Context: an optimization exercise on an open-source flow, tuned for small area and a short achievable clock period. The choices shown serve that exercise and are no tape-out recipe. RTL that was checked went through simulation tests only; none was proved equivalent to the original. Not every run is shown, and edits may drop behaviour that the tests do not exercise. Function not checked in run 14: the RTL went through the layout flow alone.

==> design.v <==
module IDP_encoder_42(
  input wire [28:0] datain,
  input wire clock,
  output wire [41:0] codeout
);
  wire t_a63245986_b1 = ~datain[1];
  wire t_a63245986_b2 = (~datain[2] & t_a63245986_b1);
  wire t_a63245986_b3 = (~datain[3] & t_a63245986_b2);
  wire t_a63245986_b4 = (~datain[4] & t_a63245986_b3);
  wire t_a63245986_b5 = (~datain[5] | t_a63245986_b4);
  wire t_a63245986_b6 = (~datain[6] & t_a63245986_b5);
  wire t_a63245986_b7 = (~datain[7] | t_a63245986_b6);
  wire t_a63245986_b8 = (~datain[8] & t_a63245986_b7);
  wire t_a63245986_b9 = (~datain[9] | t_a63245986_b8);
  wire t_a63245986_b10 = (~datain[10] | t_a63245986_b9);
  wire t_a63245986_b11 = (~datain[11] | t_a63245986_b10);
  wire t_a63245986_b12 = (~datain[12] & t_a63245986_b11);
  wire t_a63245986_b13 = (~datain[13] & t_a63245986_b12);
  wire t_a63245986_b14 = (~datain[14] & t_a63245986_b13);
  wire t_a63245986_b15 = (~datain[15] & t_a63245986_b14);
  wire t_a63245986_b16 = (~datain[16] | t_a63245986_b15);
  wire t_a63245986_b17 = (~datain[17] & t_a63245986_b16);
  wire t_a63245986_b18 = (~datain[18] | t_a63245986_b17);
  wire t_a63245986_b19 = (~datain[19] & t_a63245986_b18);
  wire t_a63245986_b20 = (~datain[20] & t_a63245986_b19);
  wire t_a63245986_b21 = (~datain[21] & t_a63245986_b20);
  wire t_a63245986_b22 = (~datain[22] | t_a63245986_b21);
  wire t_a63245986_b23 = (~datain[23] | t_a63245986_b22);
  wire t_a63245986_b24 = (~datain[24] | t_a63245986_b23);
  wire t_a63245986_b25 = (~datain[25] | t_a63245986_b24);
  wire t_a63245986_b26 = (~datain[26] & t_a63245986_b25);
  wire t_a63245986_b27 = (~datain[27] & t_a63245986_b26);
  wire t_a63245986_b28 = (~datain[28] & t_a63245986_b27);
  wire t_a165580141_b29 = ~datain[0];
  wire t_a165580141_b30 = (~datain[1] & t_a165580141_b29);
  wire t_a165580141_b31 = (~datain[2] | t_a165580141_b30);
  wire t_a165580141_b32 = (~datain[3] | t_a165580141_b31);
  wire t_a165580141_b33 = (~datain[4] & t_a165580141_b32);
  wire t_a165580141_b34 = (~datain[5] | t_a165580141_b33);
  wire t_a165580141_b35 = (~datain[6] | t_a165580141_b34);
  wire t_a165580141_b36 = (~datain[7] & t_a165580141_b35);
  wire t_a165580141_b37 = (~datain[8] | t_a165580141_b36);
  wire t_a165580141_b38 = (~datain[9] & t_a165580141_b37);
  wire t_a165580141_b39 = (~datain[10] | t_a165580141_b38);
  wire t_a165580141_b40 = (~datain[11] | t_a165580141_b39);
  wire t_a165580141_b41 = (~datain[12] & t_a165580141_b40);
  wire t_a165580141_b42 = (~datain[13] & t_a165580141_b41);
  wire t_a165580141_b43 = (~datain[14] & t_a165580141_b42);
  wire t_a165580141_b44 = (~datain[15] | t_a165580141_b43);
  wire t_a165580141_b45 = (~datain[16] & t_a165580141_b44);
  wire t_a165580141_b46 = (~datain[17] | t_a165580141_b45);
  wire t_a165580141_b47 = (~datain[18] | t_a165580141_b46);
  wire t_a165580141_b48 = (~datain[19] | t_a165580141_b47);
  wire t_a165580141_b49 = (~datain[20] | t_a165580141_b48);
  wire t_a165580141_b50 = (~datain[21] & t_a165580141_b49);
  wire t_a165580141_b51 = (~datain[22] | t_a165580141_b50);
  wire t_a165580141_b52 = (~datain[23] | t_a165580141_b51);
  wire t_a165580141_b53 = (~datain[24] | t_a165580141_b52);
  wire t_a165580141_b54 = (~datain[25] & t_a165580141_b53);
  wire t_a165580141_b55 = (~datain[26] & t_a165580141_b54);
  wire t_a165580141_b56 = (~datain[27] | t_a165580141_b55);
  wire t_a165580141_b57 = (~datain[28] & t_a165580141_b56);
  wire t_a228826127_b58 = ~datain[0];
  wire t_a228826127_b59 = (~datain[1] | t_a228826127_b58);
  wire t_a228826127_b60 = (~datain[2] | t_a228826127_b59);
  wire t_a228826127_b61 = (~datain[3] | t_a228826127_b60);
  wire t_a228826127_b62 = (~datain[4] & t_a228826127_b61);
  wire t_a228826127_b63 = (~datain[5] & t_a228826127_b62);
  wire t_a228826127_b64 = (~datain[6] & t_a228826127_b63);
  wire t_a228826127_b65 = (~datain[7] & t_a228826127_b64);
  wire t_a228826127_b66 = (~datain[8] & t_a228826127_b65);
  wire t_a228826127_b67 = (~datain[9] & t_a228826127_b66);
  wire t_a228826127_b68 = (~datain[10] | t_a228826127_b67);
  wire t_a228826127_b69 = (~datain[11] | t_a228826127_b68);
  wire t_a228826127_b70 = (~datain[12] | t_a228826127_b69);
  wire t_a228826127_b71 = (~datain[13] & t_a228826127_b70);
  wire t_a228826127_b72 = (~datain[14] & t_a228826127_b71);
  wire t_a228826127_b73 = (~datain[15] | t_a228826127_b72);
  wire t_a228826127_b74 = (~datain[16] | t_a228826127_b73);
  wire t_a228826127_b75 = (~datain[17] | t_a228826127_b74);
  wire t_a228826127_b76 = (~datain[18] & t_a228826127_b75);
  wire t_a228826127_b77 = (~datain[19] & t_a228826127_b76);
  wire t_a228826127_b78 = (~datain[20] & t_a228826127_b77);
  wire t_a228826127_b79 = (~datain[21] | t_a228826127_b78);
  wire t_a228826127_b80 = (~datain[22] & t_a228826127_b79);
  wire t_a228826127_b81 = (~datain[23] | t_a228826127_b80);
  wire t_a228826127_b82 = (~datain[24] | t_a228826127_b81);
  wire t_a228826127_b83 = (~datain[25] & t_a228826127_b82);
  wire t_a228826127_b84 = (~datain[26] | t_a228826127_b83);
  wire t_a228826127_b85 = (~datain[27] | t_a228826127_b84);
  wire t_a228826127_b86 = (~datain[28] & t_a228826127_b85);
  wire t_a331160282_b87 = ~datain[1];
  wire t_a331160282_b88 = (~datain[2] & t_a331160282_b87);
  wire t_a331160282_b89 = (~datain[3] | t_a331160282_b88);
  wire t_a331160282_b90 = (~datain[4] | t_a331160282_b89);
  wire t_a331160282_b91 = (~datain[5] & t_a331160282_b90);
  wire t_a331160282_b92 = (~datain[6] | t_a331160282_b91);
  wire t_a331160282_b93 = (~datain[7] | t_a331160282_b92);
  wire t_a331160282_b94 = (~datain[8] & t_a331160282_b93);
  wire t_a331160282_b95 = (~datain[9] | t_a331160282_b94);
  wire t_a331160282_b96 = (~datain[10] & t_a331160282_b95);
  wire t_a331160282_b97 = (~datain[11] | t_a331160282_b96);
  wire t_a331160282_b98 = (~datain[12] | t_a331160282_b97);
  wire t_a331160282_b99 = (~datain[13] & t_a331160282_b98);
  wire t_a331160282_b100 = (~datain[14] & t_a331160282_b99);
  wire t_a331160282_b101 = (~datain[15] & t_a331160282_b100);
  wire t_a331160282_b102 = (~datain[16] | t_a331160282_b101);
  wire t_a331160282_b103 = (~datain[17] & t_a331160282_b102);
  wire t_a331160282_b104 = (~datain[18] | t_a331160282_b103);
  wire t_a331160282_b105 = (~datain[19] | t_a331160282_b104);
  wire t_a331160282_b106 = (~datain[20] | t_a331160282_b105);
  wire t_a331160282_b107 = (~datain[21] | t_a331160282_b106);
  wire t_a331160282_b108 = (~datain[22] & t_a331160282_b107);
  wire t_a331160282_b109 = (~datain[23] | t_a331160282_b108);
  wire t_a331160282_b110 = (~datain[24] | t_a331160282_b109);
  wire t_a331160282_b111 = (~datain[25] | t_a331160282_b110);
  wire t_a331160282_b112 = (~datain[26] & t_a331160282_b111);
  wire t_a331160282_b113 = (~datain[27] & t_a331160282_b112);
  wire t_a331160282_b114 = (~datain[28] | t_a331160282_b113);
  wire t_a433494437_b115 = ~datain[0];
  wire t_a433494437_b116 = (~datain[1] & t_a433494437_b115);
  wire t_a433494437_b117 = (~datain[2] | t_a433494437_b116);
  wire t_a433494437_b118 = (~datain[3] & t_a433494437_b117);
  wire t_a433494437_b119 = (~datain[4] & t_a433494437_b118);
  wire t_a433494437_b120 = (~datain[5] | t_a433494437_b119);
  wire t_a433494437_b121 = (~datain[6] & t_a433494437_b120);
  wire t_a433494437_b122 = (~datain[7] | t_a433494437_b121);
  wire t_a433494437_b123 = (~datain[8] | t_a433494437_b122);
  wire t_a433494437_b124 = (~datain[9] & t_a433494437_b123);
  wire t_a433494437_b125 = (~datain[10] & t_a433494437_b124);
  wire t_a433494437_b126 = (~datain[11] | t_a433494437_b125);
  wire t_a433494437_b127 = (~datain[12] | t_a433494437_b126);
  wire t_a433494437_b128 = (~datain[13] & t_a433494437_b127);
  wire t_a433494437_b129 = (~datain[14] & t_a433494437_b128);
  wire t_a433494437_b130 = (~datain[15] | t_a433494437_b129);
  wire t_a433494437_b131 = (~datain[16] & t_a433494437_b130);
  wire t_a433494437_b132 = (~datain[17] | t_a433494437_b131);
  wire t_a433494437_b133 = (~datain[18] | t_a433494437_b132);
  wire t_a433494437_b134 = (~datain[19] & t_a433494437_b133);
  wire t_a433494437_b135 = (~datain[20] | t_a433494437_b134);
  wire t_a433494437_b136 = (~datain[21] & t_a433494437_b135);
  wire t_a433494437_b137 = (~datain[22] | t_a433494437_b136);
  wire t_a433494437_b138 = (~datain[23] | t_a433494437_b137);
  wire t_a433494437_b139 = (~datain[24] | t_a433494437_b138);
  wire t_a433494437_b140 = (~datain[25] & t_a433494437_b139);
  wire t_a433494437_b141 = (~datain[26] & t_a433494437_b140);
  wire t_a433494437_b142 = (~datain[27] | t_a433494437_b141);
  wire t_a433494437_b143 = (~datain[28] | t_a433494437_b142);
  wire t_a535828592_b144 = ~datain[4];
  wire t_a535828592_b145 = (~datain[5] | t_a535828592_b144);
  wire t_a535828592_b146 = (~datain[6] | t_a535828592_b145);
  wire t_a535828592_b147 = (~datain[7] & t_a535828592_b146);
  wire t_a535828592_b148 = (~datain[8] & t_a535828592_b147);
  wire t_a535828592_b149 = (~datain[9] & t_a535828592_b148);
  wire t_a535828592_b150 = (~datain[10] & t_a535828592_b149);
  wire t_a535828592_b151 = (~datain[11] | t_a535828592_b150);
  wire t_a535828592_b152 = (~datain[12] | t_a535828592_b151);
  wire t_a535828592_b153 = (~datain[13] & t_a535828592_b152);
  wire t_a535828592_b154 = (~datain[14] & t_a535828592_b153);
  wire t_a535828592_b155 = (~datain[15] & t_a535828592_b154);
  wire t_a535828592_b156 = (~datain[16] & t_a535828592_b155);
  wire t_a535828592_b157 = (~datain[17] & t_a535828592_b156);
  wire t_a535828592_b158 = (~datain[18] & t_a535828592_b157);
  wire t_a535828592_b159 = (~datain[19] & t_a535828592_b158);
  wire t_a535828592_b160 = (~datain[20] | t_a535828592_b159);
  wire t_a535828592_b161 = (~datain[21] | t_a535828592_b160);
  wire t_a535828592_b162 = (~datain[22] | t_a535828592_b161);
  wire t_a535828592_b163 = (~datain[23] | t_a535828592_b162);
  wire t_a535828592_b164 = (~datain[24] | t_a535828592_b163);
  wire t_a535828592_b165 = (~datain[25] | t_a535828592_b164);
  wire t_a535828592_b166 = (~datain[26] | t_a535828592_b165);
  wire t_a535828592_b167 = (~datain[27] | t_a535828592_b166);
  wire t_a535828592_b168 = (~datain[28] | t_a535828592_b167);
  wire t_t102334155_b169 = ~datain[0];
  wire t_t102334155_b170 = (~datain[1] | t_t102334155_b169);
  wire t_t102334155_b171 = (~datain[2] & t_t102334155_b170);
  wire t_t102334155_b172 = (~datain[3] | t_t102334155_b171);
  wire t_t102334155_b173 = (~datain[4] & t_t102334155_b172);
  wire t_t102334155_b174 = (~datain[5] & t_t102334155_b173);
  wire t_t102334155_b175 = (~datain[6] | t_t102334155_b174);
  wire t_t102334155_b176 = (~datain[7] | t_t102334155_b175);
  wire t_t102334155_b177 = (~datain[8] & t_t102334155_b176);
  wire t_t102334155_b178 = (~datain[9] | t_t102334155_b177);
  wire t_t102334155_b179 = (~datain[10] | t_t102334155_b178);
  wire t_t102334155_b180 = (~datain[11] | t_t102334155_b179);
  wire t_t102334155_b181 = (~datain[12] | t_t102334155_b180);
  wire t_t102334155_b182 = (~datain[13] | t_t102334155_b181);
  wire t_t102334155_b183 = (~datain[14] | t_t102334155_b182);
  wire t_t102334155_b184 = (~datain[15] & t_t102334155_b183);
  wire t_t102334155_b185 = (~datain[16] | t_t102334155_b184);
  wire t_t102334155_b186 = (~datain[17] & t_t102334155_b185);
  wire t_t102334155_b187 = (~datain[18] & t_t102334155_b186);
  wire t_t102334155_b188 = (~datain[19] | t_t102334155_b187);
  wire t_t102334155_b189 = (~datain[20] | t_t102334155_b188);
  wire t_t102334155_b190 = (~datain[21] & t_t102334155_b189);
  wire t_t102334155_b191 = (~datain[22] & t_t102334155_b190);
  wire t_t102334155_b192 = (~datain[23] & t_t102334155_b191);
  wire t_t102334155_b193 = (~datain[24] & t_t102334155_b192);
  wire t_t102334155_b194 = (~datain[25] | t_t102334155_b193);
  wire t_t102334155_b195 = (~datain[26] | t_t102334155_b194);
  wire t_t102334155_b196 = (~datain[27] & t_t102334155_b195);
  wire t_t102334155_b197 = (~datain[28] & t_t102334155_b196);
  wire t_t267914296_b198 = ~datain[3];
  wire t_t267914296_b199 = (~datain[4] | t_t267914296_b198);
  wire t_t267914296_b200 = (~datain[5] | t_t267914296_b199);
  wire t_t267914296_b201 = (~datain[6] & t_t267914296_b200);
  wire t_t267914296_b202 = (~datain[7] & t_t267914296_b201);
  wire t_t267914296_b203 = (~datain[8] & t_t267914296_b202);
  wire t_t267914296_b204 = (~datain[9] & t_t267914296_b203);
  wire t_t267914296_b205 = (~datain[10] | t_t267914296_b204);
  wire t_t267914296_b206 = (~datain[11] | t_t267914296_b205);
  wire t_t267914296_b207 = (~datain[12] & t_t267914296_b206);
  wire t_t267914296_b208 = (~datain[13] & t_t267914296_b207);
  wire t_t267914296_b209 = (~datain[14] & t_t267914296_b208);
  wire t_t267914296_b210 = (~datain[15] & t_t267914296_b209);
  wire t_t267914296_b211 = (~datain[16] & t_t267914296_b210);
  wire t_t267914296_b212 = (~datain[17] & t_t267914296_b211);
  wire t_t267914296_b213 = (~datain[18] & t_t267914296_b212);
  wire t_t267914296_b214 = (~datain[19] | t_t267914296_b213);
  wire t_t267914296_b215 = (~datain[20] | t_t267914296_b214);
  wire t_t267914296_b216 = (~datain[21] | t_t267914296_b215);
  wire t_t267914296_b217 = (~datain[22] | t_t267914296_b216);
  wire t_t267914296_b218 = (~datain[23] | t_t267914296_b217);
  wire t_t267914296_b219 = (~datain[24] | t_t267914296_b218);
  wire t_t267914296_b220 = (~datain[25] | t_t267914296_b219);
  wire t_t267914296_b221 = (~datain[26] | t_t267914296_b220);
  wire t_t267914296_b222 = (~datain[27] | t_t267914296_b221);
  wire t_t267914296_b223 = (~datain[28] & t_t267914296_b222);
  wire t_r224 = t_t102334155_b197;
  wire t_r225 = ~t_t102334155_b197 & t_a165580141_b57;
  wire t_r226 = ~t_a165580141_b57 & t_t267914296_b223;
  wire t_r227 = ~t_t267914296_b223 & t_a331160282_b114;
  wire t_r228 = ~t_a331160282_b114 & t_a433494437_b143;
  wire t_r229 = ~t_a433494437_b143 & t_a535828592_b168;
  wire t_r230 = ~t_a535828592_b168;
  wire t_s231 = t_r225;
  wire t_s232 = t_r226;
  wire t_s233 = t_r227;
  wire t_s234 = t_r228;
  wire t_s235 = t_r229;
  wire t_s236 = t_r230;
  wire t_v237 = datain[0] ^ (t_s232 | t_s233 | t_s235);
  wire t_v238 = datain[1] ^ (t_s231 | (t_s232 & t_a165580141_b29) | (t_s233 & ~t_a228826127_b58) | t_s234 | (t_s235 & t_a433494437_b115));
  wire t_v239 = datain[2] ^ ((t_s231 & t_a63245986_b1) | (t_s232 & ~t_a165580141_b30) | (t_s233 & ~t_a228826127_b59) | (t_s234 & t_a331160282_b87) | (t_s235 & ~t_a433494437_b116));
  wire t_v240 = datain[3] ^ ((t_s231 & t_a63245986_b2) | (t_s232 & ~t_a165580141_b31) | (t_s233 & ~t_a228826127_b60) | (t_s234 & ~t_a331160282_b88) | (t_s235 & t_a433494437_b117));
  wire t_v241 = datain[4] ^ ((t_s231 & t_a63245986_b3) | (t_s232 & t_a165580141_b32) | (t_s233 & t_a228826127_b61) | (t_s234 & ~t_a331160282_b89) | (t_s235 & t_a433494437_b118) | t_s236);
  wire t_v242 = datain[5] ^ ((t_s231 & ~t_a63245986_b4) | (t_s232 & ~t_a165580141_b33) | (t_s233 & t_a228826127_b62) | (t_s234 & t_a331160282_b90) | (t_s235 & ~t_a433494437_b119) | (t_s236 & ~t_a535828592_b144));
  wire t_v243 = datain[6] ^ ((t_s231 & t_a63245986_b5) | (t_s232 & ~t_a165580141_b34) | (t_s233 & t_a228826127_b63) | (t_s234 & ~t_a331160282_b91) | (t_s235 & t_a433494437_b120) | (t_s236 & ~t_a535828592_b145));
  wire t_v244 = datain[7] ^ ((t_s231 & ~t_a63245986_b6) | (t_s232 & t_a165580141_b35) | (t_s233 & t_a228826127_b64) | (t_s234 & ~t_a331160282_b92) | (t_s235 & ~t_a433494437_b121) | (t_s236 & t_a535828592_b146));
  wire t_v245 = datain[8] ^ ((t_s231 & t_a63245986_b7) | (t_s232 & ~t_a165580141_b36) | (t_s233 & t_a228826127_b65) | (t_s234 & t_a331160282_b93) | (t_s235 & ~t_a433494437_b122) | (t_s236 & t_a535828592_b147));
  wire t_v246 = datain[9] ^ ((t_s231 & ~t_a63245986_b8) | (t_s232 & t_a165580141_b37) | (t_s233 & t_a228826127_b66) | (t_s234 & ~t_a331160282_b94) | (t_s235 & t_a433494437_b123) | (t_s236 & t_a535828592_b148));
  wire t_v247 = datain[10] ^ ((t_s231 & ~t_a63245986_b9) | (t_s232 & ~t_a165580141_b38) | (t_s233 & ~t_a228826127_b67) | (t_s234 & t_a331160282_b95) | (t_s235 & t_a433494437_b124) | (t_s236 & t_a535828592_b149));
  wire t_v248 = datain[11] ^ ((t_s231 & ~t_a63245986_b10) | (t_s232 & ~t_a165580141_b39) | (t_s233 & ~t_a228826127_b68) | (t_s234 & ~t_a331160282_b96) | (t_s235 & ~t_a433494437_b125) | (t_s236 & ~t_a535828592_b150));
  wire t_v249 = datain[12] ^ ((t_s231 & t_a63245986_b11) | (t_s232 & t_a165580141_b40) | (t_s233 & ~t_a228826127_b69) | (t_s234 & ~t_a331160282_b97) | (t_s235 & ~t_a433494437_b126) | (t_s236 & ~t_a535828592_b151));
  wire t_v250 = datain[13] ^ ((t_s231 & t_a63245986_b12) | (t_s232 & t_a165580141_b41) | (t_s233 & t_a228826127_b70) | (t_s234 & t_a331160282_b98) | (t_s235 & t_a433494437_b127) | (t_s236 & t_a535828592_b152));
  wire t_v251 = datain[14] ^ ((t_s231 & t_a63245986_b13) | (t_s232 & t_a165580141_b42) | (t_s233 & t_a228826127_b71) | (t_s234 & t_a331160282_b99) | (t_s235 & t_a433494437_b128) | (t_s236 & t_a535828592_b153));
  wire t_v252 = datain[15] ^ ((t_s231 & t_a63245986_b14) | (t_s232 & ~t_a165580141_b43) | (t_s233 & ~t_a228826127_b72) | (t_s234 & t_a331160282_b100) | (t_s235 & ~t_a433494437_b129) | (t_s236 & t_a535828592_b154));
  wire t_v253 = datain[16] ^ ((t_s231 & ~t_a63245986_b15) | (t_s232 & t_a165580141_b44) | (t_s233 & ~t_a228826127_b73) | (t_s234 & ~t_a331160282_b101) | (t_s235 & t_a433494437_b130) | (t_s236 & t_a535828592_b155));
  wire t_v254 = datain[17] ^ ((t_s231 & t_a63245986_b16) | (t_s232 & ~t_a165580141_b45) | (t_s233 & ~t_a228826127_b74) | (t_s234 & t_a331160282_b102) | (t_s235 & ~t_a433494437_b131) | (t_s236 & t_a535828592_b156));
  wire t_v255 = datain[18] ^ ((t_s231 & ~t_a63245986_b17) | (t_s232 & ~t_a165580141_b46) | (t_s233 & t_a228826127_b75) | (t_s234 & ~t_a331160282_b103) | (t_s235 & ~t_a433494437_b132) | (t_s236 & t_a535828592_b157));
  wire t_v256 = datain[19] ^ ((t_s231 & t_a63245986_b18) | (t_s232 & ~t_a165580141_b47) | (t_s233 & t_a228826127_b76) | (t_s234 & ~t_a331160282_b104) | (t_s235 & t_a433494437_b133) | (t_s236 & t_a535828592_b158));
  wire t_v257 = datain[20] ^ ((t_s231 & t_a63245986_b19) | (t_s232 & ~t_a165580141_b48) | (t_s233 & t_a228826127_b77) | (t_s234 & ~t_a331160282_b105) | (t_s235 & ~t_a433494437_b134) | (t_s236 & ~t_a535828592_b159));
  wire t_v258 = datain[21] ^ ((t_s231 & t_a63245986_b20) | (t_s232 & t_a165580141_b49) | (t_s233 & ~t_a228826127_b78) | (t_s234 & ~t_a331160282_b106) | (t_s235 & t_a433494437_b135) | (t_s236 & ~t_a535828592_b160));
  wire t_v259 = datain[22] ^ ((t_s231 & ~t_a63245986_b21) | (t_s232 & ~t_a165580141_b50) | (t_s233 & t_a228826127_b79) | (t_s234 & t_a331160282_b107) | (t_s235 & ~t_a433494437_b136) | (t_s236 & ~t_a535828592_b161));
  wire t_v260 = datain[23] ^ ((t_s231 & ~t_a63245986_b22) | (t_s232 & ~t_a165580141_b51) | (t_s233 & ~t_a228826127_b80) | (t_s234 & ~t_a331160282_b108) | (t_s235 & ~t_a433494437_b137) | (t_s236 & ~t_a535828592_b162));
  wire t_v261 = datain[24] ^ ((t_s231 & ~t_a63245986_b23) | (t_s232 & ~t_a165580141_b52) | (t_s233 & ~t_a228826127_b81) | (t_s234 & ~t_a331160282_b109) | (t_s235 & ~t_a433494437_b138) | (t_s236 & ~t_a535828592_b163));
  wire t_v262 = datain[25] ^ ((t_s231 & ~t_a63245986_b24) | (t_s232 & t_a165580141_b53) | (t_s233 & t_a228826127_b82) | (t_s234 & ~t_a331160282_b110) | (t_s235 & t_a433494437_b139) | (t_s236 & ~t_a535828592_b164));
  wire t_v263 = datain[26] ^ ((t_s231 & t_a63245986_b25) | (t_s232 & t_a165580141_b54) | (t_s233 & ~t_a228826127_b83) | (t_s234 & t_a331160282_b111) | (t_s235 & t_a433494437_b140) | (t_s236 & ~t_a535828592_b165));
  wire t_c264 = t_r225 | t_r227 | t_r228;
  wire t_c265 = t_r228 | t_r230;
  wire t_c266 = t_r229 | t_r230;
  wire t_c267 = t_r226 | t_r227 | t_r229;
  wire w37__a14930352_b268 = ~t_v241;
  wire w37__a14930352_b269 = (~t_v242 | w37__a14930352_b268);
  wire w37__a14930352_b270 = (~t_v243 & w37__a14930352_b269);
  wire w37__a14930352_b271 = (~t_v244 | w37__a14930352_b270);
  wire w37__a14930352_b272 = (~t_v245 | w37__a14930352_b271);
  wire w37__a14930352_b273 = (~t_v246 & w37__a14930352_b272);
  wire w37__a14930352_b274 = (~t_v247 & w37__a14930352_b273);
  wire w37__a14930352_b275 = (~t_v248 & w37__a14930352_b274);
  wire w37__a14930352_b276 = (~t_v249 | w37__a14930352_b275);
  wire w37__a14930352_b277 = (~t_v250 & w37__a14930352_b276);
  wire w37__a14930352_b278 = (~t_v251 | w37__a14930352_b277);
  wire w37__a14930352_b279 = (~t_v252 | w37__a14930352_b278);
  wire w37__a14930352_b280 = (~t_v253 | w37__a14930352_b279);
  wire w37__a14930352_b281 = (~t_v254 | w37__a14930352_b280);
  wire w37__a14930352_b282 = (~t_v255 & w37__a14930352_b281);
  wire w37__a14930352_b283 = (~t_v256 & w37__a14930352_b282);
  wire w37__a14930352_b284 = (~t_v257 & w37__a14930352_b283);
  wire w37__a14930352_b285 = (~t_v258 | w37__a14930352_b284);
  wire w37__a14930352_b286 = (~t_v259 | w37__a14930352_b285);
  wire w37__a14930352_b287 = (~t_v260 | w37__a14930352_b286);
  wire w37__a14930352_b288 = (~t_v261 & w37__a14930352_b287);
  wire w37__a14930352_b289 = (~t_v262 & w37__a14930352_b288);
  wire w37__a14930352_b290 = (~t_v263 & w37__a14930352_b289);
  wire w37__a39088169_b291 = ~t_v237;
  wire w37__a39088169_b292 = (~t_v238 & w37__a39088169_b291);
  wire w37__a39088169_b293 = (~t_v239 & w37__a39088169_b292);
  wire w37__a39088169_b294 = (~t_v240 | w37__a39088169_b293);
  wire w37__a39088169_b295 = (~t_v241 & w37__a39088169_b294);
  wire w37__a39088169_b296 = (~t_v242 | w37__a39088169_b295);
  wire w37__a39088169_b297 = (~t_v243 & w37__a39088169_b296);
  wire w37__a39088169_b298 = (~t_v244 & w37__a39088169_b297);
  wire w37__a39088169_b299 = (~t_v245 & w37__a39088169_b298);
  wire w37__a39088169_b300 = (~t_v246 & w37__a39088169_b299);
  wire w37__a39088169_b301 = (~t_v247 & w37__a39088169_b300);
  wire w37__a39088169_b302 = (~t_v248 & w37__a39088169_b301);
  wire w37__a39088169_b303 = (~t_v249 | w37__a39088169_b302);
  wire w37__a39088169_b304 = (~t_v250 | w37__a39088169_b303);
  wire w37__a39088169_b305 = (~t_v251 | w37__a39088169_b304);
  wire w37__a39088169_b306 = (~t_v252 & w37__a39088169_b305);
  wire w37__a39088169_b307 = (~t_v253 & w37__a39088169_b306);
  wire w37__a39088169_b308 = (~t_v254 & w37__a39088169_b307);
  wire w37__a39088169_b309 = (~t_v255 | w37__a39088169_b308);
  wire w37__a39088169_b310 = (~t_v256 & w37__a39088169_b309);
  wire w37__a39088169_b311 = (~t_v257 | w37__a39088169_b310);
  wire w37__a39088169_b312 = (~t_v258 & w37__a39088169_b311);
  wire w37__a39088169_b313 = (~t_v259 | w37__a39088169_b312);
  wire w37__a39088169_b314 = (~t_v260 & w37__a39088169_b313);
  wire w37__a39088169_b315 = (~t_v261 & w37__a39088169_b314);
  wire w37__a39088169_b316 = (~t_v262 | w37__a39088169_b315);
  wire w37__a39088169_b317 = (~t_v263 & w37__a39088169_b316);
  wire w37__a63245986_b318 = ~t_v238;
  wire w37__a63245986_b319 = (~t_v239 & w37__a63245986_b318);
  wire w37__a63245986_b320 = (~t_v240 & w37__a63245986_b319);
  wire w37__a63245986_b321 = (~t_v241 & w37__a63245986_b320);
  wire w37__a63245986_b322 = (~t_v242 | w37__a63245986_b321);
  wire w37__a63245986_b323 = (~t_v243 & w37__a63245986_b322);
  wire w37__a63245986_b324 = (~t_v244 | w37__a63245986_b323);
  wire w37__a63245986_b325 = (~t_v245 & w37__a63245986_b324);
  wire w37__a63245986_b326 = (~t_v246 | w37__a63245986_b325);
  wire w37__a63245986_b327 = (~t_v247 | w37__a63245986_b326);
  wire w37__a63245986_b328 = (~t_v248 | w37__a63245986_b327);
  wire w37__a63245986_b329 = (~t_v249 & w37__a63245986_b328);
  wire w37__a63245986_b330 = (~t_v250 & w37__a63245986_b329);
  wire w37__a63245986_b331 = (~t_v251 & w37__a63245986_b330);
  wire w37__a63245986_b332 = (~t_v252 & w37__a63245986_b331);
  wire w37__a63245986_b333 = (~t_v253 | w37__a63245986_b332);
  wire w37__a63245986_b334 = (~t_v254 & w37__a63245986_b333);
  wire w37__a63245986_b335 = (~t_v255 | w37__a63245986_b334);
  wire w37__a63245986_b336 = (~t_v256 & w37__a63245986_b335);
  wire w37__a63245986_b337 = (~t_v257 & w37__a63245986_b336);
  wire w37__a63245986_b338 = (~t_v258 & w37__a63245986_b337);
  wire w37__a63245986_b339 = (~t_v259 | w37__a63245986_b338);
  wire w37__a63245986_b340 = (~t_v260 | w37__a63245986_b339);
  wire w37__a63245986_b341 = (~t_v261 | w37__a63245986_b340);
  wire w37__a63245986_b342 = (~t_v262 | w37__a63245986_b341);
  wire w37__a63245986_b343 = (~t_v263 & w37__a63245986_b342);
  wire w37__a78176338_b344 = ~t_v238;
  wire w37__a78176338_b345 = (~t_v239 & w37__a78176338_b344);
  wire w37__a78176338_b346 = (~t_v240 & w37__a78176338_b345);
  wire w37__a78176338_b347 = (~t_v241 | w37__a78176338_b346);
  wire w37__a78176338_b348 = (~t_v242 & w37__a78176338_b347);
  wire w37__a78176338_b349 = (~t_v243 | w37__a78176338_b348);
  wire w37__a78176338_b350 = (~t_v244 & w37__a78176338_b349);
  wire w37__a78176338_b351 = (~t_v245 & w37__a78176338_b350);
  wire w37__a78176338_b352 = (~t_v246 & w37__a78176338_b351);
  wire w37__a78176338_b353 = (~t_v247 & w37__a78176338_b352);
  wire w37__a78176338_b354 = (~t_v248 & w37__a78176338_b353);
  wire w37__a78176338_b355 = (~t_v249 & w37__a78176338_b354);
  wire w37__a78176338_b356 = (~t_v250 | w37__a78176338_b355);
  wire w37__a78176338_b357 = (~t_v251 | w37__a78176338_b356);
  wire w37__a78176338_b358 = (~t_v252 | w37__a78176338_b357);
  wire w37__a78176338_b359 = (~t_v253 & w37__a78176338_b358);
  wire w37__a78176338_b360 = (~t_v254 & w37__a78176338_b359);
  wire w37__a78176338_b361 = (~t_v255 & w37__a78176338_b360);
  wire w37__a78176338_b362 = (~t_v256 | w37__a78176338_b361);
  wire w37__a78176338_b363 = (~t_v257 & w37__a78176338_b362);
  wire w37__a78176338_b364 = (~t_v258 | w37__a78176338_b363);
  wire w37__a78176338_b365 = (~t_v259 & w37__a78176338_b364);
  wire w37__a78176338_b366 = (~t_v260 | w37__a78176338_b365);
  wire w37__a78176338_b367 = (~t_v261 & w37__a78176338_b366);
  wire w37__a78176338_b368 = (~t_v262 & w37__a78176338_b367);
  wire w37__a78176338_b369 = (~t_v263 | w37__a78176338_b368);
  wire w37__t24157817_b370 = ~t_v237;
  wire w37__t24157817_b371 = (~t_v238 & w37__t24157817_b370);
  wire w37__t24157817_b372 = (~t_v239 & w37__t24157817_b371);
  wire w37__t24157817_b373 = (~t_v240 | w37__t24157817_b372);
  wire w37__t24157817_b374 = (~t_v241 | w37__t24157817_b373);
  wire w37__t24157817_b375 = (~t_v242 | w37__t24157817_b374);
  wire w37__t24157817_b376 = (~t_v243 | w37__t24157817_b375);
  wire w37__t24157817_b377 = (~t_v244 & w37__t24157817_b376);
  wire w37__t24157817_b378 = (~t_v245 & w37__t24157817_b377);
  wire w37__t24157817_b379 = (~t_v246 | w37__t24157817_b378);
  wire w37__t24157817_b380 = (~t_v247 | w37__t24157817_b379);
  wire w37__t24157817_b381 = (~t_v248 | w37__t24157817_b380);
  wire w37__t24157817_b382 = (~t_v249 | w37__t24157817_b381);
  wire w37__t24157817_b383 = (~t_v250 & w37__t24157817_b382);
  wire w37__t24157817_b384 = (~t_v251 & w37__t24157817_b383);
  wire w37__t24157817_b385 = (~t_v252 | w37__t24157817_b384);
  wire w37__t24157817_b386 = (~t_v253 & w37__t24157817_b385);
  wire w37__t24157817_b387 = (~t_v254 & w37__t24157817_b386);
  wire w37__t24157817_b388 = (~t_v255 & w37__t24157817_b387);
  wire w37__t24157817_b389 = (~t_v256 & w37__t24157817_b388);
  wire w37__t24157817_b390 = (~t_v257 | w37__t24157817_b389);
  wire w37__t24157817_b391 = (~t_v258 | w37__t24157817_b390);
  wire w37__t24157817_b392 = (~t_v259 | w37__t24157817_b391);
  wire w37__t24157817_b393 = (~t_v260 & w37__t24157817_b392);
  wire w37__t24157817_b394 = (~t_v261 | w37__t24157817_b393);
  wire w37__t24157817_b395 = (~t_v262 & w37__t24157817_b394);
  wire w37__t24157817_b396 = (~t_v263 & w37__t24157817_b395);
  wire w37__r397 = w37__t24157817_b396;
  wire w37__r398 = ~w37__t24157817_b396 & w37__a39088169_b317;
  wire w37__r399 = ~t_c264 & ~w37__a39088169_b317 & w37__a63245986_b343;
  wire w37__r400 = ~w37__a63245986_b343 & w37__a78176338_b369;
  wire w37__r401 = ~w37__a78176338_b369;
  wire w37__r402 = t_c264 & ~w37__a39088169_b317 & w37__a63245986_b343;
  wire w37__s403 = w37__r398;
  wire w37__s404 = w37__r399 | w37__r402;
  wire w37__s405 = w37__r400;
  wire w37__s406 = w37__r401;
  wire w37__v407 = t_v237 ^ (w37__s404);
  wire w37__v408 = t_v238 ^ ((w37__s404 & w37__a39088169_b291) | w37__s405 | w37__s406);
  wire w37__v409 = t_v239 ^ ((w37__s404 & w37__a39088169_b292) | (w37__s405 & w37__a63245986_b318) | (w37__s406 & w37__a78176338_b344));
  wire w37__v410 = t_v240 ^ ((w37__s404 & ~w37__a39088169_b293) | (w37__s405 & w37__a63245986_b319) | (w37__s406 & w37__a78176338_b345));
  wire w37__v411 = t_v241 ^ (w37__s403 | (w37__s404 & w37__a39088169_b294) | (w37__s405 & w37__a63245986_b320) | (w37__s406 & ~w37__a78176338_b346));
  wire w37__v412 = t_v242 ^ ((w37__s403 & ~w37__a14930352_b268) | (w37__s404 & ~w37__a39088169_b295) | (w37__s405 & ~w37__a63245986_b321) | (w37__s406 & w37__a78176338_b347));
  wire w37__v413 = t_v243 ^ ((w37__s403 & w37__a14930352_b269) | (w37__s404 & w37__a39088169_b296) | (w37__s405 & w37__a63245986_b322) | (w37__s406 & ~w37__a78176338_b348));
  wire w37__v414 = t_v244 ^ ((w37__s403 & ~w37__a14930352_b270) | (w37__s404 & w37__a39088169_b297) | (w37__s405 & ~w37__a63245986_b323) | (w37__s406 & w37__a78176338_b349));
  wire w37__v415 = t_v245 ^ ((w37__s403 & ~w37__a14930352_b271) | (w37__s404 & w37__a39088169_b298) | (w37__s405 & w37__a63245986_b324) | (w37__s406 & w37__a78176338_b350));
  wire w37__v416 = t_v246 ^ ((w37__s403 & w37__a14930352_b272) | (w37__s404 & w37__a39088169_b299) | (w37__s405 & ~w37__a63245986_b325) | (w37__s406 & w37__a78176338_b351));
  wire w37__v417 = t_v247 ^ ((w37__s403 & w37__a14930352_b273) | (w37__s404 & w37__a39088169_b300) | (w37__s405 & ~w37__a63245986_b326) | (w37__s406 & w37__a78176338_b352));
  wire w37__v418 = t_v248 ^ ((w37__s403 & w37__a14930352_b274) | (w37__s404 & w37__a39088169_b301) | (w37__s405 & ~w37__a63245986_b327) | (w37__s406 & w37__a78176338_b353));
  wire w37__v419 = t_v249 ^ ((w37__s403 & ~w37__a14930352_b275) | (w37__s404 & ~w37__a39088169_b302) | (w37__s405 & w37__a63245986_b328) | (w37__s406 & w37__a78176338_b354));
  wire w37__v420 = t_v250 ^ ((w37__s403 & w37__a14930352_b276) | (w37__s404 & ~w37__a39088169_b303) | (w37__s405 & w37__a63245986_b329) | (w37__s406 & ~w37__a78176338_b355));
  wire w37__v421 = t_v251 ^ ((w37__s403 & ~w37__a14930352_b277) | (w37__s404 & ~w37__a39088169_b304) | (w37__s405 & w37__a63245986_b330) | (w37__s406 & ~w37__a78176338_b356));
  wire w37__v422 = t_v252 ^ ((w37__s403 & ~w37__a14930352_b278) | (w37__s404 & w37__a39088169_b305) | (w37__s405 & w37__a63245986_b331) | (w37__s406 & ~w37__a78176338_b357));
  wire w37__v423 = t_v253 ^ ((w37__s403 & ~w37__a14930352_b279) | (w37__s404 & w37__a39088169_b306) | (w37__s405 & ~w37__a63245986_b332) | (w37__s406 & w37__a78176338_b358));
  wire w37__v424 = t_v254 ^ ((w37__s403 & ~w37__a14930352_b280) | (w37__s404 & w37__a39088169_b307) | (w37__s405 & w37__a63245986_b333) | (w37__s406 & w37__a78176338_b359));
  wire w37__v425 = t_v255 ^ ((w37__s403 & w37__a14930352_b281) | (w37__s404 & ~w37__a39088169_b308) | (w37__s405 & ~w37__a63245986_b334) | (w37__s406 & w37__a78176338_b360));
  wire w37__v426 = t_v256 ^ ((w37__s403 & w37__a14930352_b282) | (w37__s404 & w37__a39088169_b309) | (w37__s405 & w37__a63245986_b335) | (w37__s406 & ~w37__a78176338_b361));
  wire w37__v427 = t_v257 ^ ((w37__s403 & w37__a14930352_b283) | (w37__s404 & ~w37__a39088169_b310) | (w37__s405 & w37__a63245986_b336) | (w37__s406 & w37__a78176338_b362));
  wire w37__v428 = t_v258 ^ ((w37__s403 & ~w37__a14930352_b284) | (w37__s404 & w37__a39088169_b311) | (w37__s405 & w37__a63245986_b337) | (w37__s406 & ~w37__a78176338_b363));
  wire w37__v429 = t_v259 ^ ((w37__s403 & ~w37__a14930352_b285) | (w37__s404 & ~w37__a39088169_b312) | (w37__s405 & ~w37__a63245986_b338) | (w37__s406 & w37__a78176338_b364));
  wire w37__v430 = t_v260 ^ ((w37__s403 & ~w37__a14930352_b286) | (w37__s404 & w37__a39088169_b313) | (w37__s405 & ~w37__a63245986_b339) | (w37__s406 & ~w37__a78176338_b365));
  wire w37__v431 = t_v261 ^ ((w37__s403 & w37__a14930352_b287) | (w37__s404 & w37__a39088169_b314) | (w37__s405 & ~w37__a63245986_b340) | (w37__s406 & w37__a78176338_b366));
  wire w37__c432 = w37__r398 | w37__r399 | w37__r401;
  wire w37__c433 = w37__r399 | w37__r400 | w37__r401;
  wire w37__c434 = w37__r400 | w37__r401 | w37__r402;
  wire w34__a3524578_b435 = ~w37__v408;
  wire w34__a3524578_b436 = (~w37__v409 & w34__a3524578_b435);
  wire w34__a3524578_b437 = (~w37__v410 & w34__a3524578_b436);
  wire w34__a3524578_b438 = (~w37__v411 & w34__a3524578_b437);
  wire w34__a3524578_b439 = (~w37__v412 | w34__a3524578_b438);
  wire w34__a3524578_b440 = (~w37__v413 | w34__a3524578_b439);
  wire w34__a3524578_b441 = (~w37__v414 | w34__a3524578_b440);
  wire w34__a3524578_b442 = (~w37__v415 | w34__a3524578_b441);
  wire w34__a3524578_b443 = (~w37__v416 | w34__a3524578_b442);
  wire w34__a3524578_b444 = (~w37__v417 | w34__a3524578_b443);
  wire w34__a3524578_b445 = (~w37__v418 & w34__a3524578_b444);
  wire w34__a3524578_b446 = (~w37__v419 & w34__a3524578_b445);
  wire w34__a3524578_b447 = (~w37__v420 & w34__a3524578_b446);
  wire w34__a3524578_b448 = (~w37__v421 | w34__a3524578_b447);
  wire w34__a3524578_b449 = (~w37__v422 | w34__a3524578_b448);
  wire w34__a3524578_b450 = (~w37__v423 | w34__a3524578_b449);
  wire w34__a3524578_b451 = (~w37__v424 & w34__a3524578_b450);
  wire w34__a3524578_b452 = (~w37__v425 | w34__a3524578_b451);
  wire w34__a3524578_b453 = (~w37__v426 & w34__a3524578_b452);
  wire w34__a3524578_b454 = (~w37__v427 | w34__a3524578_b453);
  wire w34__a3524578_b455 = (~w37__v428 | w34__a3524578_b454);
  wire w34__a3524578_b456 = (~w37__v429 & w34__a3524578_b455);
  wire w34__a3524578_b457 = (~w37__v430 & w34__a3524578_b456);
  wire w34__a3524578_b458 = (~w37__v431 & w34__a3524578_b457);
  wire w34__a9227465_b459 = ~w37__v407;
  wire w34__a9227465_b460 = (~w37__v408 & w34__a9227465_b459);
  wire w34__a9227465_b461 = (~w37__v409 & w34__a9227465_b460);
  wire w34__a9227465_b462 = (~w37__v410 | w34__a9227465_b461);
  wire w34__a9227465_b463 = (~w37__v411 & w34__a9227465_b462);
  wire w34__a9227465_b464 = (~w37__v412 & w34__a9227465_b463);
  wire w34__a9227465_b465 = (~w37__v413 | w34__a9227465_b464);
  wire w34__a9227465_b466 = (~w37__v414 | w34__a9227465_b465);
  wire w34__a9227465_b467 = (~w37__v415 & w34__a9227465_b466);
  wire w34__a9227465_b468 = (~w37__v416 & w34__a9227465_b467);
  wire w34__a9227465_b469 = (~w37__v417 | w34__a9227465_b468);
  wire w34__a9227465_b470 = (~w37__v418 | w34__a9227465_b469);
  wire w34__a9227465_b471 = (~w37__v419 & w34__a9227465_b470);
  wire w34__a9227465_b472 = (~w37__v420 & w34__a9227465_b471);
  wire w34__a9227465_b473 = (~w37__v421 | w34__a9227465_b472);
  wire w34__a9227465_b474 = (~w37__v422 | w34__a9227465_b473);
  wire w34__a9227465_b475 = (~w37__v423 & w34__a9227465_b474);
  wire w34__a9227465_b476 = (~w37__v424 & w34__a9227465_b475);
  wire w34__a9227465_b477 = (~w37__v425 | w34__a9227465_b476);
  wire w34__a9227465_b478 = (~w37__v426 | w34__a9227465_b477);
  wire w34__a9227465_b479 = (~w37__v427 & w34__a9227465_b478);
  wire w34__a9227465_b480 = (~w37__v428 & w34__a9227465_b479);
  wire w34__a9227465_b481 = (~w37__v429 & w34__a9227465_b480);
  wire w34__a9227465_b482 = (~w37__v430 | w34__a9227465_b481);
  wire w34__a9227465_b483 = (~w37__v431 & w34__a9227465_b482);
  wire w34__a14930352_b484 = ~w37__v411;
  wire w34__a14930352_b485 = (~w37__v412 | w34__a14930352_b484);
  wire w34__a14930352_b486 = (~w37__v413 & w34__a14930352_b485);
  wire w34__a14930352_b487 = (~w37__v414 | w34__a14930352_b486);
  wire w34__a14930352_b488 = (~w37__v415 | w34__a14930352_b487);
  wire w34__a14930352_b489 = (~w37__v416 & w34__a14930352_b488);
  wire w34__a14930352_b490 = (~w37__v417 & w34__a14930352_b489);
  wire w34__a14930352_b491 = (~w37__v418 & w34__a14930352_b490);
  wire w34__a14930352_b492 = (~w37__v419 | w34__a14930352_b491);
  wire w34__a14930352_b493 = (~w37__v420 & w34__a14930352_b492);
  wire w34__a14930352_b494 = (~w37__v421 | w34__a14930352_b493);
  wire w34__a14930352_b495 = (~w37__v422 | w34__a14930352_b494);
  wire w34__a14930352_b496 = (~w37__v423 | w34__a14930352_b495);
  wire w34__a14930352_b497 = (~w37__v424 | w34__a14930352_b496);
  wire w34__a14930352_b498 = (~w37__v425 & w34__a14930352_b497);
  wire w34__a14930352_b499 = (~w37__v426 & w34__a14930352_b498);
  wire w34__a14930352_b500 = (~w37__v427 & w34__a14930352_b499);
  wire w34__a14930352_b501 = (~w37__v428 | w34__a14930352_b500);
  wire w34__a14930352_b502 = (~w37__v429 | w34__a14930352_b501);
  wire w34__a14930352_b503 = (~w37__v430 | w34__a14930352_b502);
  wire w34__a14930352_b504 = (~w37__v431 & w34__a14930352_b503);
  wire w34__a18454930_b505 = ~w37__v408;
  wire w34__a18454930_b506 = (~w37__v409 & w34__a18454930_b505);
  wire w34__a18454930_b507 = (~w37__v410 & w34__a18454930_b506);
  wire w34__a18454930_b508 = (~w37__v411 | w34__a18454930_b507);
  wire w34__a18454930_b509 = (~w37__v412 & w34__a18454930_b508);
  wire w34__a18454930_b510 = (~w37__v413 & w34__a18454930_b509);
  wire w34__a18454930_b511 = (~w37__v414 | w34__a18454930_b510);
  wire w34__a18454930_b512 = (~w37__v415 | w34__a18454930_b511);
  wire w34__a18454930_b513 = (~w37__v416 & w34__a18454930_b512);
  wire w34__a18454930_b514 = (~w37__v417 & w34__a18454930_b513);
  wire w34__a18454930_b515 = (~w37__v418 | w34__a18454930_b514);
  wire w34__a18454930_b516 = (~w37__v419 | w34__a18454930_b515);
  wire w34__a18454930_b517 = (~w37__v420 & w34__a18454930_b516);
  wire w34__a18454930_b518 = (~w37__v421 & w34__a18454930_b517);
  wire w34__a18454930_b519 = (~w37__v422 | w34__a18454930_b518);
  wire w34__a18454930_b520 = (~w37__v423 | w34__a18454930_b519);
  wire w34__a18454930_b521 = (~w37__v424 & w34__a18454930_b520);
  wire w34__a18454930_b522 = (~w37__v425 & w34__a18454930_b521);
  wire w34__a18454930_b523 = (~w37__v426 | w34__a18454930_b522);
  wire w34__a18454930_b524 = (~w37__v427 | w34__a18454930_b523);
  wire w34__a18454930_b525 = (~w37__v428 & w34__a18454930_b524);
  wire w34__a18454930_b526 = (~w37__v429 & w34__a18454930_b525);
  wire w34__a18454930_b527 = (~w37__v430 & w34__a18454930_b526);
  wire w34__a18454930_b528 = (~w37__v431 | w34__a18454930_b527);
  wire w34__t5702887_b529 = ~w37__v407;
  wire w34__t5702887_b530 = (~w37__v408 | w34__t5702887_b529);
  wire w34__t5702887_b531 = (~w37__v409 | w34__t5702887_b530);
  wire w34__t5702887_b532 = (~w37__v410 & w34__t5702887_b531);
  wire w34__t5702887_b533 = (~w37__v411 & w34__t5702887_b532);
  wire w34__t5702887_b534 = (~w37__v412 | w34__t5702887_b533);
  wire w34__t5702887_b535 = (~w37__v413 | w34__t5702887_b534);
  wire w34__t5702887_b536 = (~w37__v414 | w34__t5702887_b535);
  wire w34__t5702887_b537 = (~w37__v415 & w34__t5702887_b536);
  wire w34__t5702887_b538 = (~w37__v416 & w34__t5702887_b537);
  wire w34__t5702887_b539 = (~w37__v417 | w34__t5702887_b538);
  wire w34__t5702887_b540 = (~w37__v418 & w34__t5702887_b539);
  wire w34__t5702887_b541 = (~w37__v419 & w34__t5702887_b540);
  wire w34__t5702887_b542 = (~w37__v420 & w34__t5702887_b541);
  wire w34__t5702887_b543 = (~w37__v421 & w34__t5702887_b542);
  wire w34__t5702887_b544 = (~w37__v422 & w34__t5702887_b543);
  wire w34__t5702887_b545 = (~w37__v423 | w34__t5702887_b544);
  wire w34__t5702887_b546 = (~w37__v424 | w34__t5702887_b545);
  wire w34__t5702887_b547 = (~w37__v425 | w34__t5702887_b546);
  wire w34__t5702887_b548 = (~w37__v426 & w34__t5702887_b547);
  wire w34__t5702887_b549 = (~w37__v427 | w34__t5702887_b548);
  wire w34__t5702887_b550 = (~w37__v428 & w34__t5702887_b549);
  wire w34__t5702887_b551 = (~w37__v429 | w34__t5702887_b550);
  wire w34__t5702887_b552 = (~w37__v430 & w34__t5702887_b551);
  wire w34__t5702887_b553 = (~w37__v431 & w34__t5702887_b552);
  wire w34__r554 = w34__t5702887_b553;
  wire w34__r555 = ~w34__t5702887_b553 & w34__a9227465_b483;
  wire w34__r556 = ~w37__c432 & ~w34__a9227465_b483 & w34__a14930352_b504;
  wire w34__r557 = ~w34__a14930352_b504 & w34__a18454930_b528;
  wire w34__r558 = ~w34__a18454930_b528;
  wire w34__r559 = w37__c432 & ~w34__a9227465_b483 & w34__a14930352_b504;
  wire w34__s560 = w34__r555;
  wire w34__s561 = w34__r556 | w34__r559;
  wire w34__s562 = w34__r557;
  wire w34__s563 = w34__r558;
  wire w34__v564 = w37__v407 ^ (w34__s561);
  wire w34__v565 = w37__v408 ^ (w34__s560 | (w34__s561 & w34__a9227465_b459) | w34__s563);
  wire w34__v566 = w37__v409 ^ ((w34__s560 & w34__a3524578_b435) | (w34__s561 & w34__a9227465_b460) | (w34__s563 & w34__a18454930_b505));
  wire w34__v567 = w37__v410 ^ ((w34__s560 & w34__a3524578_b436) | (w34__s561 & ~w34__a9227465_b461) | (w34__s563 & w34__a18454930_b506));
  wire w34__v568 = w37__v411 ^ ((w34__s560 & w34__a3524578_b437) | (w34__s561 & w34__a9227465_b462) | w34__s562 | (w34__s563 & ~w34__a18454930_b507));
  wire w34__v569 = w37__v412 ^ ((w34__s560 & ~w34__a3524578_b438) | (w34__s561 & w34__a9227465_b463) | (w34__s562 & ~w34__a14930352_b484) | (w34__s563 & w34__a18454930_b508));
  wire w34__v570 = w37__v413 ^ ((w34__s560 & ~w34__a3524578_b439) | (w34__s561 & ~w34__a9227465_b464) | (w34__s562 & w34__a14930352_b485) | (w34__s563 & w34__a18454930_b509));
  wire w34__v571 = w37__v414 ^ ((w34__s560 & ~w34__a3524578_b440) | (w34__s561 & ~w34__a9227465_b465) | (w34__s562 & ~w34__a14930352_b486) | (w34__s563 & ~w34__a18454930_b510));
  wire w34__v572 = w37__v415 ^ ((w34__s560 & ~w34__a3524578_b441) | (w34__s561 & w34__a9227465_b466) | (w34__s562 & ~w34__a14930352_b487) | (w34__s563 & ~w34__a18454930_b511));
  wire w34__v573 = w37__v416 ^ ((w34__s560 & ~w34__a3524578_b442) | (w34__s561 & w34__a9227465_b467) | (w34__s562 & w34__a14930352_b488) | (w34__s563 & w34__a18454930_b512));
  wire w34__v574 = w37__v417 ^ ((w34__s560 & ~w34__a3524578_b443) | (w34__s561 & ~w34__a9227465_b468) | (w34__s562 & w34__a14930352_b489) | (w34__s563 & w34__a18454930_b513));
  wire w34__v575 = w37__v418 ^ ((w34__s560 & w34__a3524578_b444) | (w34__s561 & ~w34__a9227465_b469) | (w34__s562 & w34__a14930352_b490) | (w34__s563 & ~w34__a18454930_b514));
  wire w34__v576 = w37__v419 ^ ((w34__s560 & w34__a3524578_b445) | (w34__s561 & w34__a9227465_b470) | (w34__s562 & ~w34__a14930352_b491) | (w34__s563 & ~w34__a18454930_b515));
  wire w34__v577 = w37__v420 ^ ((w34__s560 & w34__a3524578_b446) | (w34__s561 & w34__a9227465_b471) | (w34__s562 & w34__a14930352_b492) | (w34__s563 & w34__a18454930_b516));
  wire w34__v578 = w37__v421 ^ ((w34__s560 & ~w34__a3524578_b447) | (w34__s561 & ~w34__a9227465_b472) | (w34__s562 & ~w34__a14930352_b493) | (w34__s563 & w34__a18454930_b517));
  wire w34__v579 = w37__v422 ^ ((w34__s560 & ~w34__a3524578_b448) | (w34__s561 & ~w34__a9227465_b473) | (w34__s562 & ~w34__a14930352_b494) | (w34__s563 & ~w34__a18454930_b518));
  wire w34__v580 = w37__v423 ^ ((w34__s560 & ~w34__a3524578_b449) | (w34__s561 & w34__a9227465_b474) | (w34__s562 & ~w34__a14930352_b495) | (w34__s563 & ~w34__a18454930_b519));
  wire w34__v581 = w37__v424 ^ ((w34__s560 & w34__a3524578_b450) | (w34__s561 & w34__a9227465_b475) | (w34__s562 & ~w34__a14930352_b496) | (w34__s563 & w34__a18454930_b520));
  wire w34__v582 = w37__v425 ^ ((w34__s560 & ~w34__a3524578_b451) | (w34__s561 & ~w34__a9227465_b476) | (w34__s562 & w34__a14930352_b497) | (w34__s563 & w34__a18454930_b521));
  wire w34__v583 = w37__v426 ^ ((w34__s560 & w34__a3524578_b452) | (w34__s561 & ~w34__a9227465_b477) | (w34__s562 & w34__a14930352_b498) | (w34__s563 & ~w34__a18454930_b522));
  wire w34__v584 = w37__v427 ^ ((w34__s560 & ~w34__a3524578_b453) | (w34__s561 & w34__a9227465_b478) | (w34__s562 & w34__a14930352_b499) | (w34__s563 & ~w34__a18454930_b523));
  wire w34__v585 = w37__v428 ^ ((w34__s560 & ~w34__a3524578_b454) | (w34__s561 & w34__a9227465_b479) | (w34__s562 & ~w34__a14930352_b500) | (w34__s563 & w34__a18454930_b524));
  wire w34__v586 = w37__v429 ^ ((w34__s560 & w34__a3524578_b455) | (w34__s561 & w34__a9227465_b480) | (w34__s562 & ~w34__a14930352_b501) | (w34__s563 & w34__a18454930_b525));
  wire w34__c587 = w34__r555 | w34__r556 | w34__r558;
  wire w34__c588 = w34__r556 | w34__r557 | w34__r558;
  wire w34__c589 = w34__r557 | w34__r558 | w34__r559;
  wire w31__a832040_b590 = ~w34__v567;
  wire w31__a832040_b591 = (~w34__v568 & w31__a832040_b590);
  wire w31__a832040_b592 = (~w34__v569 | w31__a832040_b591);
  wire w31__a832040_b593 = (~w34__v570 & w31__a832040_b592);
  wire w31__a832040_b594 = (~w34__v571 & w31__a832040_b593);
  wire w31__a832040_b595 = (~w34__v572 & w31__a832040_b594);
  wire w31__a832040_b596 = (~w34__v573 | w31__a832040_b595);
  wire w31__a832040_b597 = (~w34__v574 & w31__a832040_b596);
  wire w31__a832040_b598 = (~w34__v575 & w31__a832040_b597);
  wire w31__a832040_b599 = (~w34__v576 | w31__a832040_b598);
  wire w31__a832040_b600 = (~w34__v577 | w31__a832040_b599);
  wire w31__a832040_b601 = (~w34__v578 & w31__a832040_b600);
  wire w31__a832040_b602 = (~w34__v579 | w31__a832040_b601);
  wire w31__a832040_b603 = (~w34__v580 & w31__a832040_b602);
  wire w31__a832040_b604 = (~w34__v581 & w31__a832040_b603);
  wire w31__a832040_b605 = (~w34__v582 | w31__a832040_b604);
  wire w31__a832040_b606 = (~w34__v583 | w31__a832040_b605);
  wire w31__a832040_b607 = (~w34__v584 & w31__a832040_b606);
  wire w31__a832040_b608 = (~w34__v585 & w31__a832040_b607);
  wire w31__a832040_b609 = (~w34__v586 & w31__a832040_b608);
  wire w31__a2178309_b610 = ~w34__v564;
  wire w31__a2178309_b611 = (~w34__v565 & w31__a2178309_b610);
  wire w31__a2178309_b612 = (~w34__v566 | w31__a2178309_b611);
  wire w31__a2178309_b613 = (~w34__v567 & w31__a2178309_b612);
  wire w31__a2178309_b614 = (~w34__v568 & w31__a2178309_b613);
  wire w31__a2178309_b615 = (~w34__v569 & w31__a2178309_b614);
  wire w31__a2178309_b616 = (~w34__v570 & w31__a2178309_b615);
  wire w31__a2178309_b617 = (~w34__v571 & w31__a2178309_b616);
  wire w31__a2178309_b618 = (~w34__v572 | w31__a2178309_b617);
  wire w31__a2178309_b619 = (~w34__v573 & w31__a2178309_b618);
  wire w31__a2178309_b620 = (~w34__v574 | w31__a2178309_b619);
  wire w31__a2178309_b621 = (~w34__v575 | w31__a2178309_b620);
  wire w31__a2178309_b622 = (~w34__v576 | w31__a2178309_b621);
  wire w31__a2178309_b623 = (~w34__v577 | w31__a2178309_b622);
  wire w31__a2178309_b624 = (~w34__v578 & w31__a2178309_b623);
  wire w31__a2178309_b625 = (~w34__v579 & w31__a2178309_b624);
  wire w31__a2178309_b626 = (~w34__v580 | w31__a2178309_b625);
  wire w31__a2178309_b627 = (~w34__v581 & w31__a2178309_b626);
  wire w31__a2178309_b628 = (~w34__v582 & w31__a2178309_b627);
  wire w31__a2178309_b629 = (~w34__v583 & w31__a2178309_b628);
  wire w31__a2178309_b630 = (~w34__v584 & w31__a2178309_b629);
  wire w31__a2178309_b631 = (~w34__v585 | w31__a2178309_b630);
  wire w31__a2178309_b632 = (~w34__v586 & w31__a2178309_b631);
  wire w31__a3524578_b633 = ~w34__v565;
  wire w31__a3524578_b634 = (~w34__v566 & w31__a3524578_b633);
  wire w31__a3524578_b635 = (~w34__v567 & w31__a3524578_b634);
  wire w31__a3524578_b636 = (~w34__v568 & w31__a3524578_b635);
  wire w31__a3524578_b637 = (~w34__v569 | w31__a3524578_b636);
  wire w31__a3524578_b638 = (~w34__v570 | w31__a3524578_b637);
  wire w31__a3524578_b639 = (~w34__v571 | w31__a3524578_b638);
  wire w31__a3524578_b640 = (~w34__v572 | w31__a3524578_b639);
  wire w31__a3524578_b641 = (~w34__v573 | w31__a3524578_b640);
  wire w31__a3524578_b642 = (~w34__v574 | w31__a3524578_b641);
  wire w31__a3524578_b643 = (~w34__v575 & w31__a3524578_b642);
  wire w31__a3524578_b644 = (~w34__v576 & w31__a3524578_b643);
  wire w31__a3524578_b645 = (~w34__v577 & w31__a3524578_b644);
  wire w31__a3524578_b646 = (~w34__v578 | w31__a3524578_b645);
  wire w31__a3524578_b647 = (~w34__v579 | w31__a3524578_b646);
  wire w31__a3524578_b648 = (~w34__v580 | w31__a3524578_b647);
  wire w31__a3524578_b649 = (~w34__v581 & w31__a3524578_b648);
  wire w31__a3524578_b650 = (~w34__v582 | w31__a3524578_b649);
  wire w31__a3524578_b651 = (~w34__v583 & w31__a3524578_b650);
  wire w31__a3524578_b652 = (~w34__v584 | w31__a3524578_b651);
  wire w31__a3524578_b653 = (~w34__v585 | w31__a3524578_b652);
  wire w31__a3524578_b654 = (~w34__v586 & w31__a3524578_b653);
  wire w31__a4356618_b655 = ~w34__v565;
  wire w31__a4356618_b656 = (~w34__v566 & w31__a4356618_b655);
  wire w31__a4356618_b657 = (~w34__v567 | w31__a4356618_b656);
  wire w31__a4356618_b658 = (~w34__v568 & w31__a4356618_b657);
  wire w31__a4356618_b659 = (~w34__v569 & w31__a4356618_b658);
  wire w31__a4356618_b660 = (~w34__v570 & w31__a4356618_b659);
  wire w31__a4356618_b661 = (~w34__v571 & w31__a4356618_b660);
  wire w31__a4356618_b662 = (~w34__v572 & w31__a4356618_b661);
  wire w31__a4356618_b663 = (~w34__v573 | w31__a4356618_b662);
  wire w31__a4356618_b664 = (~w34__v574 & w31__a4356618_b663);
  wire w31__a4356618_b665 = (~w34__v575 | w31__a4356618_b664);
  wire w31__a4356618_b666 = (~w34__v576 | w31__a4356618_b665);
  wire w31__a4356618_b667 = (~w34__v577 | w31__a4356618_b666);
  wire w31__a4356618_b668 = (~w34__v578 | w31__a4356618_b667);
  wire w31__a4356618_b669 = (~w34__v579 & w31__a4356618_b668);
  wire w31__a4356618_b670 = (~w34__v580 & w31__a4356618_b669);
  wire w31__a4356618_b671 = (~w34__v581 | w31__a4356618_b670);
  wire w31__a4356618_b672 = (~w34__v582 & w31__a4356618_b671);
  wire w31__a4356618_b673 = (~w34__v583 & w31__a4356618_b672);
  wire w31__a4356618_b674 = (~w34__v584 & w31__a4356618_b673);
  wire w31__a4356618_b675 = (~w34__v585 & w31__a4356618_b674);
  wire w31__a4356618_b676 = (~w34__v586 | w31__a4356618_b675);
  wire w31__t1346269_b677 = ~w34__v564;
  wire w31__t1346269_b678 = (~w34__v565 & w31__t1346269_b677);
  wire w31__t1346269_b679 = (~w34__v566 | w31__t1346269_b678);
  wire w31__t1346269_b680 = (~w34__v567 | w31__t1346269_b679);
  wire w31__t1346269_b681 = (~w34__v568 | w31__t1346269_b680);
  wire w31__t1346269_b682 = (~w34__v569 & w31__t1346269_b681);
  wire w31__t1346269_b683 = (~w34__v570 | w31__t1346269_b682);
  wire w31__t1346269_b684 = (~w34__v571 | w31__t1346269_b683);
  wire w31__t1346269_b685 = (~w34__v572 & w31__t1346269_b684);
  wire w31__t1346269_b686 = (~w34__v573 | w31__t1346269_b685);
  wire w31__t1346269_b687 = (~w34__v574 & w31__t1346269_b686);
  wire w31__t1346269_b688 = (~w34__v575 | w31__t1346269_b687);
  wire w31__t1346269_b689 = (~w34__v576 & w31__t1346269_b688);
  wire w31__t1346269_b690 = (~w34__v577 & w31__t1346269_b689);
  wire w31__t1346269_b691 = (~w34__v578 & w31__t1346269_b690);
  wire w31__t1346269_b692 = (~w34__v579 | w31__t1346269_b691);
  wire w31__t1346269_b693 = (~w34__v580 & w31__t1346269_b692);
  wire w31__t1346269_b694 = (~w34__v581 & w31__t1346269_b693);
  wire w31__t1346269_b695 = (~w34__v582 | w31__t1346269_b694);
  wire w31__t1346269_b696 = (~w34__v583 & w31__t1346269_b695);
  wire w31__t1346269_b697 = (~w34__v584 | w31__t1346269_b696);
  wire w31__t1346269_b698 = (~w34__v585 & w31__t1346269_b697);
  wire w31__t1346269_b699 = (~w34__v586 & w31__t1346269_b698);
  wire w31__r700 = w31__t1346269_b699;
  wire w31__r701 = ~w31__t1346269_b699 & w31__a2178309_b632;
  wire w31__r702 = ~w34__c587 & ~w31__a2178309_b632 & w31__a3524578_b654;
  wire w31__r703 = ~w31__a3524578_b654 & w31__a4356618_b676;
  wire w31__r704 = ~w31__a4356618_b676;
  wire w31__r705 = w34__c587 & ~w31__a2178309_b632 & w31__a3524578_b654;
  wire w31__s706 = w31__r701;
  wire w31__s707 = w31__r702 | w31__r705;
  wire w31__s708 = w31__r703;
  wire w31__s709 = w31__r704;
  wire w31__v710 = w34__v564 ^ (w31__s707);
  wire w31__v711 = w34__v565 ^ ((w31__s707 & w31__a2178309_b610) | w31__s708 | w31__s709);
  wire w31__v712 = w34__v566 ^ ((w31__s707 & ~w31__a2178309_b611) | (w31__s708 & w31__a3524578_b633) | (w31__s709 & w31__a4356618_b655));
  wire w31__v713 = w34__v567 ^ (w31__s706 | (w31__s707 & w31__a2178309_b612) | (w31__s708 & w31__a3524578_b634) | (w31__s709 & ~w31__a4356618_b656));
  wire w31__v714 = w34__v568 ^ ((w31__s706 & w31__a832040_b590) | (w31__s707 & w31__a2178309_b613) | (w31__s708 & w31__a3524578_b635) | (w31__s709 & w31__a4356618_b657));
  wire w31__v715 = w34__v569 ^ ((w31__s706 & ~w31__a832040_b591) | (w31__s707 & w31__a2178309_b614) | (w31__s708 & ~w31__a3524578_b636) | (w31__s709 & w31__a4356618_b658));
  wire w31__v716 = w34__v570 ^ ((w31__s706 & w31__a832040_b592) | (w31__s707 & w31__a2178309_b615) | (w31__s708 & ~w31__a3524578_b637) | (w31__s709 & w31__a4356618_b659));
  wire w31__v717 = w34__v571 ^ ((w31__s706 & w31__a832040_b593) | (w31__s707 & w31__a2178309_b616) | (w31__s708 & ~w31__a3524578_b638) | (w31__s709 & w31__a4356618_b660));
  wire w31__v718 = w34__v572 ^ ((w31__s706 & w31__a832040_b594) | (w31__s707 & ~w31__a2178309_b617) | (w31__s708 & ~w31__a3524578_b639) | (w31__s709 & w31__a4356618_b661));
  wire w31__v719 = w34__v573 ^ ((w31__s706 & ~w31__a832040_b595) | (w31__s707 & w31__a2178309_b618) | (w31__s708 & ~w31__a3524578_b640) | (w31__s709 & ~w31__a4356618_b662));
  wire w31__v720 = w34__v574 ^ ((w31__s706 & w31__a832040_b596) | (w31__s707 & ~w31__a2178309_b619) | (w31__s708 & ~w31__a3524578_b641) | (w31__s709 & w31__a4356618_b663));
  wire w31__v721 = w34__v575 ^ ((w31__s706 & w31__a832040_b597) | (w31__s707 & ~w31__a2178309_b620) | (w31__s708 & w31__a3524578_b642) | (w31__s709 & ~w31__a4356618_b664));
  wire w31__v722 = w34__v576 ^ ((w31__s706 & ~w31__a832040_b598) | (w31__s707 & ~w31__a2178309_b621) | (w31__s708 & w31__a3524578_b643) | (w31__s709 & ~w31__a4356618_b665));
  wire w31__v723 = w34__v577 ^ ((w31__s706 & ~w31__a832040_b599) | (w31__s707 & ~w31__a2178309_b622) | (w31__s708 & w31__a3524578_b644) | (w31__s709 & ~w31__a4356618_b666));
  wire w31__v724 = w34__v578 ^ ((w31__s706 & w31__a832040_b600) | (w31__s707 & w31__a2178309_b623) | (w31__s708 & ~w31__a3524578_b645) | (w31__s709 & ~w31__a4356618_b667));
  wire w31__v725 = w34__v579 ^ ((w31__s706 & ~w31__a832040_b601) | (w31__s707 & w31__a2178309_b624) | (w31__s708 & ~w31__a3524578_b646) | (w31__s709 & w31__a4356618_b668));
  wire w31__v726 = w34__v580 ^ ((w31__s706 & w31__a832040_b602) | (w31__s707 & ~w31__a2178309_b625) | (w31__s708 & ~w31__a3524578_b647) | (w31__s709 & w31__a4356618_b669));
  wire w31__v727 = w34__v581 ^ ((w31__s706 & w31__a832040_b603) | (w31__s707 & w31__a2178309_b626) | (w31__s708 & w31__a3524578_b648) | (w31__s709 & ~w31__a4356618_b670));
  wire w31__v728 = w34__v582 ^ ((w31__s706 & ~w31__a832040_b604) | (w31__s707 & w31__a2178309_b627) | (w31__s708 & ~w31__a3524578_b649) | (w31__s709 & w31__a4356618_b671));
  wire w31__v729 = w34__v583 ^ ((w31__s706 & ~w31__a832040_b605) | (w31__s707 & w31__a2178309_b628) | (w31__s708 & w31__a3524578_b650) | (w31__s709 & w31__a4356618_b672));
  wire w31__v730 = w34__v584 ^ ((w31__s706 & w31__a832040_b606) | (w31__s707 & w31__a2178309_b629) | (w31__s708 & ~w31__a3524578_b651) | (w31__s709 & w31__a4356618_b673));
  wire w31__c731 = w31__r701 | w31__r702 | w31__r704;
  wire w31__c732 = w31__r702 | w31__r703 | w31__r704;
  wire w31__c733 = w31__r703 | w31__r704 | w31__r705;
  wire w28__a196418_b734 = ~w31__v711;
  wire w28__a196418_b735 = (~w31__v712 & w28__a196418_b734);
  wire w28__a196418_b736 = (~w31__v713 & w28__a196418_b735);
  wire w28__a196418_b737 = (~w31__v714 & w28__a196418_b736);
  wire w28__a196418_b738 = (~w31__v715 & w28__a196418_b737);
  wire w28__a196418_b739 = (~w31__v716 | w28__a196418_b738);
  wire w28__a196418_b740 = (~w31__v717 & w28__a196418_b739);
  wire w28__a196418_b741 = (~w31__v718 | w28__a196418_b740);
  wire w28__a196418_b742 = (~w31__v719 | w28__a196418_b741);
  wire w28__a196418_b743 = (~w31__v720 | w28__a196418_b742);
  wire w28__a196418_b744 = (~w31__v721 | w28__a196418_b743);
  wire w28__a196418_b745 = (~w31__v722 | w28__a196418_b744);
  wire w28__a196418_b746 = (~w31__v723 | w28__a196418_b745);
  wire w28__a196418_b747 = (~w31__v724 | w28__a196418_b746);
  wire w28__a196418_b748 = (~w31__v725 | w28__a196418_b747);
  wire w28__a196418_b749 = (~w31__v726 & w28__a196418_b748);
  wire w28__a196418_b750 = (~w31__v727 | w28__a196418_b749);
  wire w28__a196418_b751 = (~w31__v728 & w28__a196418_b750);
  wire w28__a196418_b752 = (~w31__v729 & w28__a196418_b751);
  wire w28__a196418_b753 = (~w31__v730 & w28__a196418_b752);
  wire w28__a514229_b754 = ~w31__v710;
  wire w28__a514229_b755 = (~w31__v711 & w28__a514229_b754);
  wire w28__a514229_b756 = (~w31__v712 | w28__a514229_b755);
  wire w28__a514229_b757 = (~w31__v713 & w28__a514229_b756);
  wire w28__a514229_b758 = (~w31__v714 | w28__a514229_b757);
  wire w28__a514229_b759 = (~w31__v715 | w28__a514229_b758);
  wire w28__a514229_b760 = (~w31__v716 & w28__a514229_b759);
  wire w28__a514229_b761 = (~w31__v717 | w28__a514229_b760);
  wire w28__a514229_b762 = (~w31__v718 & w28__a514229_b761);
  wire w28__a514229_b763 = (~w31__v719 & w28__a514229_b762);
  wire w28__a514229_b764 = (~w31__v720 & w28__a514229_b763);
  wire w28__a514229_b765 = (~w31__v721 | w28__a514229_b764);
  wire w28__a514229_b766 = (~w31__v722 | w28__a514229_b765);
  wire w28__a514229_b767 = (~w31__v723 & w28__a514229_b766);
  wire w28__a514229_b768 = (~w31__v724 | w28__a514229_b767);
  wire w28__a514229_b769 = (~w31__v725 | w28__a514229_b768);
  wire w28__a514229_b770 = (~w31__v726 | w28__a514229_b769);
  wire w28__a514229_b771 = (~w31__v727 | w28__a514229_b770);
  wire w28__a514229_b772 = (~w31__v728 | w28__a514229_b771);
  wire w28__a514229_b773 = (~w31__v729 & w28__a514229_b772);
  wire w28__a514229_b774 = (~w31__v730 & w28__a514229_b773);
  wire w28__a832040_b775 = ~w31__v713;
  wire w28__a832040_b776 = (~w31__v714 & w28__a832040_b775);
  wire w28__a832040_b777 = (~w31__v715 | w28__a832040_b776);
  wire w28__a832040_b778 = (~w31__v716 & w28__a832040_b777);
  wire w28__a832040_b779 = (~w31__v717 & w28__a832040_b778);
  wire w28__a832040_b780 = (~w31__v718 & w28__a832040_b779);
  wire w28__a832040_b781 = (~w31__v719 | w28__a832040_b780);
  wire w28__a832040_b782 = (~w31__v720 & w28__a832040_b781);
  wire w28__a832040_b783 = (~w31__v721 & w28__a832040_b782);
  wire w28__a832040_b784 = (~w31__v722 | w28__a832040_b783);
  wire w28__a832040_b785 = (~w31__v723 | w28__a832040_b784);
  wire w28__a832040_b786 = (~w31__v724 & w28__a832040_b785);
  wire w28__a832040_b787 = (~w31__v725 | w28__a832040_b786);
  wire w28__a832040_b788 = (~w31__v726 & w28__a832040_b787);
  wire w28__a832040_b789 = (~w31__v727 & w28__a832040_b788);
  wire w28__a832040_b790 = (~w31__v728 | w28__a832040_b789);
  wire w28__a832040_b791 = (~w31__v729 | w28__a832040_b790);
  wire w28__a832040_b792 = (~w31__v730 & w28__a832040_b791);
  wire w28__a1028458_b793 = ~w31__v711;
  wire w28__a1028458_b794 = (~w31__v712 & w28__a1028458_b793);
  wire w28__a1028458_b795 = (~w31__v713 | w28__a1028458_b794);
  wire w28__a1028458_b796 = (~w31__v714 & w28__a1028458_b795);
  wire w28__a1028458_b797 = (~w31__v715 | w28__a1028458_b796);
  wire w28__a1028458_b798 = (~w31__v716 | w28__a1028458_b797);
  wire w28__a1028458_b799 = (~w31__v717 & w28__a1028458_b798);
  wire w28__a1028458_b800 = (~w31__v718 | w28__a1028458_b799);
  wire w28__a1028458_b801 = (~w31__v719 & w28__a1028458_b800);
  wire w28__a1028458_b802 = (~w31__v720 & w28__a1028458_b801);
  wire w28__a1028458_b803 = (~w31__v721 & w28__a1028458_b802);
  wire w28__a1028458_b804 = (~w31__v722 | w28__a1028458_b803);
  wire w28__a1028458_b805 = (~w31__v723 | w28__a1028458_b804);
  wire w28__a1028458_b806 = (~w31__v724 & w28__a1028458_b805);
  wire w28__a1028458_b807 = (~w31__v725 | w28__a1028458_b806);
  wire w28__a1028458_b808 = (~w31__v726 | w28__a1028458_b807);
  wire w28__a1028458_b809 = (~w31__v727 | w28__a1028458_b808);
  wire w28__a1028458_b810 = (~w31__v728 | w28__a1028458_b809);
  wire w28__a1028458_b811 = (~w31__v729 | w28__a1028458_b810);
  wire w28__a1028458_b812 = (~w31__v730 & w28__a1028458_b811);
  wire w28__t317811_b813 = ~w31__v710;
  wire w28__t317811_b814 = (~w31__v711 | w28__t317811_b813);
  wire w28__t317811_b815 = (~w31__v712 & w28__t317811_b814);
  wire w28__t317811_b816 = (~w31__v713 & w28__t317811_b815);
  wire w28__t317811_b817 = (~w31__v714 | w28__t317811_b816);
  wire w28__t317811_b818 = (~w31__v715 | w28__t317811_b817);
  wire w28__t317811_b819 = (~w31__v716 | w28__t317811_b818);
  wire w28__t317811_b820 = (~w31__v717 & w28__t317811_b819);
  wire w28__t317811_b821 = (~w31__v718 | w28__t317811_b820);
  wire w28__t317811_b822 = (~w31__v719 & w28__t317811_b821);
  wire w28__t317811_b823 = (~w31__v720 & w28__t317811_b822);
  wire w28__t317811_b824 = (~w31__v721 | w28__t317811_b823);
  wire w28__t317811_b825 = (~w31__v722 | w28__t317811_b824);
  wire w28__t317811_b826 = (~w31__v723 & w28__t317811_b825);
  wire w28__t317811_b827 = (~w31__v724 | w28__t317811_b826);
  wire w28__t317811_b828 = (~w31__v725 | w28__t317811_b827);
  wire w28__t317811_b829 = (~w31__v726 & w28__t317811_b828);
  wire w28__t317811_b830 = (~w31__v727 & w28__t317811_b829);
  wire w28__t317811_b831 = (~w31__v728 | w28__t317811_b830);
  wire w28__t317811_b832 = (~w31__v729 & w28__t317811_b831);
  wire w28__t317811_b833 = (~w31__v730 & w28__t317811_b832);
  wire w28__r834 = w28__t317811_b833;
  wire w28__r835 = ~w28__t317811_b833 & w28__a514229_b774;
  wire w28__r836 = ~w31__c731 & ~w28__a514229_b774 & w28__a832040_b792;
  wire w28__r837 = ~w28__a832040_b792 & w28__a1028458_b812;
  wire w28__r838 = ~w28__a1028458_b812;
  wire w28__r839 = w31__c731 & ~w28__a514229_b774 & w28__a832040_b792;
  wire w28__s840 = w28__r835;
  wire w28__s841 = w28__r836 | w28__r839;
  wire w28__s842 = w28__r837;
  wire w28__s843 = w28__r838;
  wire w28__v844 = w31__v710 ^ (w28__s841);
  wire w28__v845 = w31__v711 ^ (w28__s840 | (w28__s841 & w28__a514229_b754) | w28__s843);
  wire w28__v846 = w31__v712 ^ ((w28__s840 & w28__a196418_b734) | (w28__s841 & ~w28__a514229_b755) | (w28__s843 & w28__a1028458_b793));
  wire w28__v847 = w31__v713 ^ ((w28__s840 & w28__a196418_b735) | (w28__s841 & w28__a514229_b756) | w28__s842 | (w28__s843 & ~w28__a1028458_b794));
  wire w28__v848 = w31__v714 ^ ((w28__s840 & w28__a196418_b736) | (w28__s841 & ~w28__a514229_b757) | (w28__s842 & w28__a832040_b775) | (w28__s843 & w28__a1028458_b795));
  wire w28__v849 = w31__v715 ^ ((w28__s840 & w28__a196418_b737) | (w28__s841 & ~w28__a514229_b758) | (w28__s842 & ~w28__a832040_b776) | (w28__s843 & ~w28__a1028458_b796));
  wire w28__v850 = w31__v716 ^ ((w28__s840 & ~w28__a196418_b738) | (w28__s841 & w28__a514229_b759) | (w28__s842 & w28__a832040_b777) | (w28__s843 & ~w28__a1028458_b797));
  wire w28__v851 = w31__v717 ^ ((w28__s840 & w28__a196418_b739) | (w28__s841 & ~w28__a514229_b760) | (w28__s842 & w28__a832040_b778) | (w28__s843 & w28__a1028458_b798));
  wire w28__v852 = w31__v718 ^ ((w28__s840 & ~w28__a196418_b740) | (w28__s841 & w28__a514229_b761) | (w28__s842 & w28__a832040_b779) | (w28__s843 & ~w28__a1028458_b799));
  wire w28__v853 = w31__v719 ^ ((w28__s840 & ~w28__a196418_b741) | (w28__s841 & w28__a514229_b762) | (w28__s842 & ~w28__a832040_b780) | (w28__s843 & w28__a1028458_b800));
  wire w28__v854 = w31__v720 ^ ((w28__s840 & ~w28__a196418_b742) | (w28__s841 & w28__a514229_b763) | (w28__s842 & w28__a832040_b781) | (w28__s843 & w28__a1028458_b801));
  wire w28__v855 = w31__v721 ^ ((w28__s840 & ~w28__a196418_b743) | (w28__s841 & ~w28__a514229_b764) | (w28__s842 & w28__a832040_b782) | (w28__s843 & w28__a1028458_b802));
  wire w28__v856 = w31__v722 ^ ((w28__s840 & ~w28__a196418_b744) | (w28__s841 & ~w28__a514229_b765) | (w28__s842 & ~w28__a832040_b783) | (w28__s843 & ~w28__a1028458_b803));
  wire w28__v857 = w31__v723 ^ ((w28__s840 & ~w28__a196418_b745) | (w28__s841 & w28__a514229_b766) | (w28__s842 & ~w28__a832040_b784) | (w28__s843 & ~w28__a1028458_b804));
  wire w28__v858 = w31__v724 ^ ((w28__s840 & ~w28__a196418_b746) | (w28__s841 & ~w28__a514229_b767) | (w28__s842 & w28__a832040_b785) | (w28__s843 & w28__a1028458_b805));
  wire w28__v859 = w31__v725 ^ ((w28__s840 & ~w28__a196418_b747) | (w28__s841 & ~w28__a514229_b768) | (w28__s842 & ~w28__a832040_b786) | (w28__s843 & ~w28__a1028458_b806));
  wire w28__v860 = w31__v726 ^ ((w28__s840 & w28__a196418_b748) | (w28__s841 & ~w28__a514229_b769) | (w28__s842 & w28__a832040_b787) | (w28__s843 & ~w28__a1028458_b807));
  wire w28__v861 = w31__v727 ^ ((w28__s840 & ~w28__a196418_b749) | (w28__s841 & ~w28__a514229_b770) | (w28__s842 & w28__a832040_b788) | (w28__s843 & ~w28__a1028458_b808));
  wire w28__v862 = w31__v728 ^ ((w28__s840 & w28__a196418_b750) | (w28__s841 & ~w28__a514229_b771) | (w28__s842 & ~w28__a832040_b789) | (w28__s843 & ~w28__a1028458_b809));
  wire w28__c863 = w28__r835 | w28__r836 | w28__r838;
  wire w28__c864 = w28__r836 | w28__r837 | w28__r838;
  wire w28__c865 = w28__r837 | w28__r838 | w28__r839;
  reg [18:0] cut_v;
  reg [15:0] cut_c;
  always @(posedge clock) begin
    cut_v <= {w28__v862, w28__v861, w28__v860, w28__v859, w28__v858, w28__v857, w28__v856, w28__v855, w28__v854, w28__v853, w28__v852, w28__v851, w28__v850, w28__v849, w28__v848, w28__v847, w28__v846, w28__v845, w28__v844};
    cut_c <= {t_c267, t_c266, t_c265, t_c264, w37__c434, w37__c433, w37__c432, w34__c589, w34__c588, w34__c587, w31__c733, w31__c732, w31__c731, w28__c865, w28__c864, w28__c863};
  end
  wire w25__a46368_b866 = ~cut_v[5];
  wire w25__a46368_b867 = (~cut_v[6] & w25__a46368_b866);
  wire w25__a46368_b868 = (~cut_v[7] & w25__a46368_b867);
  wire w25__a46368_b869 = (~cut_v[8] | w25__a46368_b868);
  wire w25__a46368_b870 = (~cut_v[9] & w25__a46368_b869);
  wire w25__a46368_b871 = (~cut_v[10] | w25__a46368_b870);
  wire w25__a46368_b872 = (~cut_v[11] & w25__a46368_b871);
  wire w25__a46368_b873 = (~cut_v[12] | w25__a46368_b872);
  wire w25__a46368_b874 = (~cut_v[13] | w25__a46368_b873);
  wire w25__a46368_b875 = (~cut_v[14] & w25__a46368_b874);
  wire w25__a46368_b876 = (~cut_v[15] | w25__a46368_b875);
  wire w25__a46368_b877 = (~cut_v[16] & w25__a46368_b876);
  wire w25__a46368_b878 = (~cut_v[17] & w25__a46368_b877);
  wire w25__a46368_b879 = (~cut_v[18] & w25__a46368_b878);
  wire w25__a121393_b880 = ~cut_v[0];
  wire w25__a121393_b881 = (~cut_v[1] & w25__a121393_b880);
  wire w25__a121393_b882 = (~cut_v[2] & w25__a121393_b881);
  wire w25__a121393_b883 = (~cut_v[3] & w25__a121393_b882);
  wire w25__a121393_b884 = (~cut_v[4] | w25__a121393_b883);
  wire w25__a121393_b885 = (~cut_v[5] | w25__a121393_b884);
  wire w25__a121393_b886 = (~cut_v[6] & w25__a121393_b885);
  wire w25__a121393_b887 = (~cut_v[7] & w25__a121393_b886);
  wire w25__a121393_b888 = (~cut_v[8] & w25__a121393_b887);
  wire w25__a121393_b889 = (~cut_v[9] | w25__a121393_b888);
  wire w25__a121393_b890 = (~cut_v[10] & w25__a121393_b889);
  wire w25__a121393_b891 = (~cut_v[11] | w25__a121393_b890);
  wire w25__a121393_b892 = (~cut_v[12] | w25__a121393_b891);
  wire w25__a121393_b893 = (~cut_v[13] & w25__a121393_b892);
  wire w25__a121393_b894 = (~cut_v[14] | w25__a121393_b893);
  wire w25__a121393_b895 = (~cut_v[15] | w25__a121393_b894);
  wire w25__a121393_b896 = (~cut_v[16] | w25__a121393_b895);
  wire w25__a121393_b897 = (~cut_v[17] & w25__a121393_b896);
  wire w25__a121393_b898 = (~cut_v[18] & w25__a121393_b897);
  wire w25__a196418_b899 = ~cut_v[1];
  wire w25__a196418_b900 = (~cut_v[2] & w25__a196418_b899);
  wire w25__a196418_b901 = (~cut_v[3] & w25__a196418_b900);
  wire w25__a196418_b902 = (~cut_v[4] & w25__a196418_b901);
  wire w25__a196418_b903 = (~cut_v[5] & w25__a196418_b902);
  wire w25__a196418_b904 = (~cut_v[6] | w25__a196418_b903);
  wire w25__a196418_b905 = (~cut_v[7] & w25__a196418_b904);
  wire w25__a196418_b906 = (~cut_v[8] | w25__a196418_b905);
  wire w25__a196418_b907 = (~cut_v[9] | w25__a196418_b906);
  wire w25__a196418_b908 = (~cut_v[10] | w25__a196418_b907);
  wire w25__a196418_b909 = (~cut_v[11] | w25__a196418_b908);
  wire w25__a196418_b910 = (~cut_v[12] | w25__a196418_b909);
  wire w25__a196418_b911 = (~cut_v[13] | w25__a196418_b910);
  wire w25__a196418_b912 = (~cut_v[14] | w25__a196418_b911);
  wire w25__a196418_b913 = (~cut_v[15] | w25__a196418_b912);
  wire w25__a196418_b914 = (~cut_v[16] & w25__a196418_b913);
  wire w25__a196418_b915 = (~cut_v[17] | w25__a196418_b914);
  wire w25__a196418_b916 = (~cut_v[18] & w25__a196418_b915);
  wire w25__a242786_b917 = ~cut_v[1];
  wire w25__a242786_b918 = (~cut_v[2] & w25__a242786_b917);
  wire w25__a242786_b919 = (~cut_v[3] & w25__a242786_b918);
  wire w25__a242786_b920 = (~cut_v[4] & w25__a242786_b919);
  wire w25__a242786_b921 = (~cut_v[5] | w25__a242786_b920);
  wire w25__a242786_b922 = (~cut_v[6] | w25__a242786_b921);
  wire w25__a242786_b923 = (~cut_v[7] & w25__a242786_b922);
  wire w25__a242786_b924 = (~cut_v[8] & w25__a242786_b923);
  wire w25__a242786_b925 = (~cut_v[9] & w25__a242786_b924);
  wire w25__a242786_b926 = (~cut_v[10] | w25__a242786_b925);
  wire w25__a242786_b927 = (~cut_v[11] & w25__a242786_b926);
  wire w25__a242786_b928 = (~cut_v[12] | w25__a242786_b927);
  wire w25__a242786_b929 = (~cut_v[13] | w25__a242786_b928);
  wire w25__a242786_b930 = (~cut_v[14] & w25__a242786_b929);
  wire w25__a242786_b931 = (~cut_v[15] | w25__a242786_b930);
  wire w25__a242786_b932 = (~cut_v[16] | w25__a242786_b931);
  wire w25__a242786_b933 = (~cut_v[17] | w25__a242786_b932);
  wire w25__a242786_b934 = (~cut_v[18] & w25__a242786_b933);
  wire w25__t75025_b935 = ~cut_v[0];
  wire w25__t75025_b936 = (~cut_v[1] & w25__t75025_b935);
  wire w25__t75025_b937 = (~cut_v[2] & w25__t75025_b936);
  wire w25__t75025_b938 = (~cut_v[3] & w25__t75025_b937);
  wire w25__t75025_b939 = (~cut_v[4] | w25__t75025_b938);
  wire w25__t75025_b940 = (~cut_v[5] & w25__t75025_b939);
  wire w25__t75025_b941 = (~cut_v[6] & w25__t75025_b940);
  wire w25__t75025_b942 = (~cut_v[7] & w25__t75025_b941);
  wire w25__t75025_b943 = (~cut_v[8] | w25__t75025_b942);
  wire w25__t75025_b944 = (~cut_v[9] & w25__t75025_b943);
  wire w25__t75025_b945 = (~cut_v[10] | w25__t75025_b944);
  wire w25__t75025_b946 = (~cut_v[11] & w25__t75025_b945);
  wire w25__t75025_b947 = (~cut_v[12] & w25__t75025_b946);
  wire w25__t75025_b948 = (~cut_v[13] | w25__t75025_b947);
  wire w25__t75025_b949 = (~cut_v[14] & w25__t75025_b948);
  wire w25__t75025_b950 = (~cut_v[15] & w25__t75025_b949);
  wire w25__t75025_b951 = (~cut_v[16] | w25__t75025_b950);
  wire w25__t75025_b952 = (~cut_v[17] & w25__t75025_b951);
  wire w25__t75025_b953 = (~cut_v[18] & w25__t75025_b952);
  wire w25__r954 = w25__t75025_b953;
  wire w25__r955 = ~w25__t75025_b953 & w25__a121393_b898;
  wire w25__r956 = ~cut_c[0] & ~w25__a121393_b898 & w25__a196418_b916;
  wire w25__r957 = ~w25__a196418_b916 & w25__a242786_b934;
  wire w25__r958 = ~w25__a242786_b934;
  wire w25__r959 = cut_c[0] & ~w25__a121393_b898 & w25__a196418_b916;
  wire w25__s960 = w25__r955;
  wire w25__s961 = w25__r956 | w25__r959;
  wire w25__s962 = w25__r957;
  wire w25__s963 = w25__r958;
  wire w25__v964 = cut_v[0] ^ (w25__s961);
  wire w25__v965 = cut_v[1] ^ ((w25__s961 & w25__a121393_b880) | w25__s962 | w25__s963);
  wire w25__v966 = cut_v[2] ^ ((w25__s961 & w25__a121393_b881) | (w25__s962 & w25__a196418_b899) | (w25__s963 & w25__a242786_b917));
  wire w25__v967 = cut_v[3] ^ ((w25__s961 & w25__a121393_b882) | (w25__s962 & w25__a196418_b900) | (w25__s963 & w25__a242786_b918));
  wire w25__v968 = cut_v[4] ^ ((w25__s961 & ~w25__a121393_b883) | (w25__s962 & w25__a196418_b901) | (w25__s963 & w25__a242786_b919));
  wire w25__v969 = cut_v[5] ^ (w25__s960 | (w25__s961 & ~w25__a121393_b884) | (w25__s962 & w25__a196418_b902) | (w25__s963 & ~w25__a242786_b920));
  wire w25__v970 = cut_v[6] ^ ((w25__s960 & w25__a46368_b866) | (w25__s961 & w25__a121393_b885) | (w25__s962 & ~w25__a196418_b903) | (w25__s963 & ~w25__a242786_b921));
  wire w25__v971 = cut_v[7] ^ ((w25__s960 & w25__a46368_b867) | (w25__s961 & w25__a121393_b886) | (w25__s962 & w25__a196418_b904) | (w25__s963 & w25__a242786_b922));
  wire w25__v972 = cut_v[8] ^ ((w25__s960 & ~w25__a46368_b868) | (w25__s961 & w25__a121393_b887) | (w25__s962 & ~w25__a196418_b905) | (w25__s963 & w25__a242786_b923));
  wire w25__v973 = cut_v[9] ^ ((w25__s960 & w25__a46368_b869) | (w25__s961 & ~w25__a121393_b888) | (w25__s962 & ~w25__a196418_b906) | (w25__s963 & w25__a242786_b924));
  wire w25__v974 = cut_v[10] ^ ((w25__s960 & ~w25__a46368_b870) | (w25__s961 & w25__a121393_b889) | (w25__s962 & ~w25__a196418_b907) | (w25__s963 & ~w25__a242786_b925));
  wire w25__v975 = cut_v[11] ^ ((w25__s960 & w25__a46368_b871) | (w25__s961 & ~w25__a121393_b890) | (w25__s962 & ~w25__a196418_b908) | (w25__s963 & w25__a242786_b926));
  wire w25__v976 = cut_v[12] ^ ((w25__s960 & ~w25__a46368_b872) | (w25__s961 & ~w25__a121393_b891) | (w25__s962 & ~w25__a196418_b909) | (w25__s963 & ~w25__a242786_b927));
  wire w25__v977 = cut_v[13] ^ ((w25__s960 & ~w25__a46368_b873) | (w25__s961 & w25__a121393_b892) | (w25__s962 & ~w25__a196418_b910) | (w25__s963 & ~w25__a242786_b928));
  wire w25__v978 = cut_v[14] ^ ((w25__s960 & w25__a46368_b874) | (w25__s961 & ~w25__a121393_b893) | (w25__s962 & ~w25__a196418_b911) | (w25__s963 & w25__a242786_b929));
  wire w25__v979 = cut_v[15] ^ ((w25__s960 & ~w25__a46368_b875) | (w25__s961 & ~w25__a121393_b894) | (w25__s962 & ~w25__a196418_b912) | (w25__s963 & ~w25__a242786_b930));
  wire w25__v980 = cut_v[16] ^ ((w25__s960 & w25__a46368_b876) | (w25__s961 & ~w25__a121393_b895) | (w25__s962 & w25__a196418_b913) | (w25__s963 & ~w25__a242786_b931));
  wire w25__c981 = w25__r955 | w25__r956 | w25__r958;
  wire w25__c982 = w25__r956 | w25__r957 | w25__r958;
  wire w25__c983 = w25__r957 | w25__r958 | w25__r959;
  wire w22__a10946_b984 = ~w25__v965;
  wire w22__a10946_b985 = (~w25__v966 & w22__a10946_b984);
  wire w22__a10946_b986 = (~w25__v967 & w22__a10946_b985);
  wire w22__a10946_b987 = (~w25__v968 & w22__a10946_b986);
  wire w22__a10946_b988 = (~w25__v969 & w22__a10946_b987);
  wire w22__a10946_b989 = (~w25__v970 | w22__a10946_b988);
  wire w22__a10946_b990 = (~w25__v971 | w22__a10946_b989);
  wire w22__a10946_b991 = (~w25__v972 & w22__a10946_b990);
  wire w22__a10946_b992 = (~w25__v973 | w22__a10946_b991);
  wire w22__a10946_b993 = (~w25__v974 & w22__a10946_b992);
  wire w22__a10946_b994 = (~w25__v975 | w22__a10946_b993);
  wire w22__a10946_b995 = (~w25__v976 & w22__a10946_b994);
  wire w22__a10946_b996 = (~w25__v977 | w22__a10946_b995);
  wire w22__a10946_b997 = (~w25__v978 & w22__a10946_b996);
  wire w22__a10946_b998 = (~w25__v979 & w22__a10946_b997);
  wire w22__a10946_b999 = (~w25__v980 & w22__a10946_b998);
  wire w22__a28657_b1000 = ~w25__v964;
  wire w22__a28657_b1001 = (~w25__v965 & w22__a28657_b1000);
  wire w22__a28657_b1002 = (~w25__v966 & w22__a28657_b1001);
  wire w22__a28657_b1003 = (~w25__v967 & w22__a28657_b1002);
  wire w22__a28657_b1004 = (~w25__v968 | w22__a28657_b1003);
  wire w22__a28657_b1005 = (~w25__v969 | w22__a28657_b1004);
  wire w22__a28657_b1006 = (~w25__v970 | w22__a28657_b1005);
  wire w22__a28657_b1007 = (~w25__v971 | w22__a28657_b1006);
  wire w22__a28657_b1008 = (~w25__v972 | w22__a28657_b1007);
  wire w22__a28657_b1009 = (~w25__v973 | w22__a28657_b1008);
  wire w22__a28657_b1010 = (~w25__v974 | w22__a28657_b1009);
  wire w22__a28657_b1011 = (~w25__v975 | w22__a28657_b1010);
  wire w22__a28657_b1012 = (~w25__v976 & w22__a28657_b1011);
  wire w22__a28657_b1013 = (~w25__v977 | w22__a28657_b1012);
  wire w22__a28657_b1014 = (~w25__v978 | w22__a28657_b1013);
  wire w22__a28657_b1015 = (~w25__v979 & w22__a28657_b1014);
  wire w22__a28657_b1016 = (~w25__v980 & w22__a28657_b1015);
  wire w22__a46368_b1017 = ~w25__v969;
  wire w22__a46368_b1018 = (~w25__v970 & w22__a46368_b1017);
  wire w22__a46368_b1019 = (~w25__v971 & w22__a46368_b1018);
  wire w22__a46368_b1020 = (~w25__v972 | w22__a46368_b1019);
  wire w22__a46368_b1021 = (~w25__v973 & w22__a46368_b1020);
  wire w22__a46368_b1022 = (~w25__v974 | w22__a46368_b1021);
  wire w22__a46368_b1023 = (~w25__v975 & w22__a46368_b1022);
  wire w22__a46368_b1024 = (~w25__v976 | w22__a46368_b1023);
  wire w22__a46368_b1025 = (~w25__v977 | w22__a46368_b1024);
  wire w22__a46368_b1026 = (~w25__v978 & w22__a46368_b1025);
  wire w22__a46368_b1027 = (~w25__v979 | w22__a46368_b1026);
  wire w22__a46368_b1028 = (~w25__v980 & w22__a46368_b1027);
  wire w22__a57314_b1029 = ~w25__v965;
  wire w22__a57314_b1030 = (~w25__v966 & w22__a57314_b1029);
  wire w22__a57314_b1031 = (~w25__v967 & w22__a57314_b1030);
  wire w22__a57314_b1032 = (~w25__v968 & w22__a57314_b1031);
  wire w22__a57314_b1033 = (~w25__v969 | w22__a57314_b1032);
  wire w22__a57314_b1034 = (~w25__v970 | w22__a57314_b1033);
  wire w22__a57314_b1035 = (~w25__v971 | w22__a57314_b1034);
  wire w22__a57314_b1036 = (~w25__v972 | w22__a57314_b1035);
  wire w22__a57314_b1037 = (~w25__v973 | w22__a57314_b1036);
  wire w22__a57314_b1038 = (~w25__v974 | w22__a57314_b1037);
  wire w22__a57314_b1039 = (~w25__v975 | w22__a57314_b1038);
  wire w22__a57314_b1040 = (~w25__v976 | w22__a57314_b1039);
  wire w22__a57314_b1041 = (~w25__v977 & w22__a57314_b1040);
  wire w22__a57314_b1042 = (~w25__v978 | w22__a57314_b1041);
  wire w22__a57314_b1043 = (~w25__v979 | w22__a57314_b1042);
  wire w22__a57314_b1044 = (~w25__v980 & w22__a57314_b1043);
  wire w22__t17711_b1045 = ~w25__v964;
  wire w22__t17711_b1046 = (~w25__v965 | w22__t17711_b1045);
  wire w22__t17711_b1047 = (~w25__v966 | w22__t17711_b1046);
  wire w22__t17711_b1048 = (~w25__v967 | w22__t17711_b1047);
  wire w22__t17711_b1049 = (~w25__v968 & w22__t17711_b1048);
  wire w22__t17711_b1050 = (~w25__v969 | w22__t17711_b1049);
  wire w22__t17711_b1051 = (~w25__v970 & w22__t17711_b1050);
  wire w22__t17711_b1052 = (~w25__v971 & w22__t17711_b1051);
  wire w22__t17711_b1053 = (~w25__v972 | w22__t17711_b1052);
  wire w22__t17711_b1054 = (~w25__v973 & w22__t17711_b1053);
  wire w22__t17711_b1055 = (~w25__v974 | w22__t17711_b1054);
  wire w22__t17711_b1056 = (~w25__v975 & w22__t17711_b1055);
  wire w22__t17711_b1057 = (~w25__v976 & w22__t17711_b1056);
  wire w22__t17711_b1058 = (~w25__v977 & w22__t17711_b1057);
  wire w22__t17711_b1059 = (~w25__v978 | w22__t17711_b1058);
  wire w22__t17711_b1060 = (~w25__v979 & w22__t17711_b1059);
  wire w22__t17711_b1061 = (~w25__v980 & w22__t17711_b1060);
  wire w22__r1062 = w22__t17711_b1061;
  wire w22__r1063 = ~w22__t17711_b1061 & w22__a28657_b1016;
  wire w22__r1064 = ~w25__c981 & ~w22__a28657_b1016 & w22__a46368_b1028;
  wire w22__r1065 = ~w22__a46368_b1028 & w22__a57314_b1044;
  wire w22__r1066 = ~w22__a57314_b1044;
  wire w22__r1067 = w25__c981 & ~w22__a28657_b1016 & w22__a46368_b1028;
  wire w22__s1068 = w22__r1063;
  wire w22__s1069 = w22__r1064 | w22__r1067;
  wire w22__s1070 = w22__r1065;
  wire w22__s1071 = w22__r1066;
  wire w22__v1072 = w25__v964 ^ (w22__s1069);
  wire w22__v1073 = w25__v965 ^ (w22__s1068 | (w22__s1069 & w22__a28657_b1000) | w22__s1071);
  wire w22__v1074 = w25__v966 ^ ((w22__s1068 & w22__a10946_b984) | (w22__s1069 & w22__a28657_b1001) | (w22__s1071 & w22__a57314_b1029));
  wire w22__v1075 = w25__v967 ^ ((w22__s1068 & w22__a10946_b985) | (w22__s1069 & w22__a28657_b1002) | (w22__s1071 & w22__a57314_b1030));
  wire w22__v1076 = w25__v968 ^ ((w22__s1068 & w22__a10946_b986) | (w22__s1069 & ~w22__a28657_b1003) | (w22__s1071 & w22__a57314_b1031));
  wire w22__v1077 = w25__v969 ^ ((w22__s1068 & w22__a10946_b987) | (w22__s1069 & ~w22__a28657_b1004) | w22__s1070 | (w22__s1071 & ~w22__a57314_b1032));
  wire w22__v1078 = w25__v970 ^ ((w22__s1068 & ~w22__a10946_b988) | (w22__s1069 & ~w22__a28657_b1005) | (w22__s1070 & w22__a46368_b1017) | (w22__s1071 & ~w22__a57314_b1033));
  wire w22__v1079 = w25__v971 ^ ((w22__s1068 & ~w22__a10946_b989) | (w22__s1069 & ~w22__a28657_b1006) | (w22__s1070 & w22__a46368_b1018) | (w22__s1071 & ~w22__a57314_b1034));
  wire w22__v1080 = w25__v972 ^ ((w22__s1068 & w22__a10946_b990) | (w22__s1069 & ~w22__a28657_b1007) | (w22__s1070 & ~w22__a46368_b1019) | (w22__s1071 & ~w22__a57314_b1035));
  wire w22__v1081 = w25__v973 ^ ((w22__s1068 & ~w22__a10946_b991) | (w22__s1069 & ~w22__a28657_b1008) | (w22__s1070 & w22__a46368_b1020) | (w22__s1071 & ~w22__a57314_b1036));
  wire w22__v1082 = w25__v974 ^ ((w22__s1068 & w22__a10946_b992) | (w22__s1069 & ~w22__a28657_b1009) | (w22__s1070 & ~w22__a46368_b1021) | (w22__s1071 & ~w22__a57314_b1037));
  wire w22__v1083 = w25__v975 ^ ((w22__s1068 & ~w22__a10946_b993) | (w22__s1069 & ~w22__a28657_b1010) | (w22__s1070 & w22__a46368_b1022) | (w22__s1071 & ~w22__a57314_b1038));
  wire w22__v1084 = w25__v976 ^ ((w22__s1068 & w22__a10946_b994) | (w22__s1069 & w22__a28657_b1011) | (w22__s1070 & ~w22__a46368_b1023) | (w22__s1071 & ~w22__a57314_b1039));
  wire w22__v1085 = w25__v977 ^ ((w22__s1068 & ~w22__a10946_b995) | (w22__s1069 & ~w22__a28657_b1012) | (w22__s1070 & ~w22__a46368_b1024) | (w22__s1071 & w22__a57314_b1040));
  wire w22__v1086 = w25__v978 ^ ((w22__s1068 & w22__a10946_b996) | (w22__s1069 & ~w22__a28657_b1013) | (w22__s1070 & w22__a46368_b1025) | (w22__s1071 & ~w22__a57314_b1041));
  wire w22__c1087 = w22__r1063 | w22__r1064 | w22__r1066;
  wire w22__c1088 = w22__r1064 | w22__r1065 | w22__r1066;
  wire w22__c1089 = w22__r1065 | w22__r1066 | w22__r1067;
  wire w19__a2584_b1090 = ~w22__v1075;
  wire w19__a2584_b1091 = (~w22__v1076 | w19__a2584_b1090);
  wire w19__a2584_b1092 = (~w22__v1077 & w19__a2584_b1091);
  wire w19__a2584_b1093 = (~w22__v1078 & w19__a2584_b1092);
  wire w19__a2584_b1094 = (~w22__v1079 & w19__a2584_b1093);
  wire w19__a2584_b1095 = (~w22__v1080 & w19__a2584_b1094);
  wire w19__a2584_b1096 = (~w22__v1081 | w19__a2584_b1095);
  wire w19__a2584_b1097 = (~w22__v1082 & w19__a2584_b1096);
  wire w19__a2584_b1098 = (~w22__v1083 | w19__a2584_b1097);
  wire w19__a2584_b1099 = (~w22__v1084 & w19__a2584_b1098);
  wire w19__a2584_b1100 = (~w22__v1085 & w19__a2584_b1099);
  wire w19__a2584_b1101 = (~w22__v1086 & w19__a2584_b1100);
  wire w19__a6765_b1102 = ~w22__v1072;
  wire w19__a6765_b1103 = (~w22__v1073 & w19__a6765_b1102);
  wire w19__a6765_b1104 = (~w22__v1074 | w19__a6765_b1103);
  wire w19__a6765_b1105 = (~w22__v1075 | w19__a6765_b1104);
  wire w19__a6765_b1106 = (~w22__v1076 & w19__a6765_b1105);
  wire w19__a6765_b1107 = (~w22__v1077 | w19__a6765_b1106);
  wire w19__a6765_b1108 = (~w22__v1078 | w19__a6765_b1107);
  wire w19__a6765_b1109 = (~w22__v1079 & w19__a6765_b1108);
  wire w19__a6765_b1110 = (~w22__v1080 & w19__a6765_b1109);
  wire w19__a6765_b1111 = (~w22__v1081 | w19__a6765_b1110);
  wire w19__a6765_b1112 = (~w22__v1082 & w19__a6765_b1111);
  wire w19__a6765_b1113 = (~w22__v1083 | w19__a6765_b1112);
  wire w19__a6765_b1114 = (~w22__v1084 | w19__a6765_b1113);
  wire w19__a6765_b1115 = (~w22__v1085 & w19__a6765_b1114);
  wire w19__a6765_b1116 = (~w22__v1086 & w19__a6765_b1115);
  wire w19__a10946_b1117 = ~w22__v1073;
  wire w19__a10946_b1118 = (~w22__v1074 & w19__a10946_b1117);
  wire w19__a10946_b1119 = (~w22__v1075 & w19__a10946_b1118);
  wire w19__a10946_b1120 = (~w22__v1076 & w19__a10946_b1119);
  wire w19__a10946_b1121 = (~w22__v1077 & w19__a10946_b1120);
  wire w19__a10946_b1122 = (~w22__v1078 | w19__a10946_b1121);
  wire w19__a10946_b1123 = (~w22__v1079 | w19__a10946_b1122);
  wire w19__a10946_b1124 = (~w22__v1080 & w19__a10946_b1123);
  wire w19__a10946_b1125 = (~w22__v1081 | w19__a10946_b1124);
  wire w19__a10946_b1126 = (~w22__v1082 & w19__a10946_b1125);
  wire w19__a10946_b1127 = (~w22__v1083 | w19__a10946_b1126);
  wire w19__a10946_b1128 = (~w22__v1084 & w19__a10946_b1127);
  wire w19__a10946_b1129 = (~w22__v1085 | w19__a10946_b1128);
  wire w19__a10946_b1130 = (~w22__v1086 & w19__a10946_b1129);
  wire w19__a13530_b1131 = ~w22__v1073;
  wire w19__a13530_b1132 = (~w22__v1074 & w19__a13530_b1131);
  wire w19__a13530_b1133 = (~w22__v1075 | w19__a13530_b1132);
  wire w19__a13530_b1134 = (~w22__v1076 | w19__a13530_b1133);
  wire w19__a13530_b1135 = (~w22__v1077 & w19__a13530_b1134);
  wire w19__a13530_b1136 = (~w22__v1078 | w19__a13530_b1135);
  wire w19__a13530_b1137 = (~w22__v1079 | w19__a13530_b1136);
  wire w19__a13530_b1138 = (~w22__v1080 & w19__a13530_b1137);
  wire w19__a13530_b1139 = (~w22__v1081 & w19__a13530_b1138);
  wire w19__a13530_b1140 = (~w22__v1082 | w19__a13530_b1139);
  wire w19__a13530_b1141 = (~w22__v1083 & w19__a13530_b1140);
  wire w19__a13530_b1142 = (~w22__v1084 | w19__a13530_b1141);
  wire w19__a13530_b1143 = (~w22__v1085 | w19__a13530_b1142);
  wire w19__a13530_b1144 = (~w22__v1086 & w19__a13530_b1143);
  wire w19__t4181_b1145 = ~w22__v1072;
  wire w19__t4181_b1146 = (~w22__v1073 & w19__t4181_b1145);
  wire w19__t4181_b1147 = (~w22__v1074 | w19__t4181_b1146);
  wire w19__t4181_b1148 = (~w22__v1075 & w19__t4181_b1147);
  wire w19__t4181_b1149 = (~w22__v1076 | w19__t4181_b1148);
  wire w19__t4181_b1150 = (~w22__v1077 & w19__t4181_b1149);
  wire w19__t4181_b1151 = (~w22__v1078 | w19__t4181_b1150);
  wire w19__t4181_b1152 = (~w22__v1079 & w19__t4181_b1151);
  wire w19__t4181_b1153 = (~w22__v1080 & w19__t4181_b1152);
  wire w19__t4181_b1154 = (~w22__v1081 & w19__t4181_b1153);
  wire w19__t4181_b1155 = (~w22__v1082 & w19__t4181_b1154);
  wire w19__t4181_b1156 = (~w22__v1083 & w19__t4181_b1155);
  wire w19__t4181_b1157 = (~w22__v1084 | w19__t4181_b1156);
  wire w19__t4181_b1158 = (~w22__v1085 & w19__t4181_b1157);
  wire w19__t4181_b1159 = (~w22__v1086 & w19__t4181_b1158);
  wire w19__r1160 = w19__t4181_b1159;
  wire w19__r1161 = ~w19__t4181_b1159 & w19__a6765_b1116;
  wire w19__r1162 = ~w22__c1087 & ~w19__a6765_b1116 & w19__a10946_b1130;
  wire w19__r1163 = ~w19__a10946_b1130 & w19__a13530_b1144;
  wire w19__r1164 = ~w19__a13530_b1144;
  wire w19__r1165 = w22__c1087 & ~w19__a6765_b1116 & w19__a10946_b1130;
  wire w19__s1166 = w19__r1161;
  wire w19__s1167 = w19__r1162 | w19__r1165;
  wire w19__s1168 = w19__r1163;
  wire w19__s1169 = w19__r1164;
  wire w19__v1170 = w22__v1072 ^ (w19__s1167);
  wire w19__v1171 = w22__v1073 ^ ((w19__s1167 & w19__a6765_b1102) | w19__s1168 | w19__s1169);
  wire w19__v1172 = w22__v1074 ^ ((w19__s1167 & ~w19__a6765_b1103) | (w19__s1168 & w19__a10946_b1117) | (w19__s1169 & w19__a13530_b1131));
  wire w19__v1173 = w22__v1075 ^ (w19__s1166 | (w19__s1167 & ~w19__a6765_b1104) | (w19__s1168 & w19__a10946_b1118) | (w19__s1169 & ~w19__a13530_b1132));
  wire w19__v1174 = w22__v1076 ^ ((w19__s1166 & ~w19__a2584_b1090) | (w19__s1167 & w19__a6765_b1105) | (w19__s1168 & w19__a10946_b1119) | (w19__s1169 & ~w19__a13530_b1133));
  wire w19__v1175 = w22__v1077 ^ ((w19__s1166 & w19__a2584_b1091) | (w19__s1167 & ~w19__a6765_b1106) | (w19__s1168 & w19__a10946_b1120) | (w19__s1169 & w19__a13530_b1134));
  wire w19__v1176 = w22__v1078 ^ ((w19__s1166 & w19__a2584_b1092) | (w19__s1167 & ~w19__a6765_b1107) | (w19__s1168 & ~w19__a10946_b1121) | (w19__s1169 & ~w19__a13530_b1135));
  wire w19__v1177 = w22__v1079 ^ ((w19__s1166 & w19__a2584_b1093) | (w19__s1167 & w19__a6765_b1108) | (w19__s1168 & ~w19__a10946_b1122) | (w19__s1169 & ~w19__a13530_b1136));
  wire w19__v1178 = w22__v1080 ^ ((w19__s1166 & w19__a2584_b1094) | (w19__s1167 & w19__a6765_b1109) | (w19__s1168 & w19__a10946_b1123) | (w19__s1169 & w19__a13530_b1137));
  wire w19__v1179 = w22__v1081 ^ ((w19__s1166 & ~w19__a2584_b1095) | (w19__s1167 & ~w19__a6765_b1110) | (w19__s1168 & ~w19__a10946_b1124) | (w19__s1169 & w19__a13530_b1138));
  wire w19__v1180 = w22__v1082 ^ ((w19__s1166 & w19__a2584_b1096) | (w19__s1167 & w19__a6765_b1111) | (w19__s1168 & w19__a10946_b1125) | (w19__s1169 & ~w19__a13530_b1139));
  wire w19__v1181 = w22__v1083 ^ ((w19__s1166 & ~w19__a2584_b1097) | (w19__s1167 & ~w19__a6765_b1112) | (w19__s1168 & ~w19__a10946_b1126) | (w19__s1169 & w19__a13530_b1140));
  wire w19__v1182 = w22__v1084 ^ ((w19__s1166 & w19__a2584_b1098) | (w19__s1167 & ~w19__a6765_b1113) | (w19__s1168 & w19__a10946_b1127) | (w19__s1169 & ~w19__a13530_b1141));
  wire w19__c1183 = w19__r1161 | w19__r1162 | w19__r1164;
  wire w19__c1184 = w19__r1162 | w19__r1163 | w19__r1164;
  wire w19__c1185 = w19__r1163 | w19__r1164 | w19__r1165;
  wire w16__a610_b1186 = ~w19__v1171;
  wire w16__a610_b1187 = (~w19__v1172 & w16__a610_b1186);
  wire w16__a610_b1188 = (~w19__v1173 & w16__a610_b1187);
  wire w16__a610_b1189 = (~w19__v1174 & w16__a610_b1188);
  wire w16__a610_b1190 = (~w19__v1175 | w16__a610_b1189);
  wire w16__a610_b1191 = (~w19__v1176 | w16__a610_b1190);
  wire w16__a610_b1192 = (~w19__v1177 & w16__a610_b1191);
  wire w16__a610_b1193 = (~w19__v1178 & w16__a610_b1192);
  wire w16__a610_b1194 = (~w19__v1179 | w16__a610_b1193);
  wire w16__a610_b1195 = (~w19__v1180 & w16__a610_b1194);
  wire w16__a610_b1196 = (~w19__v1181 & w16__a610_b1195);
  wire w16__a610_b1197 = (~w19__v1182 & w16__a610_b1196);
  wire w16__a1597_b1198 = ~w19__v1170;
  wire w16__a1597_b1199 = (~w19__v1171 & w16__a1597_b1198);
  wire w16__a1597_b1200 = (~w19__v1172 | w16__a1597_b1199);
  wire w16__a1597_b1201 = (~w19__v1173 | w16__a1597_b1200);
  wire w16__a1597_b1202 = (~w19__v1174 | w16__a1597_b1201);
  wire w16__a1597_b1203 = (~w19__v1175 | w16__a1597_b1202);
  wire w16__a1597_b1204 = (~w19__v1176 & w16__a1597_b1203);
  wire w16__a1597_b1205 = (~w19__v1177 & w16__a1597_b1204);
  wire w16__a1597_b1206 = (~w19__v1178 & w16__a1597_b1205);
  wire w16__a1597_b1207 = (~w19__v1179 | w16__a1597_b1206);
  wire w16__a1597_b1208 = (~w19__v1180 | w16__a1597_b1207);
  wire w16__a1597_b1209 = (~w19__v1181 & w16__a1597_b1208);
  wire w16__a1597_b1210 = (~w19__v1182 & w16__a1597_b1209);
  wire w16__a2584_b1211 = ~w19__v1173;
  wire w16__a2584_b1212 = (~w19__v1174 | w16__a2584_b1211);
  wire w16__a2584_b1213 = (~w19__v1175 & w16__a2584_b1212);
  wire w16__a2584_b1214 = (~w19__v1176 & w16__a2584_b1213);
  wire w16__a2584_b1215 = (~w19__v1177 & w16__a2584_b1214);
  wire w16__a2584_b1216 = (~w19__v1178 & w16__a2584_b1215);
  wire w16__a2584_b1217 = (~w19__v1179 | w16__a2584_b1216);
  wire w16__a2584_b1218 = (~w19__v1180 & w16__a2584_b1217);
  wire w16__a2584_b1219 = (~w19__v1181 | w16__a2584_b1218);
  wire w16__a2584_b1220 = (~w19__v1182 & w16__a2584_b1219);
  wire w16__a3194_b1221 = ~w19__v1171;
  wire w16__a3194_b1222 = (~w19__v1172 & w16__a3194_b1221);
  wire w16__a3194_b1223 = (~w19__v1173 | w16__a3194_b1222);
  wire w16__a3194_b1224 = (~w19__v1174 | w16__a3194_b1223);
  wire w16__a3194_b1225 = (~w19__v1175 | w16__a3194_b1224);
  wire w16__a3194_b1226 = (~w19__v1176 | w16__a3194_b1225);
  wire w16__a3194_b1227 = (~w19__v1177 & w16__a3194_b1226);
  wire w16__a3194_b1228 = (~w19__v1178 & w16__a3194_b1227);
  wire w16__a3194_b1229 = (~w19__v1179 & w16__a3194_b1228);
  wire w16__a3194_b1230 = (~w19__v1180 | w16__a3194_b1229);
  wire w16__a3194_b1231 = (~w19__v1181 | w16__a3194_b1230);
  wire w16__a3194_b1232 = (~w19__v1182 & w16__a3194_b1231);
  wire w16__t987_b1233 = ~w19__v1170;
  wire w16__t987_b1234 = (~w19__v1171 | w16__t987_b1233);
  wire w16__t987_b1235 = (~w19__v1172 & w16__t987_b1234);
  wire w16__t987_b1236 = (~w19__v1173 | w16__t987_b1235);
  wire w16__t987_b1237 = (~w19__v1174 | w16__t987_b1236);
  wire w16__t987_b1238 = (~w19__v1175 & w16__t987_b1237);
  wire w16__t987_b1239 = (~w19__v1176 | w16__t987_b1238);
  wire w16__t987_b1240 = (~w19__v1177 | w16__t987_b1239);
  wire w16__t987_b1241 = (~w19__v1178 | w16__t987_b1240);
  wire w16__t987_b1242 = (~w19__v1179 | w16__t987_b1241);
  wire w16__t987_b1243 = (~w19__v1180 & w16__t987_b1242);
  wire w16__t987_b1244 = (~w19__v1181 & w16__t987_b1243);
  wire w16__t987_b1245 = (~w19__v1182 & w16__t987_b1244);
  wire w16__r1246 = w16__t987_b1245;
  wire w16__r1247 = ~w16__t987_b1245 & w16__a1597_b1210;
  wire w16__r1248 = ~w19__c1183 & ~w16__a1597_b1210 & w16__a2584_b1220;
  wire w16__r1249 = ~w16__a2584_b1220 & w16__a3194_b1232;
  wire w16__r1250 = ~w16__a3194_b1232;
  wire w16__r1251 = w19__c1183 & ~w16__a1597_b1210 & w16__a2584_b1220;
  wire w16__s1252 = w16__r1247;
  wire w16__s1253 = w16__r1248 | w16__r1251;
  wire w16__s1254 = w16__r1249;
  wire w16__s1255 = w16__r1250;
  wire w16__v1256 = w19__v1170 ^ (w16__s1253);
  wire w16__v1257 = w19__v1171 ^ (w16__s1252 | (w16__s1253 & w16__a1597_b1198) | w16__s1255);
  wire w16__v1258 = w19__v1172 ^ ((w16__s1252 & w16__a610_b1186) | (w16__s1253 & ~w16__a1597_b1199) | (w16__s1255 & w16__a3194_b1221));
  wire w16__v1259 = w19__v1173 ^ ((w16__s1252 & w16__a610_b1187) | (w16__s1253 & ~w16__a1597_b1200) | w16__s1254 | (w16__s1255 & ~w16__a3194_b1222));
  wire w16__v1260 = w19__v1174 ^ ((w16__s1252 & w16__a610_b1188) | (w16__s1253 & ~w16__a1597_b1201) | (w16__s1254 & ~w16__a2584_b1211) | (w16__s1255 & ~w16__a3194_b1223));
  wire w16__v1261 = w19__v1175 ^ ((w16__s1252 & ~w16__a610_b1189) | (w16__s1253 & ~w16__a1597_b1202) | (w16__s1254 & w16__a2584_b1212) | (w16__s1255 & ~w16__a3194_b1224));
  wire w16__v1262 = w19__v1176 ^ ((w16__s1252 & ~w16__a610_b1190) | (w16__s1253 & w16__a1597_b1203) | (w16__s1254 & w16__a2584_b1213) | (w16__s1255 & ~w16__a3194_b1225));
  wire w16__v1263 = w19__v1177 ^ ((w16__s1252 & w16__a610_b1191) | (w16__s1253 & w16__a1597_b1204) | (w16__s1254 & w16__a2584_b1214) | (w16__s1255 & w16__a3194_b1226));
  wire w16__v1264 = w19__v1178 ^ ((w16__s1252 & w16__a610_b1192) | (w16__s1253 & w16__a1597_b1205) | (w16__s1254 & w16__a2584_b1215) | (w16__s1255 & w16__a3194_b1227));
  wire w16__v1265 = w19__v1179 ^ ((w16__s1252 & ~w16__a610_b1193) | (w16__s1253 & ~w16__a1597_b1206) | (w16__s1254 & ~w16__a2584_b1216) | (w16__s1255 & w16__a3194_b1228));
  wire w16__c1266 = w16__r1247 | w16__r1248 | w16__r1250;
  wire w16__c1267 = w16__r1248 | w16__r1249 | w16__r1250;
  wire w16__c1268 = w16__r1249 | w16__r1250 | w16__r1251;
  wire w13__a144_b1269 = ~w16__v1260;
  wire w13__a144_b1270 = (~w16__v1261 & w13__a144_b1269);
  wire w13__a144_b1271 = (~w16__v1262 & w13__a144_b1270);
  wire w13__a144_b1272 = (~w16__v1263 | w13__a144_b1271);
  wire w13__a144_b1273 = (~w16__v1264 & w13__a144_b1272);
  wire w13__a144_b1274 = (~w16__v1265 & w13__a144_b1273);
  wire w13__a377_b1275 = ~w16__v1256;
  wire w13__a377_b1276 = (~w16__v1257 & w13__a377_b1275);
  wire w13__a377_b1277 = (~w16__v1258 & w13__a377_b1276);
  wire w13__a377_b1278 = (~w16__v1259 | w13__a377_b1277);
  wire w13__a377_b1279 = (~w16__v1260 | w13__a377_b1278);
  wire w13__a377_b1280 = (~w16__v1261 | w13__a377_b1279);
  wire w13__a377_b1281 = (~w16__v1262 | w13__a377_b1280);
  wire w13__a377_b1282 = (~w16__v1263 & w13__a377_b1281);
  wire w13__a377_b1283 = (~w16__v1264 | w13__a377_b1282);
  wire w13__a377_b1284 = (~w16__v1265 & w13__a377_b1283);
  wire w13__a610_b1285 = ~w16__v1257;
  wire w13__a610_b1286 = (~w16__v1258 & w13__a610_b1285);
  wire w13__a610_b1287 = (~w16__v1259 & w13__a610_b1286);
  wire w13__a610_b1288 = (~w16__v1260 & w13__a610_b1287);
  wire w13__a610_b1289 = (~w16__v1261 | w13__a610_b1288);
  wire w13__a610_b1290 = (~w16__v1262 | w13__a610_b1289);
  wire w13__a610_b1291 = (~w16__v1263 & w13__a610_b1290);
  wire w13__a610_b1292 = (~w16__v1264 & w13__a610_b1291);
  wire w13__a610_b1293 = (~w16__v1265 | w13__a610_b1292);
  wire w13__a754_b1294 = ~w16__v1257;
  wire w13__a754_b1295 = (~w16__v1258 & w13__a754_b1294);
  wire w13__a754_b1296 = (~w16__v1259 & w13__a754_b1295);
  wire w13__a754_b1297 = (~w16__v1260 | w13__a754_b1296);
  wire w13__a754_b1298 = (~w16__v1261 | w13__a754_b1297);
  wire w13__a754_b1299 = (~w16__v1262 | w13__a754_b1298);
  wire w13__a754_b1300 = (~w16__v1263 | w13__a754_b1299);
  wire w13__a754_b1301 = (~w16__v1264 & w13__a754_b1300);
  wire w13__a754_b1302 = (~w16__v1265 | w13__a754_b1301);
  wire w13__t233_b1303 = ~w16__v1256;
  wire w13__t233_b1304 = (~w16__v1257 & w13__t233_b1303);
  wire w13__t233_b1305 = (~w16__v1258 & w13__t233_b1304);
  wire w13__t233_b1306 = (~w16__v1259 | w13__t233_b1305);
  wire w13__t233_b1307 = (~w16__v1260 & w13__t233_b1306);
  wire w13__t233_b1308 = (~w16__v1261 | w13__t233_b1307);
  wire w13__t233_b1309 = (~w16__v1262 | w13__t233_b1308);
  wire w13__t233_b1310 = (~w16__v1263 | w13__t233_b1309);
  wire w13__t233_b1311 = (~w16__v1264 & w13__t233_b1310);
  wire w13__t233_b1312 = (~w16__v1265 & w13__t233_b1311);
  wire w13__r1313 = w13__t233_b1312;
  wire w13__r1314 = ~w13__t233_b1312 & w13__a377_b1284;
  wire w13__r1315 = ~w16__c1266 & ~w13__a377_b1284 & w13__a610_b1293;
  wire w13__r1316 = ~w13__a610_b1293 & w13__a754_b1302;
  wire w13__r1317 = ~w13__a754_b1302;
  wire w13__r1318 = w16__c1266 & ~w13__a377_b1284 & w13__a610_b1293;
  wire w13__s1319 = w13__r1314;
  wire w13__s1320 = w13__r1315 | w13__r1318;
  wire w13__s1321 = w13__r1316;
  wire w13__s1322 = w13__r1317;
  wire w13__v1323 = w16__v1256 ^ (w13__s1320);
  wire w13__v1324 = w16__v1257 ^ ((w13__s1320 & w13__a377_b1275) | w13__s1321 | w13__s1322);
  wire w13__v1325 = w16__v1258 ^ ((w13__s1320 & w13__a377_b1276) | (w13__s1321 & w13__a610_b1285) | (w13__s1322 & w13__a754_b1294));
  wire w13__v1326 = w16__v1259 ^ ((w13__s1320 & ~w13__a377_b1277) | (w13__s1321 & w13__a610_b1286) | (w13__s1322 & w13__a754_b1295));
  wire w13__v1327 = w16__v1260 ^ (w13__s1319 | (w13__s1320 & ~w13__a377_b1278) | (w13__s1321 & w13__a610_b1287) | (w13__s1322 & ~w13__a754_b1296));
  wire w13__v1328 = w16__v1261 ^ ((w13__s1319 & w13__a144_b1269) | (w13__s1320 & ~w13__a377_b1279) | (w13__s1321 & ~w13__a610_b1288) | (w13__s1322 & ~w13__a754_b1297));
  wire w13__v1329 = w16__v1262 ^ ((w13__s1319 & w13__a144_b1270) | (w13__s1320 & ~w13__a377_b1280) | (w13__s1321 & ~w13__a610_b1289) | (w13__s1322 & ~w13__a754_b1298));
  wire w13__v1330 = w16__v1263 ^ ((w13__s1319 & ~w13__a144_b1271) | (w13__s1320 & w13__a377_b1281) | (w13__s1321 & w13__a610_b1290) | (w13__s1322 & ~w13__a754_b1299));
  wire w13__c1331 = w13__r1314 | w13__r1315 | w13__r1317;
  wire w13__c1332 = w13__r1315 | w13__r1316 | w13__r1317;
  wire w13__c1333 = w13__r1316 | w13__r1317 | w13__r1318;
  wire w10__a34_b1334 = ~w13__v1324;
  wire w10__a34_b1335 = (~w13__v1325 & w10__a34_b1334);
  wire w10__a34_b1336 = (~w13__v1326 & w10__a34_b1335);
  wire w10__a34_b1337 = (~w13__v1327 & w10__a34_b1336);
  wire w10__a34_b1338 = (~w13__v1328 | w10__a34_b1337);
  wire w10__a34_b1339 = (~w13__v1329 & w10__a34_b1338);
  wire w10__a34_b1340 = (~w13__v1330 & w10__a34_b1339);
  wire w10__a89_b1341 = ~w13__v1323;
  wire w10__a89_b1342 = (~w13__v1324 & w10__a89_b1341);
  wire w10__a89_b1343 = (~w13__v1325 & w10__a89_b1342);
  wire w10__a89_b1344 = (~w13__v1326 | w10__a89_b1343);
  wire w10__a89_b1345 = (~w13__v1327 | w10__a89_b1344);
  wire w10__a89_b1346 = (~w13__v1328 & w10__a89_b1345);
  wire w10__a89_b1347 = (~w13__v1329 | w10__a89_b1346);
  wire w10__a89_b1348 = (~w13__v1330 & w10__a89_b1347);
  wire w10__a144_b1349 = ~w13__v1327;
  wire w10__a144_b1350 = (~w13__v1328 & w10__a144_b1349);
  wire w10__a144_b1351 = (~w13__v1329 & w10__a144_b1350);
  wire w10__a144_b1352 = (~w13__v1330 | w10__a144_b1351);
  wire w10__a178_b1353 = ~w13__v1324;
  wire w10__a178_b1354 = (~w13__v1325 & w10__a178_b1353);
  wire w10__a178_b1355 = (~w13__v1326 & w10__a178_b1354);
  wire w10__a178_b1356 = (~w13__v1327 | w10__a178_b1355);
  wire w10__a178_b1357 = (~w13__v1328 | w10__a178_b1356);
  wire w10__a178_b1358 = (~w13__v1329 & w10__a178_b1357);
  wire w10__a178_b1359 = (~w13__v1330 | w10__a178_b1358);
  wire w10__t55_b1360 = ~w13__v1323;
  wire w10__t55_b1361 = (~w13__v1324 | w10__t55_b1360);
  wire w10__t55_b1362 = (~w13__v1325 | w10__t55_b1361);
  wire w10__t55_b1363 = (~w13__v1326 & w10__t55_b1362);
  wire w10__t55_b1364 = (~w13__v1327 | w10__t55_b1363);
  wire w10__t55_b1365 = (~w13__v1328 | w10__t55_b1364);
  wire w10__t55_b1366 = (~w13__v1329 & w10__t55_b1365);
  wire w10__t55_b1367 = (~w13__v1330 & w10__t55_b1366);
  wire w10__r1368 = w10__t55_b1367;
  wire w10__r1369 = ~w10__t55_b1367 & w10__a89_b1348;
  wire w10__r1370 = ~w13__c1331 & ~w10__a89_b1348 & w10__a144_b1352;
  wire w10__r1371 = ~w10__a144_b1352 & w10__a178_b1359;
  wire w10__r1372 = ~w10__a178_b1359;
  wire w10__r1373 = w13__c1331 & ~w10__a89_b1348 & w10__a144_b1352;
  wire w10__s1374 = w10__r1369;
  wire w10__s1375 = w10__r1370 | w10__r1373;
  wire w10__s1376 = w10__r1371;
  wire w10__s1377 = w10__r1372;
  wire w10__v1378 = w13__v1323 ^ (w10__s1375);
  wire w10__v1379 = w13__v1324 ^ (w10__s1374 | (w10__s1375 & w10__a89_b1341) | w10__s1377);
  wire w10__v1380 = w13__v1325 ^ ((w10__s1374 & w10__a34_b1334) | (w10__s1375 & w10__a89_b1342) | (w10__s1377 & w10__a178_b1353));
  wire w10__v1381 = w13__v1326 ^ ((w10__s1374 & w10__a34_b1335) | (w10__s1375 & ~w10__a89_b1343) | (w10__s1377 & w10__a178_b1354));
  wire w10__v1382 = w13__v1327 ^ ((w10__s1374 & w10__a34_b1336) | (w10__s1375 & ~w10__a89_b1344) | w10__s1376 | (w10__s1377 & ~w10__a178_b1355));
  wire w10__v1383 = w13__v1328 ^ ((w10__s1374 & ~w10__a34_b1337) | (w10__s1375 & w10__a89_b1345) | (w10__s1376 & w10__a144_b1349) | (w10__s1377 & ~w10__a178_b1356));
  wire w10__c1384 = w10__r1369 | w10__r1370 | w10__r1372;
  wire w10__c1385 = w10__r1370 | w10__r1371 | w10__r1372;
  wire w10__c1386 = w10__r1371 | w10__r1372 | w10__r1373;
  wire w7__a8_b1387 = ~w10__v1381;
  wire w7__a8_b1388 = (~w10__v1382 & w7__a8_b1387);
  wire w7__a8_b1389 = (~w10__v1383 & w7__a8_b1388);
  wire w7__a21_b1390 = ~w10__v1378;
  wire w7__a21_b1391 = (~w10__v1379 & w7__a21_b1390);
  wire w7__a21_b1392 = (~w10__v1380 | w7__a21_b1391);
  wire w7__a21_b1393 = (~w10__v1381 & w7__a21_b1392);
  wire w7__a21_b1394 = (~w10__v1382 | w7__a21_b1393);
  wire w7__a21_b1395 = (~w10__v1383 & w7__a21_b1394);
  wire w7__a34_b1396 = ~w10__v1379;
  wire w7__a34_b1397 = (~w10__v1380 & w7__a34_b1396);
  wire w7__a34_b1398 = (~w10__v1381 & w7__a34_b1397);
  wire w7__a34_b1399 = (~w10__v1382 & w7__a34_b1398);
  wire w7__a34_b1400 = (~w10__v1383 | w7__a34_b1399);
  wire w7__a42_b1401 = ~w10__v1379;
  wire w7__a42_b1402 = (~w10__v1380 & w7__a42_b1401);
  wire w7__a42_b1403 = (~w10__v1381 | w7__a42_b1402);
  wire w7__a42_b1404 = (~w10__v1382 & w7__a42_b1403);
  wire w7__a42_b1405 = (~w10__v1383 | w7__a42_b1404);
  wire w7__t13_b1406 = ~w10__v1378;
  wire w7__t13_b1407 = (~w10__v1379 & w7__t13_b1406);
  wire w7__t13_b1408 = (~w10__v1380 | w7__t13_b1407);
  wire w7__t13_b1409 = (~w10__v1381 | w7__t13_b1408);
  wire w7__t13_b1410 = (~w10__v1382 & w7__t13_b1409);
  wire w7__t13_b1411 = (~w10__v1383 & w7__t13_b1410);
  wire w7__r1412 = w7__t13_b1411;
  wire w7__r1413 = ~w7__t13_b1411 & w7__a21_b1395;
  wire w7__r1414 = ~w10__c1384 & ~w7__a21_b1395 & w7__a34_b1400;
  wire w7__r1415 = ~w7__a34_b1400 & w7__a42_b1405;
  wire w7__r1416 = ~w7__a42_b1405;
  wire w7__r1417 = w10__c1384 & ~w7__a21_b1395 & w7__a34_b1400;
  wire w7__s1418 = w7__r1413;
  wire w7__s1419 = w7__r1414 | w7__r1417;
  wire w7__s1420 = w7__r1415;
  wire w7__s1421 = w7__r1416;
  wire w7__v1422 = w10__v1378 ^ (w7__s1419);
  wire w7__v1423 = w10__v1379 ^ ((w7__s1419 & w7__a21_b1390) | w7__s1420 | w7__s1421);
  wire w7__v1424 = w10__v1380 ^ ((w7__s1419 & ~w7__a21_b1391) | (w7__s1420 & w7__a34_b1396) | (w7__s1421 & w7__a42_b1401));
  wire w7__v1425 = w10__v1381 ^ (w7__s1418 | (w7__s1419 & w7__a21_b1392) | (w7__s1420 & w7__a34_b1397) | (w7__s1421 & ~w7__a42_b1402));
  wire w7__c1426 = w7__r1413 | w7__r1414 | w7__r1416;
  wire w7__c1427 = w7__r1414 | w7__r1415 | w7__r1416;
  wire w7__c1428 = w7__r1415 | w7__r1416 | w7__r1417;
  wire w4__a2_b1429 = ~w7__v1423;
  wire w4__a2_b1430 = (~w7__v1424 & w4__a2_b1429);
  wire w4__a2_b1431 = (~w7__v1425 & w4__a2_b1430);
  wire w4__a5_b1432 = ~w7__v1422;
  wire w4__a5_b1433 = (~w7__v1423 & w4__a5_b1432);
  wire w4__a5_b1434 = (~w7__v1424 | w4__a5_b1433);
  wire w4__a5_b1435 = (~w7__v1425 & w4__a5_b1434);
  wire w4__a8_b1436 = ~w7__v1425;
  wire w4__a10_b1437 = ~w7__v1423;
  wire w4__a10_b1438 = (~w7__v1424 & w4__a10_b1437);
  wire w4__a10_b1439 = (~w7__v1425 | w4__a10_b1438);
  wire w4__t3_b1440 = ~w7__v1422;
  wire w4__t3_b1441 = (~w7__v1423 | w4__t3_b1440);
  wire w4__t3_b1442 = (~w7__v1424 & w4__t3_b1441);
  wire w4__t3_b1443 = (~w7__v1425 & w4__t3_b1442);
  wire w4__r1444 = w4__t3_b1443;
  wire w4__r1445 = ~w4__t3_b1443 & w4__a5_b1435;
  wire w4__r1446 = ~w7__c1426 & ~w4__a5_b1435 & w4__a8_b1436;
  wire w4__r1447 = ~w4__a8_b1436 & w4__a10_b1439;
  wire w4__r1448 = ~w4__a10_b1439;
  wire w4__r1449 = w7__c1426 & ~w4__a5_b1435 & w4__a8_b1436;
  wire w4__s1450 = w4__r1445;
  wire w4__s1451 = w4__r1446 | w4__r1449;
  wire w4__s1452 = w4__r1447;
  wire w4__s1453 = w4__r1448;
  wire w4__v1454 = w7__v1422 ^ (w4__s1451);
  wire w4__v1455 = w7__v1423 ^ (w4__s1450 | (w4__s1451 & w4__a5_b1432) | w4__s1453);
  wire w4__c1456 = w4__r1445 | w4__r1446 | w4__r1448;
  wire w4__c1457 = w4__r1446 | w4__r1447 | w4__r1448;
  wire w4__c1458 = w4__r1447 | w4__r1448 | w4__r1449;
  wire w1__a1_b1459 = ~w4__v1454;
  wire w1__a1_b1460 = (~w4__v1455 & w1__a1_b1459);
  wire w1__t2_b1461 = ~w4__v1455;
  wire w1__r1462 = ~w4__c1456 & w1__t2_b1461;
  wire w1__r1463 = ~w4__c1456 & ~w1__t2_b1461;
  wire w1__r1464 = w4__c1456 & w1__a1_b1460;
  wire w1__r1465 = w4__c1456 & ~w1__a1_b1460;
  wire w1__s1466 = w1__r1463 | w1__r1465;
  wire w1__v1467 = w4__v1454 ^ (w1__s1466);
  wire w1__c1468 = w1__r1463 | w1__r1465;
  assign codeout = {cut_c[15], cut_c[14], cut_c[13], cut_c[12], cut_c[11], cut_c[10], cut_c[9], cut_c[8], cut_c[7], cut_c[6], cut_c[5], cut_c[4], cut_c[3], cut_c[2], cut_c[1], cut_c[0], w25__c983, w25__c982, w25__c981, w22__c1089, w22__c1088, w22__c1087, w19__c1185, w19__c1184, w19__c1183, w16__c1268, w16__c1267, w16__c1266, w13__c1333, w13__c1332, w13__c1331, w10__c1386, w10__c1385, w10__c1384, w7__c1428, w7__c1427, w7__c1426, w4__c1458, w4__c1457, w4__c1456, w1__c1468, w1__v1467};
endmodule
==> run.sh <==
#!/bin/bash
# synth_recipe.tcl (not shown) runs the flow's synth.tcl, then flattens the netlist and writes it again
# the make line also repeats each setting of config.mk as NAME=value (left out here)
make -C /OpenROAD-flow-scripts/flow DESIGN_CONFIG=/design/flow/config.mk WORK_HOME=/design/flow/orfs CLKGATE_MAP_FILE= SYNTH_SCRIPT=/design/flow/synth_recipe.tcl finish
==> config.mk <==
export PLATFORM = sky130hd
export DESIGN_NAME = IDP_encoder_42
export DESIGN_NICKNAME = IDP_encoder_42
export VERILOG_FILES = /design/flow/design.v
export SDC_FILE = /design/flow/constraint.sdc
export NUM_CORES = 4
export LEC_CHECK = 0
export ABC_AREA = 1
export CAP_MARGIN = 20
export CORE_MARGIN = 2
export CORE_UTILIZATION = 45
export CTS_CLUSTER_DIAMETER = 60
export CTS_CLUSTER_SIZE = 10
export SLEW_MARGIN = 20
==> constraint.sdc <==
create_clock -name core_clock -period 70.0 [get_ports {clock}]
set_input_delay 14.0000 -clock core_clock [delete_from_list [all_inputs] [get_ports {clock}]]
set_output_delay 14.0000 -clock core_clock [all_outputs]
set_load 0.01 [all_outputs]
==> impl_metrics.py, run 1 <==
metrics = {
    "clock_network": {
        "post-cts-setup-buffers": 0,
        "cts_buffer_depth": 2,
        "path_clk_slew_ns": 0.06,
        "cts_htree_levels": 2,
        "cts.sink_count": 35,
        "cts-root-buf": "clkbuf_16",
        "cts_tree": "built",
        "cts_hold_buf": 0,
        "numCtsBuffers": 5,
    },
    "logic_synthesis": {
        "ys_types": 69,
        "synth_top_cell_area_share": 0.235,
        "ys_warn_count": 1,
        "syn_inst": 2707,
        "synth.avg_cell_area_um2": 5.34,
        "synth_xor_area_frac": 0.0570,
        "synthMuxAreaShare": 0,
        "synth-compound-area-share": 0.0864,
        "synth_adder_area_share": 0.0104,
        "synthSimpleGateAreaFrac": 0.668,
        "ys_top_cells_by_area": "nand2_1 23%, nand3_1 11%, inv_1 7.3%",
        "async_flop_share": 0,
        "syn_area_um2": 14500,
        "syn_nets": 2749,
    },
    "critical_path": {
        "cp-end-kind": "output port",
        "critPathMaxFanout": 13,
        "path_common_cell": "nand2_1",
        "cp-start-kind": "flop",
        "path_buf_inv": 14,
    },
    "cells_and_area": {
        "fin_area_um2": 15300,
        "clkbuf_count": 5,
        "fillers": 3430,
        "largest_register_ffs": 19,
        "multi_input_area_share": 0.774,
        "fin_nets": 2769,
        "nMultiInputCombCells": 2249,
        "regArea_um2": 701,
        "seq_cell_count": 35,
        "bufAreaShareNonClock": 0.0463,
        "top_regs": "cut_v: 19 flops, cut_c: 16 flops",
        "most-common-layout-cells": "905 x nand2_1, 325 x nand3_1, 283 x inv_1",
        "final_layout_size_suffix_gt1_frac": 0.157,
        "area_delta_synth_final_pct": 6.13,
        "n_all_buffers": 71,
        "inv_count": 365,
        "clock_tree_area_fraction": 0.0110,
    },
    "floorplan": {
        "num_io_pins": 72,
        "rows": 65,
        "die_x_um": 183,
        "nWellTaps": 402,
        "chipHeight_um": 183,
    },
    "timing": {
        "setup_viol": 0,
        "fmax_ghz": 0.0373,
        "worstMarginPinSlew_ns": 0.859,
        "slew_viol_final": 0,
        "final.setup.worst_slack_ns": 43.17,
    },
    "hold_path": {
        "hold_path_class": "input port to flop",
        "whs_path_depth": 5,
        "hold_start": "datain[28]",
        "hold-path-endpoint": "cut_c[13]",
    },
    "grt": {
        "use_met3": 0.0167,
        "grt_max_degree": 18,
        "grtUsageMet2": 0.501,
        "grt_pass1_wl_mm": 77.0,
        "antenna_found_initial": 1,
        "overflow": 0,
    },
    "route": {
        "drtIter0Drc": 1202,
        "num_vias": 17400,
        "dr_wl_met3_mm": 2.26,
        "dr.pass1.iters": 6,
        "drc": 0,
    },
    "run_status": {
        "run_status": "finished clean",
    },
    "place": {
        "placed_cells": 3122,
        "gp_congestion": 0.956,
    },
}
**Run 1: I/O pins on the die edge**

Pins as bars across the die edge, other pins in grey.
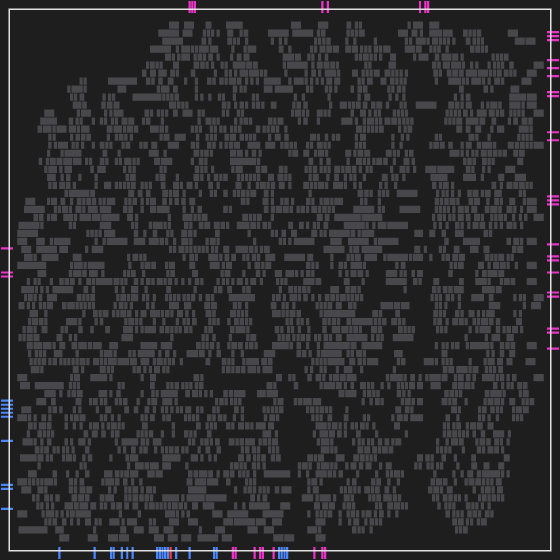
colour	port	pins	direction	edge
blue	datain	29	input	20 south, 9 west
red	clock	1	input	south
magenta	codeout	42	output	22 east, 9 south, 8 north, 3 west
all pins by edge	30 south, 22 east, 12 west, 8 north

**Run 1: the metal 1 layer**

Supply wires on this layer in grey. Cells faint in the background.
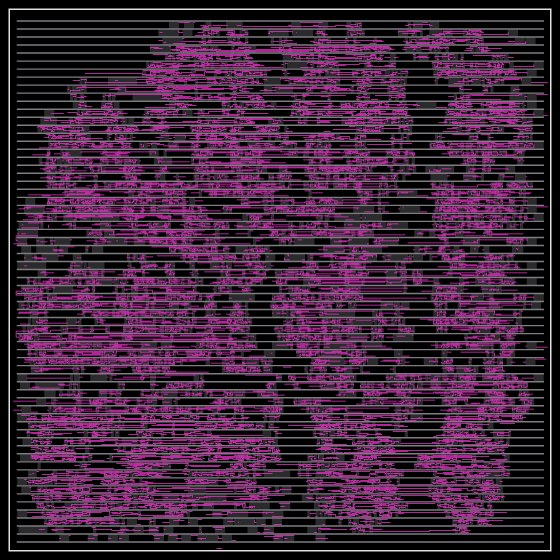
share of all routed wire	43%
longest straight run	39.1 um

**Run 1: layout detail**

Region (77, 77) to (107, 107) um. Cells in grey, sequential cells in the stronger grey; small squares are vias.
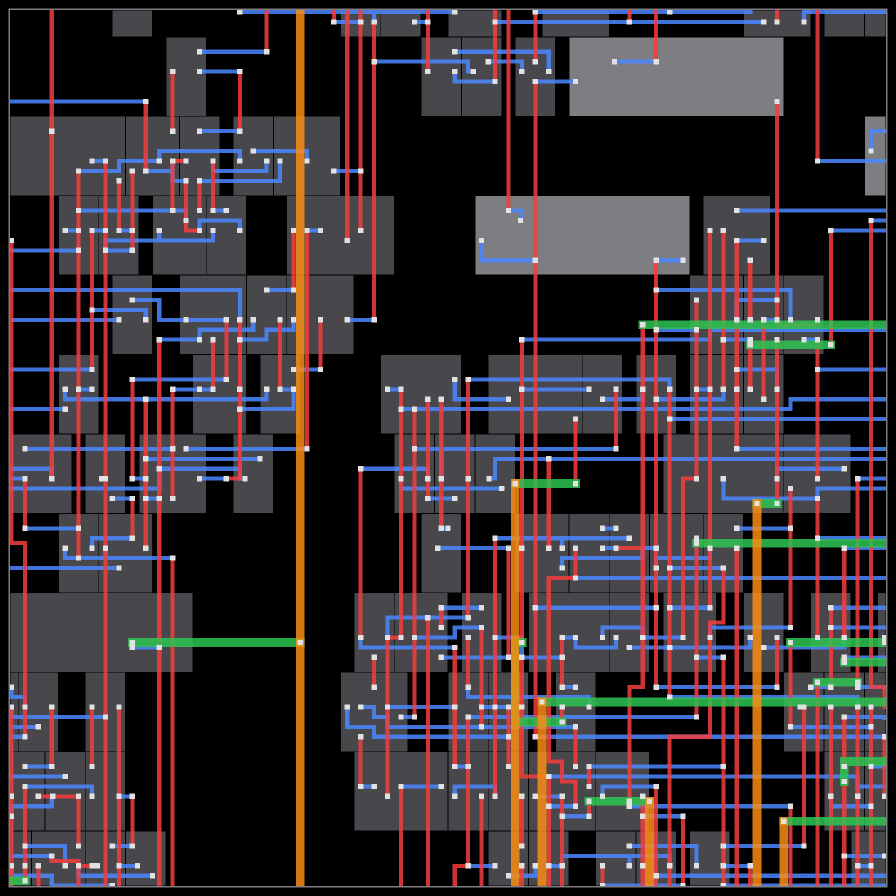
colour	layer
orange	metal 4
blue	metal 1
green	metal 3
red	metal 2
cells with their middle in the window	86
netlist names of flops here include	cut_v (2)
sequential cells in the window	2
most frequent	nand2_1 (35), nor2_1 (9), nand3_1 (9)

**Run 1: the routed nets**

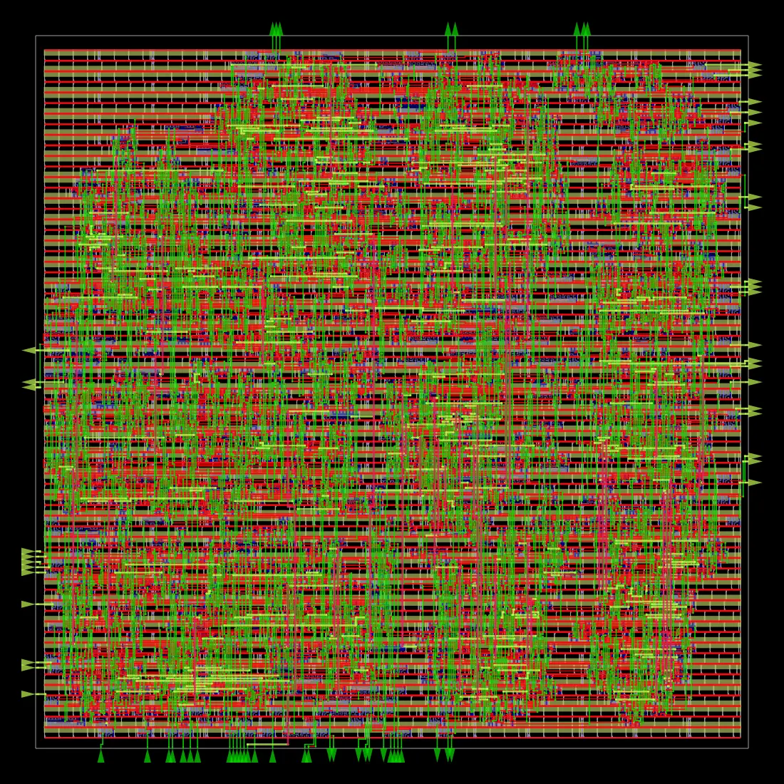

==> run 2, diff against run 1 <==
==> flow/run.sh (new file) <==
#!/bin/bash
set -euo pipefail
W=$(pwd)
rm -rf "$W/scripts_mod"
cp -r "$FLOW_HOME/scripts" "$W/scripts_mod"
cp "$W/flow/abc_area.script" "$W/scripts_mod/abc_area.script"
EXTRA=()
if [[ -f "$W/flow/make_args" ]]; then mapfile -t EXTRA < "$W/flow/make_args"; fi
bash "$W/standard.sh" SCRIPTS_DIR="$W/scripts_mod" "${EXTRA[@]}" finish > "$W/orfs_make.log" 2>&1 || { tail -50 "$W/orfs_make.log"; exit 1; }
tail -5 "$W/orfs_make.log"
==> flow/abc_area.script (new file) <==
strash
dc2
dch -f
map -D 12000
topo
buffer -c
upsize -c -D 12000
dnsize -c -D 12000
==> flow/make_args (new file) <==
BUFFER_PORTS_ARGS=-buffer_cell sky130_fd_sc_hd__buf_2
==> standard.sh (new file) <==
#!/bin/bash
# synth_recipe.tcl (not shown) runs the flow's synth.tcl, then flattens the netlist and writes it again
# the make line also repeats each setting of config.mk as NAME=value (left out here)
make -C /OpenROAD-flow-scripts/flow DESIGN_CONFIG=/design/flow/config.mk WORK_HOME=/design/flow/orfs CLKGATE_MAP_FILE= SYNTH_SCRIPT=/design/flow/synth_recipe.tcl "${@:-finish}"
--- a/config.mk
+++ b/config.mk
@@ -13,2 +13,3 @@
 export CTS_CLUSTER_SIZE = 10
+export PLACE_DENSITY = 0.75
 export SLEW_MARGIN = 20
removed: run.sh
**Run 2: the routed nets**

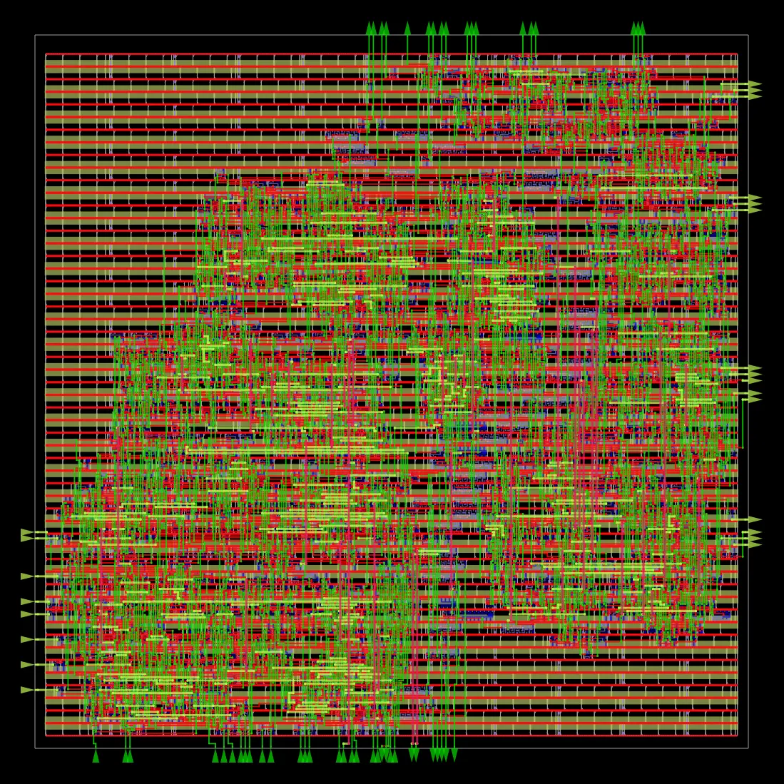
total track usage: 0.248
met2 WL post-DR: 14.3 mm
routed wire length: 30.2 mm

**Run 2: the metal 1 layer**

Supply wires on this layer in grey. Cells faint in the background.
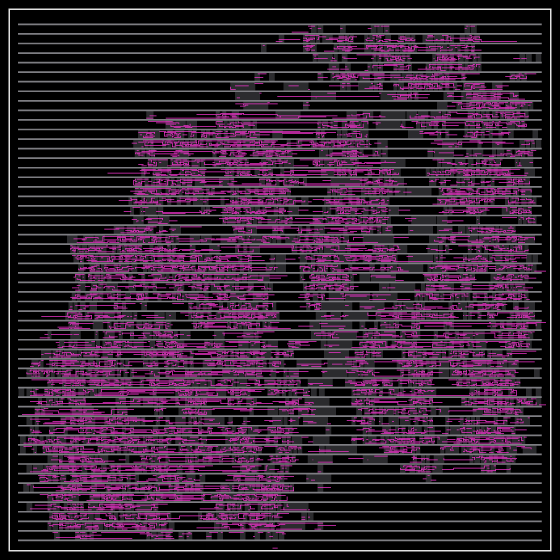
main direction	horizontal
nets with wire on the layer	1832
longest straight run	46.5 um
wire length on this layer	12600 um
share of all routed wire	42%
via count of the routed design: 12500
routing usage on met1: 0.308

==> impl_metrics.py, run 2 <==
metrics = {
    "run_status": {
        "run_status": "finished clean",
    },
    "place": {
        "gp_congestion": 1.02,
    },
    "cells_and_area": {
        "bufAreaShareNonClock": 0.0335,
        "final_layout_size_suffix_gt1_frac": 0.0677,
        "multi_input_area_share": 0.733,
        "regArea_um2": 701,
        "clkbuf_count": 6,
        "fin_nets": 1947,
        "top_regs": "cut_v: 19 flops, cut_c: 16 flops",
        "nMultiInputCombCells": 1451,
        "inv_count": 341,
        "fillers": 2318,
        "most-common-layout-cells": "350 x nand2_1, 330 x inv_1, 301 x nor2_1",
        "seq_cell_count": 35,
        "n_all_buffers": 71,
        "area_delta_synth_final_pct": 5.21,
    },
    "route": {
        "dr.pass1.iters": 6,
        "drtIter0Drc": 1387,
        "dr_wl_met3_mm": 2.25,
    },
    "grt": {
        "use_met3": 0.0206,
        "overflow": 0,
        "grt_max_degree": 18,
    },
    "logic_synthesis": {
        "syn_area_um2": 10100,
        "synth_adder_area_share": 0.0149,
        "ys_warn_count": 1,
        "synthSimpleGateAreaFrac": 0.356,
        "synth-compound-area-share": 0.256,
        "synth_xor_area_frac": 0.144,
        "ys_top_cells_by_area": "xor2_1 13%, nand2_1 13%, inv_1 12%",
        "syn_nets": 1908,
    },
    "floorplan": {
        "num_io_pins": 72,
        "nWellTaps": 280,
        "die_x_um": 154,
        "rows": 54,
    },
    "critical_path": {
        "cp-start-kind": "input port",
        "path_common_cell": "nand2_1",
        "path_buf_inv": 11,
        "cp-end-kind": "flop",
    },
    "timing": {
        "worstMarginPinSlew_ns": 0.954,
        "fmax_ghz": 0.0332,
        "slew_viol_final": 0,
    },
    "hold_path": {
        "whs_path_depth": 5,
        "hold_start": "datain[28]",
        "hold-path-endpoint": "cut_c[13]",
    },
    "clock_network": {
        "cts-root-buf": "clkbuf_16",
        "post-cts-setup-buffers": 0,
        "cts_hold_buf": 0,
        "path_clk_slew_ns": 0.05,
        "numCtsBuffers": 5,
        "cts_htree_levels": 2,
    },
}
**Run 2: routed clock nets over the placement**

Scale bar: 50 um.
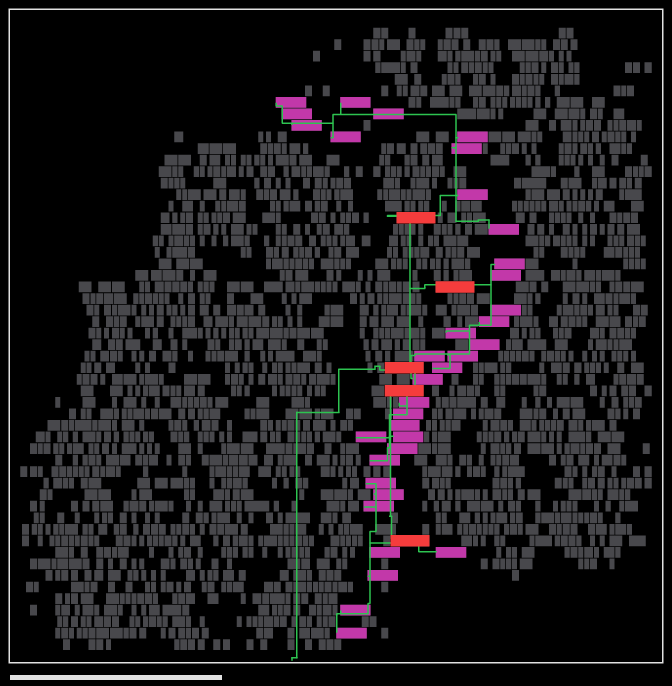
[green] clock wires | length: 471 um
[red] clock drivers | count: 5
[magenta] flip-flops | count: 35
flops lie	a column down the middle

**Run 2: layout detail**

Region (62, 62) to (92, 92) um. Cells in grey, sequential cells in the stronger grey; small squares are vias.
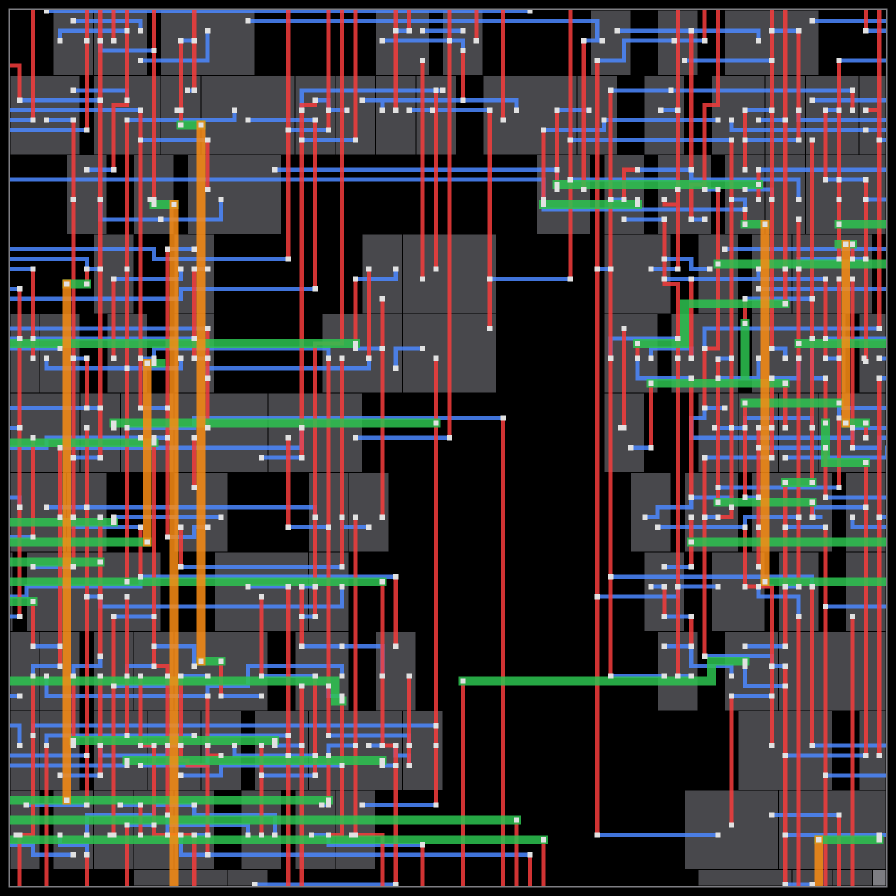

==> run 3, diff against run 2 <==
--- a/config.mk
+++ b/config.mk
@@ -13,3 +13,2 @@
 export CTS_CLUSTER_SIZE = 10
-export PLACE_DENSITY = 0.75
 export SLEW_MARGIN = 20
**Run 3: layout detail**

Region (62, 62) to (92, 92) um. Cells in grey, sequential cells in the stronger grey; small squares are vias.
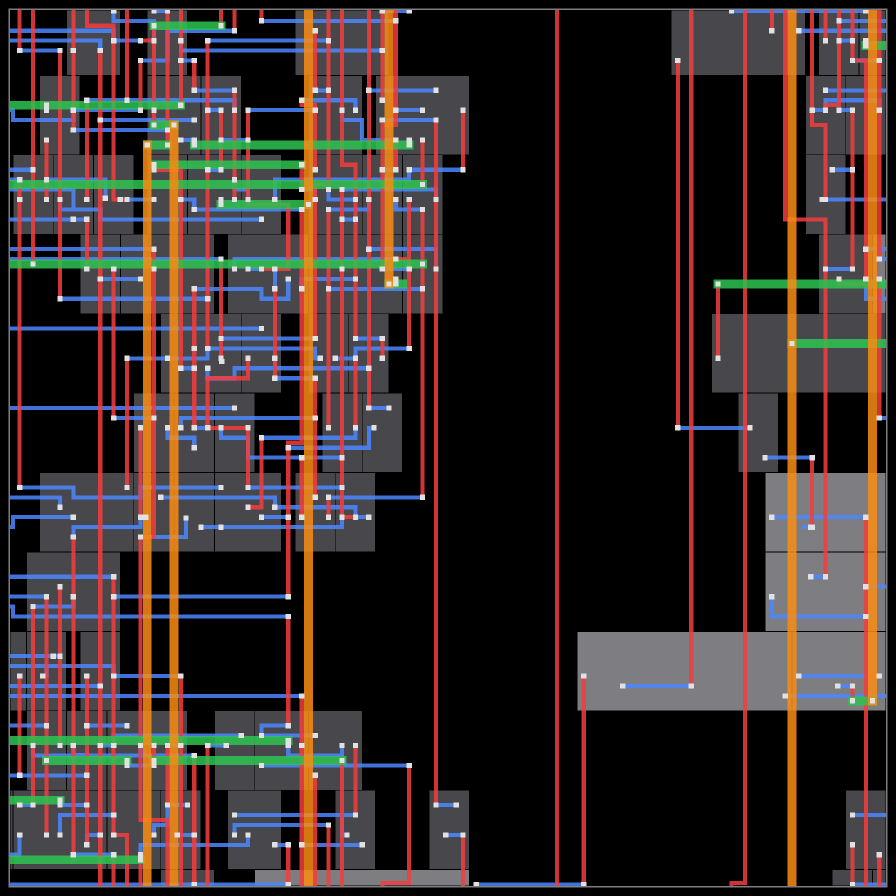
colour	layer
blue	metal 1
green	metal 3
red	metal 2
orange	metal 4
sequential cells in the window	3
most frequent	nand2_1 (17), inv_1 (12), nor2_1 (10)
cells with their middle in the window	65
netlist names of flops here include	cut_v (3)

**Run 3: the routed nets**

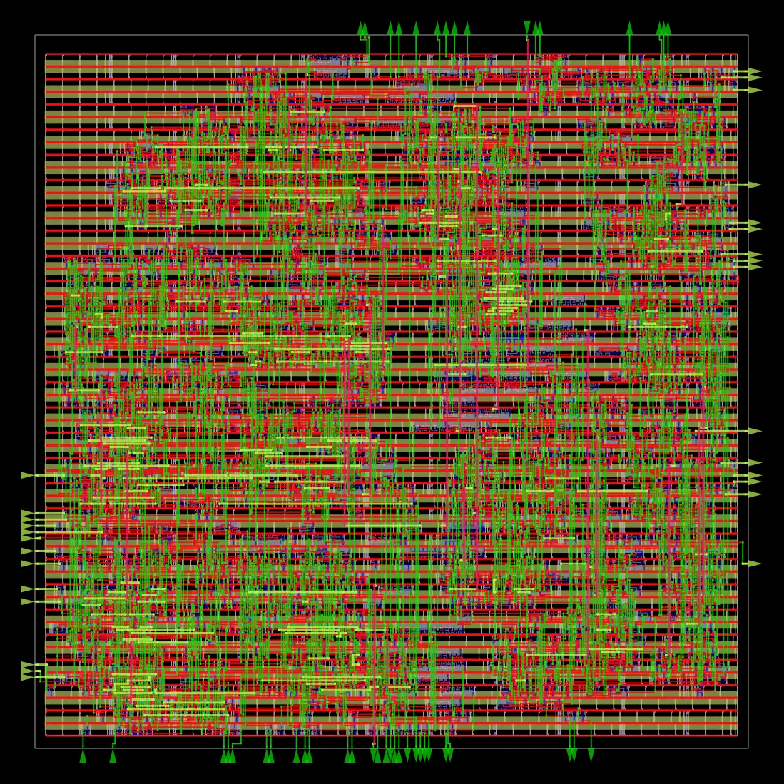
met2 WL post-DR: 15.3 mm
wire length per cell: 14.5 um
Metal-1 WL: 13.9 mm
routed wire length: 31.6 mm

==> impl_metrics.py, run 3 <==
metrics = {
    "logic_synthesis": {
        "ys_types": 60,
        "synthSimpleGateAreaFrac": 0.356,
        "ys_seq_area_frac": 0.0695,
        "syn_nets": 1908,
        "synthMuxAreaShare": 0,
        "ys.flop_type": "dfxtp_1",
        "synth_xor_area_frac": 0.144,
        "ys_warn_count": 1,
        "syn_area_um2": 10100,
        "synth_adder_area_share": 0.0149,
        "synth_top_cell_area_share": 0.134,
        "ys_top_cells_by_area": "xor2_1 13%, nand2_1 13%, inv_1 12%",
        "synth.avg_cell_area_um2": 5.40,
        "synth_top_family_by_area": "simple AND/OR/NAND/NOR gates",
        "async_flop_share": 0,
        "syn_inst": 1866,
        "synth-compound-area-share": 0.256,
    },
    "clock_network": {
        "cts.sink_count": 35,
        "cts-root-buf": "clkbuf_16",
        "path_clk_slew_ns": 0.06,
        "post_cts_resized": 0,
        "cts_hold_buf": 0,
        "post-cts-setup-buffers": 0,
        "cts_buffer_depth": 2,
        "cts_htree_levels": 2,
        "numCtsBuffers": 5,
        "cts_tree": "built",
    },
    "grt": {
        "antenna_found_initial": 0,
        "use_met3": 0.0147,
        "grt_pass1_wl_mm": 52.0,
        "overflow": 0,
        "grtUsageMet2": 0.468,
        "grt.total_usage": 0.258,
        "grt_max_degree": 18,
    },
    "place": {
        "dp_hpwl_mm": 26.6,
        "gp_congestion": 1.00,
        "portBuffers": 71,
        "placed_cells": 2178,
    },
    "critical_path": {
        "cp-end-kind": "flop",
        "max_stage_delay_ns": 0.88,
        "path_buf_inv": 12,
        "path_common_cell": "nand2_1",
        "critPathMaxFanout": 13,
        "cp-start-kind": "input port",
    },
    "cells_and_area": {
        "largest_register_ffs": 19,
        "seq_cell_count": 35,
        "area_delta_synth_final_pct": 5.37,
        "n_all_buffers": 71,
        "bufAreaShareNonClock": 0.0334,
        "top_regs": "cut_v: 19 flops, cut_c: 16 flops",
        "clock_tree_area_fraction": 0.0151,
        "fin_area_um2": 10600,
        "regArea_um2": 701,
        "most-common-layout-cells": "350 x nand2_1, 330 x inv_1, 301 x nor2_1",
        "final_layout_size_suffix_gt1_frac": 0.0682,
        "clkbuf_count": 7,
        "inv_count": 341,
        "fillers": 2397,
        "multi_input_area_um2": 7780,
        "multi_input_area_share": 0.732,
        "fin_nets": 1947,
        "largest_class": "multi-input gates",
        "nMultiInputCombCells": 1451,
    },
    "route": {
        "drtIter0Drc": 1023,
        "viasPerCell": 5.56,
        "dr_wl_met3_mm": 1.51,
        "highest_layer": "met4",
        "drc": 0,
        "dr.pass1.iters": 5,
    },
    "floorplan": {
        "nWellTaps": 280,
        "num_io_pins": 72,
        "chipHeight_um": 154,
        "rows": 54,
        "die_x_um": 154,
    },
    "hold_path": {
        "hold_start": "datain[28]",
        "hold-path-endpoint": "cut_c[13]",
        "hold_path_class": "input port to flop",
        "whs_path_depth": 5,
    },
    "timing": {
        "fmax_ghz": 0.0328,
        "slew_viol_final": 0,
        "worstMarginPinSlew_ns": 0.962,
        "hold_viol_final": 0,
        "final.setup.worst_slack_ns": 39.55,
        "setup_viol": 0,
    },
    "run_status": {
        "run_status": "finished clean",
    },
}
**Run 3: the metal 1 layer**

Supply wires on this layer in grey. Cells faint in the background.
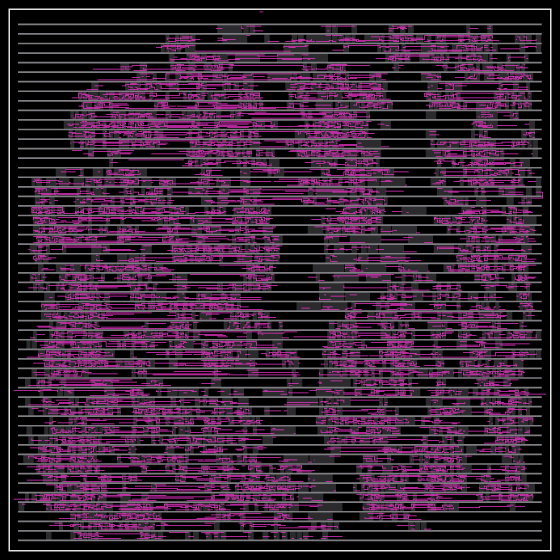
longest straight run	31.7 um
wire length on this layer	13900 um
share of all routed wire	44%
main direction	horizontal
nets with wire on the layer	1858
routing usage on met1: 0.325
via count of the routed design: 12100

**Run 3: I/O pins on the die edge**

Pins as bars across the die edge, other pins in grey.
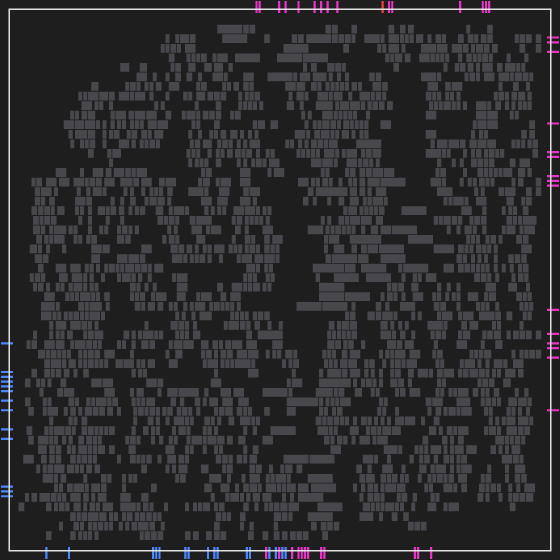

==> run 4, diff against run 3 <==
==> flow/abc_area.script (replaced) <==
strash
dc2
dch -f
map -D 12000
strash
dch -f
map -D 12000
topo
buffer -c
upsize -c -D 12000
dnsize -c -D 12000
==> flow/make_args (replaced) <==
BUFFER_PORTS_ARGS=-buffer_cell sky130_fd_sc_hd__buf_1
--- a/config.mk
+++ b/config.mk
@@ -11,4 +11,6 @@
 export CORE_UTILIZATION = 45
-export CTS_CLUSTER_DIAMETER = 60
-export CTS_CLUSTER_SIZE = 10
+export CTS_BUF_LIST = sky130_fd_sc_hd__clkbuf_8
+export CTS_CLUSTER_DIAMETER = 150
+export CTS_CLUSTER_SIZE = 40
+export PLACE_DENSITY = 0.85
 export SLEW_MARGIN = 20
**Run 4: I/O pins on the die edge**

Pins as bars across the die edge, other pins in grey.
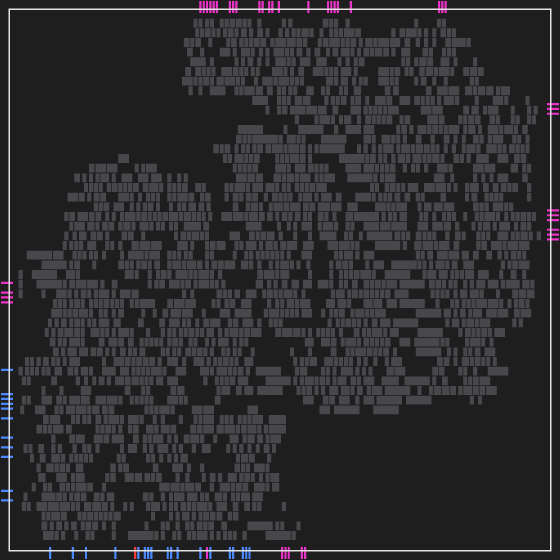
colour	port	pins	direction	edge
blue	datain	29	input	18 south, 11 west
red	clock	1	input	south
magenta	codeout	42	output	23 north, 9 east, 6 south, 4 west
die height: 152 um
PortBufs: 71
Die Wd: 152 um

**Run 4: the metal 1 layer**

Supply wires on this layer in grey. Cells faint in the background.
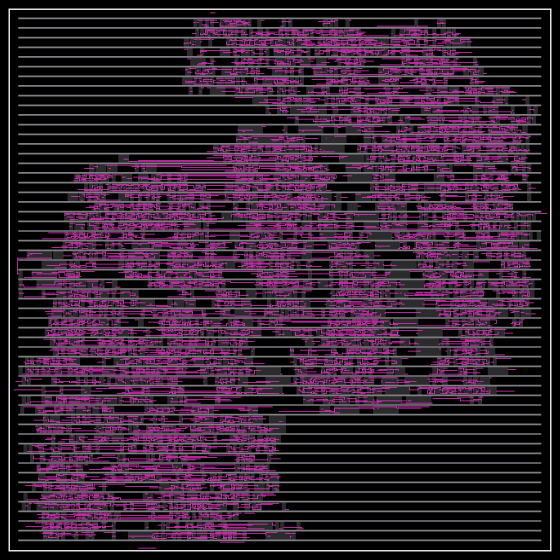
nets with wire on the layer	1828
share of all routed wire	43%
wire length on this layer	13000 um
main direction	horizontal
longest straight run	37.3 um
routing usage on met1: 0.321
routed wire length: 30.2 mm
via count of the routed design: 12300

**Run 4: the routed nets**

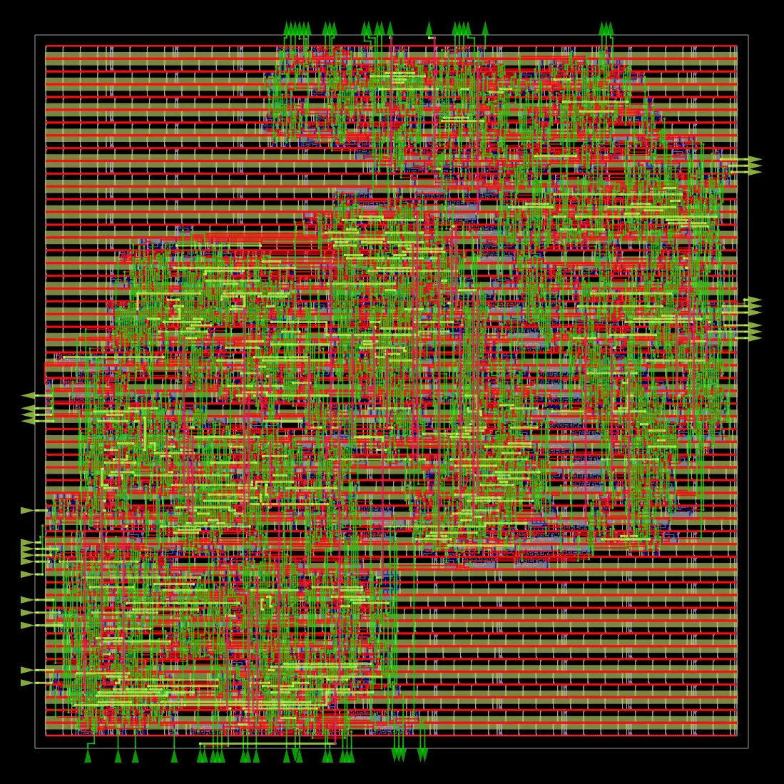
top sig layer: met4
wire length per cell: 14.0 um

==> impl_metrics.py, run 4 <==
metrics = {
    "run_status": {
        "run_status": "finished clean",
    },
    "route": {
        "wl_met2_mm": 13.8,
        "dr_wl_met3_mm": 2.12,
    },
    "cells_and_area": {
        "inv_count": 333,
        "n_all_buffers": 72,
        "multi_input_area_um2": 7660,
        "largest_register_ffs": 19,
        "largest_class": "multi-input gates",
        "fin_nets": 1917,
        "clkbuf_count": 6,
        "seq_cell_count": 35,
    },
    "logic_synthesis": {
        "synth_xor_area_frac": 0.148,
        "synth.avg_cell_area_um2": 5.38,
        "async_flop_share": 0,
        "synth_adder_area_share": 0.0152,
        "ys.flop_type": "dfxtp_1",
        "synth_top_cell_area_share": 0.138,
    },
    "hold_path": {
        "hold_start": "datain[28]",
        "whs_path_depth": 5,
        "hold_path_class": "input port to flop",
    },
    "timing": {
        "setup_viol": 0,
        "worstMarginPinSlew_ns": 0.941,
    },
    "clock_network": {
        "post_cts_resized": 0,
        "cts_htree_levels": 2,
        "cts-root-buf": "clkbuf_8",
        "cts_buffer_depth": 2,
        "cts_tree": "built",
        "cts_hold_buf": 0,
    },
    "place": {
        "gp_congestion": 1.03,
        "dp_hpwl_mm": 24.8,
    },
    "grt": {
        "grt_pass1_wl_mm": 50.6,
        "grtUsageMet2": 0.427,
        "antenna_found_initial": 0,
        "grt_max_degree": 17,
    },
    "critical_path": {
        "path_common_cell": "nand2_1",
        "cp-start-kind": "flop",
        "max_stage_delay_ns": 0.44,
    },
    "floorplan": {
        "rows": 54,
        "num_io_pins": 72,
        "nWellTaps": 280,
    },
}
**Run 4: routed clock nets over the placement**

Scale bar: 50 um.
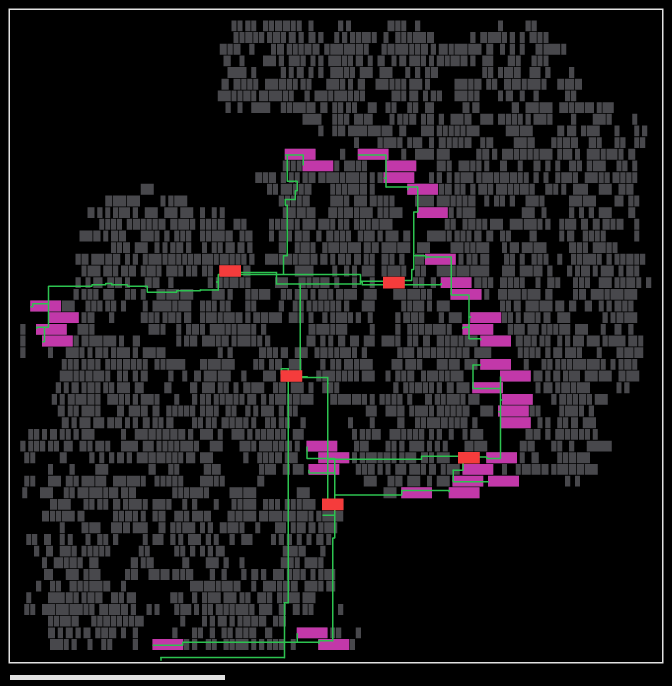

==> run 5, diff against run 4 <==
==> flow/abc_area.script (replaced) <==
strash
dc2
dch -f
map -D 14000
strash
dch -f
map -D 14000
topo
buffer -c
upsize -c -D 14000
dnsize -c -D 14000
--- a/config.mk
+++ b/config.mk
@@ -14,3 +14,3 @@
 export CTS_CLUSTER_SIZE = 40
-export PLACE_DENSITY = 0.85
+export PLACE_DENSITY = 0.75
 export SLEW_MARGIN = 20
**Run 5: routed clock nets over the placement**

Scale bar: 50 um.
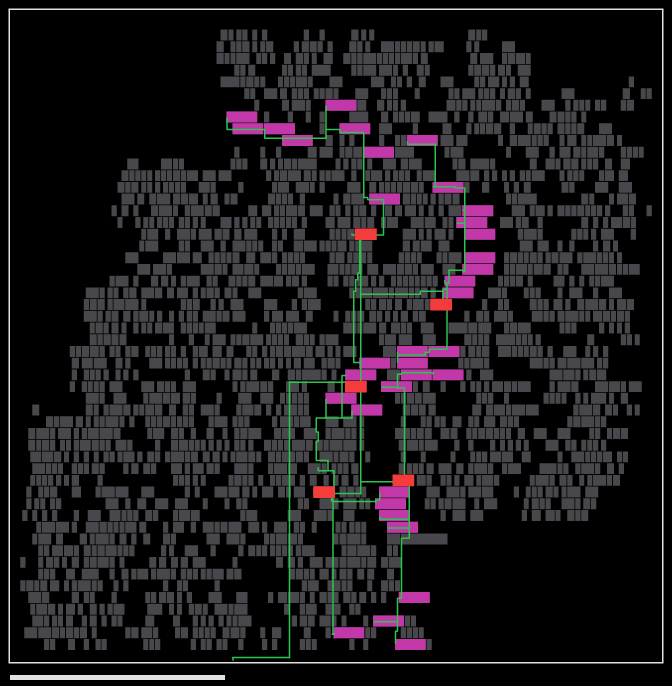
[magenta] flip-flops | count: 35
[green] clock wires | length: 603 um
[red] clock drivers | count: 5
routed clock nets	6

**Run 5: I/O pins on the die edge**

Pins as bars across the die edge, other pins in grey.
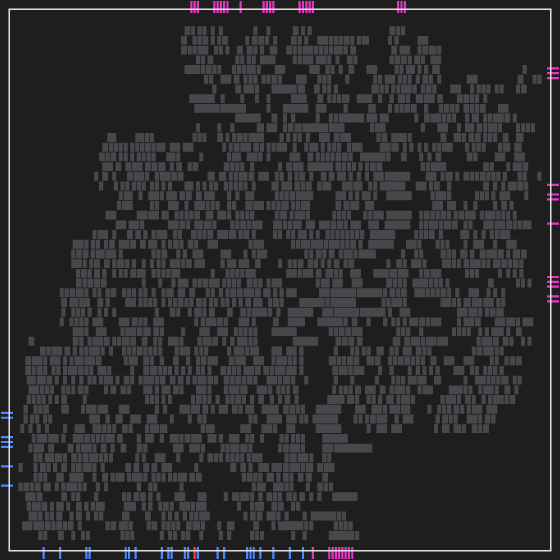
colour	port	pins	direction	edge
red	clock	1	input	south
blue	datain	29	input	22 south, 7 west
magenta	codeout	42	output	21 north, 12 east, 9 south
Die Wd: 151 um
die height: 151 um

==> impl_metrics.py, run 5 <==
metrics = {
    "run_status": {
        "run_status": "finished clean",
    },
    "clock_network": {
        "cts-root-buf": "clkbuf_8",
        "numCtsBuffers": 5,
        "path_clk_slew_ns": 0.08,
        "cts_htree_levels": 2,
        "cts_hold_buf": 0,
        "cts_tree": "built",
    },
    "cells_and_area": {
        "most-common-layout-cells": "355 x nor2_1, 338 x nand2_1, 328 x inv_1",
        "multi_input_area_share": 0.738,
        "inv_count": 333,
        "nMultiInputCombCells": 1428,
        "bufAreaShareNonClock": 0.0274,
        "fillers": 2266,
        "area_delta_synth_final_pct": 5.18,
        "multi_input_area_um2": 7580,
        "n_all_buffers": 73,
        "clock_tree_area_fraction": 0.0110,
        "seq_cell_count": 35,
    },
    "route": {
        "dr.pass1.iters": 8,
        "viasPerCell": 5.68,
        "wl_per_cell_um": 13.9,
        "wl_met1_mm": 13.2,
        "drc": 0,
        "drtIter0Drc": 1090,
        "num_vias": 12200,
        "wl_met2_mm": 14.0,
        "dr_wl_met3_mm": 1.78,
        "highest_layer": "met4",
    },
    "grt": {
        "grt_max_degree": 17,
        "antenna_found_initial": 0,
        "use_met3": 0.0199,
    },
    "logic_synthesis": {
        "synth_top_family_by_area": "simple AND/OR/NAND/NOR gates",
        "synth_adder_area_share": 0.0154,
        "ys_warn_count": 1,
        "synth-compound-area-share": 0.260,
        "syn_inst": 1832,
        "synth.avg_cell_area_um2": 5.33,
        "synth_top_cell_area_share": 0.140,
        "synth_xor_area_frac": 0.149,
        "syn_nets": 1874,
        "async_flop_share": 0,
        "synthMuxAreaShare": 0,
    },
    "hold_path": {
        "hold_start": "datain[28]",
        "hold-path-endpoint": "cut_c[13]",
        "hold_path_class": "input port to flop",
    },
    "floorplan": {
        "num_io_pins": 72,
        "nWellTaps": 275,
        "rows": 53,
    },
    "timing": {
        "final.setup.worst_slack_ns": 38.92,
        "hold_viol_final": 0,
        "fmax_ghz": 0.0322,
        "slew_viol_final": 0,
        "setup_viol": 0,
    },
    "critical_path": {
        "max_stage_delay_ns": 0.67,
        "critPathMaxFanout": 13,
        "cp-start-kind": "input port",
        "cp-end-kind": "flop",
    },
    "place": {
        "dp_hpwl_mm": 24.6,
    },
}
**Run 5: layout detail**

Region (61, 61) to (91, 91) um. Cells in grey, sequential cells in the stronger grey; small squares are vias.
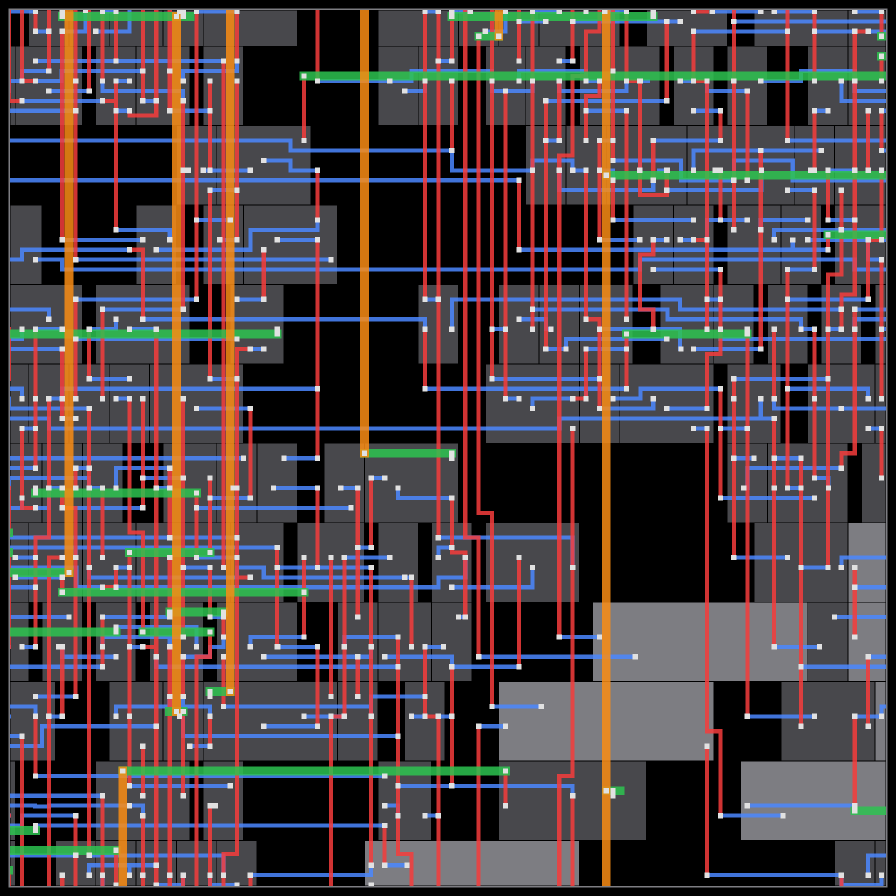
colour	layer
blue	metal 1
green	metal 3
red	metal 2
orange	metal 4
netlist names of flops here include	cut_v (3), cut_c (1)
most frequent	nand2_1 (24), inv_1 (16), nor2_1 (13)
sequential cells in the window	4
cells with their middle in the window	97

**Run 5: the routed nets**

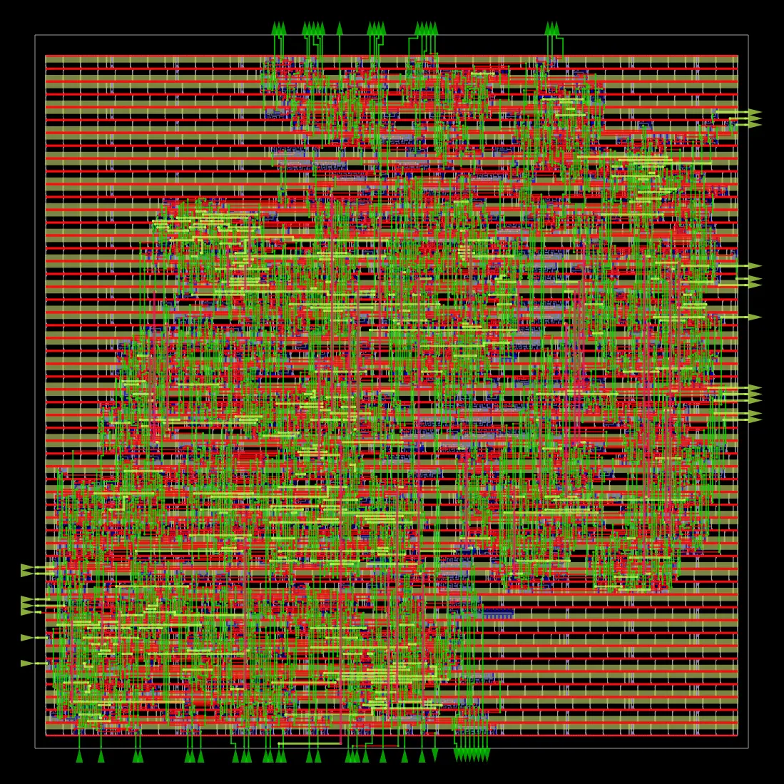

==> run 6, diff against run 5 <==
==> flow/abc_area.script (replaced) <==
strash
dc2
dch -f
map -D 10000
strash
dch -f
map -D 10000
topo
buffer -c
upsize -c -D 10000
dnsize -c -D 10000
**Run 6: the routed nets**

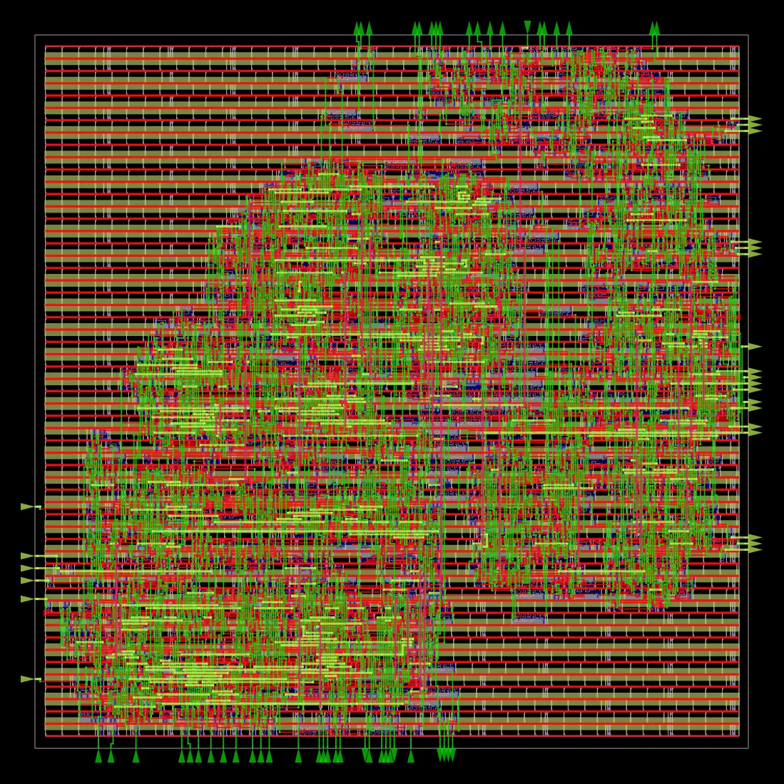
routed wire length: 30.3 mm
wire length on met3: 2.16 mm
via count of the routed design: 12300

**Run 6: I/O pins on the die edge**

Pins as bars across the die edge, other pins in grey.
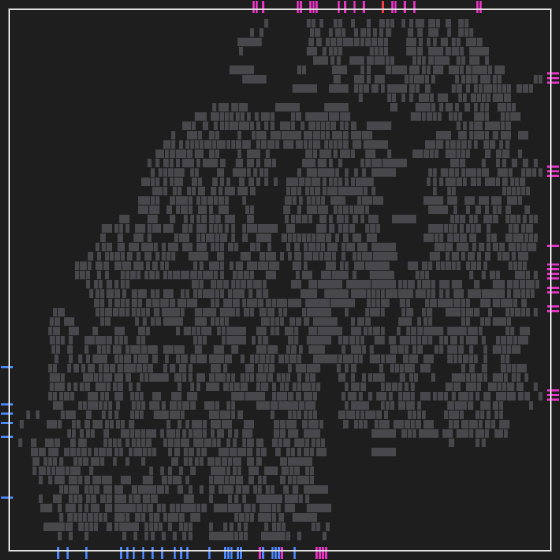
colour	port	pins	direction	edge
blue	datain	29	input	23 south, 6 west
magenta	codeout	42	output	18 north, 18 east, 6 south
red	clock	1	input	north
die height: 158 um
Die Wd: 158 um

**Run 6: the metal 1 layer**

Supply wires on this layer in grey. Cells faint in the background.
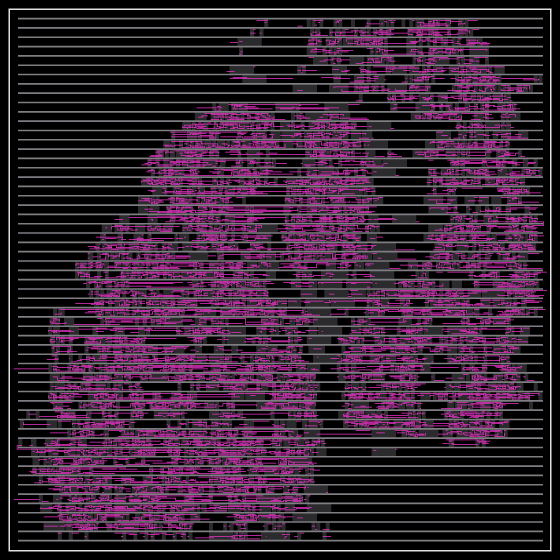
main direction	horizontal
longest straight run	45.1 um
wire length on this layer	13300 um
share of all routed wire	44%

==> impl_metrics.py, run 6 <==
metrics = {
    "run_status": {
        "run_status": "finished clean",
    },
    "clock_network": {
        "path_clk_slew_ns": 0.07,
        "cts_hold_buf": 0,
        "cts_buffer_depth": 2,
        "cts-root-buf": "clkbuf_8",
    },
    "cells_and_area": {
        "regArea_um2": 701,
        "seq_cell_count": 35,
        "most-common-layout-cells": "368 x nand2_1, 273 x nor2_1, 231 x inv_1",
        "fin_nets": 1926,
        "multi_input_area_um2": 8390,
        "bufAreaShareNonClock": 0.0241,
        "top_regs": "cut_v: 19 flops, cut_c: 16 flops",
        "nMultiInputCombCells": 1464,
        "multi_input_area_share": 0.761,
        "final_layout_size_suffix_gt1_frac": 0.126,
    },
    "logic_synthesis": {
        "async_flop_share": 0,
        "syn_area_um2": 10600,
        "synth_xor_area_frac": 0.142,
        "ys_warn_count": 1,
        "syn_nets": 1892,
        "synthMuxAreaShare": 0.000943,
        "ys.flop_type": "dfxtp_1",
        "ys_top_cells_by_area": "nand2_1 13%, xor2_1 11%, nor2_1 9.7%",
        "ys_types": 78,
    },
    "place": {
        "portBuffers": 71,
        "placed_cells": 2196,
    },
    "critical_path": {
        "cp-start-kind": "flop",
    },
    "route": {
        "drtIter0Drc": 1285,
        "drc": 0,
        "viasPerCell": 5.56,
        "wl_met1_mm": 13.3,
    },
    "timing": {
        "setup_viol": 0,
        "fmax_ghz": 0.0353,
        "slew_viol_final": 0,
    },
    "grt": {
        "overflow": 0,
        "grtUsageMet2": 0.413,
    },
    "hold_path": {
        "hold_path_class": "input port to flop",
    },
}
**Run 6: layout detail**

Region (64, 64) to (94, 94) um. Cells in grey, sequential cells in the stronger grey; small squares are vias.
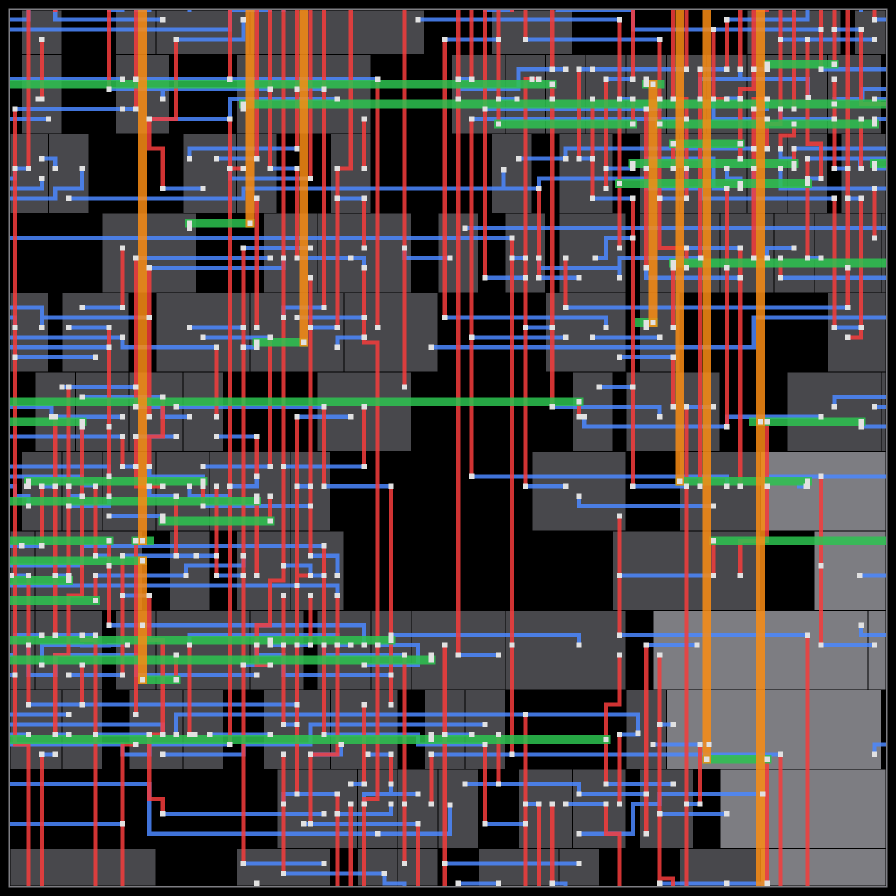

==> run 7, diff against run 6 <==
==> flow/abc_area.script (replaced) <==
strash
dc2
dch -f
map -D 11000
strash
dch -f
map -D 11000
topo
buffer -c
upsize -c -D 11000
dnsize -c -D 11000
**Run 7: layout detail**

Region (64, 64) to (94, 94) um. Cells in grey, sequential cells in the stronger grey; small squares are vias.
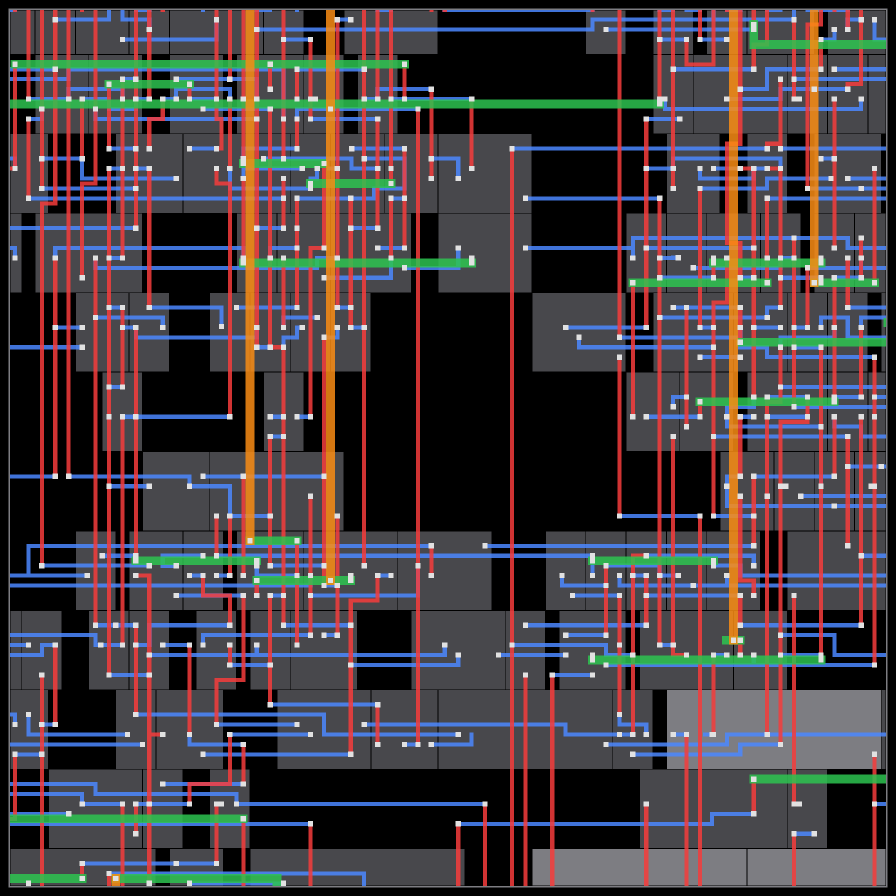
colour	layer
orange	metal 4
blue	metal 1
red	metal 2
green	metal 3
sequential cells in the window	1
netlist names of flops here include	cut_v (1)
cells with their middle in the window	102
most frequent	inv_1 (17), nand2_1 (14), nor2_1 (13)

**Run 7: I/O pins on the die edge**

Pins as bars across the die edge, other pins in grey.
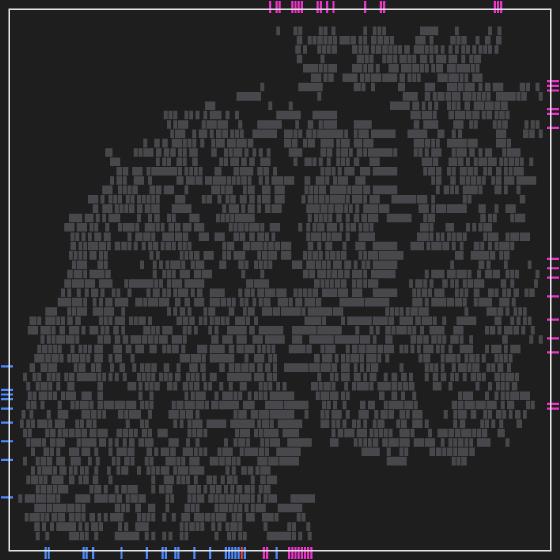
colour	port	pins	direction	edge
red	clock	1	input	south
blue	datain	29	input	20 south, 9 west
magenta	codeout	42	output	17 north, 15 east, 10 south
all pins by edge	31 south, 17 north, 15 east, 9 west
die height: 157 um
Die Wd: 157 um

**Run 7: the metal 1 layer**

Supply wires on this layer in grey. Cells faint in the background.
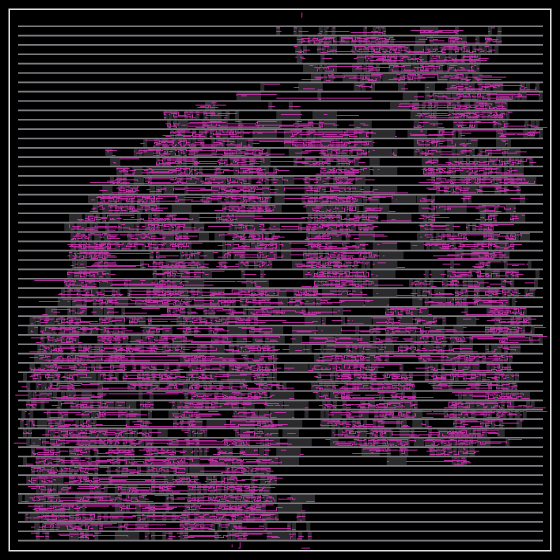
main direction	horizontal
share of all routed wire	43%

==> impl_metrics.py, run 7 <==
metrics = {
    "run_status": {
        "run_status": "finished clean",
    },
    "critical_path": {
        "path_common_cell": "nand2_1",
        "cp-end-kind": "output port",
        "cp-start-kind": "flop",
        "max_stage_delay_ns": 0.49,
    },
    "logic_synthesis": {
        "synth_top_cell_area_share": 0.121,
        "synth_top_family_by_area": "simple AND/OR/NAND/NOR gates",
        "ys_warn_count": 1,
        "ys_top_cells_by_area": "xor2_1 12%, nand2_1 11%, nor2_1 10%",
        "ys_types": 82,
        "ys.flop_type": "dfxtp_1",
    },
    "clock_network": {
        "cts-root-buf": "clkbuf_8",
        "cts_htree_levels": 2,
        "path_clk_slew_ns": 0.07,
        "cts_buffer_depth": 2,
        "post-cts-setup-buffers": 0,
        "cts.sink_count": 35,
        "cts_hold_buf": 0,
    },
    "grt": {
        "antenna_found_initial": 0,
    },
    "hold_path": {
        "hold_path_class": "input port to flop",
        "hold_start": "datain[28]",
        "hold-path-endpoint": "cut_c[13]",
    },
    "timing": {
        "setup_viol": 0,
        "slew_viol_final": 0,
    },
    "route": {
        "wl_met1_mm": 13.1,
        "highest_layer": "met4",
    },
    "floorplan": {
        "num_io_pins": 72,
    },
    "cells_and_area": {
        "final_layout_size_suffix_gt1_frac": 0.135,
        "n_all_buffers": 71,
        "inv_count": 337,
        "largest_register_ffs": 19,
        "clock_tree_area_fraction": 0.00736,
        "regArea_um2": 701,
        "fin_nets": 1910,
        "top_regs": "cut_v: 19 flops, cut_c: 16 flops",
        "bufAreaShareNonClock": 0.0241,
    },
    "place": {
        "gp_congestion": 1.02,
    },
}
**Run 7: routed clock nets over the placement**

Scale bar: 50 um.
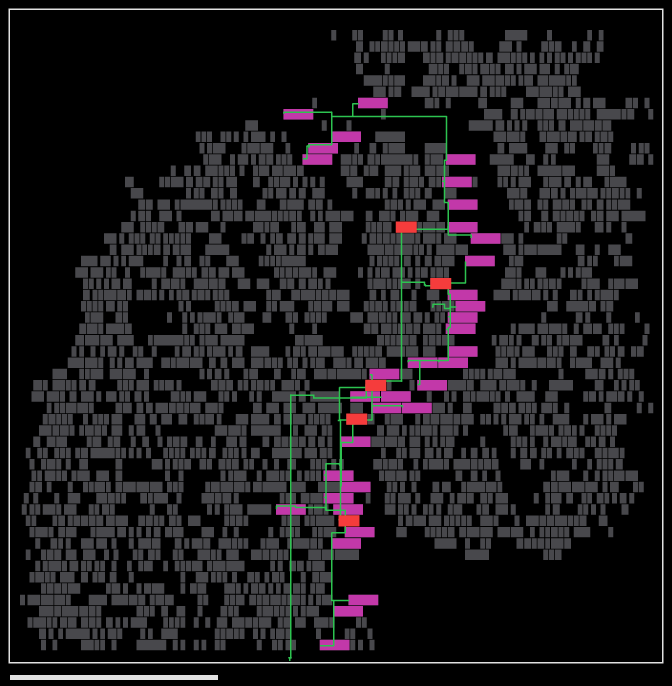

==> run 8, diff against run 7 <==
==> flow/abc_area.script (replaced) <==
strash
dc2
&get -n
&dch -f
&nf -D 12000 -R 1000
&put
topo
buffer -c
upsize -c -D 12000
dnsize -c -D 12000
**Run 8: routed clock nets over the placement**

Scale bar: 50 um.
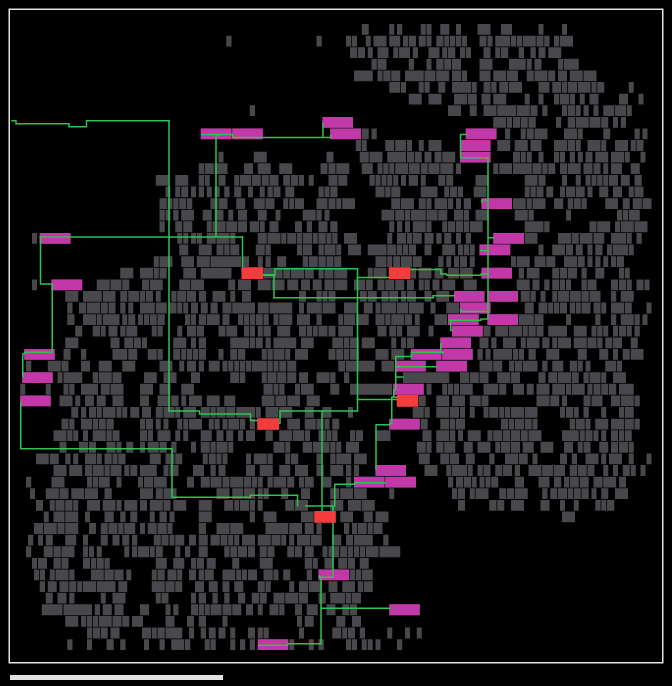
[magenta] flip-flops | count: 35
[red] clock drivers | count: 5
[green] clock wires | length: 817 um
routed clock nets	6

**Run 8: the metal 1 layer**

Supply wires on this layer in grey. Cells faint in the background.
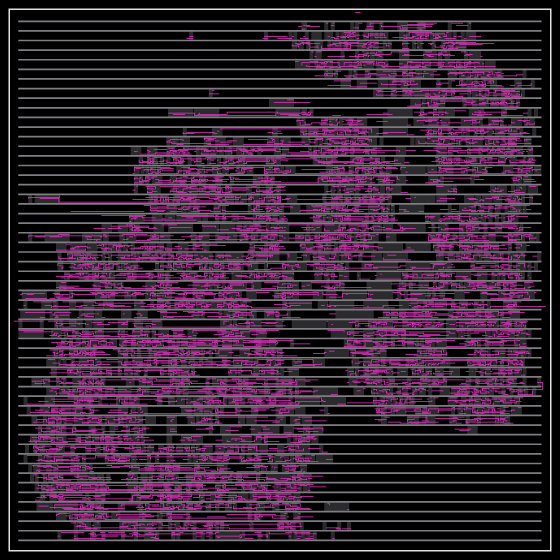
longest straight run	30.8 um
nets with wire on the layer	1576
main direction	horizontal
wire length on this layer	12500 um
share of all routed wire	43%
via count of the routed design: 11700
routed wire length: 28.9 mm
routing usage on met1: 0.307

==> impl_metrics.py, run 8 <==
metrics = {
    "run_status": {
        "run_status": "finished clean",
    },
    "grt": {
        "grtUsageMet2": 0.407,
        "overflow": 0,
        "grt_max_degree": 17,
        "antenna_found_initial": 0,
        "use_met3": 0.0247,
    },
    "clock_network": {
        "path_clk_slew_ns": 0.10,
        "cts_htree_levels": 2,
        "cts-root-buf": "clkbuf_8",
        "cts_hold_buf": 0,
        "post-cts-setup-buffers": 0,
        "cts.sink_count": 35,
        "cts_buffer_depth": 2,
        "numCtsBuffers": 5,
    },
    "timing": {
        "fmax_ghz": 0.0316,
        "worstMarginPinSlew_ns": 0.870,
        "hold_viol_final": 0,
    },
    "logic_synthesis": {
        "syn_nets": 1668,
        "synthSimpleGateAreaFrac": 0.389,
        "synth_top_family_by_area": "simple AND/OR/NAND/NOR gates",
        "syn_inst": 1626,
        "ys_warn_count": 1,
        "synthMuxAreaShare": 0.00615,
        "synth_adder_area_share": 0.0151,
        "ys_types": 96,
    },
    "cells_and_area": {
        "inv_count": 78,
        "nMultiInputCombCells": 1435,
        "n_all_buffers": 74,
        "fillers": 2280,
        "regArea_um2": 701,
        "fin_nets": 1671,
        "largest_class": "multi-input gates",
        "clock_tree_area_fraction": 0.0110,
        "multi_input_area_um2": 8530,
        "seq_cell_count": 35,
        "top_regs": "cut_v: 19 flops, cut_c: 16 flops",
        "bufAreaShareNonClock": 0.0281,
        "final_layout_size_suffix_gt1_frac": 0.0534,
        "largest_register_ffs": 19,
    },
    "route": {
        "highest_layer": "met4",
        "wl_met1_mm": 12.5,
        "drtIter0Drc": 1040,
        "drc": 0,
        "wl_per_cell_um": 15.1,
        "dr_wl_met3_mm": 2.15,
    },
    "floorplan": {
        "nWellTaps": 280,
        "die_x_um": 153,
    },
    "place": {
        "dp_hpwl_mm": 23.1,
        "placed_cells": 1902,
        "gp_congestion": 0.961,
        "portBuffers": 71,
    },
    "hold_path": {
        "whs_path_depth": 3,
        "hold-path-endpoint": "cut_c[14]",
    },
}
**Run 8: layout detail**

Region (61, 61) to (91, 91) um. Cells in grey, sequential cells in the stronger grey; small squares are vias.
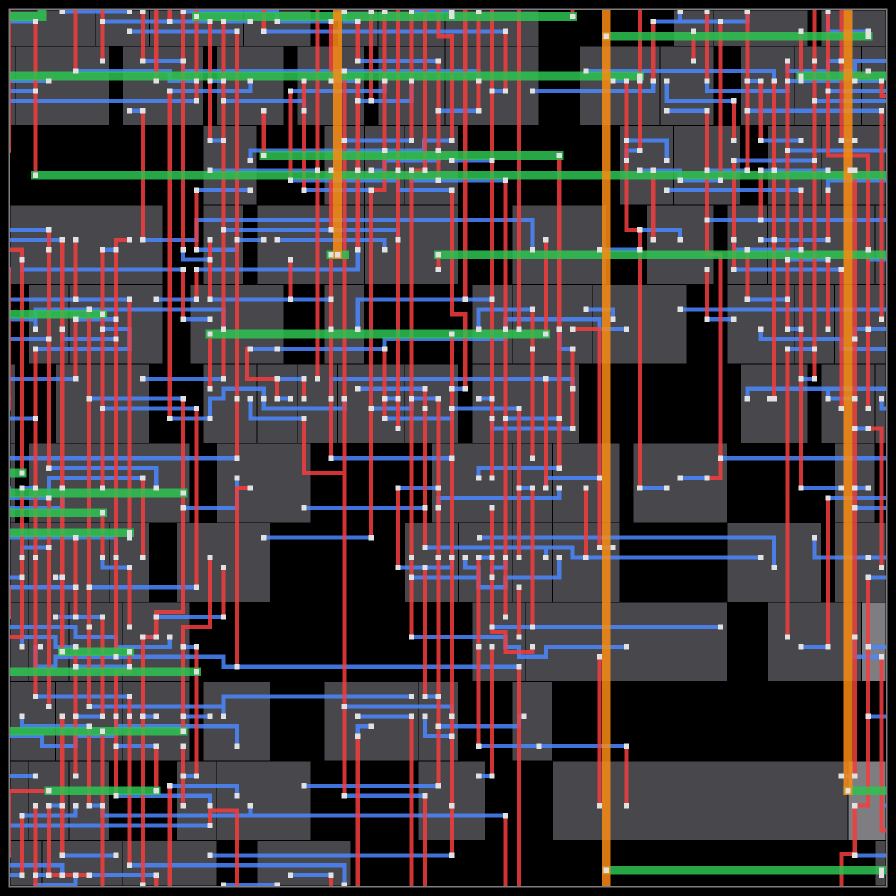
colour	layer
green	metal 3
red	metal 2
blue	metal 1
orange	metal 4
most frequent	xnor2_1 (12), nor2_1 (9), nand2_1 (9)
sequential cells in the window	0
cells with their middle in the window	83

**Run 8: I/O pins on the die edge**

Pins as bars across the die edge, other pins in grey.
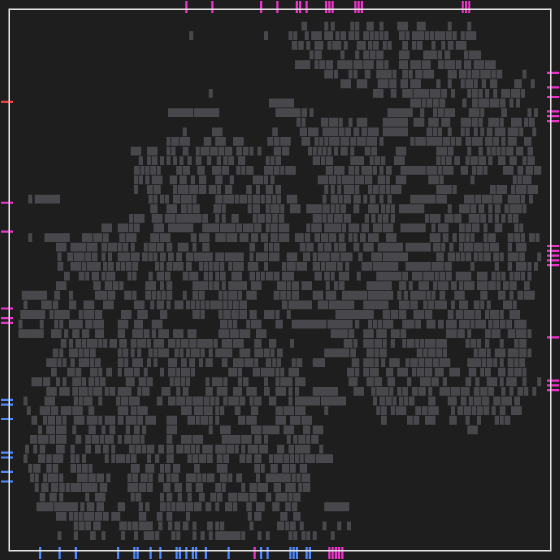

==> run 9, diff against run 8 <==
==> flow/abc_area.script (replaced) <==
strash
dc2
dch -f
map -D 12000
strash
dch -f
map -D 12000
topo
buffer -c
upsize -c -D 12000
dnsize -c -D 12000
**Run 9: I/O pins on the die edge**

Pins as bars across the die edge, other pins in grey.
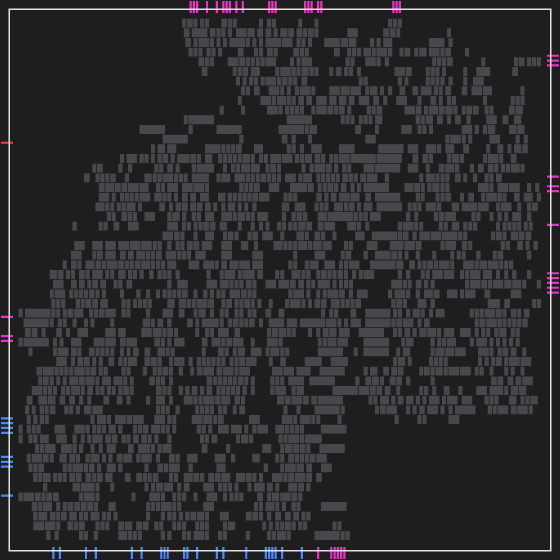
colour	port	pins	direction	edge
magenta	codeout	42	output	21 north, 12 east, 6 south, 3 west
red	clock	1	input	west
blue	datain	29	input	21 south, 8 west
Die Wd: 152 um
die height: 152 um

**Run 9: the metal 1 layer**

Supply wires on this layer in grey. Cells faint in the background.
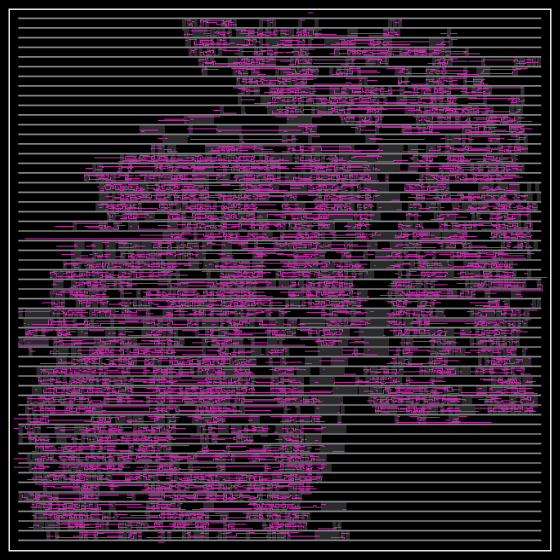
nets with wire on the layer	1827
wire length on this layer	13300 um
main direction	horizontal
longest straight run	57.0 um
share of all routed wire	44%
routing usage on met1: 0.321
via count of the routed design: 12200
routed wire length: 30.0 mm

**Run 9: the routed nets**

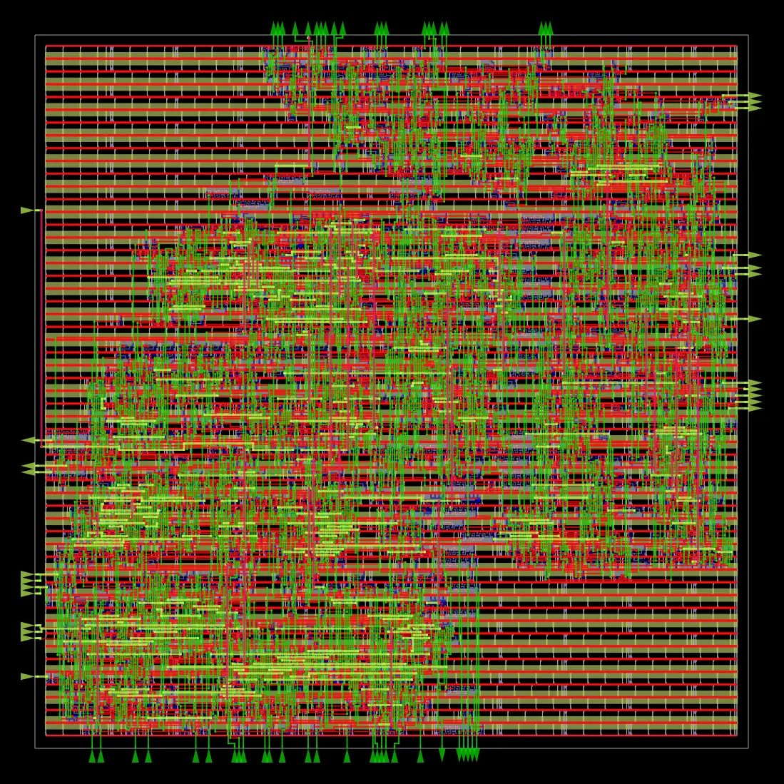
wire length per cell: 13.9 um
met2 WL post-DR: 13.8 mm
wire length on met3: 2.06 mm
Metal-1 WL: 13.3 mm
total track usage: 0.245

==> impl_metrics.py, run 9 <==
metrics = {
    "logic_synthesis": {
        "ys_top_cells_by_area": "xor2_1 14%, nand2_1 13%, nor2_1 13%",
        "syn_nets": 1874,
        "synth_adder_area_share": 0.0152,
        "ys_seq_area_frac": 0.0711,
        "synth.avg_cell_area_um2": 5.38,
        "syn_area_um2": 9850,
        "ys.flop_type": "dfxtp_1",
        "synth_xor_area_frac": 0.148,
        "synth_top_family_by_area": "simple AND/OR/NAND/NOR gates",
        "synthMuxAreaShare": 0,
        "ys_warn_count": 1,
        "syn_inst": 1832,
        "synth-compound-area-share": 0.259,
    },
    "cells_and_area": {
        "clkbuf_count": 7,
        "inv_count": 333,
        "bufAreaShareNonClock": 0.0272,
        "top_regs": "cut_v: 19 flops, cut_c: 16 flops",
        "most-common-layout-cells": "338 x nand2_1, 337 x nor2_1, 319 x inv_1",
        "seq_cell_count": 35,
        "multi_input_area_um2": 7660,
        "n_all_buffers": 73,
        "largest_class": "multi-input gates",
        "fillers": 2322,
        "fin_area_um2": 10300,
        "regArea_um2": 701,
        "clock_tree_area_fraction": 0.00968,
        "fin_nets": 1918,
        "area_delta_synth_final_pct": 5.03,
    },
    "grt": {
        "grt_max_degree": 17,
        "grt_pass1_wl_mm": 49.6,
        "use_met3": 0.0260,
    },
    "critical_path": {
        "cp-start-kind": "flop",
        "cp-end-kind": "output port",
        "max_stage_delay_ns": 0.49,
        "path_buf_inv": 18,
        "path_common_cell": "nor2_1",
        "critPathMaxFanout": 9,
    },
    "clock_network": {
        "cts.sink_count": 35,
        "post_cts_resized": 0,
        "cts_tree": "built",
        "cts_htree_levels": 2,
        "cts-root-buf": "clkbuf_8",
        "post-cts-setup-buffers": 0,
        "cts_buffer_depth": 2,
        "numCtsBuffers": 5,
    },
    "route": {
        "drc": 0,
        "dr.pass1.iters": 9,
        "viasPerCell": 5.68,
    },
    "hold_path": {
        "whs_path_depth": 5,
        "hold_start": "datain[28]",
        "hold-path-endpoint": "cut_c[13]",
        "hold_path_class": "input port to flop",
    },
    "floorplan": {
        "nWellTaps": 280,
    },
    "place": {
        "placed_cells": 2149,
        "dp_hpwl_mm": 24.6,
        "gp_congestion": 1.03,
    },
    "run_status": {
        "run_status": "finished clean",
    },
}
**Run 9: layout detail**

Region (61, 61) to (91, 91) um. Cells in grey, sequential cells in the stronger grey; small squares are vias.
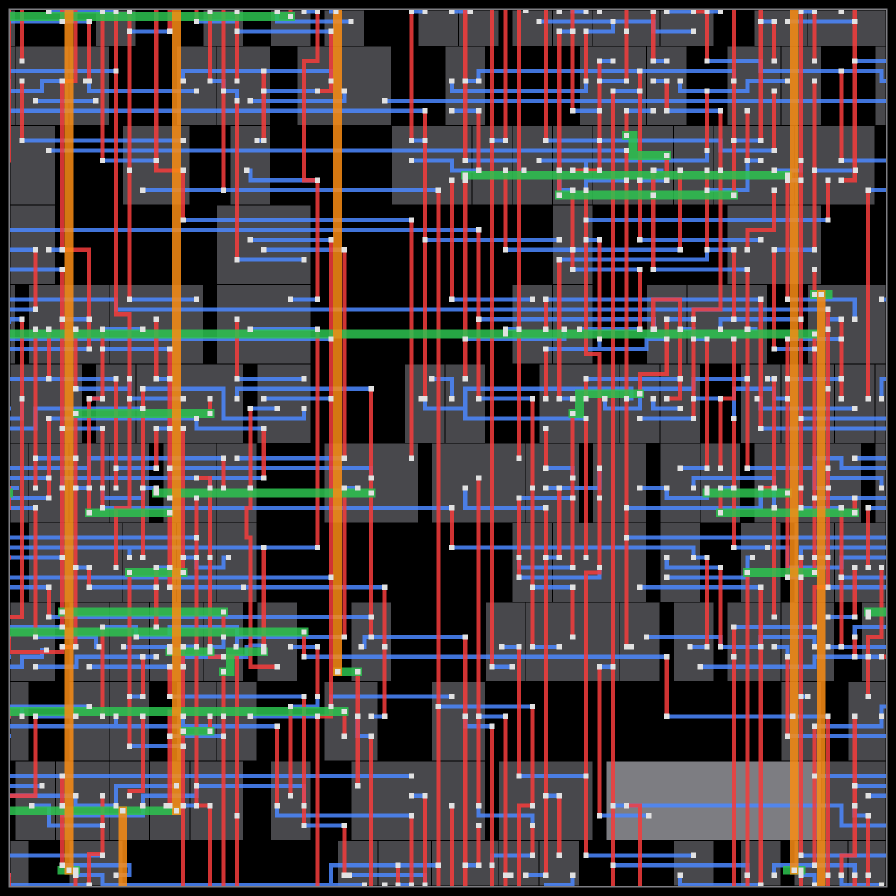

==> run 10, diff against run 9 <==
--- a/config.mk
+++ b/config.mk
@@ -14,2 +14,4 @@
 export CTS_CLUSTER_SIZE = 40
+export GPL_ROUTABILITY_DRIVEN = 0
+export GPL_TIMING_DRIVEN = 0
 export PLACE_DENSITY = 0.75
**Run 10: layout detail**

Region (61, 61) to (91, 91) um. Cells in grey, sequential cells in the stronger grey; small squares are vias.
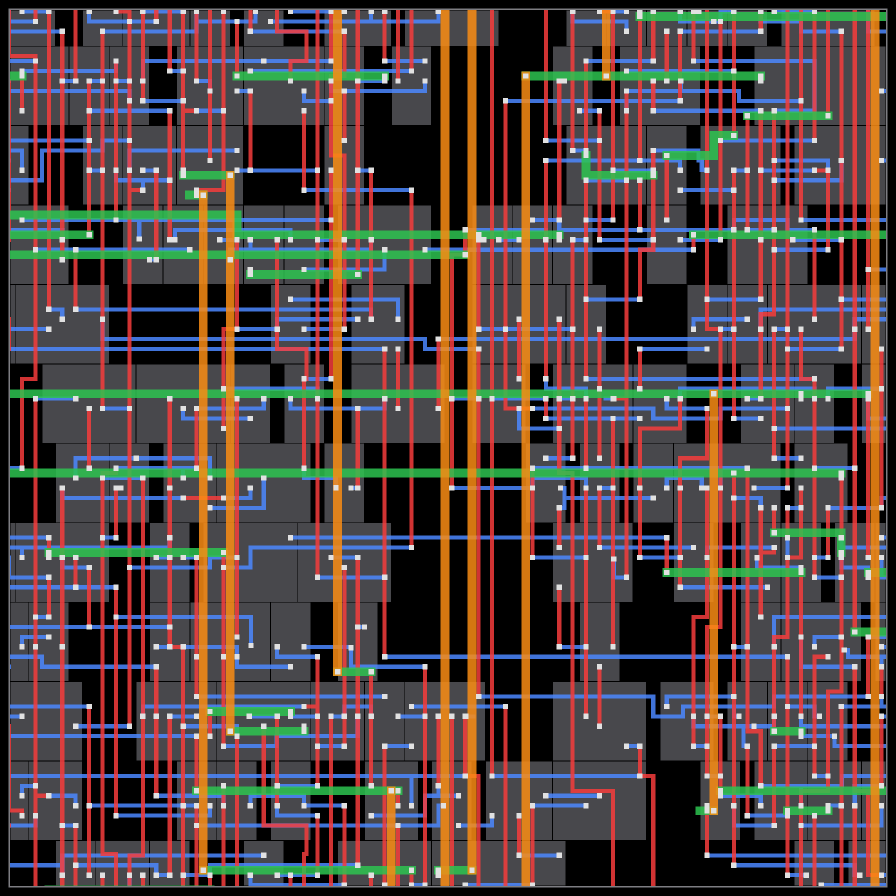
colour	layer
orange	metal 4
red	metal 2
green	metal 3
blue	metal 1
sequential cells in the window	0
most frequent	nand2_1 (26), nor2_1 (15), inv_1 (14)
cells with their middle in the window	107

**Run 10: routed clock nets over the placement**

Scale bar: 50 um.
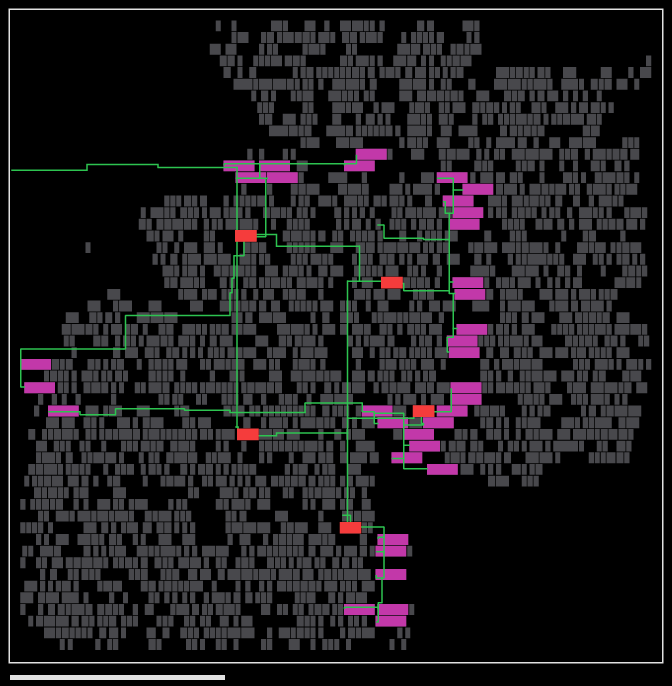
[red] clock drivers | count: 5
[magenta] flip-flops | count: 35
[green] clock wires | length: 692 um
routed clock nets	6

==> impl_metrics.py, run 10 <==
metrics = {
    "run_status": {
        "run_status": "finished clean",
    },
    "grt": {
        "grt_max_degree": 12,
        "grt.total_usage": 0.232,
        "gr-usage-met1": 0.297,
        "antenna_found_initial": 0,
        "grt_pass1_wl_mm": 47.2,
    },
    "logic_synthesis": {
        "syn_area_um2": 9850,
        "synthSimpleGateAreaFrac": 0.356,
        "synth.avg_cell_area_um2": 5.38,
        "async_flop_share": 0,
        "syn_inst": 1832,
        "ys_top_cells_by_area": "xor2_1 14%, nand2_1 13%, nor2_1 13%",
        "syn_nets": 1874,
        "synth_xor_area_frac": 0.148,
    },
    "place": {
        "placed_cells": 2180,
        "dp_hpwl_mm": 23.3,
    },
    "cells_and_area": {
        "top_regs": "cut_v: 19 flops, cut_c: 16 flops",
        "bufAreaShareNonClock": 0.0467,
        "n_all_buffers": 104,
        "clock_tree_area_fraction": 0.00807,
        "nMultiInputCombCells": 1428,
        "largest_register_ffs": 19,
    },
    "route": {
        "drtIter0Drc": 1238,
        "highest_layer": "met4",
        "dr.pass1.iters": 5,
        "viasPerCell": 5.56,
        "wl_met1_mm": 12.5,
        "dr_wl_met3_mm": 2.00,
        "wl_per_cell_um": 13.0,
    },
    "clock_network": {
        "cts_tree": "built",
        "cts_htree_levels": 2,
        "post-cts-setup-buffers": 0,
        "path_clk_slew_ns": 0.08,
        "cts_buffer_depth": 2,
    },
    "timing": {
        "setup_viol": 0,
        "final.setup.worst_slack_ns": 40.13,
        "hold_viol_final": 0,
        "slew_viol_final": 0,
    },
    "critical_path": {
        "path_buf_inv": 17,
        "path_common_cell": "nand2_1",
    },
    "floorplan": {
        "num_io_pins": 72,
        "rows": 54,
        "nWellTaps": 280,
    },
    "hold_path": {
        "hold-path-endpoint": "cut_c[13]",
    },
}
**Run 10: I/O pins on the die edge**

Pins as bars across the die edge, other pins in grey.
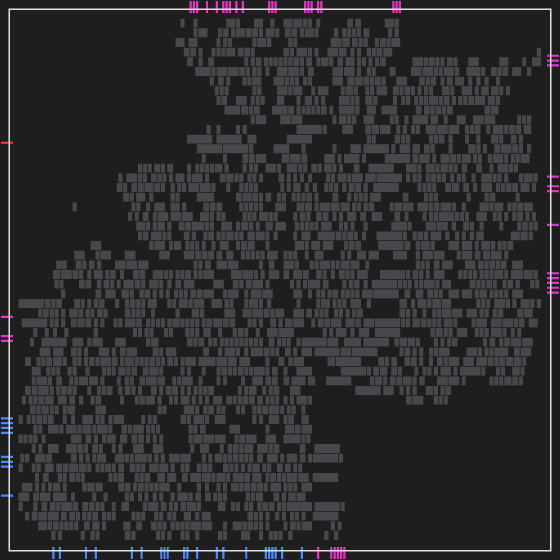
colour	port	pins	direction	edge
red	clock	1	input	west
blue	datain	29	input	21 south, 8 west
magenta	codeout	42	output	21 north, 12 east, 6 south, 3 west

**Run 10: the metal 1 layer**

Supply wires on this layer in grey. Cells faint in the background.
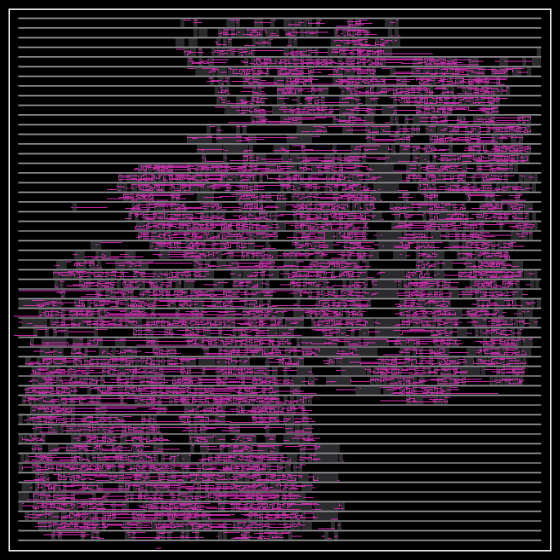

==> run 11, diff against run 10 <==
--- a/flow/abc_area.script
+++ b/flow/abc_area.script
@@ -1 +1,5 @@
+strash
+dc2
+dch -f
+map -D 12000
 strash
--- a/config.mk
+++ b/config.mk
@@ -14,4 +14,2 @@
 export CTS_CLUSTER_SIZE = 40
-export GPL_ROUTABILITY_DRIVEN = 0
-export GPL_TIMING_DRIVEN = 0
 export PLACE_DENSITY = 0.75
**Run 11: the metal 1 layer**

Supply wires on this layer in grey. Cells faint in the background.
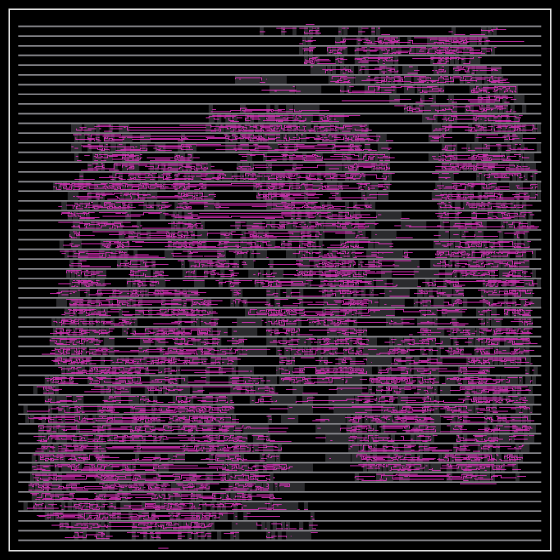
share of all routed wire	42%
longest straight run	35.4 um
nets with wire on the layer	1830
main direction	horizontal
wire length on this layer	13000 um
routed wire length: 30.8 mm
routing usage on met1: 0.325

**Run 11: I/O pins on the die edge**

Pins as bars across the die edge, other pins in grey.
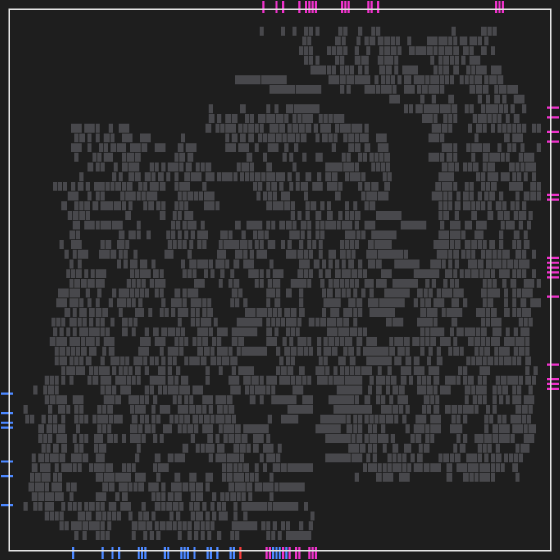
colour	port	pins	direction	edge
magenta	codeout	42	output	17 north, 16 east, 9 south
red	clock	1	input	south
blue	datain	29	input	22 south, 7 west
all pins by edge	32 south, 17 north, 16 east, 7 west

==> impl_metrics.py, run 11 <==
metrics = {
    "cells_and_area": {
        "inv_count": 320,
        "multi_input_area_share": 0.744,
        "stdcell_count": 2154,
        "n_all_buffers": 72,
        "fin_nets": 1920,
        "multi_input_area_um2": 7640,
        "fillers": 2254,
        "final_layout_size_suffix_gt1_frac": 0.0298,
        "clock_tree_area_fraction": 0.0110,
        "bufAreaShareNonClock": 0.0267,
        "largest_class": "multi-input gates",
        "most-common-layout-cells": "350 x nand2_1, 338 x nor2_1, 306 x inv_1",
        "fin_area_um2": 10300,
        "area_delta_synth_final_pct": 4.96,
        "regArea_um2": 701,
        "seq_cell_count": 35,
        "top_regs": "cut_v: 19 flops, cut_c: 16 flops",
        "largest_register_ffs": 19,
        "nMultiInputCombCells": 1444,
        "clkbuf_count": 5,
    },
    "place": {
        "dp_hpwl_mm": 25.5,
        "portBuffers": 71,
        "placed_cells": 2146,
        "gp_congestion": 1.03,
    },
    "logic_synthesis": {
        "syn_inst": 1837,
        "synth_adder_area_share": 0.0153,
        "ys_types": 55,
        "syn_area_um2": 9790,
        "synth_xor_area_frac": 0.143,
        "synthSimpleGateAreaFrac": 0.371,
        "ys.flop_type": "dfxtp_1",
        "syn_nets": 1879,
        "ys_seq_area_frac": 0.0716,
        "synth.avg_cell_area_um2": 5.33,
        "yosysMostFrequentCell": "nand2_1",
        "synthMuxAreaShare": 0,
        "synth-compound-area-share": 0.251,
        "synth_top_family_by_area": "simple AND/OR/NAND/NOR gates",
        "async_flop_share": 0,
        "ys_warn_count": 1,
        "synth_top_cell_area_share": 0.134,
        "ys_top_cells_by_area": "nand2_1 13%, xor2_1 13%, nor2_1 13%",
    },
    "critical_path": {
        "critPathMaxFanout": 16,
        "cp-start-kind": "input port",
        "cp-end-kind": "flop",
        "path_buf_inv": 19,
        "critPathSlowestCell": "nor2_1",
        "crit_family": "simple AND/OR/NAND/NOR gates",
        "max_stage_delay_ns": 0.75,
    },
    "timing": {
        "hold_viol_final": 0,
        "slew_viol_final": 0,
        "final.setup.worst_slack_ns": 40.48,
        "worstMarginPinSlew_ns": 0.922,
        "fmax_ghz": 0.0339,
        "setup_viol": 0,
    },
    "floorplan": {
        "die_x_um": 151,
        "num_io_pins": 72,
        "die-area_um2": 22900,
        "nWellTaps": 275,
        "rows": 53,
        "chipHeight_um": 151,
    },
    "clock_network": {
        "path_clk_slew_ns": 0.08,
        "cts-root-buf": "clkbuf_8",
        "numCtsBuffers": 5,
        "post-cts-setup-buffers": 0,
        "cts_buffer_depth": 2,
        "cts.sink_count": 35,
        "cts_htree_levels": 2,
        "cts_hold_buf": 0,
        "cts_tree": "built",
        "post_cts_resized": 0,
    },
    "route": {
        "viasPerCell": 5.71,
        "drtIter0Drc": 1220,
        "wl_met2_mm": 15.1,
        "drc": 0,
        "dr.pass1.iters": 6,
        "highest_layer": "met4",
        "num_vias": 12300,
        "dr_wl_met3_mm": 1.77,
    },
    "hold_path": {
        "hold_start": "datain[28]",
        "hold_path_class": "input port to flop",
        "hold-path-endpoint": "cut_c[13]",
        "whs_path_depth": 5,
    },
    "grt": {
        "grt_max_degree": 17,
        "antenna_found_initial": 0,
        "grt.total_usage": 0.266,
        "grtUsageMet2": 0.485,
        "use_met3": 0.0156,
        "overflow": 0,
        "grt_pass1_wl_mm": 50.8,
    },
    "run_status": {
        "run_status": "finished clean",
    },
}
**Run 11: the routed nets**

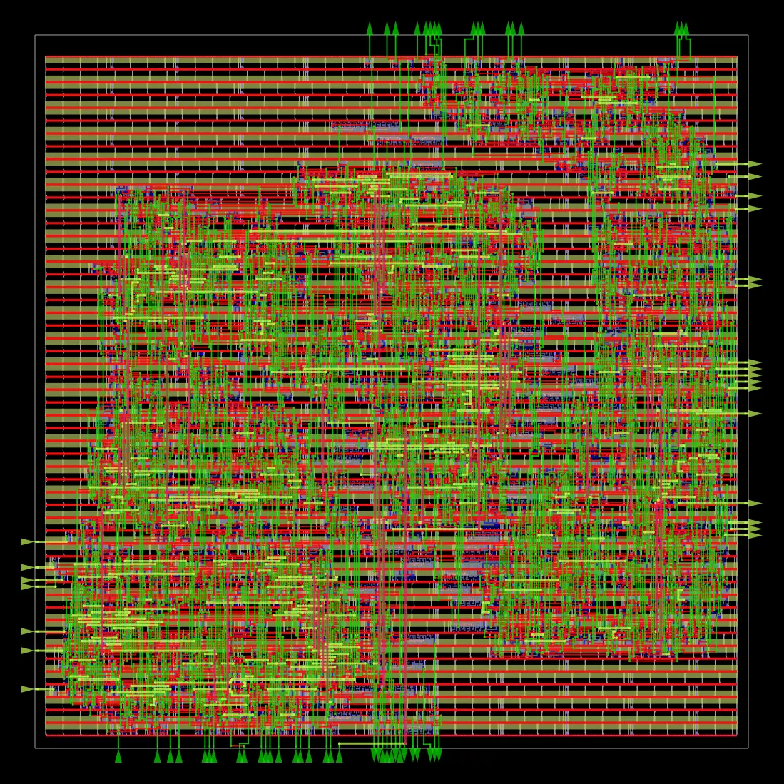
wire length per cell: 14.3 um
Metal-1 WL: 13.0 mm

**Run 11: layout detail**

Region (61, 61) to (91, 91) um. Cells in grey, sequential cells in the stronger grey; small squares are vias.
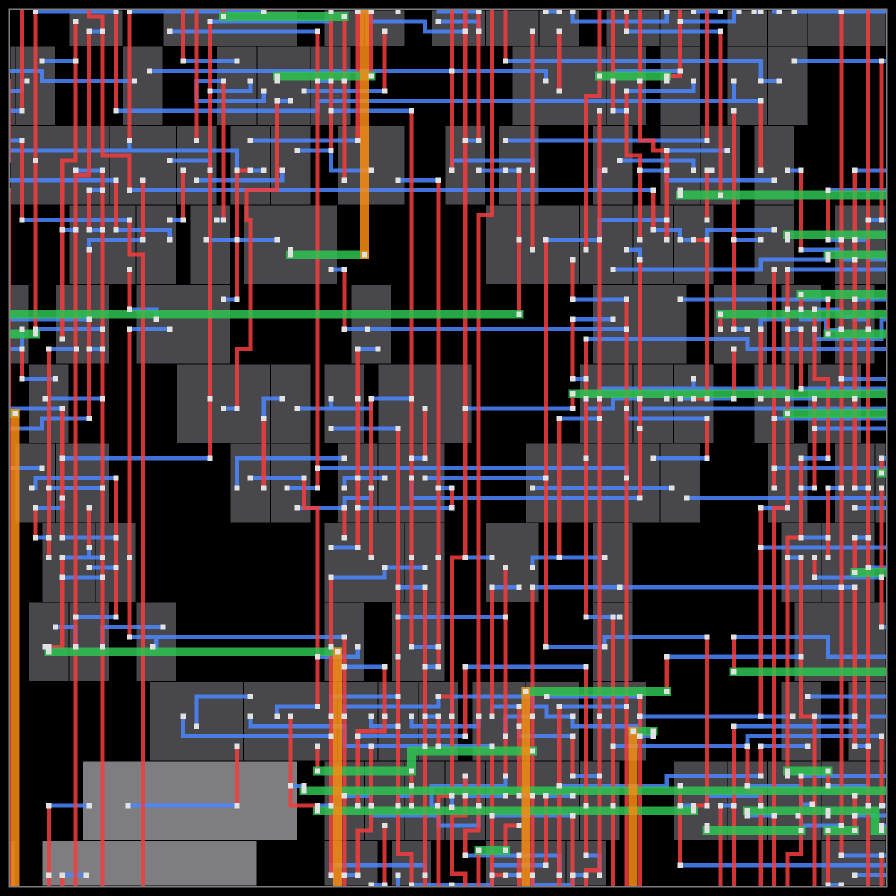

==> run 12, diff against run 11 <==
==> flow/abc_area.script (replaced) <==
strash
dc2
dch -f
map -D 12000
strash
dch -f
map -D 12000
topo
buffer -c
upsize -c -D 12000
dnsize -c -D 12000
--- a/config.mk
+++ b/config.mk
@@ -10,3 +10,3 @@
 export CORE_MARGIN = 2
-export CORE_UTILIZATION = 45
+export CORE_UTILIZATION = 65
 export CTS_BUF_LIST = sky130_fd_sc_hd__clkbuf_8
@@ -14,3 +14,3 @@
 export CTS_CLUSTER_SIZE = 40
-export PLACE_DENSITY = 0.75
+export PLACE_DENSITY = 0.8
 export SLEW_MARGIN = 20
**Run 12: layout detail**

Region (49, 49) to (79, 79) um. Cells in grey, sequential cells in the stronger grey; small squares are vias.
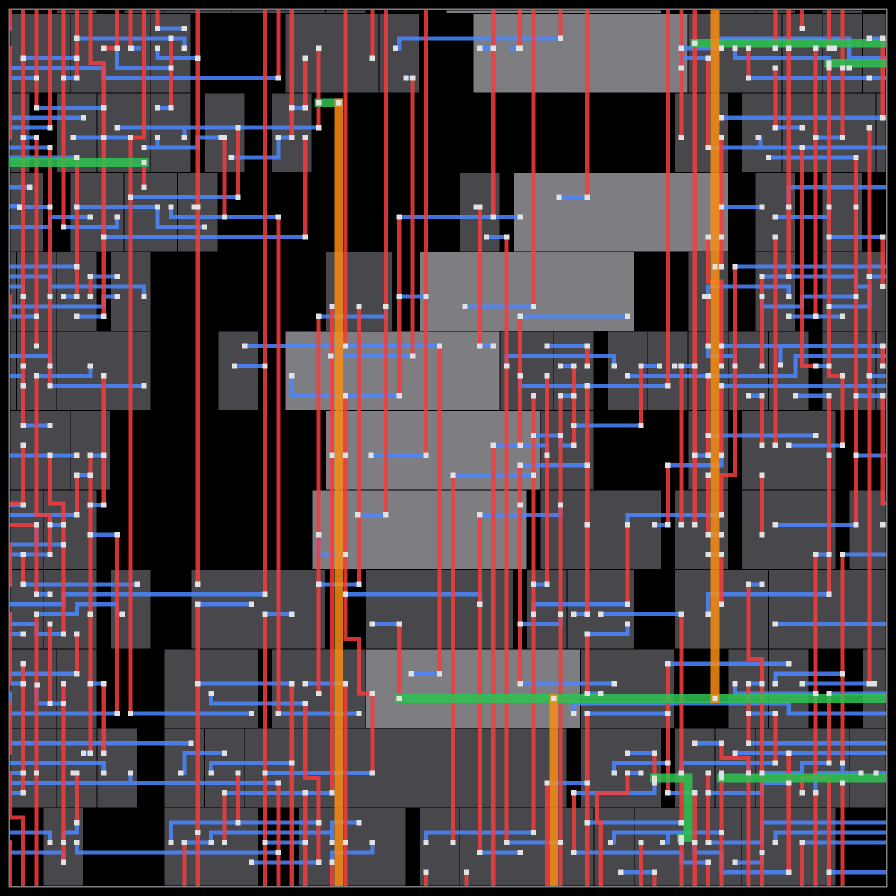
colour	layer
red	metal 2
orange	metal 4
blue	metal 1
green	metal 3
most frequent	inv_1 (18), nand2_1 (16), nor2_1 (14)
cells with their middle in the window	95
sequential cells in the window	7
netlist names of flops here include	cut_v (6), cut_c (1)

**Run 12: the routed nets**

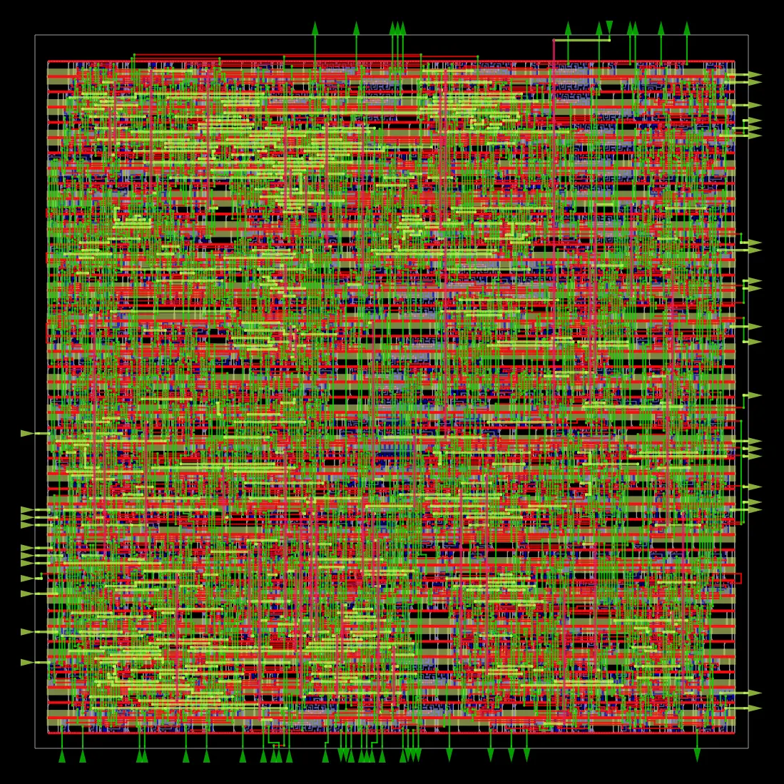
total track usage: 0.355
via count of the routed design: 12400

==> impl_metrics.py, run 12 <==
metrics = {
    "run_status": {
        "run_status": "finished clean",
    },
    "logic_synthesis": {
        "synth_top_area_cell": "xor2_1",
        "synth_top_family_by_area": "simple AND/OR/NAND/NOR gates",
        "syn_inst": 1832,
        "synth_top_cell_area_share": 0.138,
        "ys_warn_count": 1,
        "async_flop_share": 0,
        "synth.avg_cell_area_um2": 5.38,
        "synth-compound-area-share": 0.259,
        "synthMuxAreaShare": 0,
        "ys_types": 54,
        "yosysMostFrequentCell": "nand2_1",
        "ys_top_cells_by_area": "xor2_1 14%, nand2_1 13%, nor2_1 13%",
        "syn_nets": 1874,
        "synth_adder_area_share": 0.0152,
        "syn_area_um2": 9850,
        "ys.flop_type": "dfxtp_1",
        "synthSimpleGateAreaFrac": 0.356,
        "synth_xor_area_frac": 0.148,
    },
    "critical_path": {
        "cp-start-kind": "flop",
        "critical_path_cell_count": 94,
        "cp-end-kind": "output port",
        "critPathMaxFanout": 9,
        "critPathSlowestCell": "xor2_1",
        "max_stage_delay_ns": 0.48,
        "path_buf_inv": 16,
        "crit_family": "simple AND/OR/NAND/NOR gates",
        "path_common_cell": "nor2_1",
    },
    "cells_and_area": {
        "top_regs": "cut_v: 19 flops, cut_c: 16 flops",
        "antenna_cells": 0,
        "nMultiInputCombCells": 1428,
        "inv_count": 333,
        "bufAreaShareNonClock": 0.0261,
        "area_delta_synth_final_pct": 3.79,
        "stdcell_count": 2059,
        "fillers": 1420,
        "most-common-layout-cells": "338 x nand2_1, 337 x nor2_1, 318 x inv_1",
        "largest_class": "multi-input gates",
        "clock_tree_area_fraction": 0.0110,
        "multi_input_area_share": 0.750,
        "seq_cell_count": 35,
        "fin_nets": 1916,
        "final_layout_size_suffix_gt1_frac": 0.0315,
        "layout_commonest_cell": "nand2_1",
        "fin_area_um2": 10200,
        "multi_input_area_um2": 7660,
        "n_all_buffers": 71,
        "clkbuf_count": 5,
        "regArea_um2": 701,
        "largest_register_ffs": 19,
    },
    "place": {
        "gp_congestion": 1.06,
        "placed_cells": 2051,
        "dp_hpwl_mm": 24.4,
        "portBuffers": 71,
    },
    "route": {
        "wl_met2_mm": 14.1,
        "viasPerCell": 6.02,
        "highest_layer": "met4",
        "dr_wl_met3_mm": 2.55,
        "drtIter0Drc": 1315,
        "dr.pass1.iters": 6,
        "wl_met1_mm": 12.3,
        "drc": 0,
        "wl_per_cell_um": 14.5,
        "routed_wl_mm": 29.9,
    },
    "timing": {
        "setup_viol": 0,
        "worstMarginPinSlew_ns": 0.957,
        "hold_viol_final": 0,
        "final.setup.worst_slack_ns": 40.41,
        "fmax_ghz": 0.0338,
        "slew_viol_final": 0,
    },
    "grt": {
        "gr-usage-met1": 0.452,
        "use_met3": 0.0251,
        "antenna_found_initial": 0,
        "grt_max_degree": 17,
        "overflow": 0,
        "grt_pass1_wl_mm": 49.1,
        "grtUsageMet2": 0.632,
    },
    "run": {
        "cap_viol_max_count": 0,
    },
    "floorplan": {
        "die-area_um2": 16200,
        "die_x_um": 127,
        "nWellTaps": 184,
        "rows": 44,
        "chipHeight_um": 127,
        "num_io_pins": 72,
    },
    "clock_network": {
        "post_cts_resized": 0,
        "numCtsBuffers": 5,
        "cts.sink_count": 35,
        "cts-root-buf": "clkbuf_8",
        "cts_tree": "built",
        "cts_buffer_depth": 2,
        "post-cts-setup-buffers": 0,
        "path_clk_slew_ns": 0.08,
        "cts_hold_buf": 0,
    },
    "hold_path": {
        "hold_path_class": "input port to flop",
        "hold-path-endpoint": "cut_c[13]",
        "hold_start": "datain[28]",
        "whs_path_depth": 5,
    },
}
**Run 12: routed clock nets over the placement**

Scale bar: 50 um.
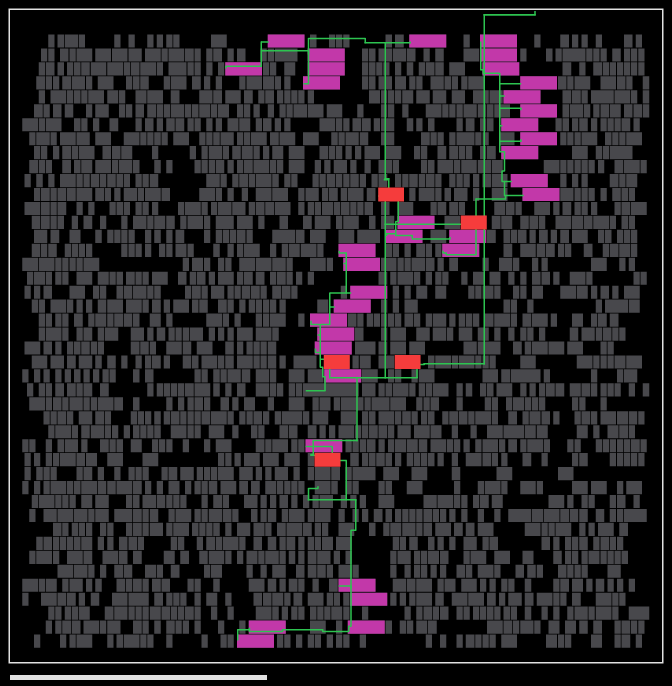
[green] clock wires | length: 523 um
[red] clock drivers | count: 5
[magenta] flip-flops | count: 35
routed clock nets	6

**Run 12: the metal 1 layer**

Supply wires on this layer in grey. Cells faint in the background.
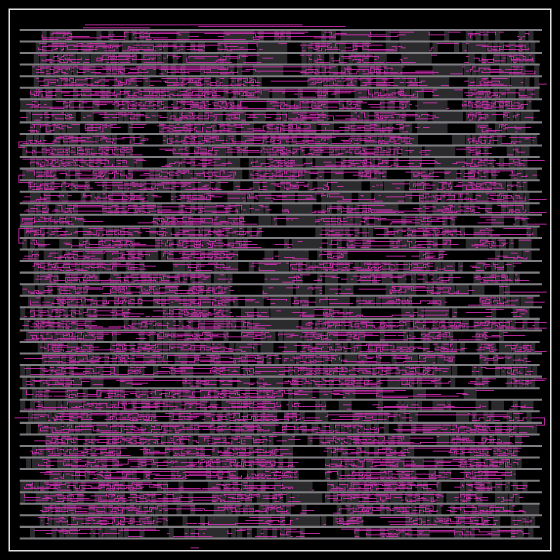

==> run 13, diff against run 12 <==
==> flow/abc_area.script (replaced) <==
strash
dc2
dch -f
map -D 12500
strash
dch -f
map -D 12500
topo
buffer -c
upsize -c -D 12500
dnsize -c -D 12500
--- a/config.mk
+++ b/config.mk
@@ -10,3 +10,3 @@
 export CORE_MARGIN = 2
-export CORE_UTILIZATION = 65
+export CORE_UTILIZATION = 45
 export CTS_BUF_LIST = sky130_fd_sc_hd__clkbuf_8
@@ -14,3 +14,3 @@
 export CTS_CLUSTER_SIZE = 40
-export PLACE_DENSITY = 0.8
+export PLACE_DENSITY = 0.75
 export SLEW_MARGIN = 20
**Run 13: the metal 1 layer**

Supply wires on this layer in grey. Cells faint in the background.
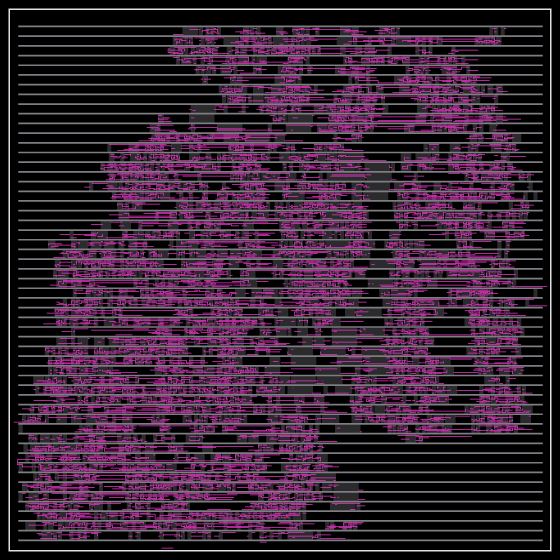
main direction	horizontal
share of all routed wire	42%
wire length on this layer	12900 um
nets with wire on the layer	1831
longest straight run	38.2 um
via count of the routed design: 12400
routed wire length: 30.7 mm
routing usage on met1: 0.324

**Run 13: routed clock nets over the placement**

Scale bar: 50 um.
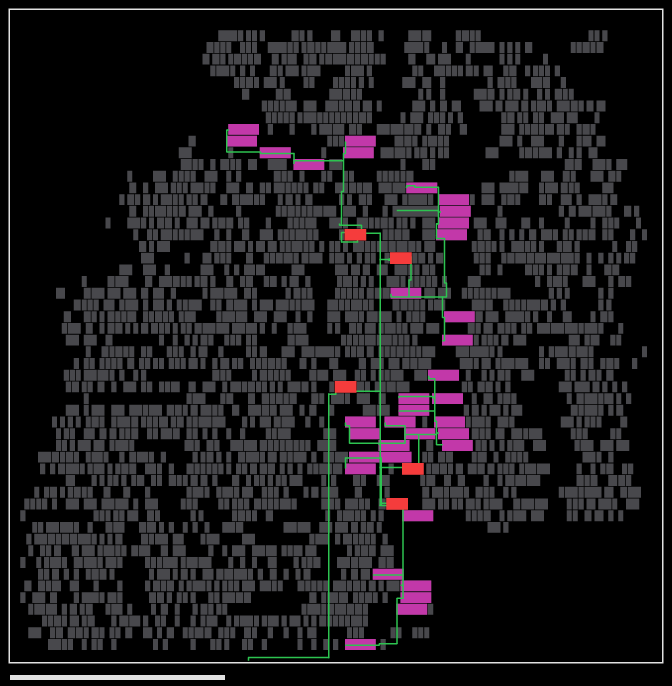
[magenta] flip-flops | count: 35
[red] clock drivers | count: 5
[green] clock wires | length: 487 um
routed clock nets	6

**Run 13: layout detail**

Region (61, 61) to (91, 91) um. Cells in grey, sequential cells in the stronger grey; small squares are vias.
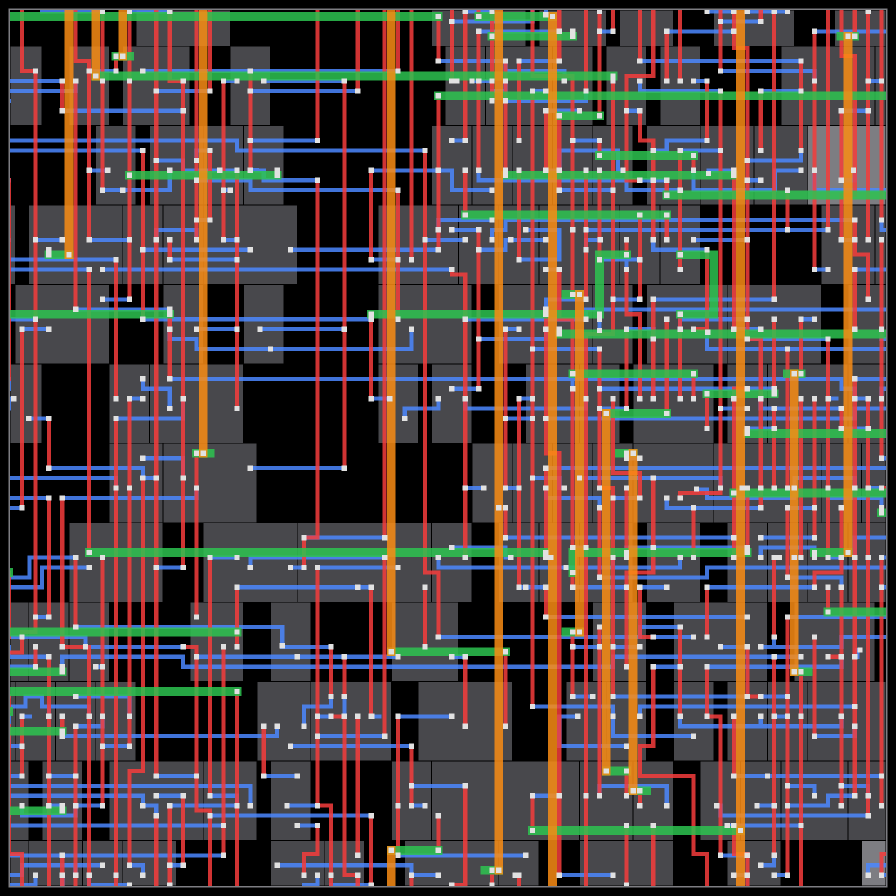
colour	layer
orange	metal 4
blue	metal 1
red	metal 2
green	metal 3
sequential cells in the window	0
cells with their middle in the window	115
most frequent	nand2_1 (26), inv_1 (20), nor2_1 (17)

==> impl_metrics.py, run 13 <==
metrics = {
    "grt": {
        "overflow": 0,
        "antenna_found_initial": 0,
        "grtUsageMet2": 0.456,
        "use_met3": 0.0216,
    },
    "floorplan": {
        "num_io_pins": 72,
        "rows": 53,
    },
    "route": {
        "drtIter0Drc": 1187,
        "wl_per_cell_um": 14.3,
        "highest_layer": "met4",
        "wl_met2_mm": 14.3,
    },
    "critical_path": {
        "path_buf_inv": 16,
        "critPathSlowestCell": "xor2_1",
        "crit_family": "simple AND/OR/NAND/NOR gates",
    },
    "cells_and_area": {
        "clkbuf_count": 5,
        "final_layout_size_suffix_gt1_frac": 0.0213,
        "multi_input_area_share": 0.739,
        "most-common-layout-cells": "346 x nor2_1, 338 x nand2_1, 325 x inv_1",
        "n_all_buffers": 73,
        "area_delta_synth_final_pct": 5.15,
        "fillers": 2334,
        "antenna_cells": 0,
        "multi_input_area_um2": 7610,
        "largest_class": "multi-input gates",
        "largest_register_ffs": 19,
        "regArea_um2": 701,
    },
    "logic_synthesis": {
        "yosysMostFrequentCell": "nor2_1",
        "synthSimpleGateAreaFrac": 0.353,
        "syn_inst": 1832,
        "synth_adder_area_share": 0.0153,
        "synthMuxAreaShare": 0,
        "async_flop_share": 0,
        "synth_top_family_by_area": "simple AND/OR/NAND/NOR gates",
    },
    "run": {
        "cap_viol_max_count": 0,
    },
    "clock_network": {
        "cts_hold_buf": 0,
        "cts_buffer_depth": 2,
    },
    "place": {
        "placed_cells": 2144,
        "gp_congestion": 1.08,
    },
    "timing": {
        "fmax_ghz": 0.0327,
    },
    "run_status": {
        "run_status": "finished clean",
    },
}
**Run 13: the routed nets**

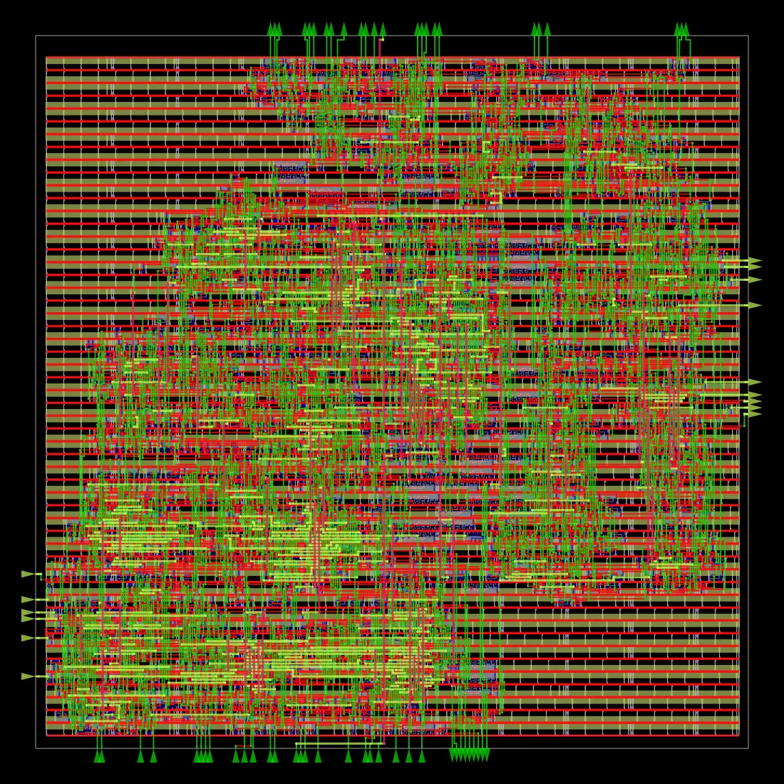

==> run 14, diff against run 13 <==
--- a/design.v
+++ b/design.v
@@ -1439,43 +1439,42 @@
   wire w7__c1428 = w7__r1415 | w7__r1416 | w7__r1417;
-  wire w4__a2_b1429 = ~w7__v1423;
-  wire w4__a2_b1430 = (~w7__v1424 & w4__a2_b1429);
-  wire w4__a2_b1431 = (~w7__v1425 & w4__a2_b1430);
-  wire w4__a5_b1432 = ~w7__v1422;
-  wire w4__a5_b1433 = (~w7__v1423 & w4__a5_b1432);
-  wire w4__a5_b1434 = (~w7__v1424 | w4__a5_b1433);
-  wire w4__a5_b1435 = (~w7__v1425 & w4__a5_b1434);
-  wire w4__a8_b1436 = ~w7__v1425;
-  wire w4__a10_b1437 = ~w7__v1423;
-  wire w4__a10_b1438 = (~w7__v1424 & w4__a10_b1437);
-  wire w4__a10_b1439 = (~w7__v1425 | w4__a10_b1438);
-  wire w4__t3_b1440 = ~w7__v1422;
-  wire w4__t3_b1441 = (~w7__v1423 | w4__t3_b1440);
-  wire w4__t3_b1442 = (~w7__v1424 & w4__t3_b1441);
-  wire w4__t3_b1443 = (~w7__v1425 & w4__t3_b1442);
-  wire w4__r1444 = w4__t3_b1443;
-  wire w4__r1445 = ~w4__t3_b1443 & w4__a5_b1435;
-  wire w4__r1446 = ~w7__c1426 & ~w4__a5_b1435 & w4__a8_b1436;
-  wire w4__r1447 = ~w4__a8_b1436 & w4__a10_b1439;
-  wire w4__r1448 = ~w4__a10_b1439;
-  wire w4__r1449 = w7__c1426 & ~w4__a5_b1435 & w4__a8_b1436;
-  wire w4__s1450 = w4__r1445;
-  wire w4__s1451 = w4__r1446 | w4__r1449;
-  wire w4__s1452 = w4__r1447;
-  wire w4__s1453 = w4__r1448;
-  wire w4__v1454 = w7__v1422 ^ (w4__s1451);
-  wire w4__v1455 = w7__v1423 ^ (w4__s1450 | (w4__s1451 & w4__a5_b1432) | w4__s1453);
-  wire w4__c1456 = w4__r1445 | w4__r1446 | w4__r1448;
-  wire w4__c1457 = w4__r1446 | w4__r1447 | w4__r1448;
-  wire w4__c1458 = w4__r1447 | w4__r1448 | w4__r1449;
-  wire w1__a1_b1459 = ~w4__v1454;
-  wire w1__a1_b1460 = (~w4__v1455 & w1__a1_b1459);
-  wire w1__t2_b1461 = ~w4__v1455;
-  wire w1__r1462 = ~w4__c1456 & w1__t2_b1461;
-  wire w1__r1463 = ~w4__c1456 & ~w1__t2_b1461;
-  wire w1__r1464 = w4__c1456 & w1__a1_b1460;
-  wire w1__r1465 = w4__c1456 & ~w1__a1_b1460;
-  wire w1__s1466 = w1__r1463 | w1__r1465;
-  wire w1__v1467 = w4__v1454 ^ (w1__s1466);
-  wire w1__c1468 = w1__r1463 | w1__r1465;
-  assign codeout = {cut_c[15], cut_c[14], cut_c[13], cut_c[12], cut_c[11], cut_c[10], cut_c[9], cut_c[8], cut_c[7], cut_c[6], cut_c[5], cut_c[4], cut_c[3], cut_c[2], cut_c[1], cut_c[0], w25__c983, w25__c982, w25__c981, w22__c1089, w22__c1088, w22__c1087, w19__c1185, w19__c1184, w19__c1183, w16__c1268, w16__c1267, w16__c1266, w13__c1333, w13__c1332, w13__c1331, w10__c1386, w10__c1385, w10__c1384, w7__c1428, w7__c1427, w7__c1426, w4__c1458, w4__c1457, w4__c1456, w1__c1468, w1__v1467};
+  wire w4__a3_b1429 = ~w7__v1422;
+  wire w4__a3_b1430 = (~w7__v1423 | w4__a3_b1429);
+  wire w4__a3_b1431 = (~w7__v1424 & w4__a3_b1430);
+  wire w4__a3_b1432 = (~w7__v1425 & w4__a3_b1431);
+  wire w4__a5_b1433 = ~w7__v1422;
+  wire w4__a5_b1434 = (~w7__v1423 & w4__a5_b1433);
+  wire w4__a5_b1435 = (~w7__v1424 | w4__a5_b1434);
+  wire w4__a5_b1436 = (~w7__v1425 & w4__a5_b1435);
+  wire w4__a8_b1437 = ~w7__v1425;
+  wire w4__r1438 = w4__a5_b1436;
+  wire w4__r1439 = ~w7__c1426 & ~w4__a5_b1436 & w4__a8_b1437;
+  wire w4__r1440 = ~w4__a8_b1437;
+  wire w4__r1441 = w7__c1426 & ~w4__a5_b1436 & w4__a8_b1437;
+  wire w4__s1442 = w4__r1439;
+  wire w4__s1443 = w4__r1441;
+  wire w4__s1444 = w4__r1440;
+  wire w4__v1445 = w7__v1422 ^ (w4__s1442 | w4__s1443);
+  wire w4__v1446 = w7__v1423 ^ ((w4__s1442 & ~w4__a3_b1429) | (w4__s1443 & w4__a5_b1433));
+  wire w4__v1447 = w7__v1424 ^ ((w4__s1442 & w4__a3_b1430) | (w4__s1443 & ~w4__a5_b1434));
+  wire w4__c1448 = w4__r1439 | w4__r1440;
+  wire w4__c1449 = w4__r1440 | w4__r1441;
+  wire w2__a1_b1450 = ~w4__v1445;
+  wire w2__a1_b1451 = (~w4__v1446 & w2__a1_b1450);
+  wire w2__a1_b1452 = (~w4__v1447 & w2__a1_b1451);
+  wire w2__a2_b1453 = ~w4__v1446;
+  wire w2__a2_b1454 = (~w4__v1447 & w2__a2_b1453);
+  wire w2__a3_b1455 = ~w4__v1445;
+  wire w2__a3_b1456 = (~w4__v1446 | w2__a3_b1455);
+  wire w2__a3_b1457 = (~w4__v1447 & w2__a3_b1456);
+  wire w2__r1458 = w2__a2_b1454;
+  wire w2__r1459 = ~w4__c1448 & ~w2__a2_b1454 & w2__a3_b1457;
+  wire w2__r1460 = ~w2__a3_b1457;
+  wire w2__r1461 = w4__c1448 & ~w2__a2_b1454 & w2__a3_b1457;
+  wire w2__s1462 = w2__r1459;
+  wire w2__s1463 = w2__r1461;
+  wire w2__s1464 = w2__r1460;
+  wire w2__v1465 = w4__v1445 ^ (w2__s1462 | w2__s1464);
+  wire w2__c1466 = w2__r1459 | w2__r1460;
+  wire w2__c1467 = w2__r1460 | w2__r1461;
+  assign codeout = {cut_c[15], cut_c[14], cut_c[13], cut_c[12], cut_c[11], cut_c[10], cut_c[9], cut_c[8], cut_c[7], cut_c[6], cut_c[5], cut_c[4], cut_c[3], cut_c[2], cut_c[1], cut_c[0], w25__c983, w25__c982, w25__c981, w22__c1089, w22__c1088, w22__c1087, w19__c1185, w19__c1184, w19__c1183, w16__c1268, w16__c1267, w16__c1266, w13__c1333, w13__c1332, w13__c1331, w10__c1386, w10__c1385, w10__c1384, w7__c1428, w7__c1427, w7__c1426, w4__c1449, w4__c1448, w2__c1467, w2__c1466, w2__v1465};
 endmodule
==> flow/abc_area.script (replaced) <==
strash
dc2
dch -f
map -D 12000
strash
dch -f
map -D 12000
topo
buffer -c
upsize -c -D 12000
dnsize -c -D 12000
**Run 14: the routed nets**

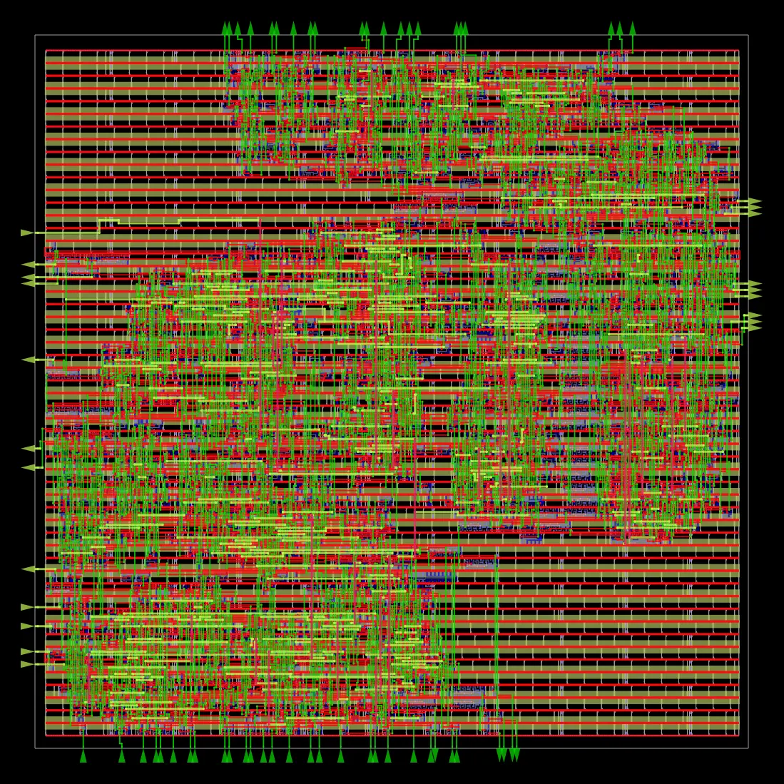
total track usage: 0.248
routed wire length: 30.3 mm
wire length on met3: 2.47 mm
met2 WL post-DR: 14.0 mm
wire length per cell: 14.0 um

**Run 14: the metal 1 layer**

Supply wires on this layer in grey. Cells faint in the background.
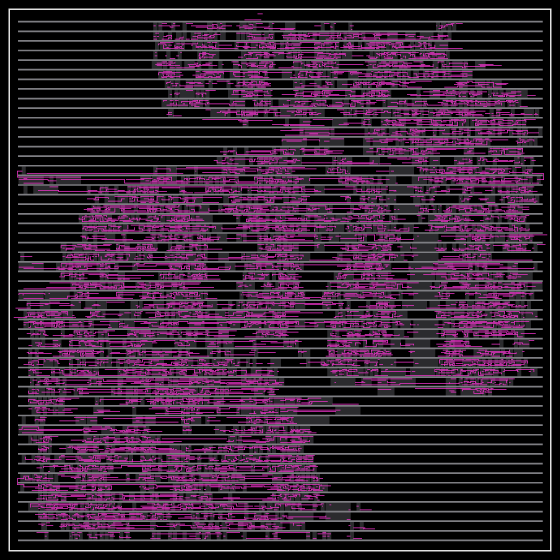
wire length on this layer	13200 um
main direction	horizontal
longest straight run	44.2 um
share of all routed wire	44%

**Run 14: I/O pins on the die edge**

Pins as bars across the die edge, other pins in grey.
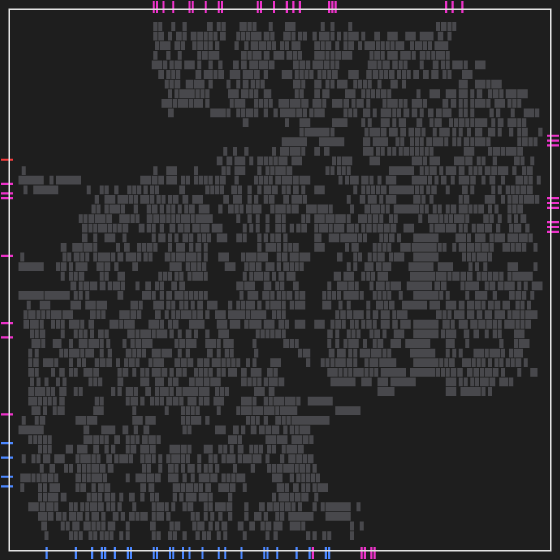
colour	port	pins	direction	edge
blue	datain	29	input	25 south, 4 west
red	clock	1	input	west
magenta	codeout	42	output	21 north, 9 east, 7 west, 5 south
all pins by edge	30 south, 21 north, 12 west, 9 east
die height: 153 um
Die Wd: 153 um

==> impl_metrics.py, run 14 <==
metrics = {
    "run_status": {
        "run_status": "finished clean",
    },
    "grt": {
        "grtUsageMet2": 0.428,
        "grt_max_degree": 14,
        "gr-usage-met1": 0.323,
        "antenna_found_initial": 0,
        "grt_pass1_wl_mm": 50.6,
        "use_met3": 0.0363,
        "overflow": 0,
    },
    "clock_network": {
        "cts.sink_count": 35,
        "cts_htree_levels": 2,
        "cts_hold_buf": 0,
        "post_cts_resized": 0,
        "cts-root-buf": "clkbuf_8",
        "numCtsBuffers": 5,
        "cts_buffer_depth": 2,
    },
    "place": {
        "portBuffers": 71,
        "gp_congestion": 1.05,
        "dp_hpwl_mm": 24.9,
        "placed_cells": 2166,
    },
    "cells_and_area": {
        "multi_input_area_share": 0.737,
        "regArea_um2": 701,
        "fin_area_um2": 10500,
        "largest_class": "multi-input gates",
        "nMultiInputCombCells": 1431,
        "multi_input_area_um2": 7710,
        "layout_commonest_cell": "nand2_1",
        "fin_nets": 1934,
        "bufAreaShareNonClock": 0.0255,
        "most-common-layout-cells": "337 x nand2_1, 331 x inv_1, 325 x nor2_1",
        "area_delta_synth_final_pct": 4.80,
        "largest_register_ffs": 19,
        "clkbuf_count": 6,
        "stdcell_count": 2174,
        "seq_cell_count": 35,
        "fillers": 2337,
        "clock_tree_area_fraction": 0.0112,
        "antenna_cells": 0,
    },
    "route": {
        "dr.pass1.iters": 6,
        "drc": 0,
        "viasPerCell": 5.71,
        "drtIter0Drc": 1400,
        "wl_met1_mm": 13.2,
        "num_vias": 12400,
    },
    "hold_path": {
        "hold_path_class": "input port to flop",
        "hold-path-endpoint": "cut_c[13]",
        "whs_path_depth": 5,
        "hold_start": "datain[28]",
    },
    "logic_synthesis": {
        "synth_top_cell_area_share": 0.137,
        "synthMuxAreaShare": 0,
        "ys.flop_type": "dfxtp_1",
        "synth.avg_cell_area_um2": 5.38,
        "synth_top_area_cell": "xor2_1",
        "synth_adder_area_share": 0.0138,
        "synth_xor_area_frac": 0.147,
        "ys_seq_area_frac": 0.0702,
        "syn_nets": 1895,
        "synth_top_family_by_area": "simple AND/OR/NAND/NOR gates",
        "ys_warn_count": 1,
        "syn_inst": 1854,
        "yosysMostFrequentCell": "nand2_1",
        "syn_area_um2": 9980,
        "synthSimpleGateAreaFrac": 0.360,
        "ys_top_cells_by_area": "xor2_1 14%, nand2_1 13%, inv_1 12%",
        "async_flop_share": 0,
    },
    "timing": {
        "slew_viol_final": 0,
        "hold_viol_final": 0,
        "worstMarginPinSlew_ns": 0.851,
        "fmax_ghz": 0.0337,
        "setup_viol": 0,
        "final.setup.worst_slack_ns": 40.30,
    },
    "floorplan": {
        "rows": 54,
        "nWellTaps": 280,
        "initial_core_util": 0.457,
    },
    "critical_path": {
        "path_common_cell": "nand2_1",
        "path_buf_inv": 17,
        "max_stage_delay_ns": 0.70,
        "crit_family": "simple AND/OR/NAND/NOR gates",
        "cp-end-kind": "flop",
        "critPathSlowestCell": "nor2_1",
    },
    "run": {
        "cap_viol_max_count": 0,
    },
}

## afterwards: timing with drivers on the ports
In the flow no input, the clock included, has a driving cell. The finished layouts below were timed again as built, in two steps. Step 1 assumes that a clkbuf_16 drives the clock port and a buf_2 every other input. Step 2 adds t to the input delays and takes it off the output delays; t is the mean of the earliest and latest rising clock arrival at the registers after step 1. Input paths then give back, and output paths get back, about the clock's delay inside the block. Three values: ideal, step 1, step 2; two values: the first two.
| run | shift t [ns] | slack for setup (ns) | hold WS [ns] | clock arrival spread, ns |
|---|---|---|---|---|
| run 1 | 0.349 | 43.175 / 43.132 / 43.481 | 14.670 / 14.650 / 14.742 | 0.024 / 0.025 |
| run 2 | 0.314 | 39.856 / 39.874 / 39.560 | 14.234 / 14.217 / 14.416 | 0.009 / 0.009 |
| run 3 | 0.314 | 39.546 / 39.565 / 39.252 | 14.220 / 14.202 / 14.420 | 0.007 / 0.007 |
| run 4 | 0.344 | 40.280 / 40.244 / 40.335 | 14.204 / 14.187 / 14.418 | 0.028 / 0.028 |
| run 5 | 0.336 | 38.923 / 38.935 / 38.599 | 14.283 / 14.268 / 14.416 | 0.007 / 0.007 |
| run 6 | 0.325 | 41.662 / 41.626 / 41.951 | 14.292 / 14.277 / 14.416 | 0.018 / 0.019 |
| run 7 | 0.322 | 41.334 / 41.300 / 41.622 | 14.206 / 14.193 / 14.414 | 0.010 / 0.011 |
| run 8 | 0.355 | 38.345 / 38.365 / 38.010 | 14.091 / 14.073 / 14.426 | 0.034 / 0.034 |
| run 9 | 0.347 | 40.333 / 40.299 / 40.484 | 14.241 / 14.227 / 14.399 | 0.026 / 0.026 |
| run 10 | 0.346 | 40.125 / 40.089 / 40.434 | 14.283 / 14.265 / 14.403 | 0.019 / 0.019 |
| run 11 | 0.333 | 40.484 / 40.456 / 40.162 | 14.098 / 14.089 / 14.422 | 0.013 / 0.013 |
| run 12 | 0.330 | 40.415 / 40.380 / 40.137 | 14.205 / 14.190 / 14.414 | 0.015 / 0.016 |
| run 13 | 0.326 | 39.426 / 39.394 / 39.719 | 14.339 / 14.335 / 14.416 | 0.005 / 0.005 |
| run 14 | 0.346 | 40.298 / 40.310 / 39.965 | 14.225 / 14.210 / 14.427 | 0.026 / 0.027 |
After both steps setup and hold are still met in every run listed. The setup slack of run 8, which loses most, moves by +0.020 ns with the drivers and by -0.335 ns with both steps.
